This is an optimization exercise on Yosys and OpenROAD, whose aim is small area and a short achievable clock period, not a production implementation. In this exercise RTL edits were held to simulation tests only and were not proved equivalent to the original. Some runs may be left out. An edit can pass the tests and still lose a function that they never use.

Fig. 1: run 1, supply network
Pins as bars on the die edge.
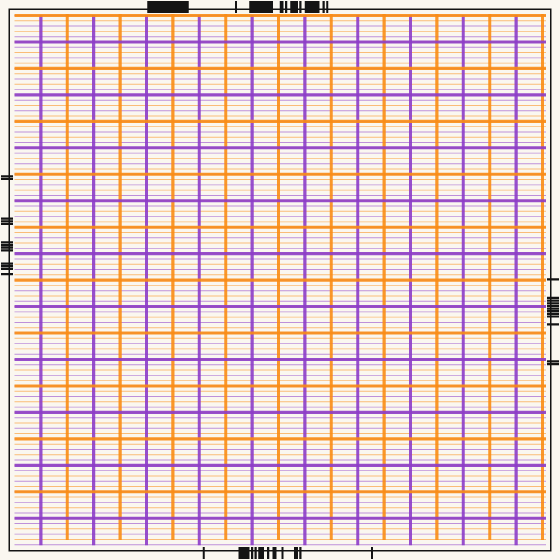
Fig. 2: run 1, cells coloured by class
Scale bar: 100 µm.
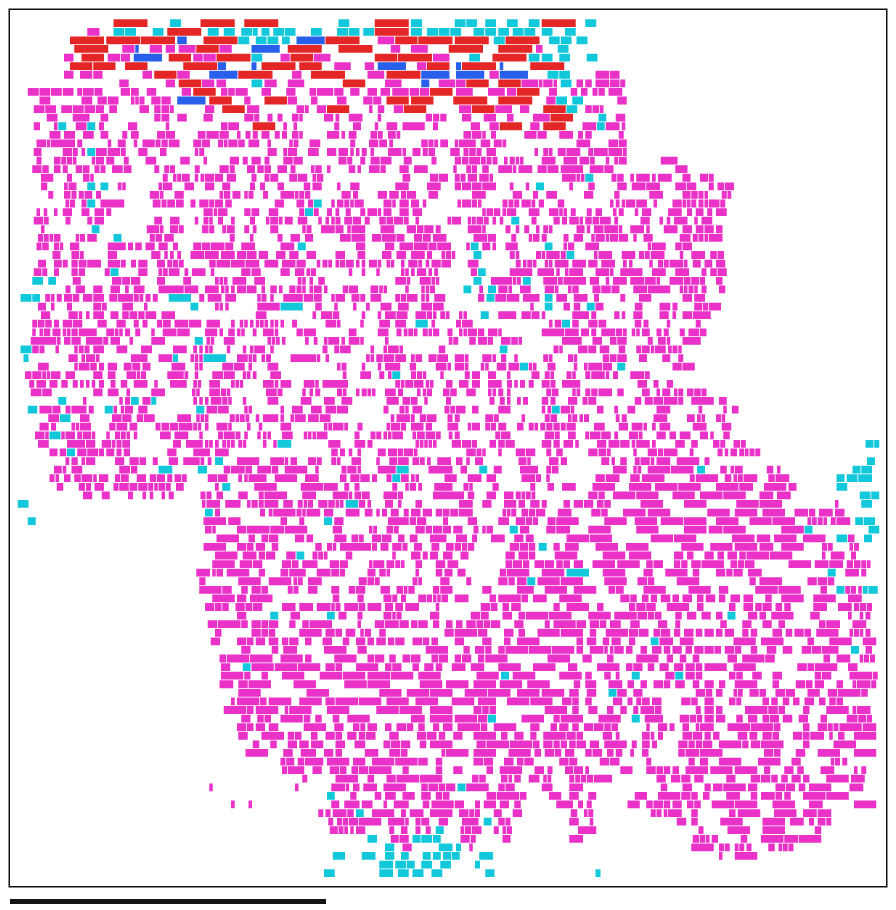
Fig. 3: run 1, clock wires, drivers and flops
Scale bar: 100 µm.
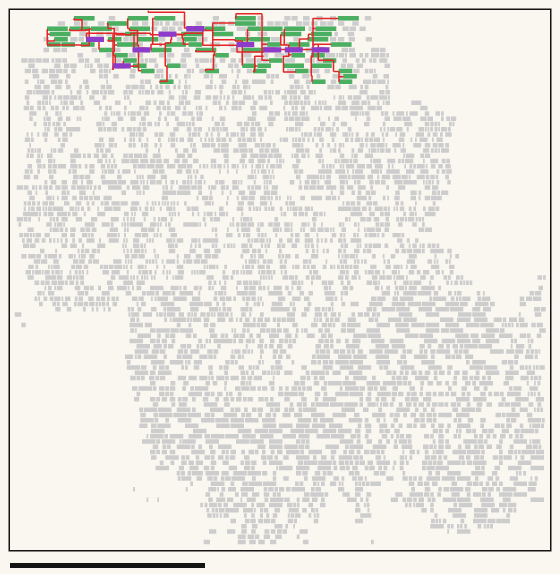
$ cat design/flow/config.mk
export PLATFORM = sky130hd
export DESIGN_NAME = fp_mac
export DESIGN_NICKNAME = fp_mac
export VERILOG_FILES = /design/flow/design.v
export SDC_FILE = /design/flow/constraint.sdc
export NUM_CORES = 4
export LEC_CHECK = 0
export CAP_MARGIN = 20
export CORE_MARGIN = 2
export CORE_UTILIZATION = 40
export PLACE_DENSITY = 0.6
export SETUP_SLACK_MARGIN = 5
export SLEW_MARGIN = 20
export SYNTH_HIERARCHICAL = 1
$ cat design/flow/constraint.sdc
create_clock -name core_clock -period 25.0 [get_ports {clk}]
set_input_delay 5.0000 -clock core_clock [delete_from_list [all_inputs] [get_ports {clk}]]
set_output_delay 5.0000 -clock core_clock [all_outputs]
set_load 0.01 [all_outputs]
$ cat design/flow/design.v
module mul_round (input wire [47:0] ps, input wire [47:0] pc,
                  input wire st1, input wire st0,
                  output wire m47, output wire [22:0] man);
wire g0, p0;
mul_ha hpg0 (.a(ps[0]), .b(pc[0]), .s(p0), .co(g0));
wire g1, p1;
mul_ha hpg1 (.a(ps[1]), .b(pc[1]), .s(p1), .co(g1));
wire g2, p2;
mul_ha hpg2 (.a(ps[2]), .b(pc[2]), .s(p2), .co(g2));
wire g3, p3;
mul_ha hpg3 (.a(ps[3]), .b(pc[3]), .s(p3), .co(g3));
wire g4, p4;
mul_ha hpg4 (.a(ps[4]), .b(pc[4]), .s(p4), .co(g4));
wire g5, p5;
mul_ha hpg5 (.a(ps[5]), .b(pc[5]), .s(p5), .co(g5));
wire g6, p6;
mul_ha hpg6 (.a(ps[6]), .b(pc[6]), .s(p6), .co(g6));
wire g7, p7;
mul_ha hpg7 (.a(ps[7]), .b(pc[7]), .s(p7), .co(g7));
wire g8, p8;
mul_ha hpg8 (.a(ps[8]), .b(pc[8]), .s(p8), .co(g8));
wire g9, p9;
mul_ha hpg9 (.a(ps[9]), .b(pc[9]), .s(p9), .co(g9));
wire g10, p10;
mul_ha hpg10 (.a(ps[10]), .b(pc[10]), .s(p10), .co(g10));
wire g11, p11;
mul_ha hpg11 (.a(ps[11]), .b(pc[11]), .s(p11), .co(g11));
wire g12, p12;
mul_ha hpg12 (.a(ps[12]), .b(pc[12]), .s(p12), .co(g12));
wire g13, p13;
mul_ha hpg13 (.a(ps[13]), .b(pc[13]), .s(p13), .co(g13));
wire g14, p14;
mul_ha hpg14 (.a(ps[14]), .b(pc[14]), .s(p14), .co(g14));
wire g15, p15;
mul_ha hpg15 (.a(ps[15]), .b(pc[15]), .s(p15), .co(g15));
wire g16, p16;
mul_ha hpg16 (.a(ps[16]), .b(pc[16]), .s(p16), .co(g16));
wire g17, p17;
mul_ha hpg17 (.a(ps[17]), .b(pc[17]), .s(p17), .co(g17));
wire g18, p18;
mul_ha hpg18 (.a(ps[18]), .b(pc[18]), .s(p18), .co(g18));
wire g19, p19;
mul_ha hpg19 (.a(ps[19]), .b(pc[19]), .s(p19), .co(g19));
wire g20, p20;
mul_ha hpg20 (.a(ps[20]), .b(pc[20]), .s(p20), .co(g20));
wire g21, p21;
mul_ha hpg21 (.a(ps[21]), .b(pc[21]), .s(p21), .co(g21));
wire g22, p22;
mul_ha hpg22 (.a(ps[22]), .b(pc[22]), .s(p22), .co(g22));
wire g23, p23;
mul_ha hpg23 (.a(ps[23]), .b(pc[23]), .s(p23), .co(g23));
wire g24, p24;
mul_ha hpg24 (.a(ps[24]), .b(pc[24]), .s(p24), .co(g24));
wire g25, p25;
mul_ha hpg25 (.a(ps[25]), .b(pc[25]), .s(p25), .co(g25));
wire g26, p26;
mul_ha hpg26 (.a(ps[26]), .b(pc[26]), .s(p26), .co(g26));
wire g27, p27;
mul_ha hpg27 (.a(ps[27]), .b(pc[27]), .s(p27), .co(g27));
wire g28, p28;
mul_ha hpg28 (.a(ps[28]), .b(pc[28]), .s(p28), .co(g28));
wire g29, p29;
mul_ha hpg29 (.a(ps[29]), .b(pc[29]), .s(p29), .co(g29));
wire g30, p30;
mul_ha hpg30 (.a(ps[30]), .b(pc[30]), .s(p30), .co(g30));
wire g31, p31;
mul_ha hpg31 (.a(ps[31]), .b(pc[31]), .s(p31), .co(g31));
wire g32, p32;
mul_ha hpg32 (.a(ps[32]), .b(pc[32]), .s(p32), .co(g32));
wire g33, p33;
mul_ha hpg33 (.a(ps[33]), .b(pc[33]), .s(p33), .co(g33));
wire g34, p34;
mul_ha hpg34 (.a(ps[34]), .b(pc[34]), .s(p34), .co(g34));
wire g35, p35;
mul_ha hpg35 (.a(ps[35]), .b(pc[35]), .s(p35), .co(g35));
wire g36, p36;
mul_ha hpg36 (.a(ps[36]), .b(pc[36]), .s(p36), .co(g36));
wire g37, p37;
mul_ha hpg37 (.a(ps[37]), .b(pc[37]), .s(p37), .co(g37));
wire g38, p38;
mul_ha hpg38 (.a(ps[38]), .b(pc[38]), .s(p38), .co(g38));
wire g39, p39;
mul_ha hpg39 (.a(ps[39]), .b(pc[39]), .s(p39), .co(g39));
wire g40, p40;
mul_ha hpg40 (.a(ps[40]), .b(pc[40]), .s(p40), .co(g40));
wire g41, p41;
mul_ha hpg41 (.a(ps[41]), .b(pc[41]), .s(p41), .co(g41));
wire g42, p42;
mul_ha hpg42 (.a(ps[42]), .b(pc[42]), .s(p42), .co(g42));
wire g43, p43;
mul_ha hpg43 (.a(ps[43]), .b(pc[43]), .s(p43), .co(g43));
wire g44, p44;
mul_ha hpg44 (.a(ps[44]), .b(pc[44]), .s(p44), .co(g44));
wire g45, p45;
mul_ha hpg45 (.a(ps[45]), .b(pc[45]), .s(p45), .co(g45));
wire g46, p46;
mul_ha hpg46 (.a(ps[46]), .b(pc[46]), .s(p46), .co(g46));
wire g47, p47;
mul_ha hpg47 (.a(ps[47]), .b(pc[47]), .s(p47), .co(g47));
wire lg0_1 = g1 | (p1 & g0);
wire lp0_1 = p1 & p0;
wire lg0_3 = g3 | (p3 & g2);
wire lp0_3 = p3 & p2;
wire lg0_5 = g5 | (p5 & g4);
wire lp0_5 = p5 & p4;
wire lg0_7 = g7 | (p7 & g6);
wire lp0_7 = p7 & p6;
wire lg0_9 = g9 | (p9 & g8);
wire lp0_9 = p9 & p8;
wire lg0_11 = g11 | (p11 & g10);
wire lp0_11 = p11 & p10;
wire lg0_13 = g13 | (p13 & g12);
wire lp0_13 = p13 & p12;
wire lg0_15 = g15 | (p15 & g14);
wire lp0_15 = p15 & p14;
wire lg0_17 = g17 | (p17 & g16);
wire lp0_17 = p17 & p16;
wire lg0_19 = g19 | (p19 & g18);
wire lp0_19 = p19 & p18;
wire lg0_21 = g21 | (p21 & g20);
wire lp0_21 = p21 & p20;
wire lg1_2 = g2 | (p2 & lg0_1);
wire lp1_2 = p2 & lp0_1;
wire lg1_3 = lg0_3 | (lp0_3 & lg0_1);
wire lp1_3 = lp0_3 & lp0_1;
wire lg1_6 = g6 | (p6 & lg0_5);
wire lp1_6 = p6 & lp0_5;
wire lg1_7 = lg0_7 | (lp0_7 & lg0_5);
wire lp1_7 = lp0_7 & lp0_5;
wire lg1_10 = g10 | (p10 & lg0_9);
wire lp1_10 = p10 & lp0_9;
wire lg1_11 = lg0_11 | (lp0_11 & lg0_9);
wire lp1_11 = lp0_11 & lp0_9;
wire lg1_14 = g14 | (p14 & lg0_13);
wire lp1_14 = p14 & lp0_13;
wire lg1_15 = lg0_15 | (lp0_15 & lg0_13);
wire lp1_15 = lp0_15 & lp0_13;
wire lg1_18 = g18 | (p18 & lg0_17);
wire lp1_18 = p18 & lp0_17;
wire lg1_19 = lg0_19 | (lp0_19 & lg0_17);
wire lp1_19 = lp0_19 & lp0_17;
wire lg2_4 = g4 | (p4 & lg1_3);
wire lp2_4 = p4 & lp1_3;
wire lg2_5 = lg0_5 | (lp0_5 & lg1_3);
wire lp2_5 = lp0_5 & lp1_3;
wire lg2_6 = lg1_6 | (lp1_6 & lg1_3);
wire lp2_6 = lp1_6 & lp1_3;
wire lg2_7 = lg1_7 | (lp1_7 & lg1_3);
wire lp2_7 = lp1_7 & lp1_3;
wire lg2_12 = g12 | (p12 & lg1_11);
wire lp2_12 = p12 & lp1_11;
wire lg2_13 = lg0_13 | (lp0_13 & lg1_11);
wire lp2_13 = lp0_13 & lp1_11;
wire lg2_14 = lg1_14 | (lp1_14 & lg1_11);
wire lp2_14 = lp1_14 & lp1_11;
wire lg2_15 = lg1_15 | (lp1_15 & lg1_11);
wire lp2_15 = lp1_15 & lp1_11;
wire lg2_20 = g20 | (p20 & lg1_19);
wire lp2_20 = p20 & lp1_19;
wire lg2_21 = lg0_21 | (lp0_21 & lg1_19);
wire lp2_21 = lp0_21 & lp1_19;
wire lg3_8 = g8 | (p8 & lg2_7);
wire lp3_8 = p8 & lp2_7;
wire lg3_9 = lg0_9 | (lp0_9 & lg2_7);
wire lp3_9 = lp0_9 & lp2_7;
wire lg3_10 = lg1_10 | (lp1_10 & lg2_7);
wire lp3_10 = lp1_10 & lp2_7;
wire lg3_11 = lg1_11 | (lp1_11 & lg2_7);
wire lp3_11 = lp1_11 & lp2_7;
wire lg3_12 = lg2_12 | (lp2_12 & lg2_7);
wire lp3_12 = lp2_12 & lp2_7;
wire lg3_13 = lg2_13 | (lp2_13 & lg2_7);
wire lp3_13 = lp2_13 & lp2_7;
wire lg3_14 = lg2_14 | (lp2_14 & lg2_7);
wire lp3_14 = lp2_14 & lp2_7;
wire lg3_15 = lg2_15 | (lp2_15 & lg2_7);
wire lp3_15 = lp2_15 & lp2_7;
wire lg4_16 = g16 | (p16 & lg3_15);
wire lp4_16 = p16 & lp3_15;
wire lg4_17 = lg0_17 | (lp0_17 & lg3_15);
wire lp4_17 = lp0_17 & lp3_15;
wire lg4_18 = lg1_18 | (lp1_18 & lg3_15);
wire lp4_18 = lp1_18 & lp3_15;
wire lg4_19 = lg1_19 | (lp1_19 & lg3_15);
wire lp4_19 = lp1_19 & lp3_15;
wire lg4_20 = lg2_20 | (lp2_20 & lg3_15);
wire lp4_20 = lp2_20 & lp3_15;
wire lg4_21 = lg2_21 | (lp2_21 & lg3_15);
wire lp4_21 = lp2_21 & lp3_15;
wire c22 = lg4_21;
wire hg0_1 = g23 | (p23 & g22);
wire hp0_1 = p23 & p22;
wire hg0_3 = g25 | (p25 & g24);
wire hp0_3 = p25 & p24;
wire hg0_5 = g27 | (p27 & g26);
wire hp0_5 = p27 & p26;
wire hg0_7 = g29 | (p29 & g28);
wire hp0_7 = p29 & p28;
wire hg0_9 = g31 | (p31 & g30);
wire hp0_9 = p31 & p30;
wire hg0_11 = g33 | (p33 & g32);
wire hp0_11 = p33 & p32;
wire hg0_13 = g35 | (p35 & g34);
wire hp0_13 = p35 & p34;
wire hg0_15 = g37 | (p37 & g36);
wire hp0_15 = p37 & p36;
wire hg0_17 = g39 | (p39 & g38);
wire hp0_17 = p39 & p38;
wire hg0_19 = g41 | (p41 & g40);
wire hp0_19 = p41 & p40;
wire hg0_21 = g43 | (p43 & g42);
wire hp0_21 = p43 & p42;
wire hg0_23 = g45 | (p45 & g44);
wire hp0_23 = p45 & p44;
wire hg1_2 = g24 | (p24 & hg0_1);
wire hp1_2 = p24 & hp0_1;
wire hg1_3 = hg0_3 | (hp0_3 & hg0_1);
wire hp1_3 = hp0_3 & hp0_1;
wire hg1_6 = g28 | (p28 & hg0_5);
wire hp1_6 = p28 & hp0_5;
wire hg1_7 = hg0_7 | (hp0_7 & hg0_5);
wire hp1_7 = hp0_7 & hp0_5;
wire hg1_10 = g32 | (p32 & hg0_9);
wire hp1_10 = p32 & hp0_9;
wire hg1_11 = hg0_11 | (hp0_11 & hg0_9);
wire hp1_11 = hp0_11 & hp0_9;
wire hg1_14 = g36 | (p36 & hg0_13);
wire hp1_14 = p36 & hp0_13;
wire hg1_15 = hg0_15 | (hp0_15 & hg0_13);
wire hp1_15 = hp0_15 & hp0_13;
wire hg1_18 = g40 | (p40 & hg0_17);
wire hp1_18 = p40 & hp0_17;
wire hg1_19 = hg0_19 | (hp0_19 & hg0_17);
wire hp1_19 = hp0_19 & hp0_17;
wire hg1_22 = g44 | (p44 & hg0_21);
wire hp1_22 = p44 & hp0_21;
wire hg1_23 = hg0_23 | (hp0_23 & hg0_21);
wire hp1_23 = hp0_23 & hp0_21;
wire hg2_4 = g26 | (p26 & hg1_3);
wire hp2_4 = p26 & hp1_3;
wire hg2_5 = hg0_5 | (hp0_5 & hg1_3);
wire hp2_5 = hp0_5 & hp1_3;
wire hg2_6 = hg1_6 | (hp1_6 & hg1_3);
wire hp2_6 = hp1_6 & hp1_3;
wire hg2_7 = hg1_7 | (hp1_7 & hg1_3);
wire hp2_7 = hp1_7 & hp1_3;
wire hg2_12 = g34 | (p34 & hg1_11);
wire hp2_12 = p34 & hp1_11;
wire hg2_13 = hg0_13 | (hp0_13 & hg1_11);
wire hp2_13 = hp0_13 & hp1_11;
wire hg2_14 = hg1_14 | (hp1_14 & hg1_11);
wire hp2_14 = hp1_14 & hp1_11;
wire hg2_15 = hg1_15 | (hp1_15 & hg1_11);
wire hp2_15 = hp1_15 & hp1_11;
wire hg2_20 = g42 | (p42 & hg1_19);
wire hp2_20 = p42 & hp1_19;
wire hg2_21 = hg0_21 | (hp0_21 & hg1_19);
wire hp2_21 = hp0_21 & hp1_19;
wire hg2_22 = hg1_22 | (hp1_22 & hg1_19);
wire hp2_22 = hp1_22 & hp1_19;
wire hg2_23 = hg1_23 | (hp1_23 & hg1_19);
wire hp2_23 = hp1_23 & hp1_19;
wire hg3_8 = g30 | (p30 & hg2_7);
wire hp3_8 = p30 & hp2_7;
wire hg3_9 = hg0_9 | (hp0_9 & hg2_7);
wire hp3_9 = hp0_9 & hp2_7;
wire hg3_10 = hg1_10 | (hp1_10 & hg2_7);
wire hp3_10 = hp1_10 & hp2_7;
wire hg3_11 = hg1_11 | (hp1_11 & hg2_7);
wire hp3_11 = hp1_11 & hp2_7;
wire hg3_12 = hg2_12 | (hp2_12 & hg2_7);
wire hp3_12 = hp2_12 & hp2_7;
wire hg3_13 = hg2_13 | (hp2_13 & hg2_7);
wire hp3_13 = hp2_13 & hp2_7;
wire hg3_14 = hg2_14 | (hp2_14 & hg2_7);
wire hp3_14 = hp2_14 & hp2_7;
wire hg3_15 = hg2_15 | (hp2_15 & hg2_7);
wire hp3_15 = hp2_15 & hp2_7;
wire hg3_24 = g46 | (p46 & hg2_23);
wire hp3_24 = p46 & hp2_23;
wire hg4_16 = g38 | (p38 & hg3_15);
wire hp4_16 = p38 & hp3_15;
wire hg4_17 = hg0_17 | (hp0_17 & hg3_15);
wire hp4_17 = hp0_17 & hp3_15;
wire hg4_18 = hg1_18 | (hp1_18 & hg3_15);
wire hp4_18 = hp1_18 & hp3_15;
wire hg4_19 = hg1_19 | (hp1_19 & hg3_15);
wire hp4_19 = hp1_19 & hp3_15;
wire hg4_20 = hg2_20 | (hp2_20 & hg3_15);
wire hp4_20 = hp2_20 & hp3_15;
wire hg4_21 = hg2_21 | (hp2_21 & hg3_15);
wire hp4_21 = hp2_21 & hp3_15;
wire hg4_22 = hg2_22 | (hp2_22 & hg3_15);
wire hp4_22 = hp2_22 & hp3_15;
wire hg4_23 = hg2_23 | (hp2_23 & hg3_15);
wire hp4_23 = hp2_23 & hp3_15;
wire hg4_24 = hg3_24 | (hp3_24 & hg3_15);
wire hp4_24 = hp3_24 & hp3_15;
wire h22 = p22 ^ c22;
wire h23 = p23 ^ (g22 | (p22 & c22));
wire h24 = p24 ^ (hg0_1 | (hp0_1 & c22));
wire h25 = p25 ^ (hg1_2 | (hp1_2 & c22));
wire h26 = p26 ^ (hg1_3 | (hp1_3 & c22));
wire h27 = p27 ^ (hg2_4 | (hp2_4 & c22));
wire h28 = p28 ^ (hg2_5 | (hp2_5 & c22));
wire h29 = p29 ^ (hg2_6 | (hp2_6 & c22));
wire h30 = p30 ^ (hg2_7 | (hp2_7 & c22));
wire h31 = p31 ^ (hg3_8 | (hp3_8 & c22));
wire h32 = p32 ^ (hg3_9 | (hp3_9 & c22));
wire h33 = p33 ^ (hg3_10 | (hp3_10 & c22));
wire h34 = p34 ^ (hg3_11 | (hp3_11 & c22));
wire h35 = p35 ^ (hg3_12 | (hp3_12 & c22));
wire h36 = p36 ^ (hg3_13 | (hp3_13 & c22));
wire h37 = p37 ^ (hg3_14 | (hp3_14 & c22));
wire h38 = p38 ^ (hg3_15 | (hp3_15 & c22));
wire h39 = p39 ^ (hg4_16 | (hp4_16 & c22));
wire h40 = p40 ^ (hg4_17 | (hp4_17 & c22));
wire h41 = p41 ^ (hg4_18 | (hp4_18 & c22));
wire h42 = p42 ^ (hg4_19 | (hp4_19 & c22));
wire h43 = p43 ^ (hg4_20 | (hp4_20 & c22));
wire h44 = p44 ^ (hg4_21 | (hp4_21 & c22));
wire h45 = p45 ^ (hg4_22 | (hp4_22 & c22));
wire h46 = p46 ^ (hg4_23 | (hp4_23 & c22));
wire h47 = p47 ^ (hg4_24 | (hp4_24 & c22));
wire m47w = h47;
wire r1 = h23 & st1;
wire r0 = h22 & st0;
wire a1 = h24;
wire a2 = a1 & h25;
wire a3 = a2 & h26;
wire a4 = a3 & h27;
wire a5 = a4 & h28;
wire a6 = a5 & h29;
wire a7 = a6 & h30;
wire a8 = a7 & h31;
wire a9 = a8 & h32;
wire a10 = a9 & h33;
wire a11 = a10 & h34;
wire a12 = a11 & h35;
wire a13 = a12 & h36;
wire a14 = a13 & h37;
wire a15 = a14 & h38;
wire a16 = a15 & h39;
wire a17 = a16 & h40;
wire a18 = a17 & h41;
wire a19 = a18 & h42;
wire a20 = a19 & h43;
wire a21 = a20 & h44;
wire a22 = a21 & h45;
wire mn1_0 = h24 ^ (r1 & 1'b1);
wire mn0_0 = h23 ^ r0;
wire mn1_1 = h25 ^ (r1 & a1);
wire mn0_1 = h24 ^ (r0 & h23 & 1'b1);
wire mn1_2 = h26 ^ (r1 & a2);
wire mn0_2 = h25 ^ (r0 & h23 & a1);
wire mn1_3 = h27 ^ (r1 & a3);
wire mn0_3 = h26 ^ (r0 & h23 & a2);
wire mn1_4 = h28 ^ (r1 & a4);
wire mn0_4 = h27 ^ (r0 & h23 & a3);
wire mn1_5 = h29 ^ (r1 & a5);
wire mn0_5 = h28 ^ (r0 & h23 & a4);
wire mn1_6 = h30 ^ (r1 & a6);
wire mn0_6 = h29 ^ (r0 & h23 & a5);
wire mn1_7 = h31 ^ (r1 & a7);
wire mn0_7 = h30 ^ (r0 & h23 & a6);
wire mn1_8 = h32 ^ (r1 & a8);
wire mn0_8 = h31 ^ (r0 & h23 & a7);
wire mn1_9 = h33 ^ (r1 & a9);
wire mn0_9 = h32 ^ (r0 & h23 & a8);
wire mn1_10 = h34 ^ (r1 & a10);
wire mn0_10 = h33 ^ (r0 & h23 & a9);
wire mn1_11 = h35 ^ (r1 & a11);
wire mn0_11 = h34 ^ (r0 & h23 & a10);
wire mn1_12 = h36 ^ (r1 & a12);
wire mn0_12 = h35 ^ (r0 & h23 & a11);
wire mn1_13 = h37 ^ (r1 & a13);
wire mn0_13 = h36 ^ (r0 & h23 & a12);
wire mn1_14 = h38 ^ (r1 & a14);
wire mn0_14 = h37 ^ (r0 & h23 & a13);
wire mn1_15 = h39 ^ (r1 & a15);
wire mn0_15 = h38 ^ (r0 & h23 & a14);
wire mn1_16 = h40 ^ (r1 & a16);
wire mn0_16 = h39 ^ (r0 & h23 & a15);
wire mn1_17 = h41 ^ (r1 & a17);
wire mn0_17 = h40 ^ (r0 & h23 & a16);
wire mn1_18 = h42 ^ (r1 & a18);
wire mn0_18 = h41 ^ (r0 & h23 & a17);
wire mn1_19 = h43 ^ (r1 & a19);
wire mn0_19 = h42 ^ (r0 & h23 & a18);
wire mn1_20 = h44 ^ (r1 & a20);
wire mn0_20 = h43 ^ (r0 & h23 & a19);
wire mn1_21 = h45 ^ (r1 & a21);
wire mn0_21 = h44 ^ (r0 & h23 & a20);
wire mn1_22 = h46 ^ (r1 & a22);
wire mn0_22 = h45 ^ (r0 & h23 & a21);
assign m47 = m47w;
assign man = m47w ? {mn1_22, mn1_21, mn1_20, mn1_19, mn1_18, mn1_17, mn1_16, mn1_15, mn1_14, mn1_13, mn1_12, mn1_11, mn1_10, mn1_9, mn1_8, mn1_7, mn1_6, mn1_5, mn1_4, mn1_3, mn1_2, mn1_1, mn1_0}
                  : {mn0_22, mn0_21, mn0_20, mn0_19, mn0_18, mn0_17, mn0_16, mn0_15, mn0_14, mn0_13, mn0_12, mn0_11, mn0_10, mn0_9, mn0_8, mn0_7, mn0_6, mn0_5, mn0_4, mn0_3, mn0_2, mn0_1, mn0_0};
endmodule
module booth_csa (input wire [23:0] x, input wire [23:0] y,
                  output wire [47:0] ps, output wire [47:0] pc);
wire t1 = y[0] ^ 1'b0;
wire t2 = (y[1] & ~y[0] & ~1'b0) | (~y[1] & y[0] & 1'b0);
wire t3 = y[1] & ~(y[0] & 1'b0);
wire t4 = x[0] ^ t3;
wire t5 = x[1] ^ t3;
wire t6 = x[2] ^ t3;
wire t7 = x[3] ^ t3;
wire t8 = x[4] ^ t3;
wire t9 = x[5] ^ t3;
wire t10 = x[6] ^ t3;
wire t11 = x[7] ^ t3;
wire t12 = x[8] ^ t3;
wire t13 = x[9] ^ t3;
wire t14 = x[10] ^ t3;
wire t15 = x[11] ^ t3;
wire t16 = x[12] ^ t3;
wire t17 = x[13] ^ t3;
wire t18 = x[14] ^ t3;
wire t19 = x[15] ^ t3;
wire t20 = x[16] ^ t3;
wire t21 = x[17] ^ t3;
wire t22 = x[18] ^ t3;
wire t23 = x[19] ^ t3;
wire t24 = x[20] ^ t3;
wire t25 = x[21] ^ t3;
wire t26 = x[22] ^ t3;
wire t27 = x[23] ^ t3;
wire t28 = (t1 & t4) | (t2 & t3);
wire t29 = (t1 & t5) | (t2 & t4);
wire t30 = (t1 & t6) | (t2 & t5);
wire t31 = (t1 & t7) | (t2 & t6);
wire t32 = (t1 & t8) | (t2 & t7);
wire t33 = (t1 & t9) | (t2 & t8);
wire t34 = (t1 & t10) | (t2 & t9);
wire t35 = (t1 & t11) | (t2 & t10);
wire t36 = (t1 & t12) | (t2 & t11);
wire t37 = (t1 & t13) | (t2 & t12);
wire t38 = (t1 & t14) | (t2 & t13);
wire t39 = (t1 & t15) | (t2 & t14);
wire t40 = (t1 & t16) | (t2 & t15);
wire t41 = (t1 & t17) | (t2 & t16);
wire t42 = (t1 & t18) | (t2 & t17);
wire t43 = (t1 & t19) | (t2 & t18);
wire t44 = (t1 & t20) | (t2 & t19);
wire t45 = (t1 & t21) | (t2 & t20);
wire t46 = (t1 & t22) | (t2 & t21);
wire t47 = (t1 & t23) | (t2 & t22);
wire t48 = (t1 & t24) | (t2 & t23);
wire t49 = (t1 & t25) | (t2 & t24);
wire t50 = (t1 & t26) | (t2 & t25);
wire t51 = (t1 & t27) | (t2 & t26);
wire t52 = (t1 & t3) | (t2 & t27);
wire t53 = ~t3;
wire t54 = y[2] ^ y[1];
wire t55 = (y[3] & ~y[2] & ~y[1]) | (~y[3] & y[2] & y[1]);
wire t56 = y[3] & ~(y[2] & y[1]);
wire t57 = x[0] ^ t56;
wire t58 = x[1] ^ t56;
wire t59 = x[2] ^ t56;
wire t60 = x[3] ^ t56;
wire t61 = x[4] ^ t56;
wire t62 = x[5] ^ t56;
wire t63 = x[6] ^ t56;
wire t64 = x[7] ^ t56;
wire t65 = x[8] ^ t56;
wire t66 = x[9] ^ t56;
wire t67 = x[10] ^ t56;
wire t68 = x[11] ^ t56;
wire t69 = x[12] ^ t56;
wire t70 = x[13] ^ t56;
wire t71 = x[14] ^ t56;
wire t72 = x[15] ^ t56;
wire t73 = x[16] ^ t56;
wire t74 = x[17] ^ t56;
wire t75 = x[18] ^ t56;
wire t76 = x[19] ^ t56;
wire t77 = x[20] ^ t56;
wire t78 = x[21] ^ t56;
wire t79 = x[22] ^ t56;
wire t80 = x[23] ^ t56;
wire t81 = (t54 & t57) | (t55 & t56);
wire t82 = (t54 & t58) | (t55 & t57);
wire t83 = (t54 & t59) | (t55 & t58);
wire t84 = (t54 & t60) | (t55 & t59);
wire t85 = (t54 & t61) | (t55 & t60);
wire t86 = (t54 & t62) | (t55 & t61);
wire t87 = (t54 & t63) | (t55 & t62);
wire t88 = (t54 & t64) | (t55 & t63);
wire t89 = (t54 & t65) | (t55 & t64);
wire t90 = (t54 & t66) | (t55 & t65);
wire t91 = (t54 & t67) | (t55 & t66);
wire t92 = (t54 & t68) | (t55 & t67);
wire t93 = (t54 & t69) | (t55 & t68);
wire t94 = (t54 & t70) | (t55 & t69);
wire t95 = (t54 & t71) | (t55 & t70);
wire t96 = (t54 & t72) | (t55 & t71);
wire t97 = (t54 & t73) | (t55 & t72);
wire t98 = (t54 & t74) | (t55 & t73);
wire t99 = (t54 & t75) | (t55 & t74);
wire t100 = (t54 & t76) | (t55 & t75);
wire t101 = (t54 & t77) | (t55 & t76);
wire t102 = (t54 & t78) | (t55 & t77);
wire t103 = (t54 & t79) | (t55 & t78);
wire t104 = (t54 & t80) | (t55 & t79);
wire t105 = (t54 & t56) | (t55 & t80);
wire t106 = ~t56;
wire t107 = y[4] ^ y[3];
wire t108 = (y[5] & ~y[4] & ~y[3]) | (~y[5] & y[4] & y[3]);
wire t109 = y[5] & ~(y[4] & y[3]);
wire t110 = x[0] ^ t109;
wire t111 = x[1] ^ t109;
wire t112 = x[2] ^ t109;
wire t113 = x[3] ^ t109;
wire t114 = x[4] ^ t109;
wire t115 = x[5] ^ t109;
wire t116 = x[6] ^ t109;
wire t117 = x[7] ^ t109;
wire t118 = x[8] ^ t109;
wire t119 = x[9] ^ t109;
wire t120 = x[10] ^ t109;
wire t121 = x[11] ^ t109;
wire t122 = x[12] ^ t109;
wire t123 = x[13] ^ t109;
wire t124 = x[14] ^ t109;
wire t125 = x[15] ^ t109;
wire t126 = x[16] ^ t109;
wire t127 = x[17] ^ t109;
wire t128 = x[18] ^ t109;
wire t129 = x[19] ^ t109;
wire t130 = x[20] ^ t109;
wire t131 = x[21] ^ t109;
wire t132 = x[22] ^ t109;
wire t133 = x[23] ^ t109;
wire t134 = (t107 & t110) | (t108 & t109);
wire t135 = (t107 & t111) | (t108 & t110);
wire t136 = (t107 & t112) | (t108 & t111);
wire t137 = (t107 & t113) | (t108 & t112);
wire t138 = (t107 & t114) | (t108 & t113);
wire t139 = (t107 & t115) | (t108 & t114);
wire t140 = (t107 & t116) | (t108 & t115);
wire t141 = (t107 & t117) | (t108 & t116);
wire t142 = (t107 & t118) | (t108 & t117);
wire t143 = (t107 & t119) | (t108 & t118);
wire t144 = (t107 & t120) | (t108 & t119);
wire t145 = (t107 & t121) | (t108 & t120);
wire t146 = (t107 & t122) | (t108 & t121);
wire t147 = (t107 & t123) | (t108 & t122);
wire t148 = (t107 & t124) | (t108 & t123);
wire t149 = (t107 & t125) | (t108 & t124);
wire t150 = (t107 & t126) | (t108 & t125);
wire t151 = (t107 & t127) | (t108 & t126);
wire t152 = (t107 & t128) | (t108 & t127);
wire t153 = (t107 & t129) | (t108 & t128);
wire t154 = (t107 & t130) | (t108 & t129);
wire t155 = (t107 & t131) | (t108 & t130);
wire t156 = (t107 & t132) | (t108 & t131);
wire t157 = (t107 & t133) | (t108 & t132);
wire t158 = (t107 & t109) | (t108 & t133);
wire t159 = ~t109;
wire t160 = y[6] ^ y[5];
wire t161 = (y[7] & ~y[6] & ~y[5]) | (~y[7] & y[6] & y[5]);
wire t162 = y[7] & ~(y[6] & y[5]);
wire t163 = x[0] ^ t162;
wire t164 = x[1] ^ t162;
wire t165 = x[2] ^ t162;
wire t166 = x[3] ^ t162;
wire t167 = x[4] ^ t162;
wire t168 = x[5] ^ t162;
wire t169 = x[6] ^ t162;
wire t170 = x[7] ^ t162;
wire t171 = x[8] ^ t162;
wire t172 = x[9] ^ t162;
wire t173 = x[10] ^ t162;
wire t174 = x[11] ^ t162;
wire t175 = x[12] ^ t162;
wire t176 = x[13] ^ t162;
wire t177 = x[14] ^ t162;
wire t178 = x[15] ^ t162;
wire t179 = x[16] ^ t162;
wire t180 = x[17] ^ t162;
wire t181 = x[18] ^ t162;
wire t182 = x[19] ^ t162;
wire t183 = x[20] ^ t162;
wire t184 = x[21] ^ t162;
wire t185 = x[22] ^ t162;
wire t186 = x[23] ^ t162;
wire t187 = (t160 & t163) | (t161 & t162);
wire t188 = (t160 & t164) | (t161 & t163);
wire t189 = (t160 & t165) | (t161 & t164);
wire t190 = (t160 & t166) | (t161 & t165);
wire t191 = (t160 & t167) | (t161 & t166);
wire t192 = (t160 & t168) | (t161 & t167);
wire t193 = (t160 & t169) | (t161 & t168);
wire t194 = (t160 & t170) | (t161 & t169);
wire t195 = (t160 & t171) | (t161 & t170);
wire t196 = (t160 & t172) | (t161 & t171);
wire t197 = (t160 & t173) | (t161 & t172);
wire t198 = (t160 & t174) | (t161 & t173);
wire t199 = (t160 & t175) | (t161 & t174);
wire t200 = (t160 & t176) | (t161 & t175);
wire t201 = (t160 & t177) | (t161 & t176);
wire t202 = (t160 & t178) | (t161 & t177);
wire t203 = (t160 & t179) | (t161 & t178);
wire t204 = (t160 & t180) | (t161 & t179);
wire t205 = (t160 & t181) | (t161 & t180);
wire t206 = (t160 & t182) | (t161 & t181);
wire t207 = (t160 & t183) | (t161 & t182);
wire t208 = (t160 & t184) | (t161 & t183);
wire t209 = (t160 & t185) | (t161 & t184);
wire t210 = (t160 & t186) | (t161 & t185);
wire t211 = (t160 & t162) | (t161 & t186);
wire t212 = ~t162;
wire t213 = y[8] ^ y[7];
wire t214 = (y[9] & ~y[8] & ~y[7]) | (~y[9] & y[8] & y[7]);
wire t215 = y[9] & ~(y[8] & y[7]);
wire t216 = x[0] ^ t215;
wire t217 = x[1] ^ t215;
wire t218 = x[2] ^ t215;
wire t219 = x[3] ^ t215;
wire t220 = x[4] ^ t215;
wire t221 = x[5] ^ t215;
wire t222 = x[6] ^ t215;
wire t223 = x[7] ^ t215;
wire t224 = x[8] ^ t215;
wire t225 = x[9] ^ t215;
wire t226 = x[10] ^ t215;
wire t227 = x[11] ^ t215;
wire t228 = x[12] ^ t215;
wire t229 = x[13] ^ t215;
wire t230 = x[14] ^ t215;
wire t231 = x[15] ^ t215;
wire t232 = x[16] ^ t215;
wire t233 = x[17] ^ t215;
wire t234 = x[18] ^ t215;
wire t235 = x[19] ^ t215;
wire t236 = x[20] ^ t215;
wire t237 = x[21] ^ t215;
wire t238 = x[22] ^ t215;
wire t239 = x[23] ^ t215;
wire t240 = (t213 & t216) | (t214 & t215);
wire t241 = (t213 & t217) | (t214 & t216);
wire t242 = (t213 & t218) | (t214 & t217);
wire t243 = (t213 & t219) | (t214 & t218);
wire t244 = (t213 & t220) | (t214 & t219);
wire t245 = (t213 & t221) | (t214 & t220);
wire t246 = (t213 & t222) | (t214 & t221);
wire t247 = (t213 & t223) | (t214 & t222);
wire t248 = (t213 & t224) | (t214 & t223);
wire t249 = (t213 & t225) | (t214 & t224);
wire t250 = (t213 & t226) | (t214 & t225);
wire t251 = (t213 & t227) | (t214 & t226);
wire t252 = (t213 & t228) | (t214 & t227);
wire t253 = (t213 & t229) | (t214 & t228);
wire t254 = (t213 & t230) | (t214 & t229);
wire t255 = (t213 & t231) | (t214 & t230);
wire t256 = (t213 & t232) | (t214 & t231);
wire t257 = (t213 & t233) | (t214 & t232);
wire t258 = (t213 & t234) | (t214 & t233);
wire t259 = (t213 & t235) | (t214 & t234);
wire t260 = (t213 & t236) | (t214 & t235);
wire t261 = (t213 & t237) | (t214 & t236);
wire t262 = (t213 & t238) | (t214 & t237);
wire t263 = (t213 & t239) | (t214 & t238);
wire t264 = (t213 & t215) | (t214 & t239);
wire t265 = ~t215;
wire t266 = y[10] ^ y[9];
wire t267 = (y[11] & ~y[10] & ~y[9]) | (~y[11] & y[10] & y[9]);
wire t268 = y[11] & ~(y[10] & y[9]);
wire t269 = x[0] ^ t268;
wire t270 = x[1] ^ t268;
wire t271 = x[2] ^ t268;
wire t272 = x[3] ^ t268;
wire t273 = x[4] ^ t268;
wire t274 = x[5] ^ t268;
wire t275 = x[6] ^ t268;
wire t276 = x[7] ^ t268;
wire t277 = x[8] ^ t268;
wire t278 = x[9] ^ t268;
wire t279 = x[10] ^ t268;
wire t280 = x[11] ^ t268;
wire t281 = x[12] ^ t268;
wire t282 = x[13] ^ t268;
wire t283 = x[14] ^ t268;
wire t284 = x[15] ^ t268;
wire t285 = x[16] ^ t268;
wire t286 = x[17] ^ t268;
wire t287 = x[18] ^ t268;
wire t288 = x[19] ^ t268;
wire t289 = x[20] ^ t268;
wire t290 = x[21] ^ t268;
wire t291 = x[22] ^ t268;
wire t292 = x[23] ^ t268;
wire t293 = (t266 & t269) | (t267 & t268);
wire t294 = (t266 & t270) | (t267 & t269);
wire t295 = (t266 & t271) | (t267 & t270);
wire t296 = (t266 & t272) | (t267 & t271);
wire t297 = (t266 & t273) | (t267 & t272);
wire t298 = (t266 & t274) | (t267 & t273);
wire t299 = (t266 & t275) | (t267 & t274);
wire t300 = (t266 & t276) | (t267 & t275);
wire t301 = (t266 & t277) | (t267 & t276);
wire t302 = (t266 & t278) | (t267 & t277);
wire t303 = (t266 & t279) | (t267 & t278);
wire t304 = (t266 & t280) | (t267 & t279);
wire t305 = (t266 & t281) | (t267 & t280);
wire t306 = (t266 & t282) | (t267 & t281);
wire t307 = (t266 & t283) | (t267 & t282);
wire t308 = (t266 & t284) | (t267 & t283);
wire t309 = (t266 & t285) | (t267 & t284);
wire t310 = (t266 & t286) | (t267 & t285);
wire t311 = (t266 & t287) | (t267 & t286);
wire t312 = (t266 & t288) | (t267 & t287);
wire t313 = (t266 & t289) | (t267 & t288);
wire t314 = (t266 & t290) | (t267 & t289);
wire t315 = (t266 & t291) | (t267 & t290);
wire t316 = (t266 & t292) | (t267 & t291);
wire t317 = (t266 & t268) | (t267 & t292);
wire t318 = ~t268;
wire t319 = y[12] ^ y[11];
wire t320 = (y[13] & ~y[12] & ~y[11]) | (~y[13] & y[12] & y[11]);
wire t321 = y[13] & ~(y[12] & y[11]);
wire t322 = x[0] ^ t321;
wire t323 = x[1] ^ t321;
wire t324 = x[2] ^ t321;
wire t325 = x[3] ^ t321;
wire t326 = x[4] ^ t321;
wire t327 = x[5] ^ t321;
wire t328 = x[6] ^ t321;
wire t329 = x[7] ^ t321;
wire t330 = x[8] ^ t321;
wire t331 = x[9] ^ t321;
wire t332 = x[10] ^ t321;
wire t333 = x[11] ^ t321;
wire t334 = x[12] ^ t321;
wire t335 = x[13] ^ t321;
wire t336 = x[14] ^ t321;
wire t337 = x[15] ^ t321;
wire t338 = x[16] ^ t321;
wire t339 = x[17] ^ t321;
wire t340 = x[18] ^ t321;
wire t341 = x[19] ^ t321;
wire t342 = x[20] ^ t321;
wire t343 = x[21] ^ t321;
wire t344 = x[22] ^ t321;
wire t345 = x[23] ^ t321;
wire t346 = (t319 & t322) | (t320 & t321);
wire t347 = (t319 & t323) | (t320 & t322);
wire t348 = (t319 & t324) | (t320 & t323);
wire t349 = (t319 & t325) | (t320 & t324);
wire t350 = (t319 & t326) | (t320 & t325);
wire t351 = (t319 & t327) | (t320 & t326);
wire t352 = (t319 & t328) | (t320 & t327);
wire t353 = (t319 & t329) | (t320 & t328);
wire t354 = (t319 & t330) | (t320 & t329);
wire t355 = (t319 & t331) | (t320 & t330);
wire t356 = (t319 & t332) | (t320 & t331);
wire t357 = (t319 & t333) | (t320 & t332);
wire t358 = (t319 & t334) | (t320 & t333);
wire t359 = (t319 & t335) | (t320 & t334);
wire t360 = (t319 & t336) | (t320 & t335);
wire t361 = (t319 & t337) | (t320 & t336);
wire t362 = (t319 & t338) | (t320 & t337);
wire t363 = (t319 & t339) | (t320 & t338);
wire t364 = (t319 & t340) | (t320 & t339);
wire t365 = (t319 & t341) | (t320 & t340);
wire t366 = (t319 & t342) | (t320 & t341);
wire t367 = (t319 & t343) | (t320 & t342);
wire t368 = (t319 & t344) | (t320 & t343);
wire t369 = (t319 & t345) | (t320 & t344);
wire t370 = (t319 & t321) | (t320 & t345);
wire t371 = ~t321;
wire t372 = y[14] ^ y[13];
wire t373 = (y[15] & ~y[14] & ~y[13]) | (~y[15] & y[14] & y[13]);
wire t374 = y[15] & ~(y[14] & y[13]);
wire t375 = x[0] ^ t374;
wire t376 = x[1] ^ t374;
wire t377 = x[2] ^ t374;
wire t378 = x[3] ^ t374;
wire t379 = x[4] ^ t374;
wire t380 = x[5] ^ t374;
wire t381 = x[6] ^ t374;
wire t382 = x[7] ^ t374;
wire t383 = x[8] ^ t374;
wire t384 = x[9] ^ t374;
wire t385 = x[10] ^ t374;
wire t386 = x[11] ^ t374;
wire t387 = x[12] ^ t374;
wire t388 = x[13] ^ t374;
wire t389 = x[14] ^ t374;
wire t390 = x[15] ^ t374;
wire t391 = x[16] ^ t374;
wire t392 = x[17] ^ t374;
wire t393 = x[18] ^ t374;
wire t394 = x[19] ^ t374;
wire t395 = x[20] ^ t374;
wire t396 = x[21] ^ t374;
wire t397 = x[22] ^ t374;
wire t398 = x[23] ^ t374;
wire t399 = (t372 & t375) | (t373 & t374);
wire t400 = (t372 & t376) | (t373 & t375);
wire t401 = (t372 & t377) | (t373 & t376);
wire t402 = (t372 & t378) | (t373 & t377);
wire t403 = (t372 & t379) | (t373 & t378);
wire t404 = (t372 & t380) | (t373 & t379);
wire t405 = (t372 & t381) | (t373 & t380);
wire t406 = (t372 & t382) | (t373 & t381);
wire t407 = (t372 & t383) | (t373 & t382);
wire t408 = (t372 & t384) | (t373 & t383);
wire t409 = (t372 & t385) | (t373 & t384);
wire t410 = (t372 & t386) | (t373 & t385);
wire t411 = (t372 & t387) | (t373 & t386);
wire t412 = (t372 & t388) | (t373 & t387);
wire t413 = (t372 & t389) | (t373 & t388);
wire t414 = (t372 & t390) | (t373 & t389);
wire t415 = (t372 & t391) | (t373 & t390);
wire t416 = (t372 & t392) | (t373 & t391);
wire t417 = (t372 & t393) | (t373 & t392);
wire t418 = (t372 & t394) | (t373 & t393);
wire t419 = (t372 & t395) | (t373 & t394);
wire t420 = (t372 & t396) | (t373 & t395);
wire t421 = (t372 & t397) | (t373 & t396);
wire t422 = (t372 & t398) | (t373 & t397);
wire t423 = (t372 & t374) | (t373 & t398);
wire t424 = ~t374;
wire t425 = y[16] ^ y[15];
wire t426 = (y[17] & ~y[16] & ~y[15]) | (~y[17] & y[16] & y[15]);
wire t427 = y[17] & ~(y[16] & y[15]);
wire t428 = x[0] ^ t427;
wire t429 = x[1] ^ t427;
wire t430 = x[2] ^ t427;
wire t431 = x[3] ^ t427;
wire t432 = x[4] ^ t427;
wire t433 = x[5] ^ t427;
wire t434 = x[6] ^ t427;
wire t435 = x[7] ^ t427;
wire t436 = x[8] ^ t427;
wire t437 = x[9] ^ t427;
wire t438 = x[10] ^ t427;
wire t439 = x[11] ^ t427;
wire t440 = x[12] ^ t427;
wire t441 = x[13] ^ t427;
wire t442 = x[14] ^ t427;
wire t443 = x[15] ^ t427;
wire t444 = x[16] ^ t427;
wire t445 = x[17] ^ t427;
wire t446 = x[18] ^ t427;
wire t447 = x[19] ^ t427;
wire t448 = x[20] ^ t427;
wire t449 = x[21] ^ t427;
wire t450 = x[22] ^ t427;
wire t451 = x[23] ^ t427;
wire t452 = (t425 & t428) | (t426 & t427);
wire t453 = (t425 & t429) | (t426 & t428);
wire t454 = (t425 & t430) | (t426 & t429);
wire t455 = (t425 & t431) | (t426 & t430);
wire t456 = (t425 & t432) | (t426 & t431);
wire t457 = (t425 & t433) | (t426 & t432);
wire t458 = (t425 & t434) | (t426 & t433);
wire t459 = (t425 & t435) | (t426 & t434);
wire t460 = (t425 & t436) | (t426 & t435);
wire t461 = (t425 & t437) | (t426 & t436);
wire t462 = (t425 & t438) | (t426 & t437);
wire t463 = (t425 & t439) | (t426 & t438);
wire t464 = (t425 & t440) | (t426 & t439);
wire t465 = (t425 & t441) | (t426 & t440);
wire t466 = (t425 & t442) | (t426 & t441);
wire t467 = (t425 & t443) | (t426 & t442);
wire t468 = (t425 & t444) | (t426 & t443);
wire t469 = (t425 & t445) | (t426 & t444);
wire t470 = (t425 & t446) | (t426 & t445);
wire t471 = (t425 & t447) | (t426 & t446);
wire t472 = (t425 & t448) | (t426 & t447);
wire t473 = (t425 & t449) | (t426 & t448);
wire t474 = (t425 & t450) | (t426 & t449);
wire t475 = (t425 & t451) | (t426 & t450);
wire t476 = (t425 & t427) | (t426 & t451);
wire t477 = ~t427;
wire t478 = y[18] ^ y[17];
wire t479 = (y[19] & ~y[18] & ~y[17]) | (~y[19] & y[18] & y[17]);
wire t480 = y[19] & ~(y[18] & y[17]);
wire t481 = x[0] ^ t480;
wire t482 = x[1] ^ t480;
wire t483 = x[2] ^ t480;
wire t484 = x[3] ^ t480;
wire t485 = x[4] ^ t480;
wire t486 = x[5] ^ t480;
wire t487 = x[6] ^ t480;
wire t488 = x[7] ^ t480;
wire t489 = x[8] ^ t480;
wire t490 = x[9] ^ t480;
wire t491 = x[10] ^ t480;
wire t492 = x[11] ^ t480;
wire t493 = x[12] ^ t480;
wire t494 = x[13] ^ t480;
wire t495 = x[14] ^ t480;
wire t496 = x[15] ^ t480;
wire t497 = x[16] ^ t480;
wire t498 = x[17] ^ t480;
wire t499 = x[18] ^ t480;
wire t500 = x[19] ^ t480;
wire t501 = x[20] ^ t480;
wire t502 = x[21] ^ t480;
wire t503 = x[22] ^ t480;
wire t504 = x[23] ^ t480;
wire t505 = (t478 & t481) | (t479 & t480);
wire t506 = (t478 & t482) | (t479 & t481);
wire t507 = (t478 & t483) | (t479 & t482);
wire t508 = (t478 & t484) | (t479 & t483);
wire t509 = (t478 & t485) | (t479 & t484);
wire t510 = (t478 & t486) | (t479 & t485);
wire t511 = (t478 & t487) | (t479 & t486);
wire t512 = (t478 & t488) | (t479 & t487);
wire t513 = (t478 & t489) | (t479 & t488);
wire t514 = (t478 & t490) | (t479 & t489);
wire t515 = (t478 & t491) | (t479 & t490);
wire t516 = (t478 & t492) | (t479 & t491);
wire t517 = (t478 & t493) | (t479 & t492);
wire t518 = (t478 & t494) | (t479 & t493);
wire t519 = (t478 & t495) | (t479 & t494);
wire t520 = (t478 & t496) | (t479 & t495);
wire t521 = (t478 & t497) | (t479 & t496);
wire t522 = (t478 & t498) | (t479 & t497);
wire t523 = (t478 & t499) | (t479 & t498);
wire t524 = (t478 & t500) | (t479 & t499);
wire t525 = (t478 & t501) | (t479 & t500);
wire t526 = (t478 & t502) | (t479 & t501);
wire t527 = (t478 & t503) | (t479 & t502);
wire t528 = (t478 & t504) | (t479 & t503);
wire t529 = (t478 & t480) | (t479 & t504);
wire t530 = ~t480;
wire t531 = y[20] ^ y[19];
wire t532 = (y[21] & ~y[20] & ~y[19]) | (~y[21] & y[20] & y[19]);
wire t533 = y[21] & ~(y[20] & y[19]);
wire t534 = x[0] ^ t533;
wire t535 = x[1] ^ t533;
wire t536 = x[2] ^ t533;
wire t537 = x[3] ^ t533;
wire t538 = x[4] ^ t533;
wire t539 = x[5] ^ t533;
wire t540 = x[6] ^ t533;
wire t541 = x[7] ^ t533;
wire t542 = x[8] ^ t533;
wire t543 = x[9] ^ t533;
wire t544 = x[10] ^ t533;
wire t545 = x[11] ^ t533;
wire t546 = x[12] ^ t533;
wire t547 = x[13] ^ t533;
wire t548 = x[14] ^ t533;
wire t549 = x[15] ^ t533;
wire t550 = x[16] ^ t533;
wire t551 = x[17] ^ t533;
wire t552 = x[18] ^ t533;
wire t553 = x[19] ^ t533;
wire t554 = x[20] ^ t533;
wire t555 = x[21] ^ t533;
wire t556 = x[22] ^ t533;
wire t557 = x[23] ^ t533;
wire t558 = (t531 & t534) | (t532 & t533);
wire t559 = (t531 & t535) | (t532 & t534);
wire t560 = (t531 & t536) | (t532 & t535);
wire t561 = (t531 & t537) | (t532 & t536);
wire t562 = (t531 & t538) | (t532 & t537);
wire t563 = (t531 & t539) | (t532 & t538);
wire t564 = (t531 & t540) | (t532 & t539);
wire t565 = (t531 & t541) | (t532 & t540);
wire t566 = (t531 & t542) | (t532 & t541);
wire t567 = (t531 & t543) | (t532 & t542);
wire t568 = (t531 & t544) | (t532 & t543);
wire t569 = (t531 & t545) | (t532 & t544);
wire t570 = (t531 & t546) | (t532 & t545);
wire t571 = (t531 & t547) | (t532 & t546);
wire t572 = (t531 & t548) | (t532 & t547);
wire t573 = (t531 & t549) | (t532 & t548);
wire t574 = (t531 & t550) | (t532 & t549);
wire t575 = (t531 & t551) | (t532 & t550);
wire t576 = (t531 & t552) | (t532 & t551);
wire t577 = (t531 & t553) | (t532 & t552);
wire t578 = (t531 & t554) | (t532 & t553);
wire t579 = (t531 & t555) | (t532 & t554);
wire t580 = (t531 & t556) | (t532 & t555);
wire t581 = (t531 & t557) | (t532 & t556);
wire t582 = (t531 & t533) | (t532 & t557);
wire t583 = ~t533;
wire t584 = y[22] ^ y[21];
wire t585 = (y[23] & ~y[22] & ~y[21]) | (~y[23] & y[22] & y[21]);
wire t586 = y[23] & ~(y[22] & y[21]);
wire t587 = x[0] ^ t586;
wire t588 = x[1] ^ t586;
wire t589 = x[2] ^ t586;
wire t590 = x[3] ^ t586;
wire t591 = x[4] ^ t586;
wire t592 = x[5] ^ t586;
wire t593 = x[6] ^ t586;
wire t594 = x[7] ^ t586;
wire t595 = x[8] ^ t586;
wire t596 = x[9] ^ t586;
wire t597 = x[10] ^ t586;
wire t598 = x[11] ^ t586;
wire t599 = x[12] ^ t586;
wire t600 = x[13] ^ t586;
wire t601 = x[14] ^ t586;
wire t602 = x[15] ^ t586;
wire t603 = x[16] ^ t586;
wire t604 = x[17] ^ t586;
wire t605 = x[18] ^ t586;
wire t606 = x[19] ^ t586;
wire t607 = x[20] ^ t586;
wire t608 = x[21] ^ t586;
wire t609 = x[22] ^ t586;
wire t610 = x[23] ^ t586;
wire t611 = (t584 & t587) | (t585 & t586);
wire t612 = (t584 & t588) | (t585 & t587);
wire t613 = (t584 & t589) | (t585 & t588);
wire t614 = (t584 & t590) | (t585 & t589);
wire t615 = (t584 & t591) | (t585 & t590);
wire t616 = (t584 & t592) | (t585 & t591);
wire t617 = (t584 & t593) | (t585 & t592);
wire t618 = (t584 & t594) | (t585 & t593);
wire t619 = (t584 & t595) | (t585 & t594);
wire t620 = (t584 & t596) | (t585 & t595);
wire t621 = (t584 & t597) | (t585 & t596);
wire t622 = (t584 & t598) | (t585 & t597);
wire t623 = (t584 & t599) | (t585 & t598);
wire t624 = (t584 & t600) | (t585 & t599);
wire t625 = (t584 & t601) | (t585 & t600);
wire t626 = (t584 & t602) | (t585 & t601);
wire t627 = (t584 & t603) | (t585 & t602);
wire t628 = (t584 & t604) | (t585 & t603);
wire t629 = (t584 & t605) | (t585 & t604);
wire t630 = (t584 & t606) | (t585 & t605);
wire t631 = (t584 & t607) | (t585 & t606);
wire t632 = (t584 & t608) | (t585 & t607);
wire t633 = (t584 & t609) | (t585 & t608);
wire t634 = (t584 & t610) | (t585 & t609);
wire t635 = (t584 & t586) | (t585 & t610);
wire t636 = ~t586;
wire t637 = x[0] & y[23];
wire t638 = x[1] & y[23];
wire t639 = x[2] & y[23];
wire t640 = x[3] & y[23];
wire t641 = x[4] & y[23];
wire t642 = x[5] & y[23];
wire t643 = x[6] & y[23];
wire t644 = x[7] & y[23];
wire t645 = x[8] & y[23];
wire t646 = x[9] & y[23];
wire t647 = x[10] & y[23];
wire t648 = x[11] & y[23];
wire t649 = x[12] & y[23];
wire t650 = x[13] & y[23];
wire t651 = x[14] & y[23];
wire t652 = x[15] & y[23];
wire t653 = x[16] & y[23];
wire t654 = x[17] & y[23];
wire t655 = x[18] & y[23];
wire t656 = x[19] & y[23];
wire t657 = x[20] & y[23];
wire t658 = x[21] & y[23];
wire t659 = x[22] & y[23];
wire t660 = x[23] & y[23];
wire t661s, t661c;
mul_ha u661 (.a(1'b1), .b(t53), .s(t661s), .co(t661c));
wire t662s, t662c;
mul_ha u662 (.a(1'b1), .b(t639), .s(t662s), .co(t662c));
wire t663s, t663c;
mul_ha u663 (.a(t427), .b(t44), .s(t663s), .co(t663c));
wire t664s, t664c;
mul_ha u664 (.a(t45), .b(t96), .s(t664s), .co(t664c));
wire t665s, t665c;
mul_fa u665 (.a(t480), .b(t46), .c(t97), .s(t665s), .co(t665c));
wire t666s, t666c;
mul_ha u666 (.a(t148), .b(t199), .s(t666s), .co(t666c));
wire t667s, t667c;
mul_fa u667 (.a(t47), .b(t98), .c(t149), .s(t667s), .co(t667c));
wire t668s, t668c;
mul_ha u668 (.a(t200), .b(t251), .s(t668s), .co(t668c));
wire t669s, t669c;
mul_fa u669 (.a(t533), .b(t48), .c(t99), .s(t669s), .co(t669c));
wire t670s, t670c;
mul_fa u670 (.a(t150), .b(t201), .c(t252), .s(t670s), .co(t670c));
wire t671s, t671c;
mul_ha u671 (.a(t303), .b(t354), .s(t671s), .co(t671c));
wire t672s, t672c;
mul_fa u672 (.a(t49), .b(t100), .c(t151), .s(t672s), .co(t672c));
wire t673s, t673c;
mul_fa u673 (.a(t202), .b(t253), .c(t304), .s(t673s), .co(t673c));
wire t674s, t674c;
mul_ha u674 (.a(t355), .b(t406), .s(t674s), .co(t674c));
wire t675s, t675c;
mul_fa u675 (.a(t586), .b(t50), .c(t101), .s(t675s), .co(t675c));
wire t676s, t676c;
mul_fa u676 (.a(t152), .b(t203), .c(t254), .s(t676s), .co(t676c));
wire t677s, t677c;
mul_fa u677 (.a(t305), .b(t356), .c(t407), .s(t677s), .co(t677c));
wire t678s, t678c;
mul_ha u678 (.a(t458), .b(t509), .s(t678s), .co(t678c));
wire t679s, t679c;
mul_fa u679 (.a(t51), .b(t102), .c(t153), .s(t679s), .co(t679c));
wire t680s, t680c;
mul_fa u680 (.a(t204), .b(t255), .c(t306), .s(t680s), .co(t680c));
wire t681s, t681c;
mul_fa u681 (.a(t357), .b(t408), .c(t459), .s(t681s), .co(t681c));
wire t682s, t682c;
mul_ha u682 (.a(t510), .b(t561), .s(t682s), .co(t682c));
wire t683s, t683c;
mul_fa u683 (.a(t637), .b(t52), .c(t103), .s(t683s), .co(t683c));
wire t684s, t684c;
mul_fa u684 (.a(t154), .b(t205), .c(t256), .s(t684s), .co(t684c));
wire t685s, t685c;
mul_fa u685 (.a(t307), .b(t358), .c(t409), .s(t685s), .co(t685c));
wire t686s, t686c;
mul_fa u686 (.a(t460), .b(t511), .c(t562), .s(t686s), .co(t686c));
wire t687s, t687c;
mul_fa u687 (.a(t638), .b(t661s), .c(t104), .s(t687s), .co(t687c));
wire t688s, t688c;
mul_fa u688 (.a(t155), .b(t206), .c(t257), .s(t688s), .co(t688c));
wire t689s, t689c;
mul_fa u689 (.a(t308), .b(t359), .c(t410), .s(t689s), .co(t689c));
wire t690s, t690c;
mul_fa u690 (.a(t461), .b(t512), .c(t563), .s(t690s), .co(t690c));
wire t691s, t691c;
mul_fa u691 (.a(t661c), .b(t662s), .c(t105), .s(t691s), .co(t691c));
wire t692s, t692c;
mul_fa u692 (.a(t156), .b(t207), .c(t258), .s(t692s), .co(t692c));
wire t693s, t693c;
mul_fa u693 (.a(t309), .b(t360), .c(t411), .s(t693s), .co(t693c));
wire t694s, t694c;
mul_fa u694 (.a(t462), .b(t513), .c(t564), .s(t694s), .co(t694c));
wire t695s, t695c;
mul_fa u695 (.a(t106), .b(t640), .c(t662c), .s(t695s), .co(t695c));
wire t696s, t696c;
mul_fa u696 (.a(t157), .b(t208), .c(t259), .s(t696s), .co(t696c));
wire t697s, t697c;
mul_fa u697 (.a(t310), .b(t361), .c(t412), .s(t697s), .co(t697c));
wire t698s, t698c;
mul_fa u698 (.a(t463), .b(t514), .c(t565), .s(t698s), .co(t698c));
wire t699s, t699c;
mul_fa u699 (.a(1'b1), .b(t641), .c(t158), .s(t699s), .co(t699c));
wire t700s, t700c;
mul_fa u700 (.a(t209), .b(t260), .c(t311), .s(t700s), .co(t700c));
wire t701s, t701c;
mul_fa u701 (.a(t362), .b(t413), .c(t464), .s(t701s), .co(t701c));
wire t702s, t702c;
mul_ha u702 (.a(t515), .b(t566), .s(t702s), .co(t702c));
wire t703s, t703c;
mul_fa u703 (.a(t159), .b(t642), .c(t210), .s(t703s), .co(t703c));
wire t704s, t704c;
mul_fa u704 (.a(t261), .b(t312), .c(t363), .s(t704s), .co(t704c));
wire t705s, t705c;
mul_fa u705 (.a(t414), .b(t465), .c(t516), .s(t705s), .co(t705c));
wire t706s, t706c;
mul_fa u706 (.a(1'b1), .b(t643), .c(t211), .s(t706s), .co(t706c));
wire t707s, t707c;
mul_fa u707 (.a(t262), .b(t313), .c(t364), .s(t707s), .co(t707c));
wire t708s, t708c;
mul_ha u708 (.a(t415), .b(t466), .s(t708s), .co(t708c));
wire t709s, t709c;
mul_fa u709 (.a(t212), .b(t644), .c(t263), .s(t709s), .co(t709c));
wire t710s, t710c;
mul_fa u710 (.a(t314), .b(t365), .c(t416), .s(t710s), .co(t710c));
wire t711s, t711c;
mul_fa u711 (.a(1'b1), .b(t645), .c(t264), .s(t711s), .co(t711c));
wire t712s, t712c;
mul_ha u712 (.a(t315), .b(t366), .s(t712s), .co(t712c));
wire t713s, t713c;
mul_fa u713 (.a(t265), .b(t646), .c(t316), .s(t713s), .co(t713c));
wire t714s, t714c;
mul_ha u714 (.a(1'b1), .b(t647), .s(t714s), .co(t714c));
wire t715s, t715c;
mul_ha u715 (.a(t268), .b(t38), .s(t715s), .co(t715c));
wire t716s, t716c;
mul_ha u716 (.a(t39), .b(t90), .s(t716s), .co(t716c));
wire t717s, t717c;
mul_fa u717 (.a(t321), .b(t40), .c(t91), .s(t717s), .co(t717c));
wire t718s, t718c;
mul_ha u718 (.a(t142), .b(t193), .s(t718s), .co(t718c));
wire t719s, t719c;
mul_fa u719 (.a(t41), .b(t92), .c(t143), .s(t719s), .co(t719c));
wire t720s, t720c;
mul_ha u720 (.a(t194), .b(t245), .s(t720s), .co(t720c));
wire t721s, t721c;
mul_fa u721 (.a(t374), .b(t42), .c(t93), .s(t721s), .co(t721c));
wire t722s, t722c;
mul_fa u722 (.a(t144), .b(t195), .c(t246), .s(t722s), .co(t722c));
wire t723s, t723c;
mul_ha u723 (.a(t297), .b(t348), .s(t723s), .co(t723c));
wire t724s, t724c;
mul_fa u724 (.a(t43), .b(t94), .c(t145), .s(t724s), .co(t724c));
wire t725s, t725c;
mul_fa u725 (.a(t196), .b(t247), .c(t298), .s(t725s), .co(t725c));
wire t726s, t726c;
mul_ha u726 (.a(t349), .b(t400), .s(t726s), .co(t726c));
wire t727s, t727c;
mul_fa u727 (.a(t95), .b(t146), .c(t197), .s(t727s), .co(t727c));
wire t728s, t728c;
mul_fa u728 (.a(t248), .b(t299), .c(t350), .s(t728s), .co(t728c));
wire t729s, t729c;
mul_fa u729 (.a(t401), .b(t452), .c(t663s), .s(t729s), .co(t729c));
wire t730s, t730c;
mul_fa u730 (.a(t147), .b(t198), .c(t249), .s(t730s), .co(t730c));
wire t731s, t731c;
mul_fa u731 (.a(t300), .b(t351), .c(t402), .s(t731s), .co(t731c));
wire t732s, t732c;
mul_fa u732 (.a(t453), .b(t663c), .c(t664s), .s(t732s), .co(t732c));
wire t733s, t733c;
mul_fa u733 (.a(t250), .b(t301), .c(t352), .s(t733s), .co(t733c));
wire t734s, t734c;
mul_fa u734 (.a(t403), .b(t454), .c(t505), .s(t734s), .co(t734c));
wire t735s, t735c;
mul_fa u735 (.a(t664c), .b(t666s), .c(t665s), .s(t735s), .co(t735c));
wire t736s, t736c;
mul_fa u736 (.a(t302), .b(t353), .c(t404), .s(t736s), .co(t736c));
wire t737s, t737c;
mul_fa u737 (.a(t455), .b(t506), .c(t666c), .s(t737s), .co(t737c));
wire t738s, t738c;
mul_fa u738 (.a(t668s), .b(t665c), .c(t667s), .s(t738s), .co(t738c));
wire t739s, t739c;
mul_fa u739 (.a(t405), .b(t456), .c(t507), .s(t739s), .co(t739c));
wire t740s, t740c;
mul_fa u740 (.a(t558), .b(t668c), .c(t671s), .s(t740s), .co(t740c));
wire t741s, t741c;
mul_fa u741 (.a(t667c), .b(t669s), .c(t670s), .s(t741s), .co(t741c));
wire t742s, t742c;
mul_fa u742 (.a(t457), .b(t508), .c(t559), .s(t742s), .co(t742c));
wire t743s, t743c;
mul_fa u743 (.a(t671c), .b(t674s), .c(t669c), .s(t743s), .co(t743c));
wire t744s, t744c;
mul_fa u744 (.a(t670c), .b(t672s), .c(t673s), .s(t744s), .co(t744c));
wire t745s, t745c;
mul_fa u745 (.a(t560), .b(t611), .c(t674c), .s(t745s), .co(t745c));
wire t746s, t746c;
mul_fa u746 (.a(t678s), .b(t672c), .c(t673c), .s(t746s), .co(t746c));
wire t747s, t747c;
mul_fa u747 (.a(t675s), .b(t676s), .c(t677s), .s(t747s), .co(t747c));
wire t748s, t748c;
mul_fa u748 (.a(t612), .b(t678c), .c(t682s), .s(t748s), .co(t748c));
wire t749s, t749c;
mul_fa u749 (.a(t675c), .b(t676c), .c(t677c), .s(t749s), .co(t749c));
wire t750s, t750c;
mul_fa u750 (.a(t679s), .b(t680s), .c(t681s), .s(t750s), .co(t750c));
wire t751s, t751c;
mul_fa u751 (.a(t613), .b(t682c), .c(t679c), .s(t751s), .co(t751c));
wire t752s, t752c;
mul_fa u752 (.a(t680c), .b(t681c), .c(t683s), .s(t752s), .co(t752c));
wire t753s, t753c;
mul_fa u753 (.a(t684s), .b(t685s), .c(t686s), .s(t753s), .co(t753c));
wire t754s, t754c;
mul_fa u754 (.a(t614), .b(t683c), .c(t684c), .s(t754s), .co(t754c));
wire t755s, t755c;
mul_fa u755 (.a(t685c), .b(t686c), .c(t687s), .s(t755s), .co(t755c));
wire t756s, t756c;
mul_fa u756 (.a(t688s), .b(t689s), .c(t690s), .s(t756s), .co(t756c));
wire t757s, t757c;
mul_fa u757 (.a(t615), .b(t687c), .c(t688c), .s(t757s), .co(t757c));
wire t758s, t758c;
mul_fa u758 (.a(t689c), .b(t690c), .c(t691s), .s(t758s), .co(t758c));
wire t759s, t759c;
mul_fa u759 (.a(t692s), .b(t693s), .c(t694s), .s(t759s), .co(t759c));
wire t760s, t760c;
mul_fa u760 (.a(t616), .b(t695s), .c(t691c), .s(t760s), .co(t760c));
wire t761s, t761c;
mul_fa u761 (.a(t692c), .b(t693c), .c(t694c), .s(t761s), .co(t761c));
wire t762s, t762c;
mul_fa u762 (.a(t696s), .b(t697s), .c(t698s), .s(t762s), .co(t762c));
wire t763s, t763c;
mul_fa u763 (.a(t617), .b(t695c), .c(t702s), .s(t763s), .co(t763c));
wire t764s, t764c;
mul_fa u764 (.a(t696c), .b(t697c), .c(t698c), .s(t764s), .co(t764c));
wire t765s, t765c;
mul_fa u765 (.a(t699s), .b(t700s), .c(t701s), .s(t765s), .co(t765c));
wire t766s, t766c;
mul_fa u766 (.a(t567), .b(t618), .c(t702c), .s(t766s), .co(t766c));
wire t767s, t767c;
mul_fa u767 (.a(t699c), .b(t700c), .c(t701c), .s(t767s), .co(t767c));
wire t768s, t768c;
mul_fa u768 (.a(t703s), .b(t704s), .c(t705s), .s(t768s), .co(t768c));
wire t769s, t769c;
mul_fa u769 (.a(t517), .b(t568), .c(t619), .s(t769s), .co(t769c));
wire t770s, t770c;
mul_fa u770 (.a(t708s), .b(t703c), .c(t704c), .s(t770s), .co(t770c));
wire t771s, t771c;
mul_fa u771 (.a(t705c), .b(t706s), .c(t707s), .s(t771s), .co(t771c));
wire t772s, t772c;
mul_fa u772 (.a(t467), .b(t518), .c(t569), .s(t772s), .co(t772c));
wire t773s, t773c;
mul_fa u773 (.a(t620), .b(t708c), .c(t706c), .s(t773s), .co(t773c));
wire t774s, t774c;
mul_fa u774 (.a(t707c), .b(t709s), .c(t710s), .s(t774s), .co(t774c));
wire t775s, t775c;
mul_fa u775 (.a(t417), .b(t468), .c(t519), .s(t775s), .co(t775c));
wire t776s, t776c;
mul_fa u776 (.a(t570), .b(t621), .c(t712s), .s(t776s), .co(t776c));
wire t777s, t777c;
mul_fa u777 (.a(t709c), .b(t710c), .c(t711s), .s(t777s), .co(t777c));
wire t778s, t778c;
mul_fa u778 (.a(t367), .b(t418), .c(t469), .s(t778s), .co(t778c));
wire t779s, t779c;
mul_fa u779 (.a(t520), .b(t571), .c(t622), .s(t779s), .co(t779c));
wire t780s, t780c;
mul_fa u780 (.a(t712c), .b(t711c), .c(t713s), .s(t780s), .co(t780c));
wire t781s, t781c;
mul_fa u781 (.a(t714s), .b(t317), .c(t368), .s(t781s), .co(t781c));
wire t782s, t782c;
mul_fa u782 (.a(t419), .b(t470), .c(t521), .s(t782s), .co(t782c));
wire t783s, t783c;
mul_fa u783 (.a(t572), .b(t623), .c(t713c), .s(t783s), .co(t783c));
wire t784s, t784c;
mul_fa u784 (.a(t318), .b(t648), .c(t714c), .s(t784s), .co(t784c));
wire t785s, t785c;
mul_fa u785 (.a(t369), .b(t420), .c(t471), .s(t785s), .co(t785c));
wire t786s, t786c;
mul_fa u786 (.a(t522), .b(t573), .c(t624), .s(t786s), .co(t786c));
wire t787s, t787c;
mul_fa u787 (.a(1'b1), .b(t649), .c(t370), .s(t787s), .co(t787c));
wire t788s, t788c;
mul_fa u788 (.a(t421), .b(t472), .c(t523), .s(t788s), .co(t788c));
wire t789s, t789c;
mul_ha u789 (.a(t574), .b(t625), .s(t789s), .co(t789c));
wire t790s, t790c;
mul_fa u790 (.a(t371), .b(t650), .c(t422), .s(t790s), .co(t790c));
wire t791s, t791c;
mul_fa u791 (.a(t473), .b(t524), .c(t575), .s(t791s), .co(t791c));
wire t792s, t792c;
mul_fa u792 (.a(1'b1), .b(t651), .c(t423), .s(t792s), .co(t792c));
wire t793s, t793c;
mul_ha u793 (.a(t474), .b(t525), .s(t793s), .co(t793c));
wire t794s, t794c;
mul_fa u794 (.a(t424), .b(t652), .c(t475), .s(t794s), .co(t794c));
wire t795s, t795c;
mul_ha u795 (.a(1'b1), .b(t653), .s(t795s), .co(t795c));
wire t796s, t796c;
mul_ha u796 (.a(t162), .b(t34), .s(t796s), .co(t796c));
wire t797s, t797c;
mul_ha u797 (.a(t35), .b(t86), .s(t797s), .co(t797c));
wire t798s, t798c;
mul_fa u798 (.a(t215), .b(t36), .c(t87), .s(t798s), .co(t798c));
wire t799s, t799c;
mul_ha u799 (.a(t138), .b(t189), .s(t799s), .co(t799c));
wire t800s, t800c;
mul_fa u800 (.a(t37), .b(t88), .c(t139), .s(t800s), .co(t800c));
wire t801s, t801c;
mul_ha u801 (.a(t190), .b(t241), .s(t801s), .co(t801c));
wire t802s, t802c;
mul_fa u802 (.a(t89), .b(t140), .c(t191), .s(t802s), .co(t802c));
wire t803s, t803c;
mul_fa u803 (.a(t242), .b(t293), .c(t715s), .s(t803s), .co(t803c));
wire t804s, t804c;
mul_fa u804 (.a(t141), .b(t192), .c(t243), .s(t804s), .co(t804c));
wire t805s, t805c;
mul_fa u805 (.a(t294), .b(t715c), .c(t716s), .s(t805s), .co(t805c));
wire t806s, t806c;
mul_fa u806 (.a(t244), .b(t295), .c(t346), .s(t806s), .co(t806c));
wire t807s, t807c;
mul_fa u807 (.a(t716c), .b(t718s), .c(t717s), .s(t807s), .co(t807c));
wire t808s, t808c;
mul_fa u808 (.a(t296), .b(t347), .c(t718c), .s(t808s), .co(t808c));
wire t809s, t809c;
mul_fa u809 (.a(t720s), .b(t717c), .c(t719s), .s(t809s), .co(t809c));
wire t810s, t810c;
mul_fa u810 (.a(t399), .b(t720c), .c(t723s), .s(t810s), .co(t810c));
wire t811s, t811c;
mul_fa u811 (.a(t719c), .b(t721s), .c(t722s), .s(t811s), .co(t811c));
wire t812s, t812c;
mul_fa u812 (.a(t723c), .b(t726s), .c(t721c), .s(t812s), .co(t812c));
wire t813s, t813c;
mul_fa u813 (.a(t722c), .b(t724s), .c(t725s), .s(t813s), .co(t813c));
wire t814s, t814c;
mul_fa u814 (.a(t726c), .b(t724c), .c(t725c), .s(t814s), .co(t814c));
wire t815s, t815c;
mul_fa u815 (.a(t727s), .b(t728s), .c(t729s), .s(t815s), .co(t815c));
wire t816s, t816c;
mul_fa u816 (.a(t727c), .b(t728c), .c(t730s), .s(t816s), .co(t816c));
wire t817s, t817c;
mul_fa u817 (.a(t731s), .b(t729c), .c(t732s), .s(t817s), .co(t817c));
wire t818s, t818c;
mul_fa u818 (.a(t730c), .b(t731c), .c(t733s), .s(t818s), .co(t818c));
wire t819s, t819c;
mul_fa u819 (.a(t734s), .b(t732c), .c(t735s), .s(t819s), .co(t819c));
wire t820s, t820c;
mul_fa u820 (.a(t733c), .b(t734c), .c(t736s), .s(t820s), .co(t820c));
wire t821s, t821c;
mul_fa u821 (.a(t737s), .b(t735c), .c(t738s), .s(t821s), .co(t821c));
wire t822s, t822c;
mul_fa u822 (.a(t736c), .b(t739s), .c(t737c), .s(t822s), .co(t822c));
wire t823s, t823c;
mul_fa u823 (.a(t740s), .b(t738c), .c(t741s), .s(t823s), .co(t823c));
wire t824s, t824c;
mul_fa u824 (.a(t739c), .b(t742s), .c(t740c), .s(t824s), .co(t824c));
wire t825s, t825c;
mul_fa u825 (.a(t741c), .b(t743s), .c(t744s), .s(t825s), .co(t825c));
wire t826s, t826c;
mul_fa u826 (.a(t742c), .b(t745s), .c(t743c), .s(t826s), .co(t826c));
wire t827s, t827c;
mul_fa u827 (.a(t744c), .b(t746s), .c(t747s), .s(t827s), .co(t827c));
wire t828s, t828c;
mul_fa u828 (.a(t745c), .b(t746c), .c(t748s), .s(t828s), .co(t828c));
wire t829s, t829c;
mul_fa u829 (.a(t747c), .b(t749s), .c(t750s), .s(t829s), .co(t829c));
wire t830s, t830c;
mul_fa u830 (.a(t748c), .b(t749c), .c(t750c), .s(t830s), .co(t830c));
wire t831s, t831c;
mul_fa u831 (.a(t751s), .b(t752s), .c(t753s), .s(t831s), .co(t831c));
wire t832s, t832c;
mul_fa u832 (.a(t751c), .b(t752c), .c(t753c), .s(t832s), .co(t832c));
wire t833s, t833c;
mul_fa u833 (.a(t754s), .b(t755s), .c(t756s), .s(t833s), .co(t833c));
wire t834s, t834c;
mul_fa u834 (.a(t754c), .b(t755c), .c(t756c), .s(t834s), .co(t834c));
wire t835s, t835c;
mul_fa u835 (.a(t757s), .b(t758s), .c(t759s), .s(t835s), .co(t835c));
wire t836s, t836c;
mul_fa u836 (.a(t757c), .b(t758c), .c(t759c), .s(t836s), .co(t836c));
wire t837s, t837c;
mul_fa u837 (.a(t760s), .b(t761s), .c(t762s), .s(t837s), .co(t837c));
wire t838s, t838c;
mul_fa u838 (.a(t760c), .b(t761c), .c(t763s), .s(t838s), .co(t838c));
wire t839s, t839c;
mul_fa u839 (.a(t762c), .b(t764s), .c(t765s), .s(t839s), .co(t839c));
wire t840s, t840c;
mul_fa u840 (.a(t763c), .b(t766s), .c(t764c), .s(t840s), .co(t840c));
wire t841s, t841c;
mul_fa u841 (.a(t765c), .b(t767s), .c(t768s), .s(t841s), .co(t841c));
wire t842s, t842c;
mul_fa u842 (.a(t769s), .b(t766c), .c(t767c), .s(t842s), .co(t842c));
wire t843s, t843c;
mul_fa u843 (.a(t768c), .b(t770s), .c(t771s), .s(t843s), .co(t843c));
wire t844s, t844c;
mul_fa u844 (.a(t769c), .b(t772s), .c(t770c), .s(t844s), .co(t844c));
wire t845s, t845c;
mul_fa u845 (.a(t771c), .b(t773s), .c(t774s), .s(t845s), .co(t845c));
wire t846s, t846c;
mul_fa u846 (.a(t772c), .b(t775s), .c(t773c), .s(t846s), .co(t846c));
wire t847s, t847c;
mul_fa u847 (.a(t776s), .b(t774c), .c(t777s), .s(t847s), .co(t847c));
wire t848s, t848c;
mul_fa u848 (.a(t775c), .b(t778s), .c(t779s), .s(t848s), .co(t848c));
wire t849s, t849c;
mul_fa u849 (.a(t776c), .b(t777c), .c(t780s), .s(t849s), .co(t849c));
wire t850s, t850c;
mul_fa u850 (.a(t778c), .b(t779c), .c(t781s), .s(t850s), .co(t850c));
wire t851s, t851c;
mul_fa u851 (.a(t782s), .b(t780c), .c(t783s), .s(t851s), .co(t851c));
wire t852s, t852c;
mul_fa u852 (.a(t784s), .b(t781c), .c(t782c), .s(t852s), .co(t852c));
wire t853s, t853c;
mul_fa u853 (.a(t785s), .b(t786s), .c(t783c), .s(t853s), .co(t853c));
wire t854s, t854c;
mul_fa u854 (.a(t784c), .b(t789s), .c(t785c), .s(t854s), .co(t854c));
wire t855s, t855c;
mul_fa u855 (.a(t786c), .b(t787s), .c(t788s), .s(t855s), .co(t855c));
wire t856s, t856c;
mul_fa u856 (.a(t626), .b(t789c), .c(t787c), .s(t856s), .co(t856c));
wire t857s, t857c;
mul_fa u857 (.a(t788c), .b(t790s), .c(t791s), .s(t857s), .co(t857c));
wire t858s, t858c;
mul_fa u858 (.a(t576), .b(t627), .c(t793s), .s(t858s), .co(t858c));
wire t859s, t859c;
mul_fa u859 (.a(t790c), .b(t791c), .c(t792s), .s(t859s), .co(t859c));
wire t860s, t860c;
mul_fa u860 (.a(t526), .b(t577), .c(t628), .s(t860s), .co(t860c));
wire t861s, t861c;
mul_fa u861 (.a(t793c), .b(t792c), .c(t794s), .s(t861s), .co(t861c));
wire t862s, t862c;
mul_fa u862 (.a(t795s), .b(t476), .c(t527), .s(t862s), .co(t862c));
wire t863s, t863c;
mul_fa u863 (.a(t578), .b(t629), .c(t794c), .s(t863s), .co(t863c));
wire t864s, t864c;
mul_fa u864 (.a(t477), .b(t654), .c(t795c), .s(t864s), .co(t864c));
wire t865s, t865c;
mul_fa u865 (.a(t528), .b(t579), .c(t630), .s(t865s), .co(t865c));
wire t866s, t866c;
mul_fa u866 (.a(1'b1), .b(t655), .c(t529), .s(t866s), .co(t866c));
wire t867s, t867c;
mul_ha u867 (.a(t580), .b(t631), .s(t867s), .co(t867c));
wire t868s, t868c;
mul_fa u868 (.a(t530), .b(t656), .c(t581), .s(t868s), .co(t868c));
wire t869s, t869c;
mul_ha u869 (.a(1'b1), .b(t657), .s(t869s), .co(t869c));
wire t870s, t870c;
mul_ha u870 (.a(t109), .b(t32), .s(t870s), .co(t870c));
wire t871s, t871c;
mul_ha u871 (.a(t33), .b(t84), .s(t871s), .co(t871c));
wire t872s, t872c;
mul_fa u872 (.a(t85), .b(t136), .c(t187), .s(t872s), .co(t872c));
wire t873s, t873c;
mul_fa u873 (.a(t137), .b(t188), .c(t796c), .s(t873s), .co(t873c));
wire t874s, t874c;
mul_fa u874 (.a(t240), .b(t797c), .c(t799s), .s(t874s), .co(t874c));
wire t875s, t875c;
mul_fa u875 (.a(t799c), .b(t801s), .c(t798c), .s(t875s), .co(t875c));
wire t876s, t876c;
mul_fa u876 (.a(t801c), .b(t800c), .c(t802s), .s(t876s), .co(t876c));
wire t877s, t877c;
mul_fa u877 (.a(t802c), .b(t804s), .c(t803c), .s(t877s), .co(t877c));
wire t878s, t878c;
mul_fa u878 (.a(t804c), .b(t806s), .c(t805c), .s(t878s), .co(t878c));
wire t879s, t879c;
mul_fa u879 (.a(t806c), .b(t808s), .c(t807c), .s(t879s), .co(t879c));
wire t880s, t880c;
mul_fa u880 (.a(t808c), .b(t810s), .c(t809c), .s(t880s), .co(t880c));
wire t881s, t881c;
mul_fa u881 (.a(t810c), .b(t811c), .c(t812s), .s(t881s), .co(t881c));
wire t882s, t882c;
mul_fa u882 (.a(t812c), .b(t813c), .c(t814s), .s(t882s), .co(t882c));
wire t883s, t883c;
mul_fa u883 (.a(t814c), .b(t816s), .c(t815c), .s(t883s), .co(t883c));
wire t884s, t884c;
mul_fa u884 (.a(t816c), .b(t818s), .c(t817c), .s(t884s), .co(t884c));
wire t885s, t885c;
mul_fa u885 (.a(t818c), .b(t820s), .c(t819c), .s(t885s), .co(t885c));
wire t886s, t886c;
mul_fa u886 (.a(t820c), .b(t822s), .c(t821c), .s(t886s), .co(t886c));
wire t887s, t887c;
mul_fa u887 (.a(t822c), .b(t824s), .c(t823c), .s(t887s), .co(t887c));
wire t888s, t888c;
mul_fa u888 (.a(t824c), .b(t826s), .c(t825c), .s(t888s), .co(t888c));
wire t889s, t889c;
mul_fa u889 (.a(t826c), .b(t828s), .c(t827c), .s(t889s), .co(t889c));
wire t890s, t890c;
mul_fa u890 (.a(t828c), .b(t829c), .c(t830s), .s(t890s), .co(t890c));
wire t891s, t891c;
mul_fa u891 (.a(t830c), .b(t831c), .c(t832s), .s(t891s), .co(t891c));
wire t892s, t892c;
mul_fa u892 (.a(t832c), .b(t833c), .c(t834s), .s(t892s), .co(t892c));
wire t893s, t893c;
mul_fa u893 (.a(t834c), .b(t835c), .c(t836s), .s(t893s), .co(t893c));
wire t894s, t894c;
mul_fa u894 (.a(t836c), .b(t838s), .c(t837c), .s(t894s), .co(t894c));
wire t895s, t895c;
mul_fa u895 (.a(t838c), .b(t840s), .c(t839c), .s(t895s), .co(t895c));
wire t896s, t896c;
mul_fa u896 (.a(t840c), .b(t842s), .c(t841c), .s(t896s), .co(t896c));
wire t897s, t897c;
mul_fa u897 (.a(t842c), .b(t844s), .c(t843c), .s(t897s), .co(t897c));
wire t898s, t898c;
mul_fa u898 (.a(t844c), .b(t846s), .c(t845c), .s(t898s), .co(t898c));
wire t899s, t899c;
mul_fa u899 (.a(t848s), .b(t846c), .c(t847c), .s(t899s), .co(t899c));
wire t900s, t900c;
mul_fa u900 (.a(t848c), .b(t850s), .c(t849c), .s(t900s), .co(t900c));
wire t901s, t901c;
mul_fa u901 (.a(t850c), .b(t852s), .c(t851c), .s(t901s), .co(t901c));
wire t902s, t902c;
mul_fa u902 (.a(t852c), .b(t854s), .c(t855s), .s(t902s), .co(t902c));
wire t903s, t903c;
mul_fa u903 (.a(t854c), .b(t855c), .c(t856s), .s(t903s), .co(t903c));
wire t904s, t904c;
mul_fa u904 (.a(t856c), .b(t858s), .c(t857c), .s(t904s), .co(t904c));
wire t905s, t905c;
mul_fa u905 (.a(t860s), .b(t858c), .c(t859c), .s(t905s), .co(t905c));
wire t906s, t906c;
mul_fa u906 (.a(t860c), .b(t862s), .c(t861c), .s(t906s), .co(t906c));
wire t907s, t907c;
mul_fa u907 (.a(t864s), .b(t862c), .c(t865s), .s(t907s), .co(t907c));
wire t908s, t908c;
mul_fa u908 (.a(t864c), .b(t867s), .c(t865c), .s(t908s), .co(t908c));
wire t909s, t909c;
mul_fa u909 (.a(t632), .b(t867c), .c(t866c), .s(t909s), .co(t909c));
wire t910s, t910c;
mul_fa u910 (.a(t869s), .b(t582), .c(t633), .s(t910s), .co(t910c));
wire t911s, t911c;
mul_fa u911 (.a(t583), .b(t658), .c(t869c), .s(t911s), .co(t911c));
wire t912s, t912c;
mul_ha u912 (.a(1'b1), .b(t659), .s(t912s), .co(t912c));
wire t913s, t913c;
mul_ha u913 (.a(t56), .b(t30), .s(t913s), .co(t913c));
wire t914s, t914c;
mul_ha u914 (.a(t31), .b(t82), .s(t914s), .co(t914c));
wire t915s, t915c;
mul_fa u915 (.a(t83), .b(t134), .c(t870s), .s(t915s), .co(t915c));
wire t916s, t916c;
mul_fa u916 (.a(t135), .b(t870c), .c(t871s), .s(t916s), .co(t916c));
wire t917s, t917c;
mul_fa u917 (.a(t871c), .b(t796s), .c(t872s), .s(t917s), .co(t917c));
wire t918s, t918c;
mul_fa u918 (.a(t797s), .b(t872c), .c(t873s), .s(t918s), .co(t918c));
wire t919s, t919c;
mul_fa u919 (.a(t798s), .b(t873c), .c(t874s), .s(t919s), .co(t919c));
wire t920s, t920c;
mul_fa u920 (.a(t800s), .b(t874c), .c(t875s), .s(t920s), .co(t920c));
wire t921s, t921c;
mul_fa u921 (.a(t875c), .b(t803s), .c(t876s), .s(t921s), .co(t921c));
wire t922s, t922c;
mul_fa u922 (.a(t805s), .b(t876c), .c(t877s), .s(t922s), .co(t922c));
wire t923s, t923c;
mul_fa u923 (.a(t807s), .b(t877c), .c(t878s), .s(t923s), .co(t923c));
wire t924s, t924c;
mul_fa u924 (.a(t809s), .b(t878c), .c(t879s), .s(t924s), .co(t924c));
wire t925s, t925c;
mul_fa u925 (.a(t811s), .b(t879c), .c(t880s), .s(t925s), .co(t925c));
wire t926s, t926c;
mul_fa u926 (.a(t813s), .b(t880c), .c(t881s), .s(t926s), .co(t926c));
wire t927s, t927c;
mul_fa u927 (.a(t881c), .b(t815s), .c(t882s), .s(t927s), .co(t927c));
wire t928s, t928c;
mul_fa u928 (.a(t882c), .b(t817s), .c(t883s), .s(t928s), .co(t928c));
wire t929s, t929c;
mul_fa u929 (.a(t819s), .b(t883c), .c(t884s), .s(t929s), .co(t929c));
wire t930s, t930c;
mul_fa u930 (.a(t821s), .b(t884c), .c(t885s), .s(t930s), .co(t930c));
wire t931s, t931c;
mul_fa u931 (.a(t823s), .b(t885c), .c(t886s), .s(t931s), .co(t931c));
wire t932s, t932c;
mul_fa u932 (.a(t825s), .b(t886c), .c(t887s), .s(t932s), .co(t932c));
wire t933s, t933c;
mul_fa u933 (.a(t827s), .b(t887c), .c(t888s), .s(t933s), .co(t933c));
wire t934s, t934c;
mul_fa u934 (.a(t829s), .b(t888c), .c(t889s), .s(t934s), .co(t934c));
wire t935s, t935c;
mul_fa u935 (.a(t831s), .b(t889c), .c(t890s), .s(t935s), .co(t935c));
wire t936s, t936c;
mul_fa u936 (.a(t833s), .b(t890c), .c(t891s), .s(t936s), .co(t936c));
wire t937s, t937c;
mul_fa u937 (.a(t835s), .b(t891c), .c(t892s), .s(t937s), .co(t937c));
wire t938s, t938c;
mul_fa u938 (.a(t837s), .b(t892c), .c(t893s), .s(t938s), .co(t938c));
wire t939s, t939c;
mul_fa u939 (.a(t839s), .b(t893c), .c(t894s), .s(t939s), .co(t939c));
wire t940s, t940c;
mul_fa u940 (.a(t841s), .b(t894c), .c(t895s), .s(t940s), .co(t940c));
wire t941s, t941c;
mul_fa u941 (.a(t843s), .b(t895c), .c(t896s), .s(t941s), .co(t941c));
wire t942s, t942c;
mul_fa u942 (.a(t845s), .b(t896c), .c(t897s), .s(t942s), .co(t942c));
wire t943s, t943c;
mul_fa u943 (.a(t847s), .b(t897c), .c(t898s), .s(t943s), .co(t943c));
wire t944s, t944c;
mul_fa u944 (.a(t849s), .b(t898c), .c(t899s), .s(t944s), .co(t944c));
wire t945s, t945c;
mul_fa u945 (.a(t851s), .b(t899c), .c(t900s), .s(t945s), .co(t945c));
wire t946s, t946c;
mul_fa u946 (.a(t853s), .b(t900c), .c(t901s), .s(t946s), .co(t946c));
wire t947s, t947c;
mul_fa u947 (.a(t853c), .b(t902s), .c(t901c), .s(t947s), .co(t947c));
wire t948s, t948c;
mul_fa u948 (.a(t857s), .b(t902c), .c(t903s), .s(t948s), .co(t948c));
wire t949s, t949c;
mul_fa u949 (.a(t859s), .b(t903c), .c(t904s), .s(t949s), .co(t949c));
wire t950s, t950c;
mul_fa u950 (.a(t861s), .b(t904c), .c(t905s), .s(t950s), .co(t950c));
wire t951s, t951c;
mul_fa u951 (.a(t863s), .b(t905c), .c(t906s), .s(t951s), .co(t951c));
wire t952s, t952c;
mul_fa u952 (.a(t863c), .b(t907s), .c(t906c), .s(t952s), .co(t952c));
wire t953s, t953c;
mul_fa u953 (.a(t866s), .b(t907c), .c(t908s), .s(t953s), .co(t953c));
wire t954s, t954c;
mul_fa u954 (.a(t868s), .b(t908c), .c(t909s), .s(t954s), .co(t954c));
wire t955s, t955c;
mul_fa u955 (.a(t868c), .b(t910s), .c(t909c), .s(t955s), .co(t955c));
wire t956s, t956c;
mul_fa u956 (.a(t634), .b(t911s), .c(t910c), .s(t956s), .co(t956c));
wire t957s, t957c;
mul_fa u957 (.a(t912s), .b(t635), .c(t911c), .s(t957s), .co(t957c));
wire t958s, t958c;
mul_fa u958 (.a(t636), .b(t660), .c(t912c), .s(t958s), .co(t958c));
assign ps = {t957c, t956c, t955c, t954c, t953c, t952c, t951c, t950c, t949c, t948c, t947c, t946c, t945c, t944c, t943c, t942c, t941c, t940c, t939c, t938c, t937c, t936c, t935c, t934c, t933c, t932c, t931c, t930c, t929c, t928c, t927c, t926c, t925c, t924c, t923c, t922c, t921c, t920c, t919c, t918c, t917c, t916c, t915c, t914c, t913c, t913s, t29, t3};
assign pc = {t958s, t957s, t956s, t955s, t954s, t953s, t952s, t951s, t950s, t949s, t948s, t947s, t946s, t945s, t944s, t943s, t942s, t941s, t940s, t939s, t938s, t937s, t936s, t935s, t934s, t933s, t932s, t931s, t930s, t929s, t928s, t927s, t926s, t925s, t924s, t923s, t922s, t921s, t920s, t919s, t918s, t917s, t916s, t915s, t914s, t81, 1'b0, t28};
endmodule
module mul_fa (input wire a, input wire b, input wire c, output wire s, output wire co);
assign s  = a ^ b ^ c;
assign co = (a & b) | (a & c) | (b & c);
endmodule
module mul_ha (input wire a, input wire b, output wire s, output wire co);
assign s  = a ^ b;
assign co = a & b;
endmodule
module fp_mac (
    input  wire        clk,
    input  wire [31:0] a,
    input  wire [31:0] b,
    input  wire        en_mult,
    input  wire        en_accuml,
    input  wire        rst_accuml,
    output reg  [31:0] acc_out
);
reg  [31:0] s;                        
wire [31:0] res;
fp_mac_core core (.a(a), .b(b), .en_mult(en_mult), .s(s), .res(res));
always @(posedge clk) begin
    if (rst_accuml) begin
        acc_out <= s;
        s       <= 32'd0;
    end else if (en_accuml) begin
        acc_out <= res;
        s       <= res;
    end else begin
        s       <= 32'd0;
    end
end
endmodule
module fp_mac_core (
    input  wire [31:0] a,
    input  wire [31:0] b,
    input  wire        en_mult,
    input  wire [31:0] s,
    output wire [31:0] res
);
wire [7:0]  ea = a[30:23];
wire [7:0]  eb = b[30:23];
wire        a_spec = &ea;
wire        b_spec = &eb;
wire        p_zero = ~en_mult | (~|a[30:0]) | (~|b[30:0]);
wire        p_pass = ~en_mult | a_spec | b_spec | p_zero;
wire [31:0] p_fix  = (~en_mult) ? 32'd0 : a_spec ? a : b_spec ? b : 32'd0;
wire [47:0] ps, pc;
booth_csa mul (.x({1'b1, a[22:0]}), .y({1'b1, b[22:0]}), .ps(ps), .pc(pc));
function [4:0] tz23;
    input [22:0] v;
    integer k;
    begin
        tz23 = 5'd23;
        for (k = 22; k >= 0; k = k - 1)
            if (v[k]) tz23 = k[4:0];
    end
endfunction
wire [5:0]  tzs = {1'b0, tz23(a[22:0])} + {1'b0, tz23(b[22:0])};
wire        st1 = tzs <= 6'd22;       
wire        st0 = tzs <= 6'd21;       
wire        m47r;
wire [22:0] man;
mul_round rnd (.ps(ps), .pc(pc), .st1(st1), .st0(st0), .m47(m47r), .man(man));
wire        m47 = m47r & ~p_pass;
wire [7:0]  pe0 = ea + eb - 8'd127;
wire [7:0]  ye0 = p_pass ? p_fix[30:23] : pe0;
wire [22:0] ym  = p_pass ? p_fix[22:0] : man;
wire        sy  = p_pass ? p_fix[31] : a[31] ^ b[31];
wire [7:0]  xe = s[30:23];
wire        sx = s[31];
wire        eop = sx ^ sy;
wire [8:0]  dxa = {1'b0, xe} - {1'b0, ye0};
wire [8:0]  dya = {1'b0, ye0} - {1'b0, xe};
wire [7:0]  ye1 = ye0 + 8'd1;
wire [8:0]  dxb = {1'b0, xe} - {1'b0, ye1};
wire [8:0]  dyb = {1'b0, ye1} - {1'b0, xe};
wire [7:0]  ye  = m47 ? ye1 : ye0;
wire        eswap = m47 ? dxb[8] : dxa[8];                   
wire [7:0]  ad    = m47 ? (dxb[8] ? dyb[7:0] : dxb[7:0])
                        : (dxa[8] ? dya[7:0] : dxa[7:0]);    
wire        ad0   = ad == 8'd0;
wire        ad1   = ad == 8'd1;
wire [7:0]  le    = eswap ? ye : xe;
wire [31:0] y = {sy, ye, ym};
wire        bothzero = (~|s[30:0]) & (~|y[30:0]);
wire [23:0] xm = {1'b1, s[22:0]};
wire [23:0] ymf = {1'b1, ym};
function [24:0] addsub24;
    input [23:0] a;
    input [23:0] b;
    input        sub;
    reg   [23:0] bb, g, p, t, gg;
    reg          co, ci;
    integer l, k, j;
    begin
        bb = b ^ {24{sub}};
        g = a & bb;
        p = a ^ bb;
        t = p;
        gg = g;
        for (l = 1; l < 32; l = l * 2)
            for (k = 0; k < 24; k = k + 1)
                if ((k / l) % 2 == 1) begin
                    j = (k / l) * l - 1;
                    gg[k] = gg[k] | (t[k] & gg[j]);
                    t[k] = t[k] & t[j];
                end
        co = gg[23];
        ci = sub & co;
        addsub24 = {co, (p ^ ({gg[22:0], 1'b0} | ({t[22:0], 1'b1} & {24{ci}}))) ^ {24{sub & ~co}}};
    end
endfunction
function [7:0] sub8;
    input [7:0] a;
    input [7:0] b;
    reg   [7:0] g, p, t;
    integer l, k, j;
    begin
        g = a & ~b;
        p = a ^ ~b;
        t = p;
        g[0] = g[0] | p[0];           
        for (l = 1; l < 8; l = l * 2)
            for (k = 0; k < 8; k = k + 1)
                if ((k / l) % 2 == 1) begin
                    j = (k / l) * l - 1;
                    g[k] = g[k] | (t[k] & g[j]);
                    t[k] = t[k] & t[j];
                end
        sub8 = p ^ {g[6:0], 1'b1};
    end
endfunction
function [4:0] lzc32;
    input [31:0] v;
    reg   [7:0]  z4;
    reg   [15:0] c4;
    reg   [3:0]  z8;
    reg   [11:0] c8;
    reg   [1:0]  z16;
    reg   [7:0]  c16;
    integer k;
    begin
        for (k = 0; k < 8; k = k + 1) begin
            z4[k] = ~|v[4*k +: 4];
            c4[2*k +: 2] = v[4*k+3] ? 2'd0 : v[4*k+2] ? 2'd1 : v[4*k+1] ? 2'd2 : 2'd3;
        end
        for (k = 0; k < 4; k = k + 1) begin
            z8[k] = z4[2*k+1] & z4[2*k];
            c8[3*k +: 3] = z4[2*k+1] ? {1'b1, c4[4*k +: 2]} : {1'b0, c4[4*k+2 +: 2]};
        end
        for (k = 0; k < 2; k = k + 1) begin
            z16[k] = z8[2*k+1] & z8[2*k];
            c16[4*k +: 4] = z8[2*k+1] ? {1'b1, c8[6*k +: 3]} : {1'b0, c8[6*k+3 +: 3]};
        end
        lzc32 = z16[1] ? {1'b1, c16[3:0]} : {1'b0, c16[7:4]};
    end
endfunction
wire [23:0] lm = eswap ? ymf : xm;
wire [23:0] sm = eswap ? xm : ymf;
wire [23:0] sr = (ad >= 8'd24) ? 24'd0 : (sm >> ad[4:0]);
wire [24:0] as = addsub24(lm, sr, eop);
wire [24:0] fsum = {as[24] & ~eop, as[23:0]};
wire [22:0] f_man = fsum[24] ? fsum[23:1] : fsum[23] ? fsum[22:0] : {fsum[21:0], 1'b0};
wire [7:0]  f_exp = fsum[24] ? le + 8'd1 : fsum[23] ? le : le - 8'd1;
wire        f_sign = eswap ? sy : sx;
wire [23:0] nb = ad0 ? sm : {1'b0, sm[23:1]};
wire [24:0] nas = addsub24(lm, nb, 1'b1);
wire [23:0] nd = nas[23:0];
wire [4:0]  nlz = lzc32({nd, 8'hFF});
wire [23:0] nsh16 = nlz[4] ? {nd[7:0], 16'd0} : nd;
wire [23:0] nsh8  = nlz[3] ? {nsh16[15:0], 8'd0} : nsh16;
wire [23:0] nsh4  = nlz[2] ? {nsh8[19:0], 4'd0} : nsh8;
wire [23:0] nsh2  = nlz[1] ? {nsh4[21:0], 2'd0} : nsh4;
wire [23:0] nsh   = nlz[0] ? {nsh2[22:0], 1'd0} : nsh2;
wire [22:0] n_man = nsh[22:0];
wire        nzero = ~|nd;
wire [7:0]  le16  = le - 8'd16;
wire [3:0]  leh1  = le[7:4] - 4'd1;
wire [3:0]  le16h1 = le16[7:4] - 4'd1;
wire [4:0]  nel   = {1'b1, nlz[4] ? le16[3:0] : le[3:0]} - {1'b0, nlz[3:0]};
wire [3:0]  neh   = nlz[4] ? (nel[4] ? le16[7:4] : le16h1) : (nel[4] ? le[7:4] : leh1);
wire [7:0]  n_exp = nzero ? 8'd0 : {neh, nel[3:0]};
wire        n_sign = nzero ? 1'b0 : nas[24] ? f_sign : ~f_sign;
wire        near = eop & (ad0 | ad1);
assign res = bothzero ? {sx & sy, 31'd0}
           : near     ? {n_sign, n_exp, n_man}
           :            {f_sign, f_exp, f_man};
endmodule
$ cat design/flow/run.sh
#!/bin/bash
# synth_recipe.tcl (not shown) runs the flow's synth.tcl, then flattens the netlist and writes it again
# the make line also repeats each setting of config.mk as NAME=value (left out here)
make -C /OpenROAD-flow-scripts/flow DESIGN_CONFIG=/design/flow/config.mk WORK_HOME=/design/flow/orfs CLKGATE_MAP_FILE= SYNTH_SCRIPT=/design/flow/synth_recipe.tcl finish
==> flow_summary.yaml, run 1 <==
clock_network:
  path_clk_slew_ns: 0.06
  cts_setup_buffers: 13
  cts.sinks: 64
  cts_root_buffer: "clkbuf_16"
  htreeDepth: 3
  cts_resized: 72
sta:
  max_freq_ghz: 0.0511
  worst_pin_slew_ns: 1.10
  maxSlewViolCount: 0
placed_design:
  port-buffer-count: 99
  place_ws_ns: 2.07
  dp.cells: 4469
  globalplace.congestion: 0.957
logic_synthesis:
  synth-seq-cells: 64
  synth_edf_count: 32
  netlist.area_leader.share: 0.181
  syn_avg_cell_area_um2: 8.16
  syn_inst: 3667
detailed_routing:
  vias: 28375
  wl_um: 114000
  drtIter0Drc: 3080
  routedWlPerCell_um: 25.0
  ant_nets: 0
  top_layer_used: "met5"
  dr_wl_met2_um: 48400
cells_and_area:
  n_fill_cell: 7620
  area_growth_pct: 6.23
  drive_above_1_share: 0.102
  finalNonFillerCells: 4544
  final_util: 0.428
status:
  outcome: "finished clean"
grt:
  grt_usage: 0.281
  antenna_found_initial: 4
  grt_pass1_vias: 27183
worst_hold_path:
  min_to: "acc_out[31]$_DFFE_PP_"
  worstHoldPathType: "flip-flop to flip-flop"
worst_setup_path:
  critPathMaxStageDelay_ns: 0.84
  worstSetupStartpoint: "a[18]"
  cp-end-kind: "flip-flop"
  path_max_fanout: 43
floorplan:
  chipHeight_um: 278
Notes on Fig. 1 above:
[VDD] orange
[VSS] purple
rows: 100
signal pins: 100

Notes on Fig. 2 above:
[flip-flops] red | cells: 64
[all other logic] magenta | cells: 3292
[clock drivers and dummy loads] blue | cells: 16
[other buffers and delay cells] cyan | cells: 202
design area: 31800 µm²
core region area: 74300 µm²
FP Rows: 100
fraction of area in registers: 0.0504

Notes on Fig. 3 above:
[clock wires] red | length: 749 µm
[cells driving clock nets] purple | count: 9
[flip-flops] green | count: 64
routed clock nets: 10
Worst-Skew Late Latency: 0.32 ns
Clock Skew: 0.00879 ns

-- run 1: synthesized netlist by cell type (all sizes together), types with 115 or more instances --
library cell,count
a21oi,183
buf,217
clkbuf,128
fa,271
ha,203
inv,115
mux2i,144
nand2,286
nor2,256
o21ai,173
o22ai,272
xnor2,396
-- run 1: per-module statistics from Yosys, one instance, submodules excluded --
| module | times used | cells inside |
|---|---|---|
| fp_mac_core | 1 | 1774 |
| booth_csa | 1 | 994 |
| mul_round | 1 | 414 |
| fp_mac | 1 | 139 |
| mul_fa | 264 | 1 |
| mul_ha | 82 | 1 |
-- run 1: placed cells by master (no fill, tap or decap), drive strengths merged, types with 30 or more instances in the layout --
cell type / synthesis / final
a211oi: 51 / 51
a21o: 45 / 45
a21oi: 183 / 187
a31oi: 39 / 39
and2: 52 / 52
and3b: 43 / 43
buf: 217 / 106
clkdlybuf4s50: 0 / 75
dfxtp: 32 / 32
edfxtp: 32 / 32
fa: 271 / 271
ha: 203 / 203
inv: 115 / 115
mux2: 51 / 52
mux2i: 144 / 144
nand2: 286 / 286
nand2b: 47 / 47
nand3: 72 / 72
nand4: 30 / 30
nor2: 256 / 256
nor3: 86 / 86
nor4: 30 / 30
o21ai: 173 / 173
o22ai: 272 / 272
xnor2: 396 / 396
xor2: 40 / 40
-- run 1: area by class of cell --
class                      count  area, µm²  share of cell area
antenna                        1       2.50           0.0000787
clock buffer                  11        233             0.00732
clock inverter                 5       33.8             0.00106
inverter                     116        567              0.0178
multi-input combinational   3161      26200               0.825
sequential                    64       1600              0.0504
tap                          969       1210              0.0381
timing repair buffer         202       1800              0.0565
timing repair inverter        15        104             0.00327
-- run 1: cell families after synthesis --
group	after synthesis
AO/OA/AOI/OAI	1029
AND/OR/NAND/NOR	1003
adder cells (fa/ha/maj)	474
buffers and inverters	461
XOR/XNOR	436
multiplexers	197
flip-flops	64
other	3
-- run 1: flip-flops by register name, summed over array words and instances (netlist names) --
register / cells
acc_out: 32
s: 32
-- run 1: critical path, delay by kind of cell --
family,cells,cell delay (ns)
AO/OA/AOI/OAI,19,4.51
adder cells (fa/ha/maj),9,3.74
AND/OR/NAND/NOR,11,2.87
buffers and inverters,9,2.33
XOR/XNOR,4,0.56
multiplexers,2,0.49
Fig. 4: run 1, metal layers overlaid
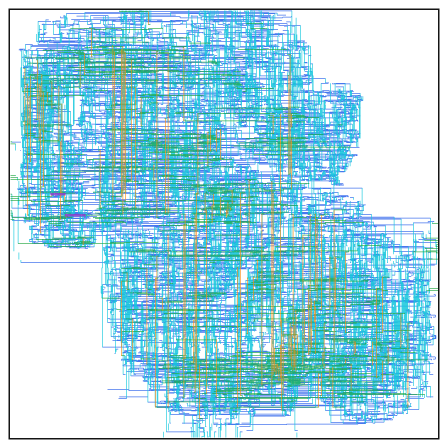

--- run 2 (diff from run 1) ---
--- a/design/flow/design.v
+++ b/design/flow/design.v
@@ -1745,88 +1745,259 @@
 wire        bothzero = (~|s[30:0]) & (~|y[30:0]);
 wire [23:0] xm = {1'b1, s[22:0]};
 wire [23:0] ymf = {1'b1, ym};
-function [24:0] addsub24;
-    input [23:0] a;
-    input [23:0] b;
-    input        sub;
-    reg   [23:0] bb, g, p, t, gg;
-    reg          co, ci;
-    integer l, k, j;
-    begin
-        bb = b ^ {24{sub}};
-        g = a & bb;
-        p = a ^ bb;
-        t = p;
-        gg = g;
-        for (l = 1; l < 32; l = l * 2)
-            for (k = 0; k < 24; k = k + 1)
-                if ((k / l) % 2 == 1) begin
-                    j = (k / l) * l - 1;
-                    gg[k] = gg[k] | (t[k] & gg[j]);
-                    t[k] = t[k] & t[j];
-                end
-        co = gg[23];
-        ci = sub & co;
-        addsub24 = {co, (p ^ ({gg[22:0], 1'b0} | ({t[22:0], 1'b1} & {24{ci}}))) ^ {24{sub & ~co}}};
-    end
-endfunction
-function [7:0] sub8;
-    input [7:0] a;
-    input [7:0] b;
-    reg   [7:0] g, p, t;
-    integer l, k, j;
-    begin
-        g = a & ~b;
-        p = a ^ ~b;
-        t = p;
-        g[0] = g[0] | p[0];           
-        for (l = 1; l < 8; l = l * 2)
-            for (k = 0; k < 8; k = k + 1)
-                if ((k / l) % 2 == 1) begin
-                    j = (k / l) * l - 1;
-                    g[k] = g[k] | (t[k] & g[j]);
-                    t[k] = t[k] & t[j];
-                end
-        sub8 = p ^ {g[6:0], 1'b1};
-    end
-endfunction
-function [4:0] lzc32;
-    input [31:0] v;
-    reg   [7:0]  z4;
-    reg   [15:0] c4;
-    reg   [3:0]  z8;
-    reg   [11:0] c8;
-    reg   [1:0]  z16;
-    reg   [7:0]  c16;
-    integer k;
-    begin
-        for (k = 0; k < 8; k = k + 1) begin
-            z4[k] = ~|v[4*k +: 4];
-            c4[2*k +: 2] = v[4*k+3] ? 2'd0 : v[4*k+2] ? 2'd1 : v[4*k+1] ? 2'd2 : 2'd3;
-        end
-        for (k = 0; k < 4; k = k + 1) begin
-            z8[k] = z4[2*k+1] & z4[2*k];
-            c8[3*k +: 3] = z4[2*k+1] ? {1'b1, c4[4*k +: 2]} : {1'b0, c4[4*k+2 +: 2]};
-        end
-        for (k = 0; k < 2; k = k + 1) begin
-            z16[k] = z8[2*k+1] & z8[2*k];
-            c16[4*k +: 4] = z8[2*k+1] ? {1'b1, c8[6*k +: 3]} : {1'b0, c8[6*k+3 +: 3]};
-        end
-        lzc32 = z16[1] ? {1'b1, c16[3:0]} : {1'b0, c16[7:4]};
-    end
-endfunction
 wire [23:0] lm = eswap ? ymf : xm;
 wire [23:0] sm = eswap ? xm : ymf;
 wire [23:0] sr = (ad >= 8'd24) ? 24'd0 : (sm >> ad[4:0]);
-wire [24:0] as = addsub24(lm, sr, eop);
+wire [23:0] fad_g = (lm) & (sr ^ {24{eop}});
+wire [23:0] fad_p = (lm) ^ (sr ^ {24{eop}});
+wire [23:0] fad_g0 = {fad_g[23:1], fad_g[0] | (fad_p[0] & (eop))};
+wire fad_g0_1 = fad_g0[1] | (fad_p[1] & fad_g0[0]);
+wire fad_t0_1 = fad_p[1] & fad_p[0];
+wire fad_g0_3 = fad_g0[3] | (fad_p[3] & fad_g0[2]);
+wire fad_t0_3 = fad_p[3] & fad_p[2];
+wire fad_g0_5 = fad_g0[5] | (fad_p[5] & fad_g0[4]);
+wire fad_t0_5 = fad_p[5] & fad_p[4];
+wire fad_g0_7 = fad_g0[7] | (fad_p[7] & fad_g0[6]);
+wire fad_t0_7 = fad_p[7] & fad_p[6];
+wire fad_g0_9 = fad_g0[9] | (fad_p[9] & fad_g0[8]);
+wire fad_t0_9 = fad_p[9] & fad_p[8];
+wire fad_g0_11 = fad_g0[11] | (fad_p[11] & fad_g0[10]);
+wire fad_t0_11 = fad_p[11] & fad_p[10];
+wire fad_g0_13 = fad_g0[13] | (fad_p[13] & fad_g0[12]);
+wire fad_t0_13 = fad_p[13] & fad_p[12];
+wire fad_g0_15 = fad_g0[15] | (fad_p[15] & fad_g0[14]);
+wire fad_t0_15 = fad_p[15] & fad_p[14];
+wire fad_g0_17 = fad_g0[17] | (fad_p[17] & fad_g0[16]);
+wire fad_t0_17 = fad_p[17] & fad_p[16];
+wire fad_g0_19 = fad_g0[19] | (fad_p[19] & fad_g0[18]);
+wire fad_t0_19 = fad_p[19] & fad_p[18];
+wire fad_g0_21 = fad_g0[21] | (fad_p[21] & fad_g0[20]);
+wire fad_t0_21 = fad_p[21] & fad_p[20];
+wire fad_g0_23 = fad_g0[23] | (fad_p[23] & fad_g0[22]);
+wire fad_t0_23 = fad_p[23] & fad_p[22];
+wire fad_g1_2 = fad_g0[2] | (fad_p[2] & fad_g0_1);
+wire fad_t1_2 = fad_p[2] & fad_t0_1;
+wire fad_g1_3 = fad_g0_3 | (fad_t0_3 & fad_g0_1);
+wire fad_t1_3 = fad_t0_3 & fad_t0_1;
+wire fad_g1_6 = fad_g0[6] | (fad_p[6] & fad_g0_5);
+wire fad_t1_6 = fad_p[6] & fad_t0_5;
+wire fad_g1_7 = fad_g0_7 | (fad_t0_7 & fad_g0_5);
+wire fad_t1_7 = fad_t0_7 & fad_t0_5;
+wire fad_g1_10 = fad_g0[10] | (fad_p[10] & fad_g0_9);
+wire fad_t1_10 = fad_p[10] & fad_t0_9;
+wire fad_g1_11 = fad_g0_11 | (fad_t0_11 & fad_g0_9);
+wire fad_t1_11 = fad_t0_11 & fad_t0_9;
+wire fad_g1_14 = fad_g0[14] | (fad_p[14] & fad_g0_13);
+wire fad_t1_14 = fad_p[14] & fad_t0_13;
+wire fad_g1_15 = fad_g0_15 | (fad_t0_15 & fad_g0_13);
+wire fad_t1_15 = fad_t0_15 & fad_t0_13;
+wire fad_g1_18 = fad_g0[18] | (fad_p[18] & fad_g0_17);
+wire fad_t1_18 = fad_p[18] & fad_t0_17;
+wire fad_g1_19 = fad_g0_19 | (fad_t0_19 & fad_g0_17);
+wire fad_t1_19 = fad_t0_19 & fad_t0_17;
+wire fad_g1_22 = fad_g0[22] | (fad_p[22] & fad_g0_21);
+wire fad_t1_22 = fad_p[22] & fad_t0_21;
+wire fad_g1_23 = fad_g0_23 | (fad_t0_23 & fad_g0_21);
+wire fad_t1_23 = fad_t0_23 & fad_t0_21;
+wire fad_g2_4 = fad_g0[4] | (fad_p[4] & fad_g1_3);
+wire fad_t2_4 = fad_p[4] & fad_t1_3;
+wire fad_g2_5 = fad_g0_5 | (fad_t0_5 & fad_g1_3);
+wire fad_t2_5 = fad_t0_5 & fad_t1_3;
+wire fad_g2_6 = fad_g1_6 | (fad_t1_6 & fad_g1_3);
+wire fad_t2_6 = fad_t1_6 & fad_t1_3;
+wire fad_g2_7 = fad_g1_7 | (fad_t1_7 & fad_g1_3);
+wire fad_t2_7 = fad_t1_7 & fad_t1_3;
+wire fad_g2_12 = fad_g0[12] | (fad_p[12] & fad_g1_11);
+wire fad_t2_12 = fad_p[12] & fad_t1_11;
+wire fad_g2_13 = fad_g0_13 | (fad_t0_13 & fad_g1_11);
+wire fad_t2_13 = fad_t0_13 & fad_t1_11;
+wire fad_g2_14 = fad_g1_14 | (fad_t1_14 & fad_g1_11);
+wire fad_t2_14 = fad_t1_14 & fad_t1_11;
+wire fad_g2_15 = fad_g1_15 | (fad_t1_15 & fad_g1_11);
+wire fad_t2_15 = fad_t1_15 & fad_t1_11;
+wire fad_g2_20 = fad_g0[20] | (fad_p[20] & fad_g1_19);
+wire fad_t2_20 = fad_p[20] & fad_t1_19;
+wire fad_g2_21 = fad_g0_21 | (fad_t0_21 & fad_g1_19);
+wire fad_t2_21 = fad_t0_21 & fad_t1_19;
+wire fad_g2_22 = fad_g1_22 | (fad_t1_22 & fad_g1_19);
+wire fad_t2_22 = fad_t1_22 & fad_t1_19;
+wire fad_g2_23 = fad_g1_23 | (fad_t1_23 & fad_g1_19);
+wire fad_t2_23 = fad_t1_23 & fad_t1_19;
+wire fad_g3_8 = fad_g0[8] | (fad_p[8] & fad_g2_7);
+wire fad_t3_8 = fad_p[8] & fad_t2_7;
+wire fad_g3_9 = fad_g0_9 | (fad_t0_9 & fad_g2_7);
+wire fad_t3_9 = fad_t0_9 & fad_t2_7;
+wire fad_g3_10 = fad_g1_10 | (fad_t1_10 & fad_g2_7);
+wire fad_t3_10 = fad_t1_10 & fad_t2_7;
+wire fad_g3_11 = fad_g1_11 | (fad_t1_11 & fad_g2_7);
+wire fad_t3_11 = fad_t1_11 & fad_t2_7;
+wire fad_g3_12 = fad_g2_12 | (fad_t2_12 & fad_g2_7);
+wire fad_t3_12 = fad_t2_12 & fad_t2_7;
+wire fad_g3_13 = fad_g2_13 | (fad_t2_13 & fad_g2_7);
+wire fad_t3_13 = fad_t2_13 & fad_t2_7;
+wire fad_g3_14 = fad_g2_14 | (fad_t2_14 & fad_g2_7);
+wire fad_t3_14 = fad_t2_14 & fad_t2_7;
+wire fad_g3_15 = fad_g2_15 | (fad_t2_15 & fad_g2_7);
+wire fad_t3_15 = fad_t2_15 & fad_t2_7;
+wire fad_g4_16 = fad_g0[16] | (fad_p[16] & fad_g3_15);
+wire fad_t4_16 = fad_p[16] & fad_t3_15;
+wire fad_g4_17 = fad_g0_17 | (fad_t0_17 & fad_g3_15);
+wire fad_t4_17 = fad_t0_17 & fad_t3_15;
+wire fad_g4_18 = fad_g1_18 | (fad_t1_18 & fad_g3_15);
+wire fad_t4_18 = fad_t1_18 & fad_t3_15;
+wire fad_g4_19 = fad_g1_19 | (fad_t1_19 & fad_g3_15);
+wire fad_t4_19 = fad_t1_19 & fad_t3_15;
+wire fad_g4_20 = fad_g2_20 | (fad_t2_20 & fad_g3_15);
+wire fad_t4_20 = fad_t2_20 & fad_t3_15;
+wire fad_g4_21 = fad_g2_21 | (fad_t2_21 & fad_g3_15);
+wire fad_t4_21 = fad_t2_21 & fad_t3_15;
+wire fad_g4_22 = fad_g2_22 | (fad_t2_22 & fad_g3_15);
+wire fad_t4_22 = fad_t2_22 & fad_t3_15;
+wire fad_g4_23 = fad_g2_23 | (fad_t2_23 & fad_g3_15);
+wire fad_t4_23 = fad_t2_23 & fad_t3_15;
+wire [23:0] fad_c = {fad_g4_22, fad_g4_21, fad_g4_20, fad_g4_19, fad_g4_18, fad_g4_17, fad_g4_16, fad_g3_15, fad_g3_14, fad_g3_13, fad_g3_12, fad_g3_11, fad_g3_10, fad_g3_9, fad_g3_8, fad_g2_7, fad_g2_6, fad_g2_5, fad_g2_4, fad_g1_3, fad_g1_2, fad_g0_1, fad_g0[0], eop};
+wire [24:0] fad_r = {fad_g4_23, fad_p ^ fad_c};
+wire [24:0] as = fad_r;
 wire [24:0] fsum = {as[24] & ~eop, as[23:0]};
 wire [22:0] f_man = fsum[24] ? fsum[23:1] : fsum[23] ? fsum[22:0] : {fsum[21:0], 1'b0};
 wire [7:0]  f_exp = fsum[24] ? le + 8'd1 : fsum[23] ? le : le - 8'd1;
 wire        f_sign = eswap ? sy : sx;
 wire [23:0] nb = ad0 ? sm : {1'b0, sm[23:1]};
-wire [24:0] nas = addsub24(lm, nb, 1'b1);
+wire [23:0] nad_g = (lm) & ~(nb);
+wire [23:0] nad_p = (lm) ^ ~(nb);
+wire nad_g0_1 = nad_g[1] | (nad_p[1] & nad_g[0]);
+wire nad_t0_1 = nad_p[1] & nad_p[0];
+wire nad_g0_3 = nad_g[3] | (nad_p[3] & nad_g[2]);
+wire nad_t0_3 = nad_p[3] & nad_p[2];
+wire nad_g0_5 = nad_g[5] | (nad_p[5] & nad_g[4]);
+wire nad_t0_5 = nad_p[5] & nad_p[4];
+wire nad_g0_7 = nad_g[7] | (nad_p[7] & nad_g[6]);
+wire nad_t0_7 = nad_p[7] & nad_p[6];
+wire nad_g0_9 = nad_g[9] | (nad_p[9] & nad_g[8]);
+wire nad_t0_9 = nad_p[9] & nad_p[8];
+wire nad_g0_11 = nad_g[11] | (nad_p[11] & nad_g[10]);
+wire nad_t0_11 = nad_p[11] & nad_p[10];
+wire nad_g0_13 = nad_g[13] | (nad_p[13] & nad_g[12]);
+wire nad_t0_13 = nad_p[13] & nad_p[12];
+wire nad_g0_15 = nad_g[15] | (nad_p[15] & nad_g[14]);
+wire nad_t0_15 = nad_p[15] & nad_p[14];
+wire nad_g0_17 = nad_g[17] | (nad_p[17] & nad_g[16]);
+wire nad_t0_17 = nad_p[17] & nad_p[16];
+wire nad_g0_19 = nad_g[19] | (nad_p[19] & nad_g[18]);
+wire nad_t0_19 = nad_p[19] & nad_p[18];
+wire nad_g0_21 = nad_g[21] | (nad_p[21] & nad_g[20]);
+wire nad_t0_21 = nad_p[21] & nad_p[20];
+wire nad_g0_23 = nad_g[23] | (nad_p[23] & nad_g[22]);
+wire nad_t0_23 = nad_p[23] & nad_p[22];
+wire nad_g1_2 = nad_g[2] | (nad_p[2] & nad_g0_1);
+wire nad_t1_2 = nad_p[2] & nad_t0_1;
+wire nad_g1_3 = nad_g0_3 | (nad_t0_3 & nad_g0_1);
+wire nad_t1_3 = nad_t0_3 & nad_t0_1;
+wire nad_g1_6 = nad_g[6] | (nad_p[6] & nad_g0_5);
+wire nad_t1_6 = nad_p[6] & nad_t0_5;
+wire nad_g1_7 = nad_g0_7 | (nad_t0_7 & nad_g0_5);
+wire nad_t1_7 = nad_t0_7 & nad_t0_5;
+wire nad_g1_10 = nad_g[10] | (nad_p[10] & nad_g0_9);
+wire nad_t1_10 = nad_p[10] & nad_t0_9;
+wire nad_g1_11 = nad_g0_11 | (nad_t0_11 & nad_g0_9);
+wire nad_t1_11 = nad_t0_11 & nad_t0_9;
+wire nad_g1_14 = nad_g[14] | (nad_p[14] & nad_g0_13);
+wire nad_t1_14 = nad_p[14] & nad_t0_13;
+wire nad_g1_15 = nad_g0_15 | (nad_t0_15 & nad_g0_13);
+wire nad_t1_15 = nad_t0_15 & nad_t0_13;
+wire nad_g1_18 = nad_g[18] | (nad_p[18] & nad_g0_17);
+wire nad_t1_18 = nad_p[18] & nad_t0_17;
+wire nad_g1_19 = nad_g0_19 | (nad_t0_19 & nad_g0_17);
+wire nad_t1_19 = nad_t0_19 & nad_t0_17;
+wire nad_g1_22 = nad_g[22] | (nad_p[22] & nad_g0_21);
+wire nad_t1_22 = nad_p[22] & nad_t0_21;
+wire nad_g1_23 = nad_g0_23 | (nad_t0_23 & nad_g0_21);
+wire nad_t1_23 = nad_t0_23 & nad_t0_21;
+wire nad_g2_4 = nad_g[4] | (nad_p[4] & nad_g1_3);
+wire nad_t2_4 = nad_p[4] & nad_t1_3;
+wire nad_g2_5 = nad_g0_5 | (nad_t0_5 & nad_g1_3);
+wire nad_t2_5 = nad_t0_5 & nad_t1_3;
+wire nad_g2_6 = nad_g1_6 | (nad_t1_6 & nad_g1_3);
+wire nad_t2_6 = nad_t1_6 & nad_t1_3;
+wire nad_g2_7 = nad_g1_7 | (nad_t1_7 & nad_g1_3);
+wire nad_t2_7 = nad_t1_7 & nad_t1_3;
+wire nad_g2_12 = nad_g[12] | (nad_p[12] & nad_g1_11);
+wire nad_t2_12 = nad_p[12] & nad_t1_11;
+wire nad_g2_13 = nad_g0_13 | (nad_t0_13 & nad_g1_11);
+wire nad_t2_13 = nad_t0_13 & nad_t1_11;
+wire nad_g2_14 = nad_g1_14 | (nad_t1_14 & nad_g1_11);
+wire nad_t2_14 = nad_t1_14 & nad_t1_11;
+wire nad_g2_15 = nad_g1_15 | (nad_t1_15 & nad_g1_11);
+wire nad_t2_15 = nad_t1_15 & nad_t1_11;
+wire nad_g2_20 = nad_g[20] | (nad_p[20] & nad_g1_19);
+wire nad_t2_20 = nad_p[20] & nad_t1_19;
+wire nad_g2_21 = nad_g0_21 | (nad_t0_21 & nad_g1_19);
+wire nad_t2_21 = nad_t0_21 & nad_t1_19;
+wire nad_g2_22 = nad_g1_22 | (nad_t1_22 & nad_g1_19);
+wire nad_t2_22 = nad_t1_22 & nad_t1_19;
+wire nad_g2_23 = nad_g1_23 | (nad_t1_23 & nad_g1_19);
+wire nad_t2_23 = nad_t1_23 & nad_t1_19;
+wire nad_g3_8 = nad_g[8] | (nad_p[8] & nad_g2_7);
+wire nad_t3_8 = nad_p[8] & nad_t2_7;
+wire nad_g3_9 = nad_g0_9 | (nad_t0_9 & nad_g2_7);
+wire nad_t3_9 = nad_t0_9 & nad_t2_7;
+wire nad_g3_10 = nad_g1_10 | (nad_t1_10 & nad_g2_7);
+wire nad_t3_10 = nad_t1_10 & nad_t2_7;
+wire nad_g3_11 = nad_g1_11 | (nad_t1_11 & nad_g2_7);
+wire nad_t3_11 = nad_t1_11 & nad_t2_7;
+wire nad_g3_12 = nad_g2_12 | (nad_t2_12 & nad_g2_7);
+wire nad_t3_12 = nad_t2_12 & nad_t2_7;
+wire nad_g3_13 = nad_g2_13 | (nad_t2_13 & nad_g2_7);
+wire nad_t3_13 = nad_t2_13 & nad_t2_7;
+wire nad_g3_14 = nad_g2_14 | (nad_t2_14 & nad_g2_7);
+wire nad_t3_14 = nad_t2_14 & nad_t2_7;
+wire nad_g3_15 = nad_g2_15 | (nad_t2_15 & nad_g2_7);
+wire nad_t3_15 = nad_t2_15 & nad_t2_7;
+wire nad_g4_16 = nad_g[16] | (nad_p[16] & nad_g3_15);
+wire nad_t4_16 = nad_p[16] & nad_t3_15;
+wire nad_g4_17 = nad_g0_17 | (nad_t0_17 & nad_g3_15);
+wire nad_t4_17 = nad_t0_17 & nad_t3_15;
+wire nad_g4_18 = nad_g1_18 | (nad_t1_18 & nad_g3_15);
+wire nad_t4_18 = nad_t1_18 & nad_t3_15;
+wire nad_g4_19 = nad_g1_19 | (nad_t1_19 & nad_g3_15);
+wire nad_t4_19 = nad_t1_19 & nad_t3_15;
+wire nad_g4_20 = nad_g2_20 | (nad_t2_20 & nad_g3_15);
+wire nad_t4_20 = nad_t2_20 & nad_t3_15;
+wire nad_g4_21 = nad_g2_21 | (nad_t2_21 & nad_g3_15);
+wire nad_t4_21 = nad_t2_21 & nad_t3_15;
+wire nad_g4_22 = nad_g2_22 | (nad_t2_22 & nad_g3_15);
+wire nad_t4_22 = nad_t2_22 & nad_t3_15;
+wire nad_g4_23 = nad_g2_23 | (nad_t2_23 & nad_g3_15);
+wire nad_t4_23 = nad_t2_23 & nad_t3_15;
+wire nad_co = nad_g4_23;
+wire [23:0] nad_gg = {nad_g4_22, nad_g4_21, nad_g4_20, nad_g4_19, nad_g4_18, nad_g4_17, nad_g4_16, nad_g3_15, nad_g3_14, nad_g3_13, nad_g3_12, nad_g3_11, nad_g3_10, nad_g3_9, nad_g3_8, nad_g2_7, nad_g2_6, nad_g2_5, nad_g2_4, nad_g1_3, nad_g1_2, nad_g0_1, nad_g[0], 1'b0};
+wire [23:0] nad_tt = {nad_t4_22, nad_t4_21, nad_t4_20, nad_t4_19, nad_t4_18, nad_t4_17, nad_t4_16, nad_t3_15, nad_t3_14, nad_t3_13, nad_t3_12, nad_t3_11, nad_t3_10, nad_t3_9, nad_t3_8, nad_t2_7, nad_t2_6, nad_t2_5, nad_t2_4, nad_t1_3, nad_t1_2, nad_t0_1, nad_p[0], 1'b1};
+wire [24:0] nad_r = {nad_co, (nad_p ^ (nad_gg | (nad_tt & {24{nad_co}}))) ^ {24{~nad_co}}};
+wire [24:0] nas = nad_r;
 wire [23:0] nd = nas[23:0];
-wire [4:0]  nlz = lzc32({nd, 8'hFF});
+wire [31:0] lzv = {nd, 8'hFF};
+wire [7:0]  lz_z4;
+wire [15:0] lz_c4;
+wire [3:0]  lz_z8;
+wire [11:0] lz_c8;
+wire [1:0]  lz_z16;
+wire [7:0]  lz_c16;
+genvar gk;
+generate
+    for (gk = 0; gk < 8; gk = gk + 1) begin : lz4
+        assign lz_z4[gk] = ~|lzv[4*gk +: 4];
+        assign lz_c4[2*gk +: 2] = lzv[4*gk+3] ? 2'd0 : lzv[4*gk+2] ? 2'd1 : lzv[4*gk+1] ? 2'd2 : 2'd3;
+    end
+    for (gk = 0; gk < 4; gk = gk + 1) begin : lz8
+        assign lz_z8[gk] = lz_z4[2*gk+1] & lz_z4[2*gk];
+        assign lz_c8[3*gk +: 3] = lz_z4[2*gk+1] ? {1'b1, lz_c4[4*gk +: 2]} : {1'b0, lz_c4[4*gk+2 +: 2]};
+    end
+    for (gk = 0; gk < 2; gk = gk + 1) begin : lz16
+        assign lz_z16[gk] = lz_z8[2*gk+1] & lz_z8[2*gk];
+        assign lz_c16[4*gk +: 4] = lz_z8[2*gk+1] ? {1'b1, lz_c8[6*gk +: 3]} : {1'b0, lz_c8[6*gk+3 +: 3]};
+    end
+endgenerate
+wire [4:0]  nlz = lz_z16[1] ? {1'b1, lz_c16[3:0]} : {1'b0, lz_c16[7:4]};
 wire [23:0] nsh16 = nlz[4] ? {nd[7:0], 16'd0} : nd;
 wire [23:0] nsh8  = nlz[3] ? {nsh16[15:0], 8'd0} : nsh16;
 wire [23:0] nsh4  = nlz[2] ? {nsh8[19:0], 4'd0} : nsh8;
@@ -1834,12 +2005,35 @@
 wire [23:0] nsh   = nlz[0] ? {nsh2[22:0], 1'd0} : nsh2;
 wire [22:0] n_man = nsh[22:0];
 wire        nzero = ~|nd;
-wire [7:0]  le16  = le - 8'd16;
-wire [3:0]  leh1  = le[7:4] - 4'd1;
-wire [3:0]  le16h1 = le16[7:4] - 4'd1;
-wire [4:0]  nel   = {1'b1, nlz[4] ? le16[3:0] : le[3:0]} - {1'b0, nlz[3:0]};
-wire [3:0]  neh   = nlz[4] ? (nel[4] ? le16[7:4] : le16h1) : (nel[4] ? le[7:4] : leh1);
-wire [7:0]  n_exp = nzero ? 8'd0 : {neh, nel[3:0]};
+wire [7:0] nex_g = (le) & ~({3'd0, nlz});
+wire [7:0] nex_p = (le) ^ ~({3'd0, nlz});
+wire [7:0] nex_g0 = {nex_g[7:1], nex_g[0] | nex_p[0]};
+wire nex_g0_1 = nex_g0[1] | (nex_p[1] & nex_g0[0]);
+wire nex_t0_1 = nex_p[1] & nex_p[0];
+wire nex_g0_3 = nex_g0[3] | (nex_p[3] & nex_g0[2]);
+wire nex_t0_3 = nex_p[3] & nex_p[2];
+wire nex_g0_5 = nex_g0[5] | (nex_p[5] & nex_g0[4]);
+wire nex_t0_5 = nex_p[5] & nex_p[4];
+wire nex_g0_7 = nex_g0[7] | (nex_p[7] & nex_g0[6]);
+wire nex_t0_7 = nex_p[7] & nex_p[6];
+wire nex_g1_2 = nex_g0[2] | (nex_p[2] & nex_g0_1);
+wire nex_t1_2 = nex_p[2] & nex_t0_1;
+wire nex_g1_3 = nex_g0_3 | (nex_t0_3 & nex_g0_1);
+wire nex_t1_3 = nex_t0_3 & nex_t0_1;
+wire nex_g1_6 = nex_g0[6] | (nex_p[6] & nex_g0_5);
+wire nex_t1_6 = nex_p[6] & nex_t0_5;
+wire nex_g1_7 = nex_g0_7 | (nex_t0_7 & nex_g0_5);
+wire nex_t1_7 = nex_t0_7 & nex_t0_5;
+wire nex_g2_4 = nex_g0[4] | (nex_p[4] & nex_g1_3);
+wire nex_t2_4 = nex_p[4] & nex_t1_3;
+wire nex_g2_5 = nex_g0_5 | (nex_t0_5 & nex_g1_3);
+wire nex_t2_5 = nex_t0_5 & nex_t1_3;
+wire nex_g2_6 = nex_g1_6 | (nex_t1_6 & nex_g1_3);
+wire nex_t2_6 = nex_t1_6 & nex_t1_3;
+wire nex_g2_7 = nex_g1_7 | (nex_t1_7 & nex_g1_3);
+wire nex_t2_7 = nex_t1_7 & nex_t1_3;
+wire [7:0] nex_r = nex_p ^ {nex_g2_6, nex_g2_5, nex_g2_4, nex_g1_3, nex_g1_2, nex_g0_1, nex_g0[0], 1'b1};
+wire [7:0]  n_exp = nzero ? 8'd0 : nex_r;
 wire        n_sign = nzero ? 1'b0 : nas[24] ? f_sign : ~f_sign;
 wire        near = eop & (ad0 | ad1);
 assign res = bothzero ? {sx & sy, 31'd0}
Fig. 5: run 2, metal layers overlaid
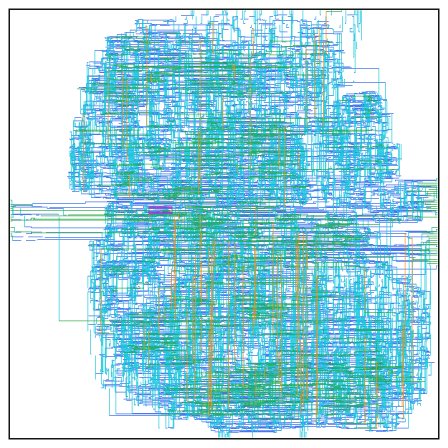
[met2] cyan | wire length: 47.4 mm
[met1] blue | wire length: 47.8 mm
[met5] purple | wire length: 27.6 µm
[met3] green | wire length: 12700 µm
[met4] orange | wire length: 3620 µm

Fig. 6: run 2, clock tree after CTS
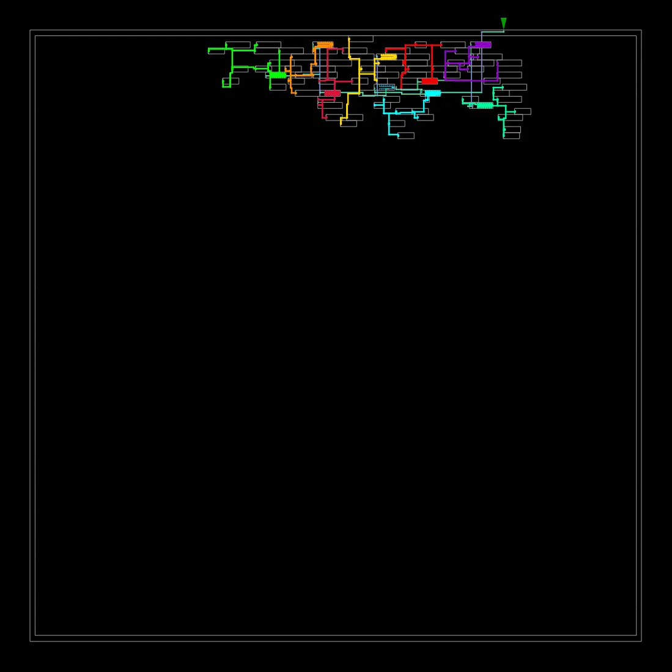
num sequential: 64
clk sinks: 64

Fig. 7: run 2, clock wires, drivers and flops
Scale bar: 100 µm.
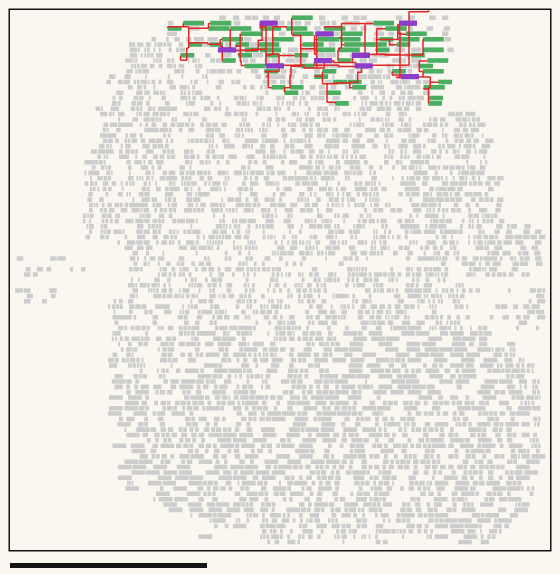
[cells driving clock nets] purple | count: 9
[flip-flops] green | count: 64
[clock wires] red | length: 830 µm
routed clock nets: 10

Fig. 8: run 2, supply network
Pins as bars on the die edge.
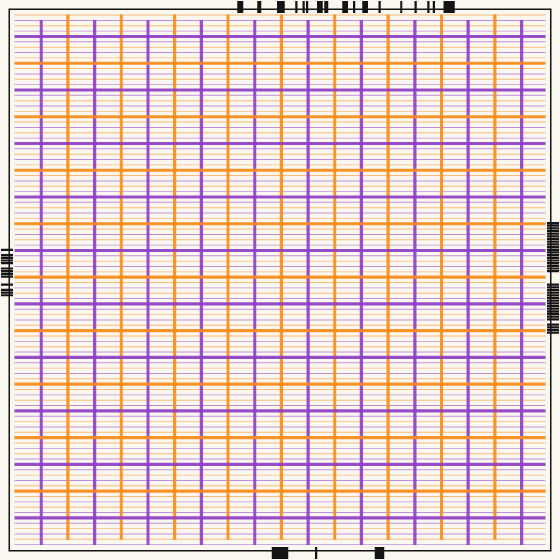
[VSS] purple
[VDD] orange
met4 straps: 19
rows: 99
met1 rails: 100
met5 straps: 19
signal pins: 100
core region area: 72700 µm²
Vert. Die Dim: 275 µm
die width: 275 µm

==> flow_summary.yaml, run 2 <==
status:
  outcome: "finished clean"
placed_design:
  dp.cells: 4379
clock_network:
  cts_root_buffer: "clkbuf_16"
  path_clk_slew_ns: 0.05
sta:
  maxSlewViolCount: 0
  worst_pin_slew_ns: 1.19
cells_and_area:
  top_regs: "acc_out x32, s x32"
  final_util: 0.429
  drive_above_1_share: 0.106
  finalNonFillerCells: 4454
  layout_common_cells: "xnor2_1 (340), fa_1 (278), o22ai_1 (269), nand2_1 (263), nor2_1 (241)"
detailed_routing:
  vias: 28241
worst_setup_path:
  crit_family: "compound AO/OA/AOI/OAI gates"
  path_max_fanout: 42
  path_buf_inv: 7
  critPathMaxStageDelay_ns: 0.66
logic_synthesis:
  synth_common_cells: "xnor2_1 (346), fa_1 (278), o22ai_1 (274), nand2_1 (263), nor2_1 (245)"
  syn_avg_cell_area_um2: 8.15
  syn_inst: 3594
  synth-seq-cells: 64
  yosysMostFrequentCell: "xnor2_1"
grt:
  grt_pass1_vias: 26431
  grt_usage: 0.282
floorplan:
  rows: 99
worst_hold_path:
  worstHoldPathType: "flip-flop to flip-flop"
[run 2: changes by cell type after synthesis, sizes merged, moves of 13 or more]
cell / before / now
a22oi: 21 / 8
a21oi: 183 / 209
o211ai: 22 / 44
xnor2: 396 / 347
nand3: 72 / 88
nand2: 286 / 266
mux2i: 144 / 84
xor2: 40 / 59
[run 2: path summary, 6_finish.rpt]
kind / start / endpoint / slack [ns] / cells after the start
hold / removal: s[31]$_SDFF_PP0_ / acc_out[31]$_DFFE_PP_ / 0.66 / 1
setup / recovery: b[21] / acc_out[30]$_DFFE_PP_ / 5.48 / 52
setup reg to reg: s[23]$_SDFF_PP0_ / acc_out[30]$_DFFE_PP_ / 14.34 / 38
hold reg to reg: s[31]$_SDFF_PP0_ / acc_out[31]$_DFFE_PP_ / 0.66 / 1
[run 2: area by class of cell]
type                    instances  area [µm²]
multi-input cells            3090       25700
repair buffers                193        1690
clock inverters                 3        38.8
flip-flops and latches         64        1600
clock buffers                  13         270
diodes                          1        2.50
fillers                      7313       41600
repair inverters               19         123
well taps                     959        1200
inverters                     112         543
[run 2: per-layer routing]
layer  wire length [µm]  vias to the layer above
li1                   -                    12794
met1              47800                    13686
met2              47400                     1579
met3              12700                      178
met4               3620                        4
met5                 27                        -
[run 2: logic make-up after synthesis]
| group | Yosys count |
|---|---|
| XOR/XNOR | 406 |
| multiplexers | 142 |
| other | 3 |
| buffers and inverters | 462 |
| AO/OA/AOI/OAI | 1040 |
| AND/OR/NAND/NOR | 1002 |
| adder cells (fa/ha/maj) | 475 |
| flip-flops | 64 |
[run 2: worst reg2reg max path: cells and delay by family, from the launching register on]
family / cells / cell delay [ns]
XOR/XNOR: 2 / 0.34
AND/OR/NAND/NOR: 9 / 2.58
AO/OA/AOI/OAI: 15 / 4.09
adder cells (fa/ha/maj): 5 / 1.63
flip-flops: 1 / 0.46
buffers and inverters: 5 / 0.73
multiplexers: 2 / 0.57
[run 2: timing repair]
action | in CTS | in global routing
pin swaps | 8 | 6
endpoints found under the setup margin | 64 | 51
gates cloned | 10 | 18
endpoints found under the hold margin | 0 | 0
setup buffers | 14 | 16
resized for setup | 75 | 120
Fig. 9: run 2, cells coloured by class
Scale bar: 100 µm.
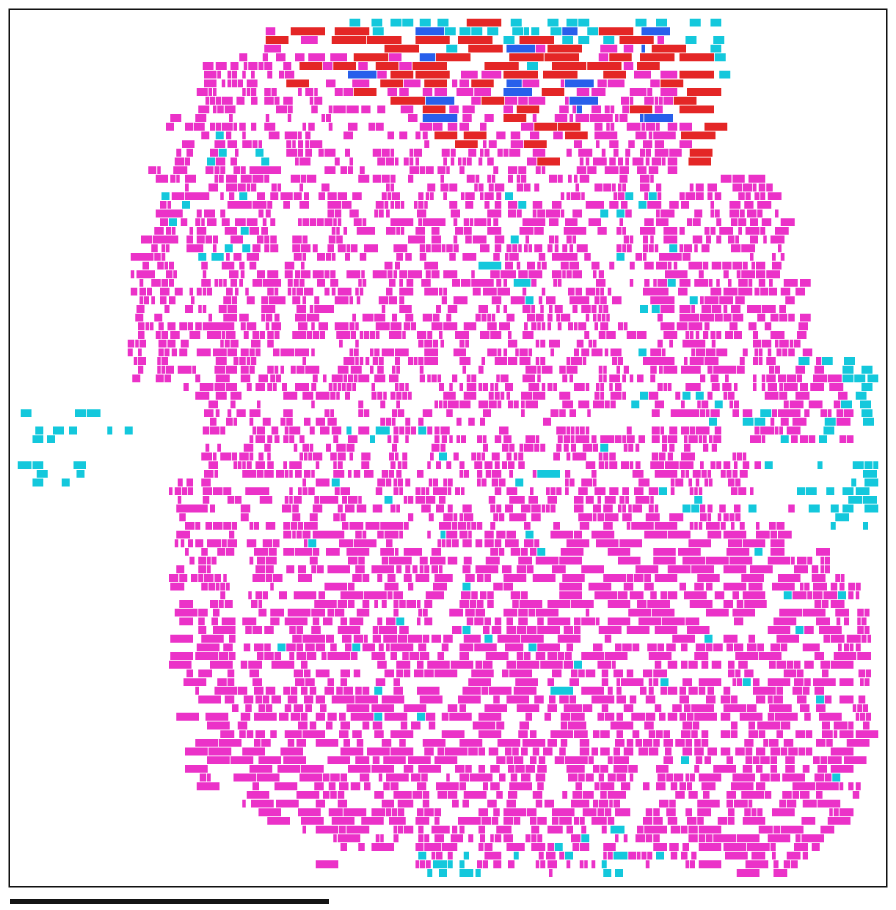

--- run 3: outline of the changes from run 2 ---
design/flow/design.v: 2042 -> 1864 lines; modules unchanged: 4
  booth_csa: edited, 1261 -> 1261 lines
  fp_mac_core: edited, 350 -> 172 lines
==> module fp_mac_core as of run 3 <==
module fp_mac_core (
    input  wire [31:0] a,
    input  wire [31:0] b,
    input  wire        en_mult,
    input  wire [31:0] s,
    output wire [31:0] res
);
wire [7:0]  ea = a[30:23];
wire [7:0]  eb = b[30:23];
wire        a_spec = &ea;
wire        b_spec = &eb;
wire        p_zero = ~en_mult | (~|a[30:0]) | (~|b[30:0]);
wire        p_pass = ~en_mult | a_spec | b_spec | p_zero;
wire [31:0] p_fix  = (~en_mult) ? 32'd0 : a_spec ? a : b_spec ? b : 32'd0;
wire [47:0] ps, pc;
booth_csa mul (.x({1'b1, a[22:0]}), .y({1'b1, b[22:0]}), .ps(ps), .pc(pc));
function [4:0] tz23;
    input [22:0] v;
    integer k;
    begin
        tz23 = 5'd23;
        for (k = 22; k >= 0; k = k - 1)
            if (v[k]) tz23 = k[4:0];
    end
endfunction
wire [5:0]  tzs = {1'b0, tz23(a[22:0])} + {1'b0, tz23(b[22:0])};
wire        st1 = tzs <= 6'd22;       
wire        st0 = tzs <= 6'd21;       
wire        m47r;
wire [22:0] man;
mul_round rnd (.ps(ps), .pc(pc), .st1(st1), .st0(st0), .m47(m47r), .man(man));
wire        m47 = m47r & ~p_pass;
wire [7:0]  pe0 = ea + eb - 8'd127;
wire [7:0]  ye0 = p_pass ? p_fix[30:23] : pe0;
wire [22:0] ym  = p_pass ? p_fix[22:0] : man;
wire        sy  = p_pass ? p_fix[31] : a[31] ^ b[31];
wire [7:0]  xe = s[30:23];
wire        sx = s[31];
wire        eop = sx ^ sy;
wire [8:0]  dxa = {1'b0, xe} - {1'b0, ye0};
wire [8:0]  dya = {1'b0, ye0} - {1'b0, xe};
wire [7:0]  ye1 = ye0 + 8'd1;
wire [8:0]  dxb = {1'b0, xe} - {1'b0, ye1};
wire [8:0]  dyb = {1'b0, ye1} - {1'b0, xe};
wire [7:0]  ye  = m47 ? ye1 : ye0;
wire        eswap = m47 ? dxb[8] : dxa[8];                   
wire [7:0]  ad    = m47 ? (dxb[8] ? dyb[7:0] : dxb[7:0])
                        : (dxa[8] ? dya[7:0] : dxa[7:0]);    
wire        ad0   = ad == 8'd0;
wire        ad1   = ad == 8'd1;
wire [7:0]  le    = eswap ? ye : xe;
wire [31:0] y = {sy, ye, ym};
wire        bothzero = (~|s[30:0]) & (~|y[30:0]);
wire [23:0] xm = {1'b1, s[22:0]};
wire [23:0] ymf = {1'b1, ym};
function [24:0] add24;
    input [23:0] a;
    input [23:0] b;
    input        cin;
    reg   [23:0] g, p, t;
    integer l, k, j;
    begin
        g = a & b;
        p = a ^ b;
        t = p;
        g[0] = g[0] | (p[0] & cin);
        for (l = 1; l < 32; l = l * 2)
            for (k = 0; k < 24; k = k + 1)
                if ((k / l) % 2 == 1) begin
                    j = (k / l) * l - 1;
                    g[k] = g[k] | (t[k] & g[j]);
                    t[k] = t[k] & t[j];
                end
        add24 = {g[23], p ^ {g[22:0], cin}};
    end
endfunction
function [24:0] addsub24;
    input [23:0] a;
    input [23:0] b;
    input        sub;
    reg   [23:0] bb, g, p, t, gg;
    reg          co, ci;
    integer l, k, j;
    begin
        bb = b ^ {24{sub}};
        g = a & bb;
        p = a ^ bb;
        t = p;
        gg = g;
        for (l = 1; l < 32; l = l * 2)
            for (k = 0; k < 24; k = k + 1)
                if ((k / l) % 2 == 1) begin
                    j = (k / l) * l - 1;
                    gg[k] = gg[k] | (t[k] & gg[j]);
                    t[k] = t[k] & t[j];
                end
        co = gg[23];
        ci = sub & co;
        addsub24 = {co, (p ^ ({gg[22:0], 1'b0} | ({t[22:0], 1'b1} & {24{ci}}))) ^ {24{sub & ~co}}};
    end
endfunction
function [7:0] sub8;
    input [7:0] a;
    input [7:0] b;
    reg   [7:0] g, p, t;
    integer l, k, j;
    begin
        g = a & ~b;
        p = a ^ ~b;
        t = p;
        g[0] = g[0] | p[0];           
        for (l = 1; l < 8; l = l * 2)
            for (k = 0; k < 8; k = k + 1)
                if ((k / l) % 2 == 1) begin
                    j = (k / l) * l - 1;
                    g[k] = g[k] | (t[k] & g[j]);
                    t[k] = t[k] & t[j];
                end
        sub8 = p ^ {g[6:0], 1'b1};
    end
endfunction
function [4:0] lzc32;
    input [31:0] v;
    reg   [7:0]  z4;
    reg   [15:0] c4;
    reg   [3:0]  z8;
    reg   [11:0] c8;
    reg   [1:0]  z16;
    reg   [7:0]  c16;
    integer k;
    begin
        for (k = 0; k < 8; k = k + 1) begin
            z4[k] = ~|v[4*k +: 4];
            c4[2*k +: 2] = v[4*k+3] ? 2'd0 : v[4*k+2] ? 2'd1 : v[4*k+1] ? 2'd2 : 2'd3;
        end
        for (k = 0; k < 4; k = k + 1) begin
            z8[k] = z4[2*k+1] & z4[2*k];
            c8[3*k +: 3] = z4[2*k+1] ? {1'b1, c4[4*k +: 2]} : {1'b0, c4[4*k+2 +: 2]};
        end
        for (k = 0; k < 2; k = k + 1) begin
            z16[k] = z8[2*k+1] & z8[2*k];
            c16[4*k +: 4] = z8[2*k+1] ? {1'b1, c8[6*k +: 3]} : {1'b0, c8[6*k+3 +: 3]};
        end
        lzc32 = z16[1] ? {1'b1, c16[3:0]} : {1'b0, c16[7:4]};
    end
endfunction
wire [23:0] lm = eswap ? ymf : xm;
wire [23:0] sm = eswap ? xm : ymf;
wire [23:0] sr = (ad >= 8'd24) ? 24'd0 : (sm >> ad[4:0]);
wire [24:0] as = add24(lm, sr ^ {24{eop}}, eop);
wire [24:0] fsum = {as[24] & ~eop, as[23:0]};
wire [22:0] f_man = fsum[24] ? fsum[23:1] : fsum[23] ? fsum[22:0] : {fsum[21:0], 1'b0};
wire [7:0]  f_exp = fsum[24] ? le + 8'd1 : fsum[23] ? le : le - 8'd1;
wire        f_sign = eswap ? sy : sx;
wire [23:0] nb = ad0 ? sm : {1'b0, sm[23:1]};
wire [24:0] nas = addsub24(lm, nb, 1'b1);
wire [23:0] nd = nas[23:0];
wire [4:0]  nlz = lzc32({nd, 8'hFF});
wire [23:0] nsh16 = nlz[4] ? {nd[7:0], 16'd0} : nd;
wire [23:0] nsh8  = nlz[3] ? {nsh16[15:0], 8'd0} : nsh16;
wire [23:0] nsh4  = nlz[2] ? {nsh8[19:0], 4'd0} : nsh8;
wire [23:0] nsh2  = nlz[1] ? {nsh4[21:0], 2'd0} : nsh4;
wire [23:0] nsh   = nlz[0] ? {nsh2[22:0], 1'd0} : nsh2;
wire [22:0] n_man = nsh[22:0];
wire        nzero = ~|nd;
wire [7:0]  n_exp = nzero ? 8'd0 : sub8(le, {3'd0, nlz});
wire        n_sign = nzero ? 1'b0 : nas[24] ? f_sign : ~f_sign;
wire        near = eop & (ad0 | ad1);
assign res = bothzero ? {sx & sy, 31'd0}
           : near     ? {n_sign, n_exp, n_man}
           :            {f_sign, f_exp, f_man};
endmodule
Fig. 10: run 3, cells coloured by class
Scale bar: 100 µm.
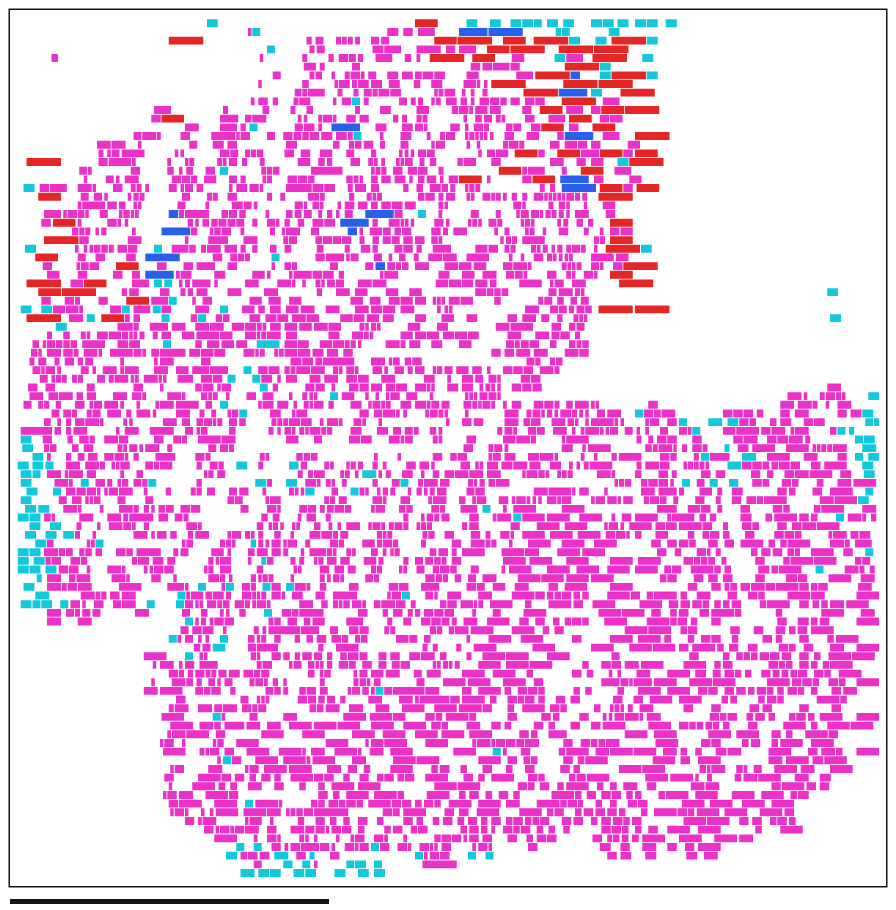
[flip-flops] red | cells: 64
[all other logic] magenta | cells: 3105
[clock drivers and dummy loads] blue | cells: 16
[other buffers and delay cells] cyan | cells: 184
Final Core Density: 0.429
design area: 31200 µm²

Fig. 11: run 3, clock tree after CTS
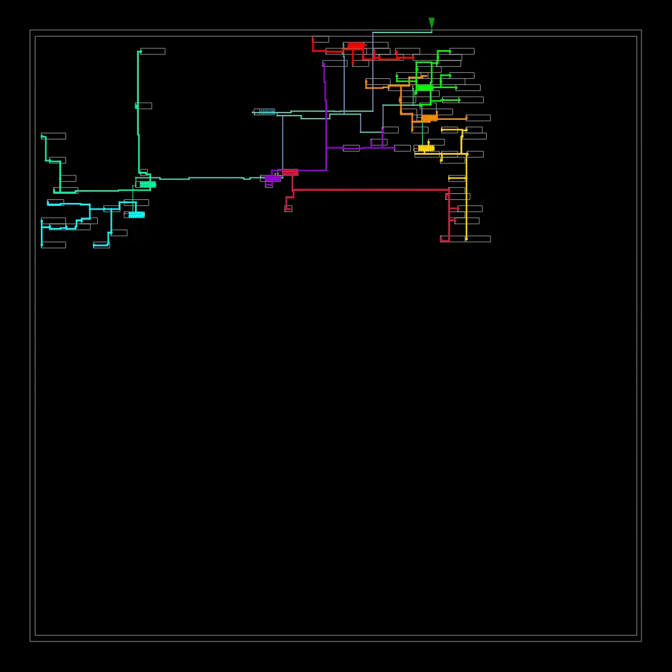
Root Buffer: clkbuf_16
CTS H-tree lvls: 3
CTS Buf Count: 9

Fig. 12: run 3, metal layers overlaid
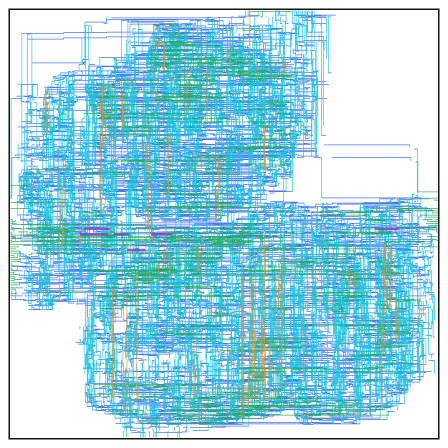
[met1] blue | wire length: 48.5 mm
[met2] cyan | wire length: 48.7 mm
[met4] orange | wire length: 2660 µm
[met5] purple | wire length: 75.4 µm
[met3] green | wire length: 9450 µm
gr usage total: 0.281
Vias: 27.3k
WL final: 109000 µm
Routed wire per std cell: 25.2 µm

Fig. 13: run 3, clock wiring as the flow saved it
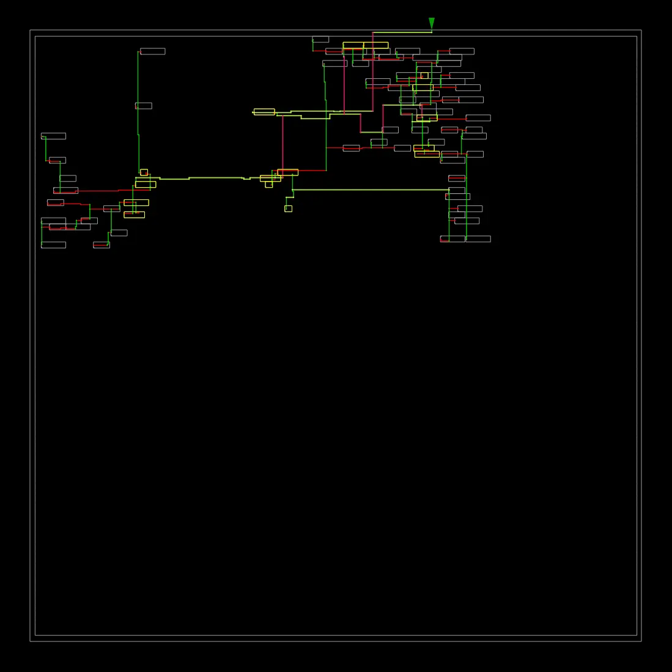
Clock Skew: 0.00961 ns
clkbuf count: 9
Worst-Skew Late Latency: 0.36 ns

==> flow_summary.yaml, run 3 <==
cells_and_area:
  ff_latch_area_um2: 1600
  finalNonFillerCells: 4329
  layout_common_cells: "xnor2_1 (312), fa_1 (272), o22ai_1 (235), nand2_1 (204), nor2_1 (203)"
  drive_above_1_share: 0.110
  final_common_cell: "xnor2_1"
  n_fill_cell: 7423
  top_regs: "acc_out x32, s x32"
grt:
  busiest_layer: "met2"
  grt_pass1_vias: 26223
  grt_overflow_total: 0
  grt_pass1_wl_um: 163000
  grt_util_met1: 0.399
floorplan:
  chipHeight_um: 275
  core_area_um2: 72800
  die_w_um: 275
  rows: 99
sta:
  maxSlewViolCount: 0
  worst_pin_slew_ns: 1.12
worst_setup_path:
  critPathMaxStageDelay_ns: 0.59
  path_max_fanout: 39
  cp_common_cell: "fa_1"
status:
  outcome: "finished clean"
logic_synthesis:
  syn_avg_cell_area_um2: 8.40
  syn_inst: 3494
clock_network:
  cts.sinks: 64
  path_clk_slew_ns: 0.06
worst_hold_path:
  worstHoldPathType: "flip-flop to flip-flop"
placed_design:
  dp.cells: 4286
  dpl.hpwl_um: 86800
detailed_routing:
  ant_nets: 0
[run 3: layout make-up]
class,instances,share of cell area
multi-input cells,2945,0.822
repair buffers,184,0.0521
flip-flops and latches,64,0.0513
well taps,959,0.0384
inverters,156,0.0238
clock buffers,9,0.00722
clock inverters,7,0.00401
repair inverters,4,0.000842
diodes,1,0.0000802
[run 3: through the flow]
step	utilization	hold WS, ns
floorplan	-	0.556
global placement	0.414	0.594
global route	0.429	0.647
CTS	0.422	0.606
finish	0.429	0.603
detailed placement	0.414	0.589
[run 3: timing repair]
action | 4_1_cts | 5_1_grt
buffers inserted | 1 | 18
resized for setup | 56 | 76
setup endpoints to repair | 64 | 62
endpoints found under the hold margin | 0 | 0
pin swaps | 1 | 8
gates cloned | 1 | 6
[run 3: final timing paths]
kind	from	end	slack (ns)	depth (start not counted)
worst max-delay path	b[1]	acc_out[29]$_DFFE_PP_	5.52	53
worst max register to register	s[25]$_SDFF_PP0_	acc_out[29]$_DFFE_PP_	14.80	37
worst min register to register	s[31]$_SDFF_PP0_	acc_out[31]$_DFFE_PP_	0.60	1
worst min-delay path	s[31]$_SDFF_PP0_	acc_out[31]$_DFFE_PP_	0.60	1
[run 3: metal layers]
metal / part of all wire / vias to the layer above
met2: 0.45 / 1230
li1: - / 12483
met1: 0.44 / 13414
met5: 0.00069 / -
met3: 0.086 / 174
met4: 0.024 / 12
[run 3: critical path, delay by kind of cell]
family          cells  cell delay [ns]
compound gates     21             5.85
fa+ha+maj           9             3.77
buf+inv             9             2.26
simple gates       10             1.72
mux                 2             0.64
xor+xnor            2             0.26
Fig. 14: run 3, supply network
Pins as bars on the die edge.
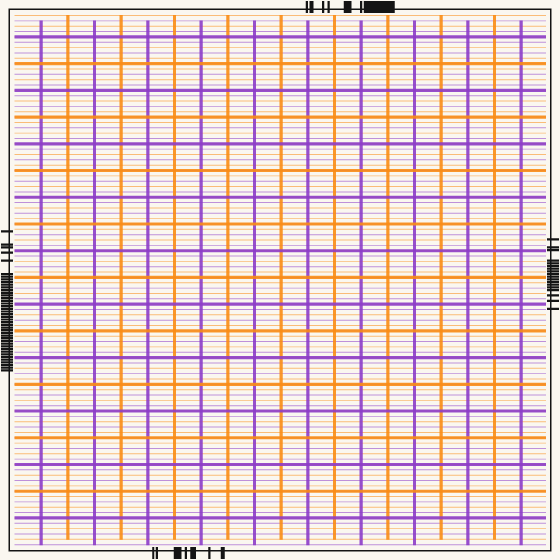

--- run 4 (diff from run 3) ---
--- a/design/flow/design.v
+++ b/design/flow/design.v
@@ -1791,26 +1791,6 @@
         addsub24 = {co, (p ^ ({gg[22:0], 1'b0} | ({t[22:0], 1'b1} & {24{ci}}))) ^ {24{sub & ~co}}};
     end
 endfunction
-function [7:0] sub8;
-    input [7:0] a;
-    input [7:0] b;
-    reg   [7:0] g, p, t;
-    integer l, k, j;
-    begin
-        g = a & ~b;
-        p = a ^ ~b;
-        t = p;
-        g[0] = g[0] | p[0];           
-        for (l = 1; l < 8; l = l * 2)
-            for (k = 0; k < 8; k = k + 1)
-                if ((k / l) % 2 == 1) begin
-                    j = (k / l) * l - 1;
-                    g[k] = g[k] | (t[k] & g[j]);
-                    t[k] = t[k] & t[j];
-                end
-        sub8 = p ^ {g[6:0], 1'b1};
-    end
-endfunction
 function [4:0] lzc32;
     input [31:0] v;
     reg   [7:0]  z4;
@@ -1855,7 +1835,12 @@
 wire [23:0] nsh   = nlz[0] ? {nsh2[22:0], 1'd0} : nsh2;
 wire [22:0] n_man = nsh[22:0];
 wire        nzero = ~|nd;
-wire [7:0]  n_exp = nzero ? 8'd0 : sub8(le, {3'd0, nlz});
+wire [7:0]  le16   = le - 8'd16;
+wire [3:0]  leh1   = le[7:4] - 4'd1;
+wire [3:0]  le16h1 = le16[7:4] - 4'd1;
+wire [4:0]  nel    = {1'b1, nlz[4] ? le16[3:0] : le[3:0]} - {1'b0, nlz[3:0]};
+wire [3:0]  neh    = nlz[4] ? (nel[4] ? le16[7:4] : le16h1) : (nel[4] ? le[7:4] : leh1);
+wire [7:0]  n_exp  = nzero ? 8'd0 : {neh, nel[3:0]};
 wire        n_sign = nzero ? 1'b0 : nas[24] ? f_sign : ~f_sign;
 wire        near = eop & (ad0 | ad1);
 assign res = bothzero ? {sx & sy, 31'd0}
Fig. 15: run 4, supply network
Pins as bars on the die edge.
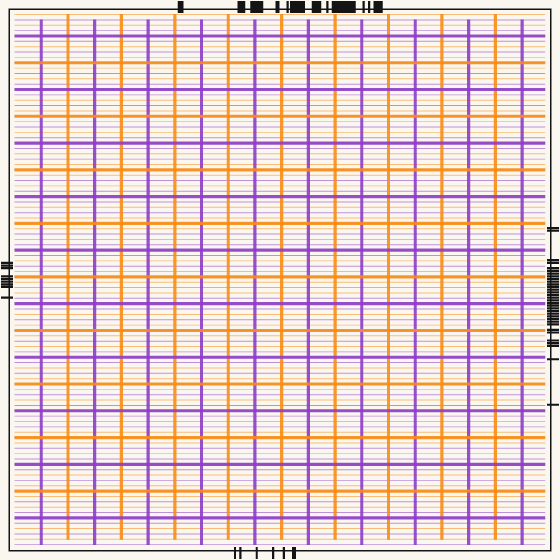
[VSS] purple
[VDD] orange
met4 straps: 19
rows: 99
core region area: 72600 µm²
die width: 274 µm

Fig. 16: run 4, clock tree after CTS
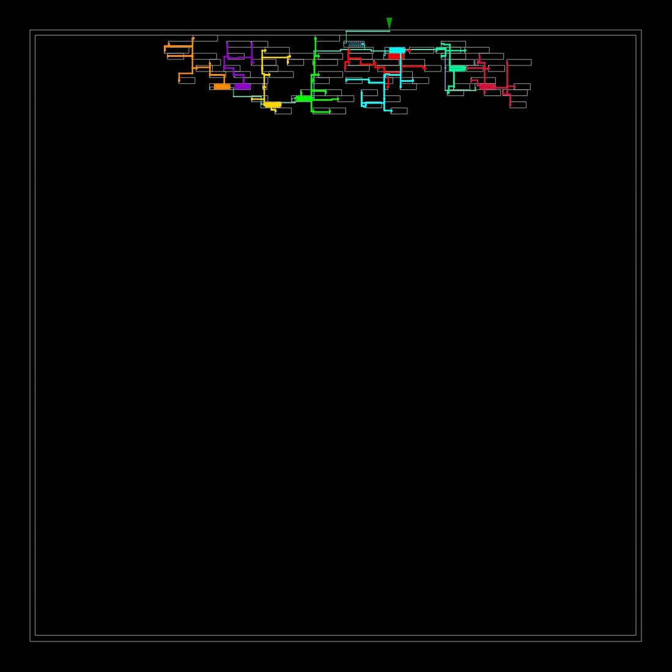

Fig. 17: run 4, clock wires, drivers and flops
Scale bar: 100 µm.
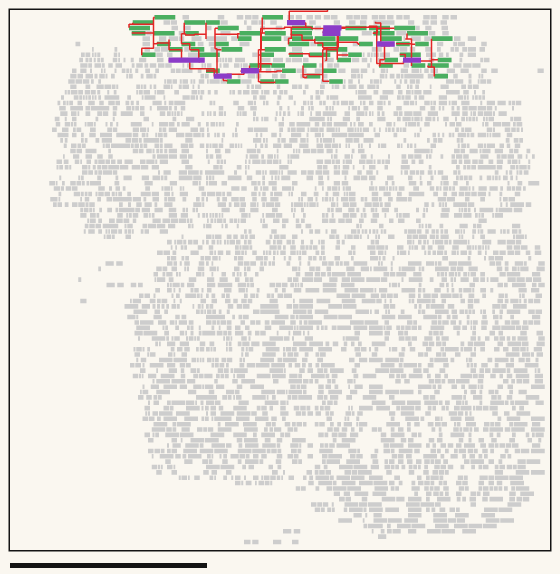
Worst-Skew Late Latency: 0.33 ns
Clock Skew: 0.00647 ns

Fig. 18: run 4, metal layers overlaid
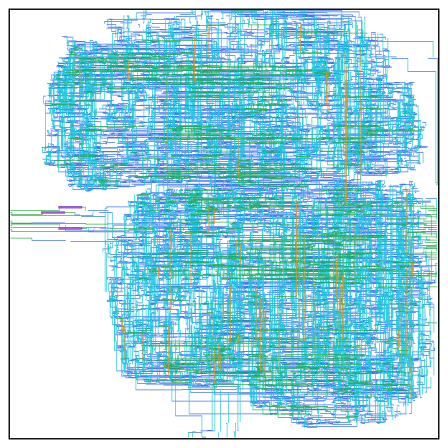
[met5] purple | wire length: 41.4 µm
[met4] orange | wire length: 2480 µm
[met3] green | wire length: 11700 µm
[met1] blue | wire length: 48.4 mm
[met2] cyan | wire length: 46.3 mm
Vias: 27.6k
WL final: 109000 µm
Routed wire per std cell: 24.9 µm
gr usage total: 0.281

==> flow_summary.yaml, run 4 <==
grt:
  antenna_found_initial: 6
  grt_pass1_vias: 25953
  grt_pass1_wl_um: 163000
  grt_overflow_total: 0
sta:
  maxSlewViolCount: 0
  worst_pin_slew_ns: 1.17
  final.setup.tns_ns: 0
  max_freq_ghz: 0.0510
clock_network:
  htreeDepth: 3
  cts_root_buffer: "clkbuf_16"
  cts.sinks: 64
  path_clk_slew_ns: 0.05
  cts_tree: "done"
  cts_buffer_depth: 2
  cts_buffers: 9
worst_setup_path:
  crit_type: "primary input to flip-flop"
  cp_common_cell: "fa_1"
  critPathMaxStageDelay_ns: 1.09
  rrSetupSlack_ns: 14.52
  path_max_fanout: 19
detailed_routing:
  ant_nets: 0
placed_design:
  dp.cells: 4312
  dpl.hpwl_um: 87500
status:
  outcome: "finished clean"
cells_and_area:
  final_common_cell: "xnor2_1"
  layout_common_cells: "xnor2_1 (347), nor2_1 (271), fa_1 (270), o22ai_1 (234), ha_1 (205)"
  finalNonFillerCells: 4364
  drive_above_1_share: 0.114
  top_regs: "acc_out x32, s x32"
worst_hold_path:
  worstHoldPathType: "flip-flop to flip-flop"
logic_synthesis:
  syn_avg_cell_area_um2: 8.32
  syn_inst: 3515
  ys_warn_count: 8
floorplan:
  rows: 99
  start_util: 0.403
job:
  cap_violations: 0
run 4: cell types whose count changed in the layout (fill, tap and decap cells not counted), moves of 15 or more:
cell,before,now
nand2_1,204,184
buf_4,81,99
xnor2_1,312,347
nor2_1,203,271
xor2_1,66,42
a21oi_1,190,172
a211oi_1,53,38
run 4: path summary, 6_finish.rpt:
path | start | endpoint | cells past startpoint
worst min register to register | s[31]$_SDFF_PP0_ | acc_out[31]$_DFFE_PP_ | 1
worst min-delay path | s[31]$_SDFF_PP0_ | acc_out[31]$_DFFE_PP_ | 1
worst max-delay path | a[10] | acc_out[29]$_DFFE_PP_ | 50
worst max register to register | s[29]$_SDFF_PP0_ | acc_out[29]$_DFFE_PP_ | 35
run 4: final cells by class:
| type | instances | area, µm² |
|---|---|---|
| inverter | 151 | 681 |
| timing repair inverter | 3 | 18.8 |
| fill | 7294 | 41200 |
| clock inverter | 4 | 68.8 |
| tap | 959 | 1200 |
| sequential | 64 | 1600 |
| timing repair buffer | 207 | 1850 |
| antenna | 4 | 10.0 |
| multi-input combinational | 2960 | 25700 |
| clock buffer | 12 | 246 |
run 4: per-stage QoR:
| stage | setup WS [ns] | hold slack, ns | cell area (µm²) | util |
|---|---|---|---|---|
| after detailed placement | 1.27 | 0.603 | 30200 | 0.416 |
| after CTS | 5.01 | 0.615 | 30800 | 0.425 |
| after floorplan | 5.01 | 0.561 | 29300 | - |
| after global placement | 1.35 | 0.599 | 30200 | 0.416 |
| final | 5.37 | 0.610 | 31400 | 0.432 |
| after global routing | 4.97 | 0.632 | 31400 | 0.432 |
run 4: routing by layer:
layer	wire, µm	GRT usage	share of wire
met1	48400	0.410	0.44
met2	46300	0.423	0.43
met3	11700	0.0622	0.11
met4	2480	0.0548	0.023
met5	41	0	0.00038
run 4: critical path, delay by kind of cell:
| kind | cells | cell delay [ns] |
|---|---|---|
| mux | 3 | 0.81 |
| simple gates | 9 | 2.49 |
| buf+inv | 8 | 2.25 |
| xor+xnor | 2 | 0.33 |
| fa+ha+maj | 9 | 3.86 |
| compound gates | 19 | 5.03 |
run 4: repair_timing:
item | 4_1_cts | 5_1_grt
gates cloned | 0 | 4
pin swaps | 3 | 12
endpoints found under the setup margin | 64 | 50
setup buffers | 6 | 22
resized for setup | 79 | 106
Fig. 19: run 4, clock wiring as the flow saved it
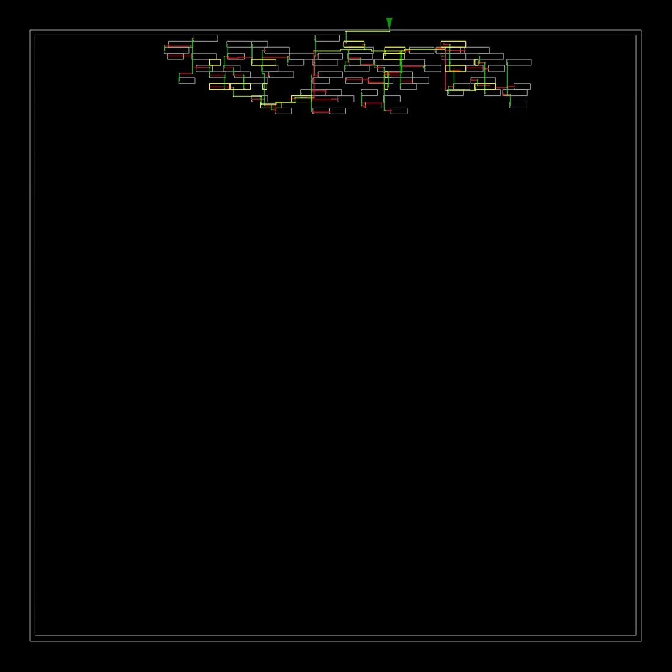

--- run 5 (diff from run 4) ---
--- a/design/flow/design.v
+++ b/design/flow/design.v
@@ -1766,31 +1766,6 @@
         add24 = {g[23], p ^ {g[22:0], cin}};
     end
 endfunction
-function [24:0] addsub24;
-    input [23:0] a;
-    input [23:0] b;
-    input        sub;
-    reg   [23:0] bb, g, p, t, gg;
-    reg          co, ci;
-    integer l, k, j;
-    begin
-        bb = b ^ {24{sub}};
-        g = a & bb;
-        p = a ^ bb;
-        t = p;
-        gg = g;
-        for (l = 1; l < 32; l = l * 2)
-            for (k = 0; k < 24; k = k + 1)
-                if ((k / l) % 2 == 1) begin
-                    j = (k / l) * l - 1;
-                    gg[k] = gg[k] | (t[k] & gg[j]);
-                    t[k] = t[k] & t[j];
-                end
-        co = gg[23];
-        ci = sub & co;
-        addsub24 = {co, (p ^ ({gg[22:0], 1'b0} | ({t[22:0], 1'b1} & {24{ci}}))) ^ {24{sub & ~co}}};
-    end
-endfunction
 function [4:0] lzc32;
     input [31:0] v;
     reg   [7:0]  z4;
@@ -1825,7 +1800,9 @@
 wire [7:0]  f_exp = fsum[24] ? le + 8'd1 : fsum[23] ? le : le - 8'd1;
 wire        f_sign = eswap ? sy : sx;
 wire [23:0] nb = ad0 ? sm : {1'b0, sm[23:1]};
-wire [24:0] nas = addsub24(lm, nb, 1'b1);
+wire [24:0] nd1 = add24(lm, ~nb, 1'b1);
+wire [24:0] nd2 = add24(nb, ~lm, 1'b1);
+wire [24:0] nas = {nd1[24], nd1[24] ? nd1[23:0] : nd2[23:0]};
 wire [23:0] nd = nas[23:0];
 wire [4:0]  nlz = lzc32({nd, 8'hFF});
 wire [23:0] nsh16 = nlz[4] ? {nd[7:0], 16'd0} : nd;
Fig. 20: run 5, clock wiring as the flow saved it
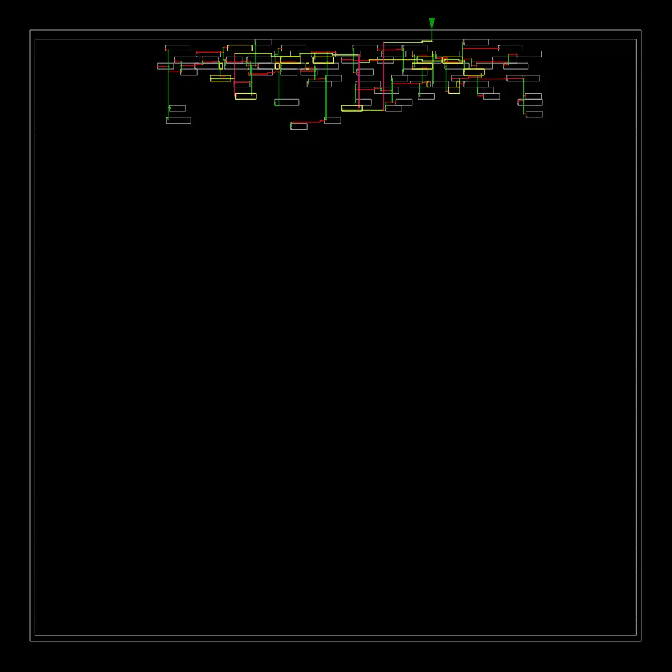
Clock Skew: 0.00347 ns
clkbuf count: 11

Fig. 21: run 5, supply network
Pins as bars on the die edge.
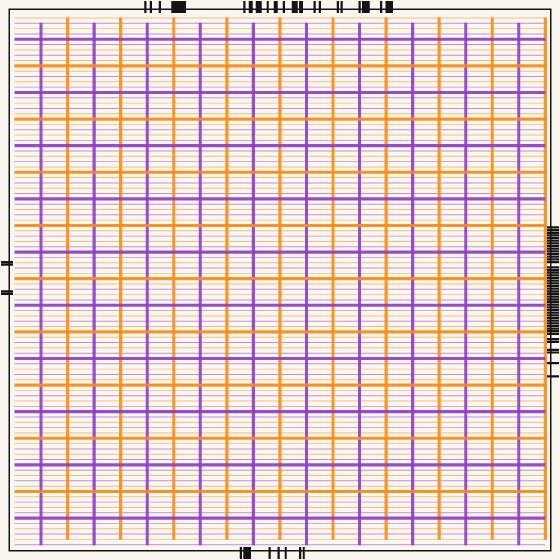
core region area: 73100 µm²
die width: 276 µm
Vert. Die Dim: 276 µm

Fig. 22: run 5, clock wires, drivers and flops
Scale bar: 100 µm.
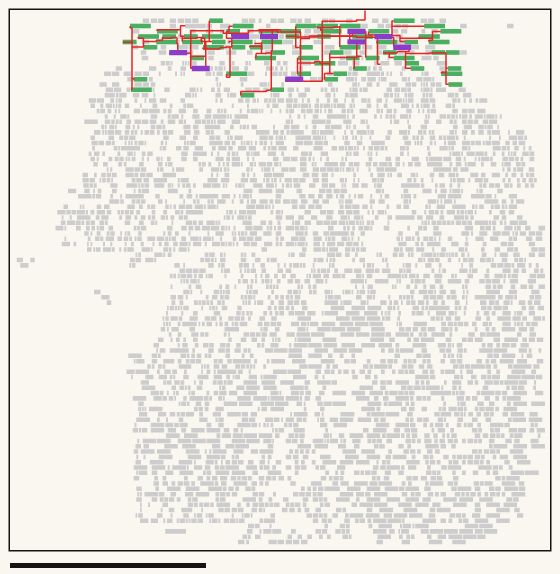
[cells driving clock nets] purple | count: 9
[flip-flops] green | count: 64
[clock wires] red | length: 910 µm
routed clock nets: 10

Fig. 23: run 5, clock tree after CTS
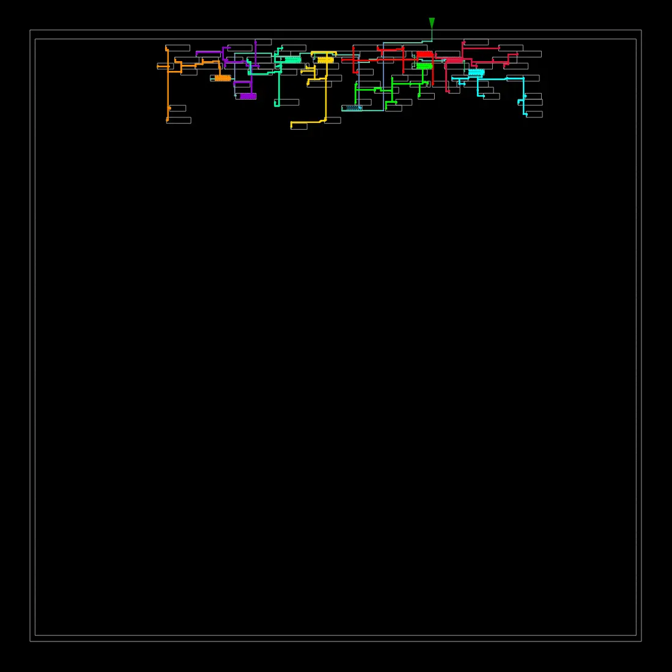

==> flow_summary.yaml, run 5 <==
status:
  outcome: "finished clean"
detailed_routing:
  wl_um: 108000
  routedWlPerCell_um: 24.6
  ant_nets: 0
  drt-met1-wl_um: 48700
  firstDrtPassIters: 19
  dr_wl_met2_um: 46500
  route.met3.wl_um: 9920
  vias: 27409
  top_layer_used: "met5"
  drtIter0Drc: 3035
worst_hold_path:
  worstHoldPathType: "flip-flop to flip-flop"
  min_to: "acc_out[1]$_DFFE_PP_"
  hold_path.startpoint: "s[1]$_SDFF_PP0_"
  holdPathStages: 1
worst_setup_path:
  r2r_start: "s[23]$_SDFF_PP0_"
  cp_common_cell: "fa_1"
  reg2reg_to: "acc_out[30]$_DFFE_PP_"
  crit_type: "primary input to flip-flop"
  path_max_fanout: 37
  critPathMaxStageDelay_ns: 0.65
  worstSetupStartpoint: "b[20]"
  rrSetupSlack_ns: 14.62
  reg2regPathDepth: 42
sta:
  post-route-period-util: 0.783
  rsz0062_at_grt: "no"
  fin_crit_ns: 19.59
  worst_pin_slew_ns: 1.11
  final.setup.tns_ns: 0
  maxSlewViolCount: 0
  max_freq_ghz: 0.0511
grt:
  grt_usage: 0.274
  antenna_found_initial: 1
  grt_overflow_total: 0
  grt_pass1_wl_um: 164000
  grt_pass1_vias: 26391
cells_and_area:
  drive_above_1_share: 0.119
  n_fill_cell: 7376
  final_common_cell: "xnor2_1"
  fin_area_um2: 31900
  top_regs: "acc_out x32, s x32"
  area_growth_pct: 7.70
  layout_common_cells: "xnor2_1 (319), fa_1 (278), nor2_1 (264), o22ai_1 (235), ha_1 (224)"
job:
  cap_violations: 0
clock_network:
  cts_root_buffer: "clkbuf_16"
  cts.sinks: 64
  clk_latency_ns: 0.33
  cts_tree: "done"
  cts_buffers: 9
  cts_buffer_depth: 2
  htreeDepth: 3
  path_clk_slew_ns: 0.05
logic_synthesis:
  syn_inst: 3539
  ys_warn_count: 8
  syn_avg_cell_area_um2: 8.37
placed_design:
  post_dp_cell_area_um2: 30600
  dpl.hpwl_um: 84200
floorplan:
  start_util: 0.405
  rows: 99
-- run 5: metrics by stage --
stage          setup WS [ns]  instances  hold slack, ns   util
2_1_floorplan           5.94       3545           0.561      -
3_3_place_gp            2.01       4344           0.659  0.418
3_5_place_dp            1.89       4344           0.657  0.418
4_1_cts                 4.94       4372           0.667  0.428
5_1_grt                 4.94       4408           0.684  0.436
6_report                5.41       4409           0.664  0.436
-- run 5: critical path: cells and delay by family --
kind / cells / cell delay, ns
AO/OA/AOI/OAI: 23 / 5.39
XOR/XNOR: 2 / 0.33
adder cells (fa/ha/maj): 10 / 4.04
buffers and inverters: 9 / 1.97
multiplexers: 1 / 0.26
AND/OR/NAND/NOR: 14 / 2.60
-- run 5: worst max path at each step --
stage,end,slack (ns),depth (start not counted)
finish,acc_out[30]$_DFFE_PP_,5.41,59
CTS,acc_out[30]$_DFFE_PP_,4.94,57
global placement,acc_out[28]$_DFFE_PP_,2.01,56
detailed placement,acc_out[30]$_DFFE_PP_,1.89,57
global route,acc_out[30]$_DFFE_PP_,4.94,59
floorplan,acc_out[30]$_DFFE_PP_,5.94,62
-- run 5: metal layers --
layer  global-route usage  vias to the layer above
met1                0.397                    13345
li1                     -                    12531
met4               0.0708                        2
met3               0.0477                      198
met5                    0                        -
met2                0.417                     1333
-- run 5: area by class of cell --
cell class / count / area (µm²) / share of cell area
Timing Repair inverter: 10 / 68.8 / 0.00216
Sequential cell: 64 / 1600 / 0.0502
Antenna cell: 1 / 2.50 / 0.0000785
Inverter: 191 / 922 / 0.0289
Timing Repair Buffer: 206 / 1830 / 0.0572
Clock inverter: 5 / 46.3 / 0.00145
Clock buffer: 11 / 243 / 0.00761
Multi-Input combinational cell: 2962 / 26000 / 0.815
Tap cell: 959 / 1200 / 0.0376
-- run 5: repair_timing --
item	in CTS	in global routing
setup endpoints to repair	64	62
setup buffers	7	27
cloned	5	9
pin swaps	5	20
gates resized for setup	104	102

## separate check: timing with driven ports
No port has a modelled driver above. Below, the same layouts with a new extraction and two added sets of constraints. Step 1 sets driving cells, clkbuf_16 on the clock port and buf_2 on the other inputs (assumed; they add their load-dependent delay and slew). Step 2 moves the port delays by t, midway between the first and last clock arrival at a register: inputs arrive t later, outputs are due t later. That takes back most of the time a late clock gives input paths. a / b / c = no drivers / after step 1 / after step 2; a / b = the first two.
run	shift t [ns]	setup slack, ns	worst setup path at the end	latest minus earliest clock arrival (ns)	cell pins on the clock port's net
run 1	0.347	5.442 / 5.429 / 5.082	input to register	0.008 / 0.009	1
run 2	0.361	5.481 / 5.402 / 5.041	input to register	0.006 / 0.006	1
run 3	0.396	5.519 / 5.512 / 5.116	input to register	0.010 / 0.010	1
run 4	0.348	5.373 / 5.377 / 5.028	input to register	0.007 / 0.007	1
run 5	0.360	5.415 / 5.424 / 5.064	input to register	0.003 / 0.003	1
After both steps setup and hold are still met in every run listed. The setup slack of run 2, which loses most, moves by -0.079 ns with the drivers and by -0.440 ns with both steps.
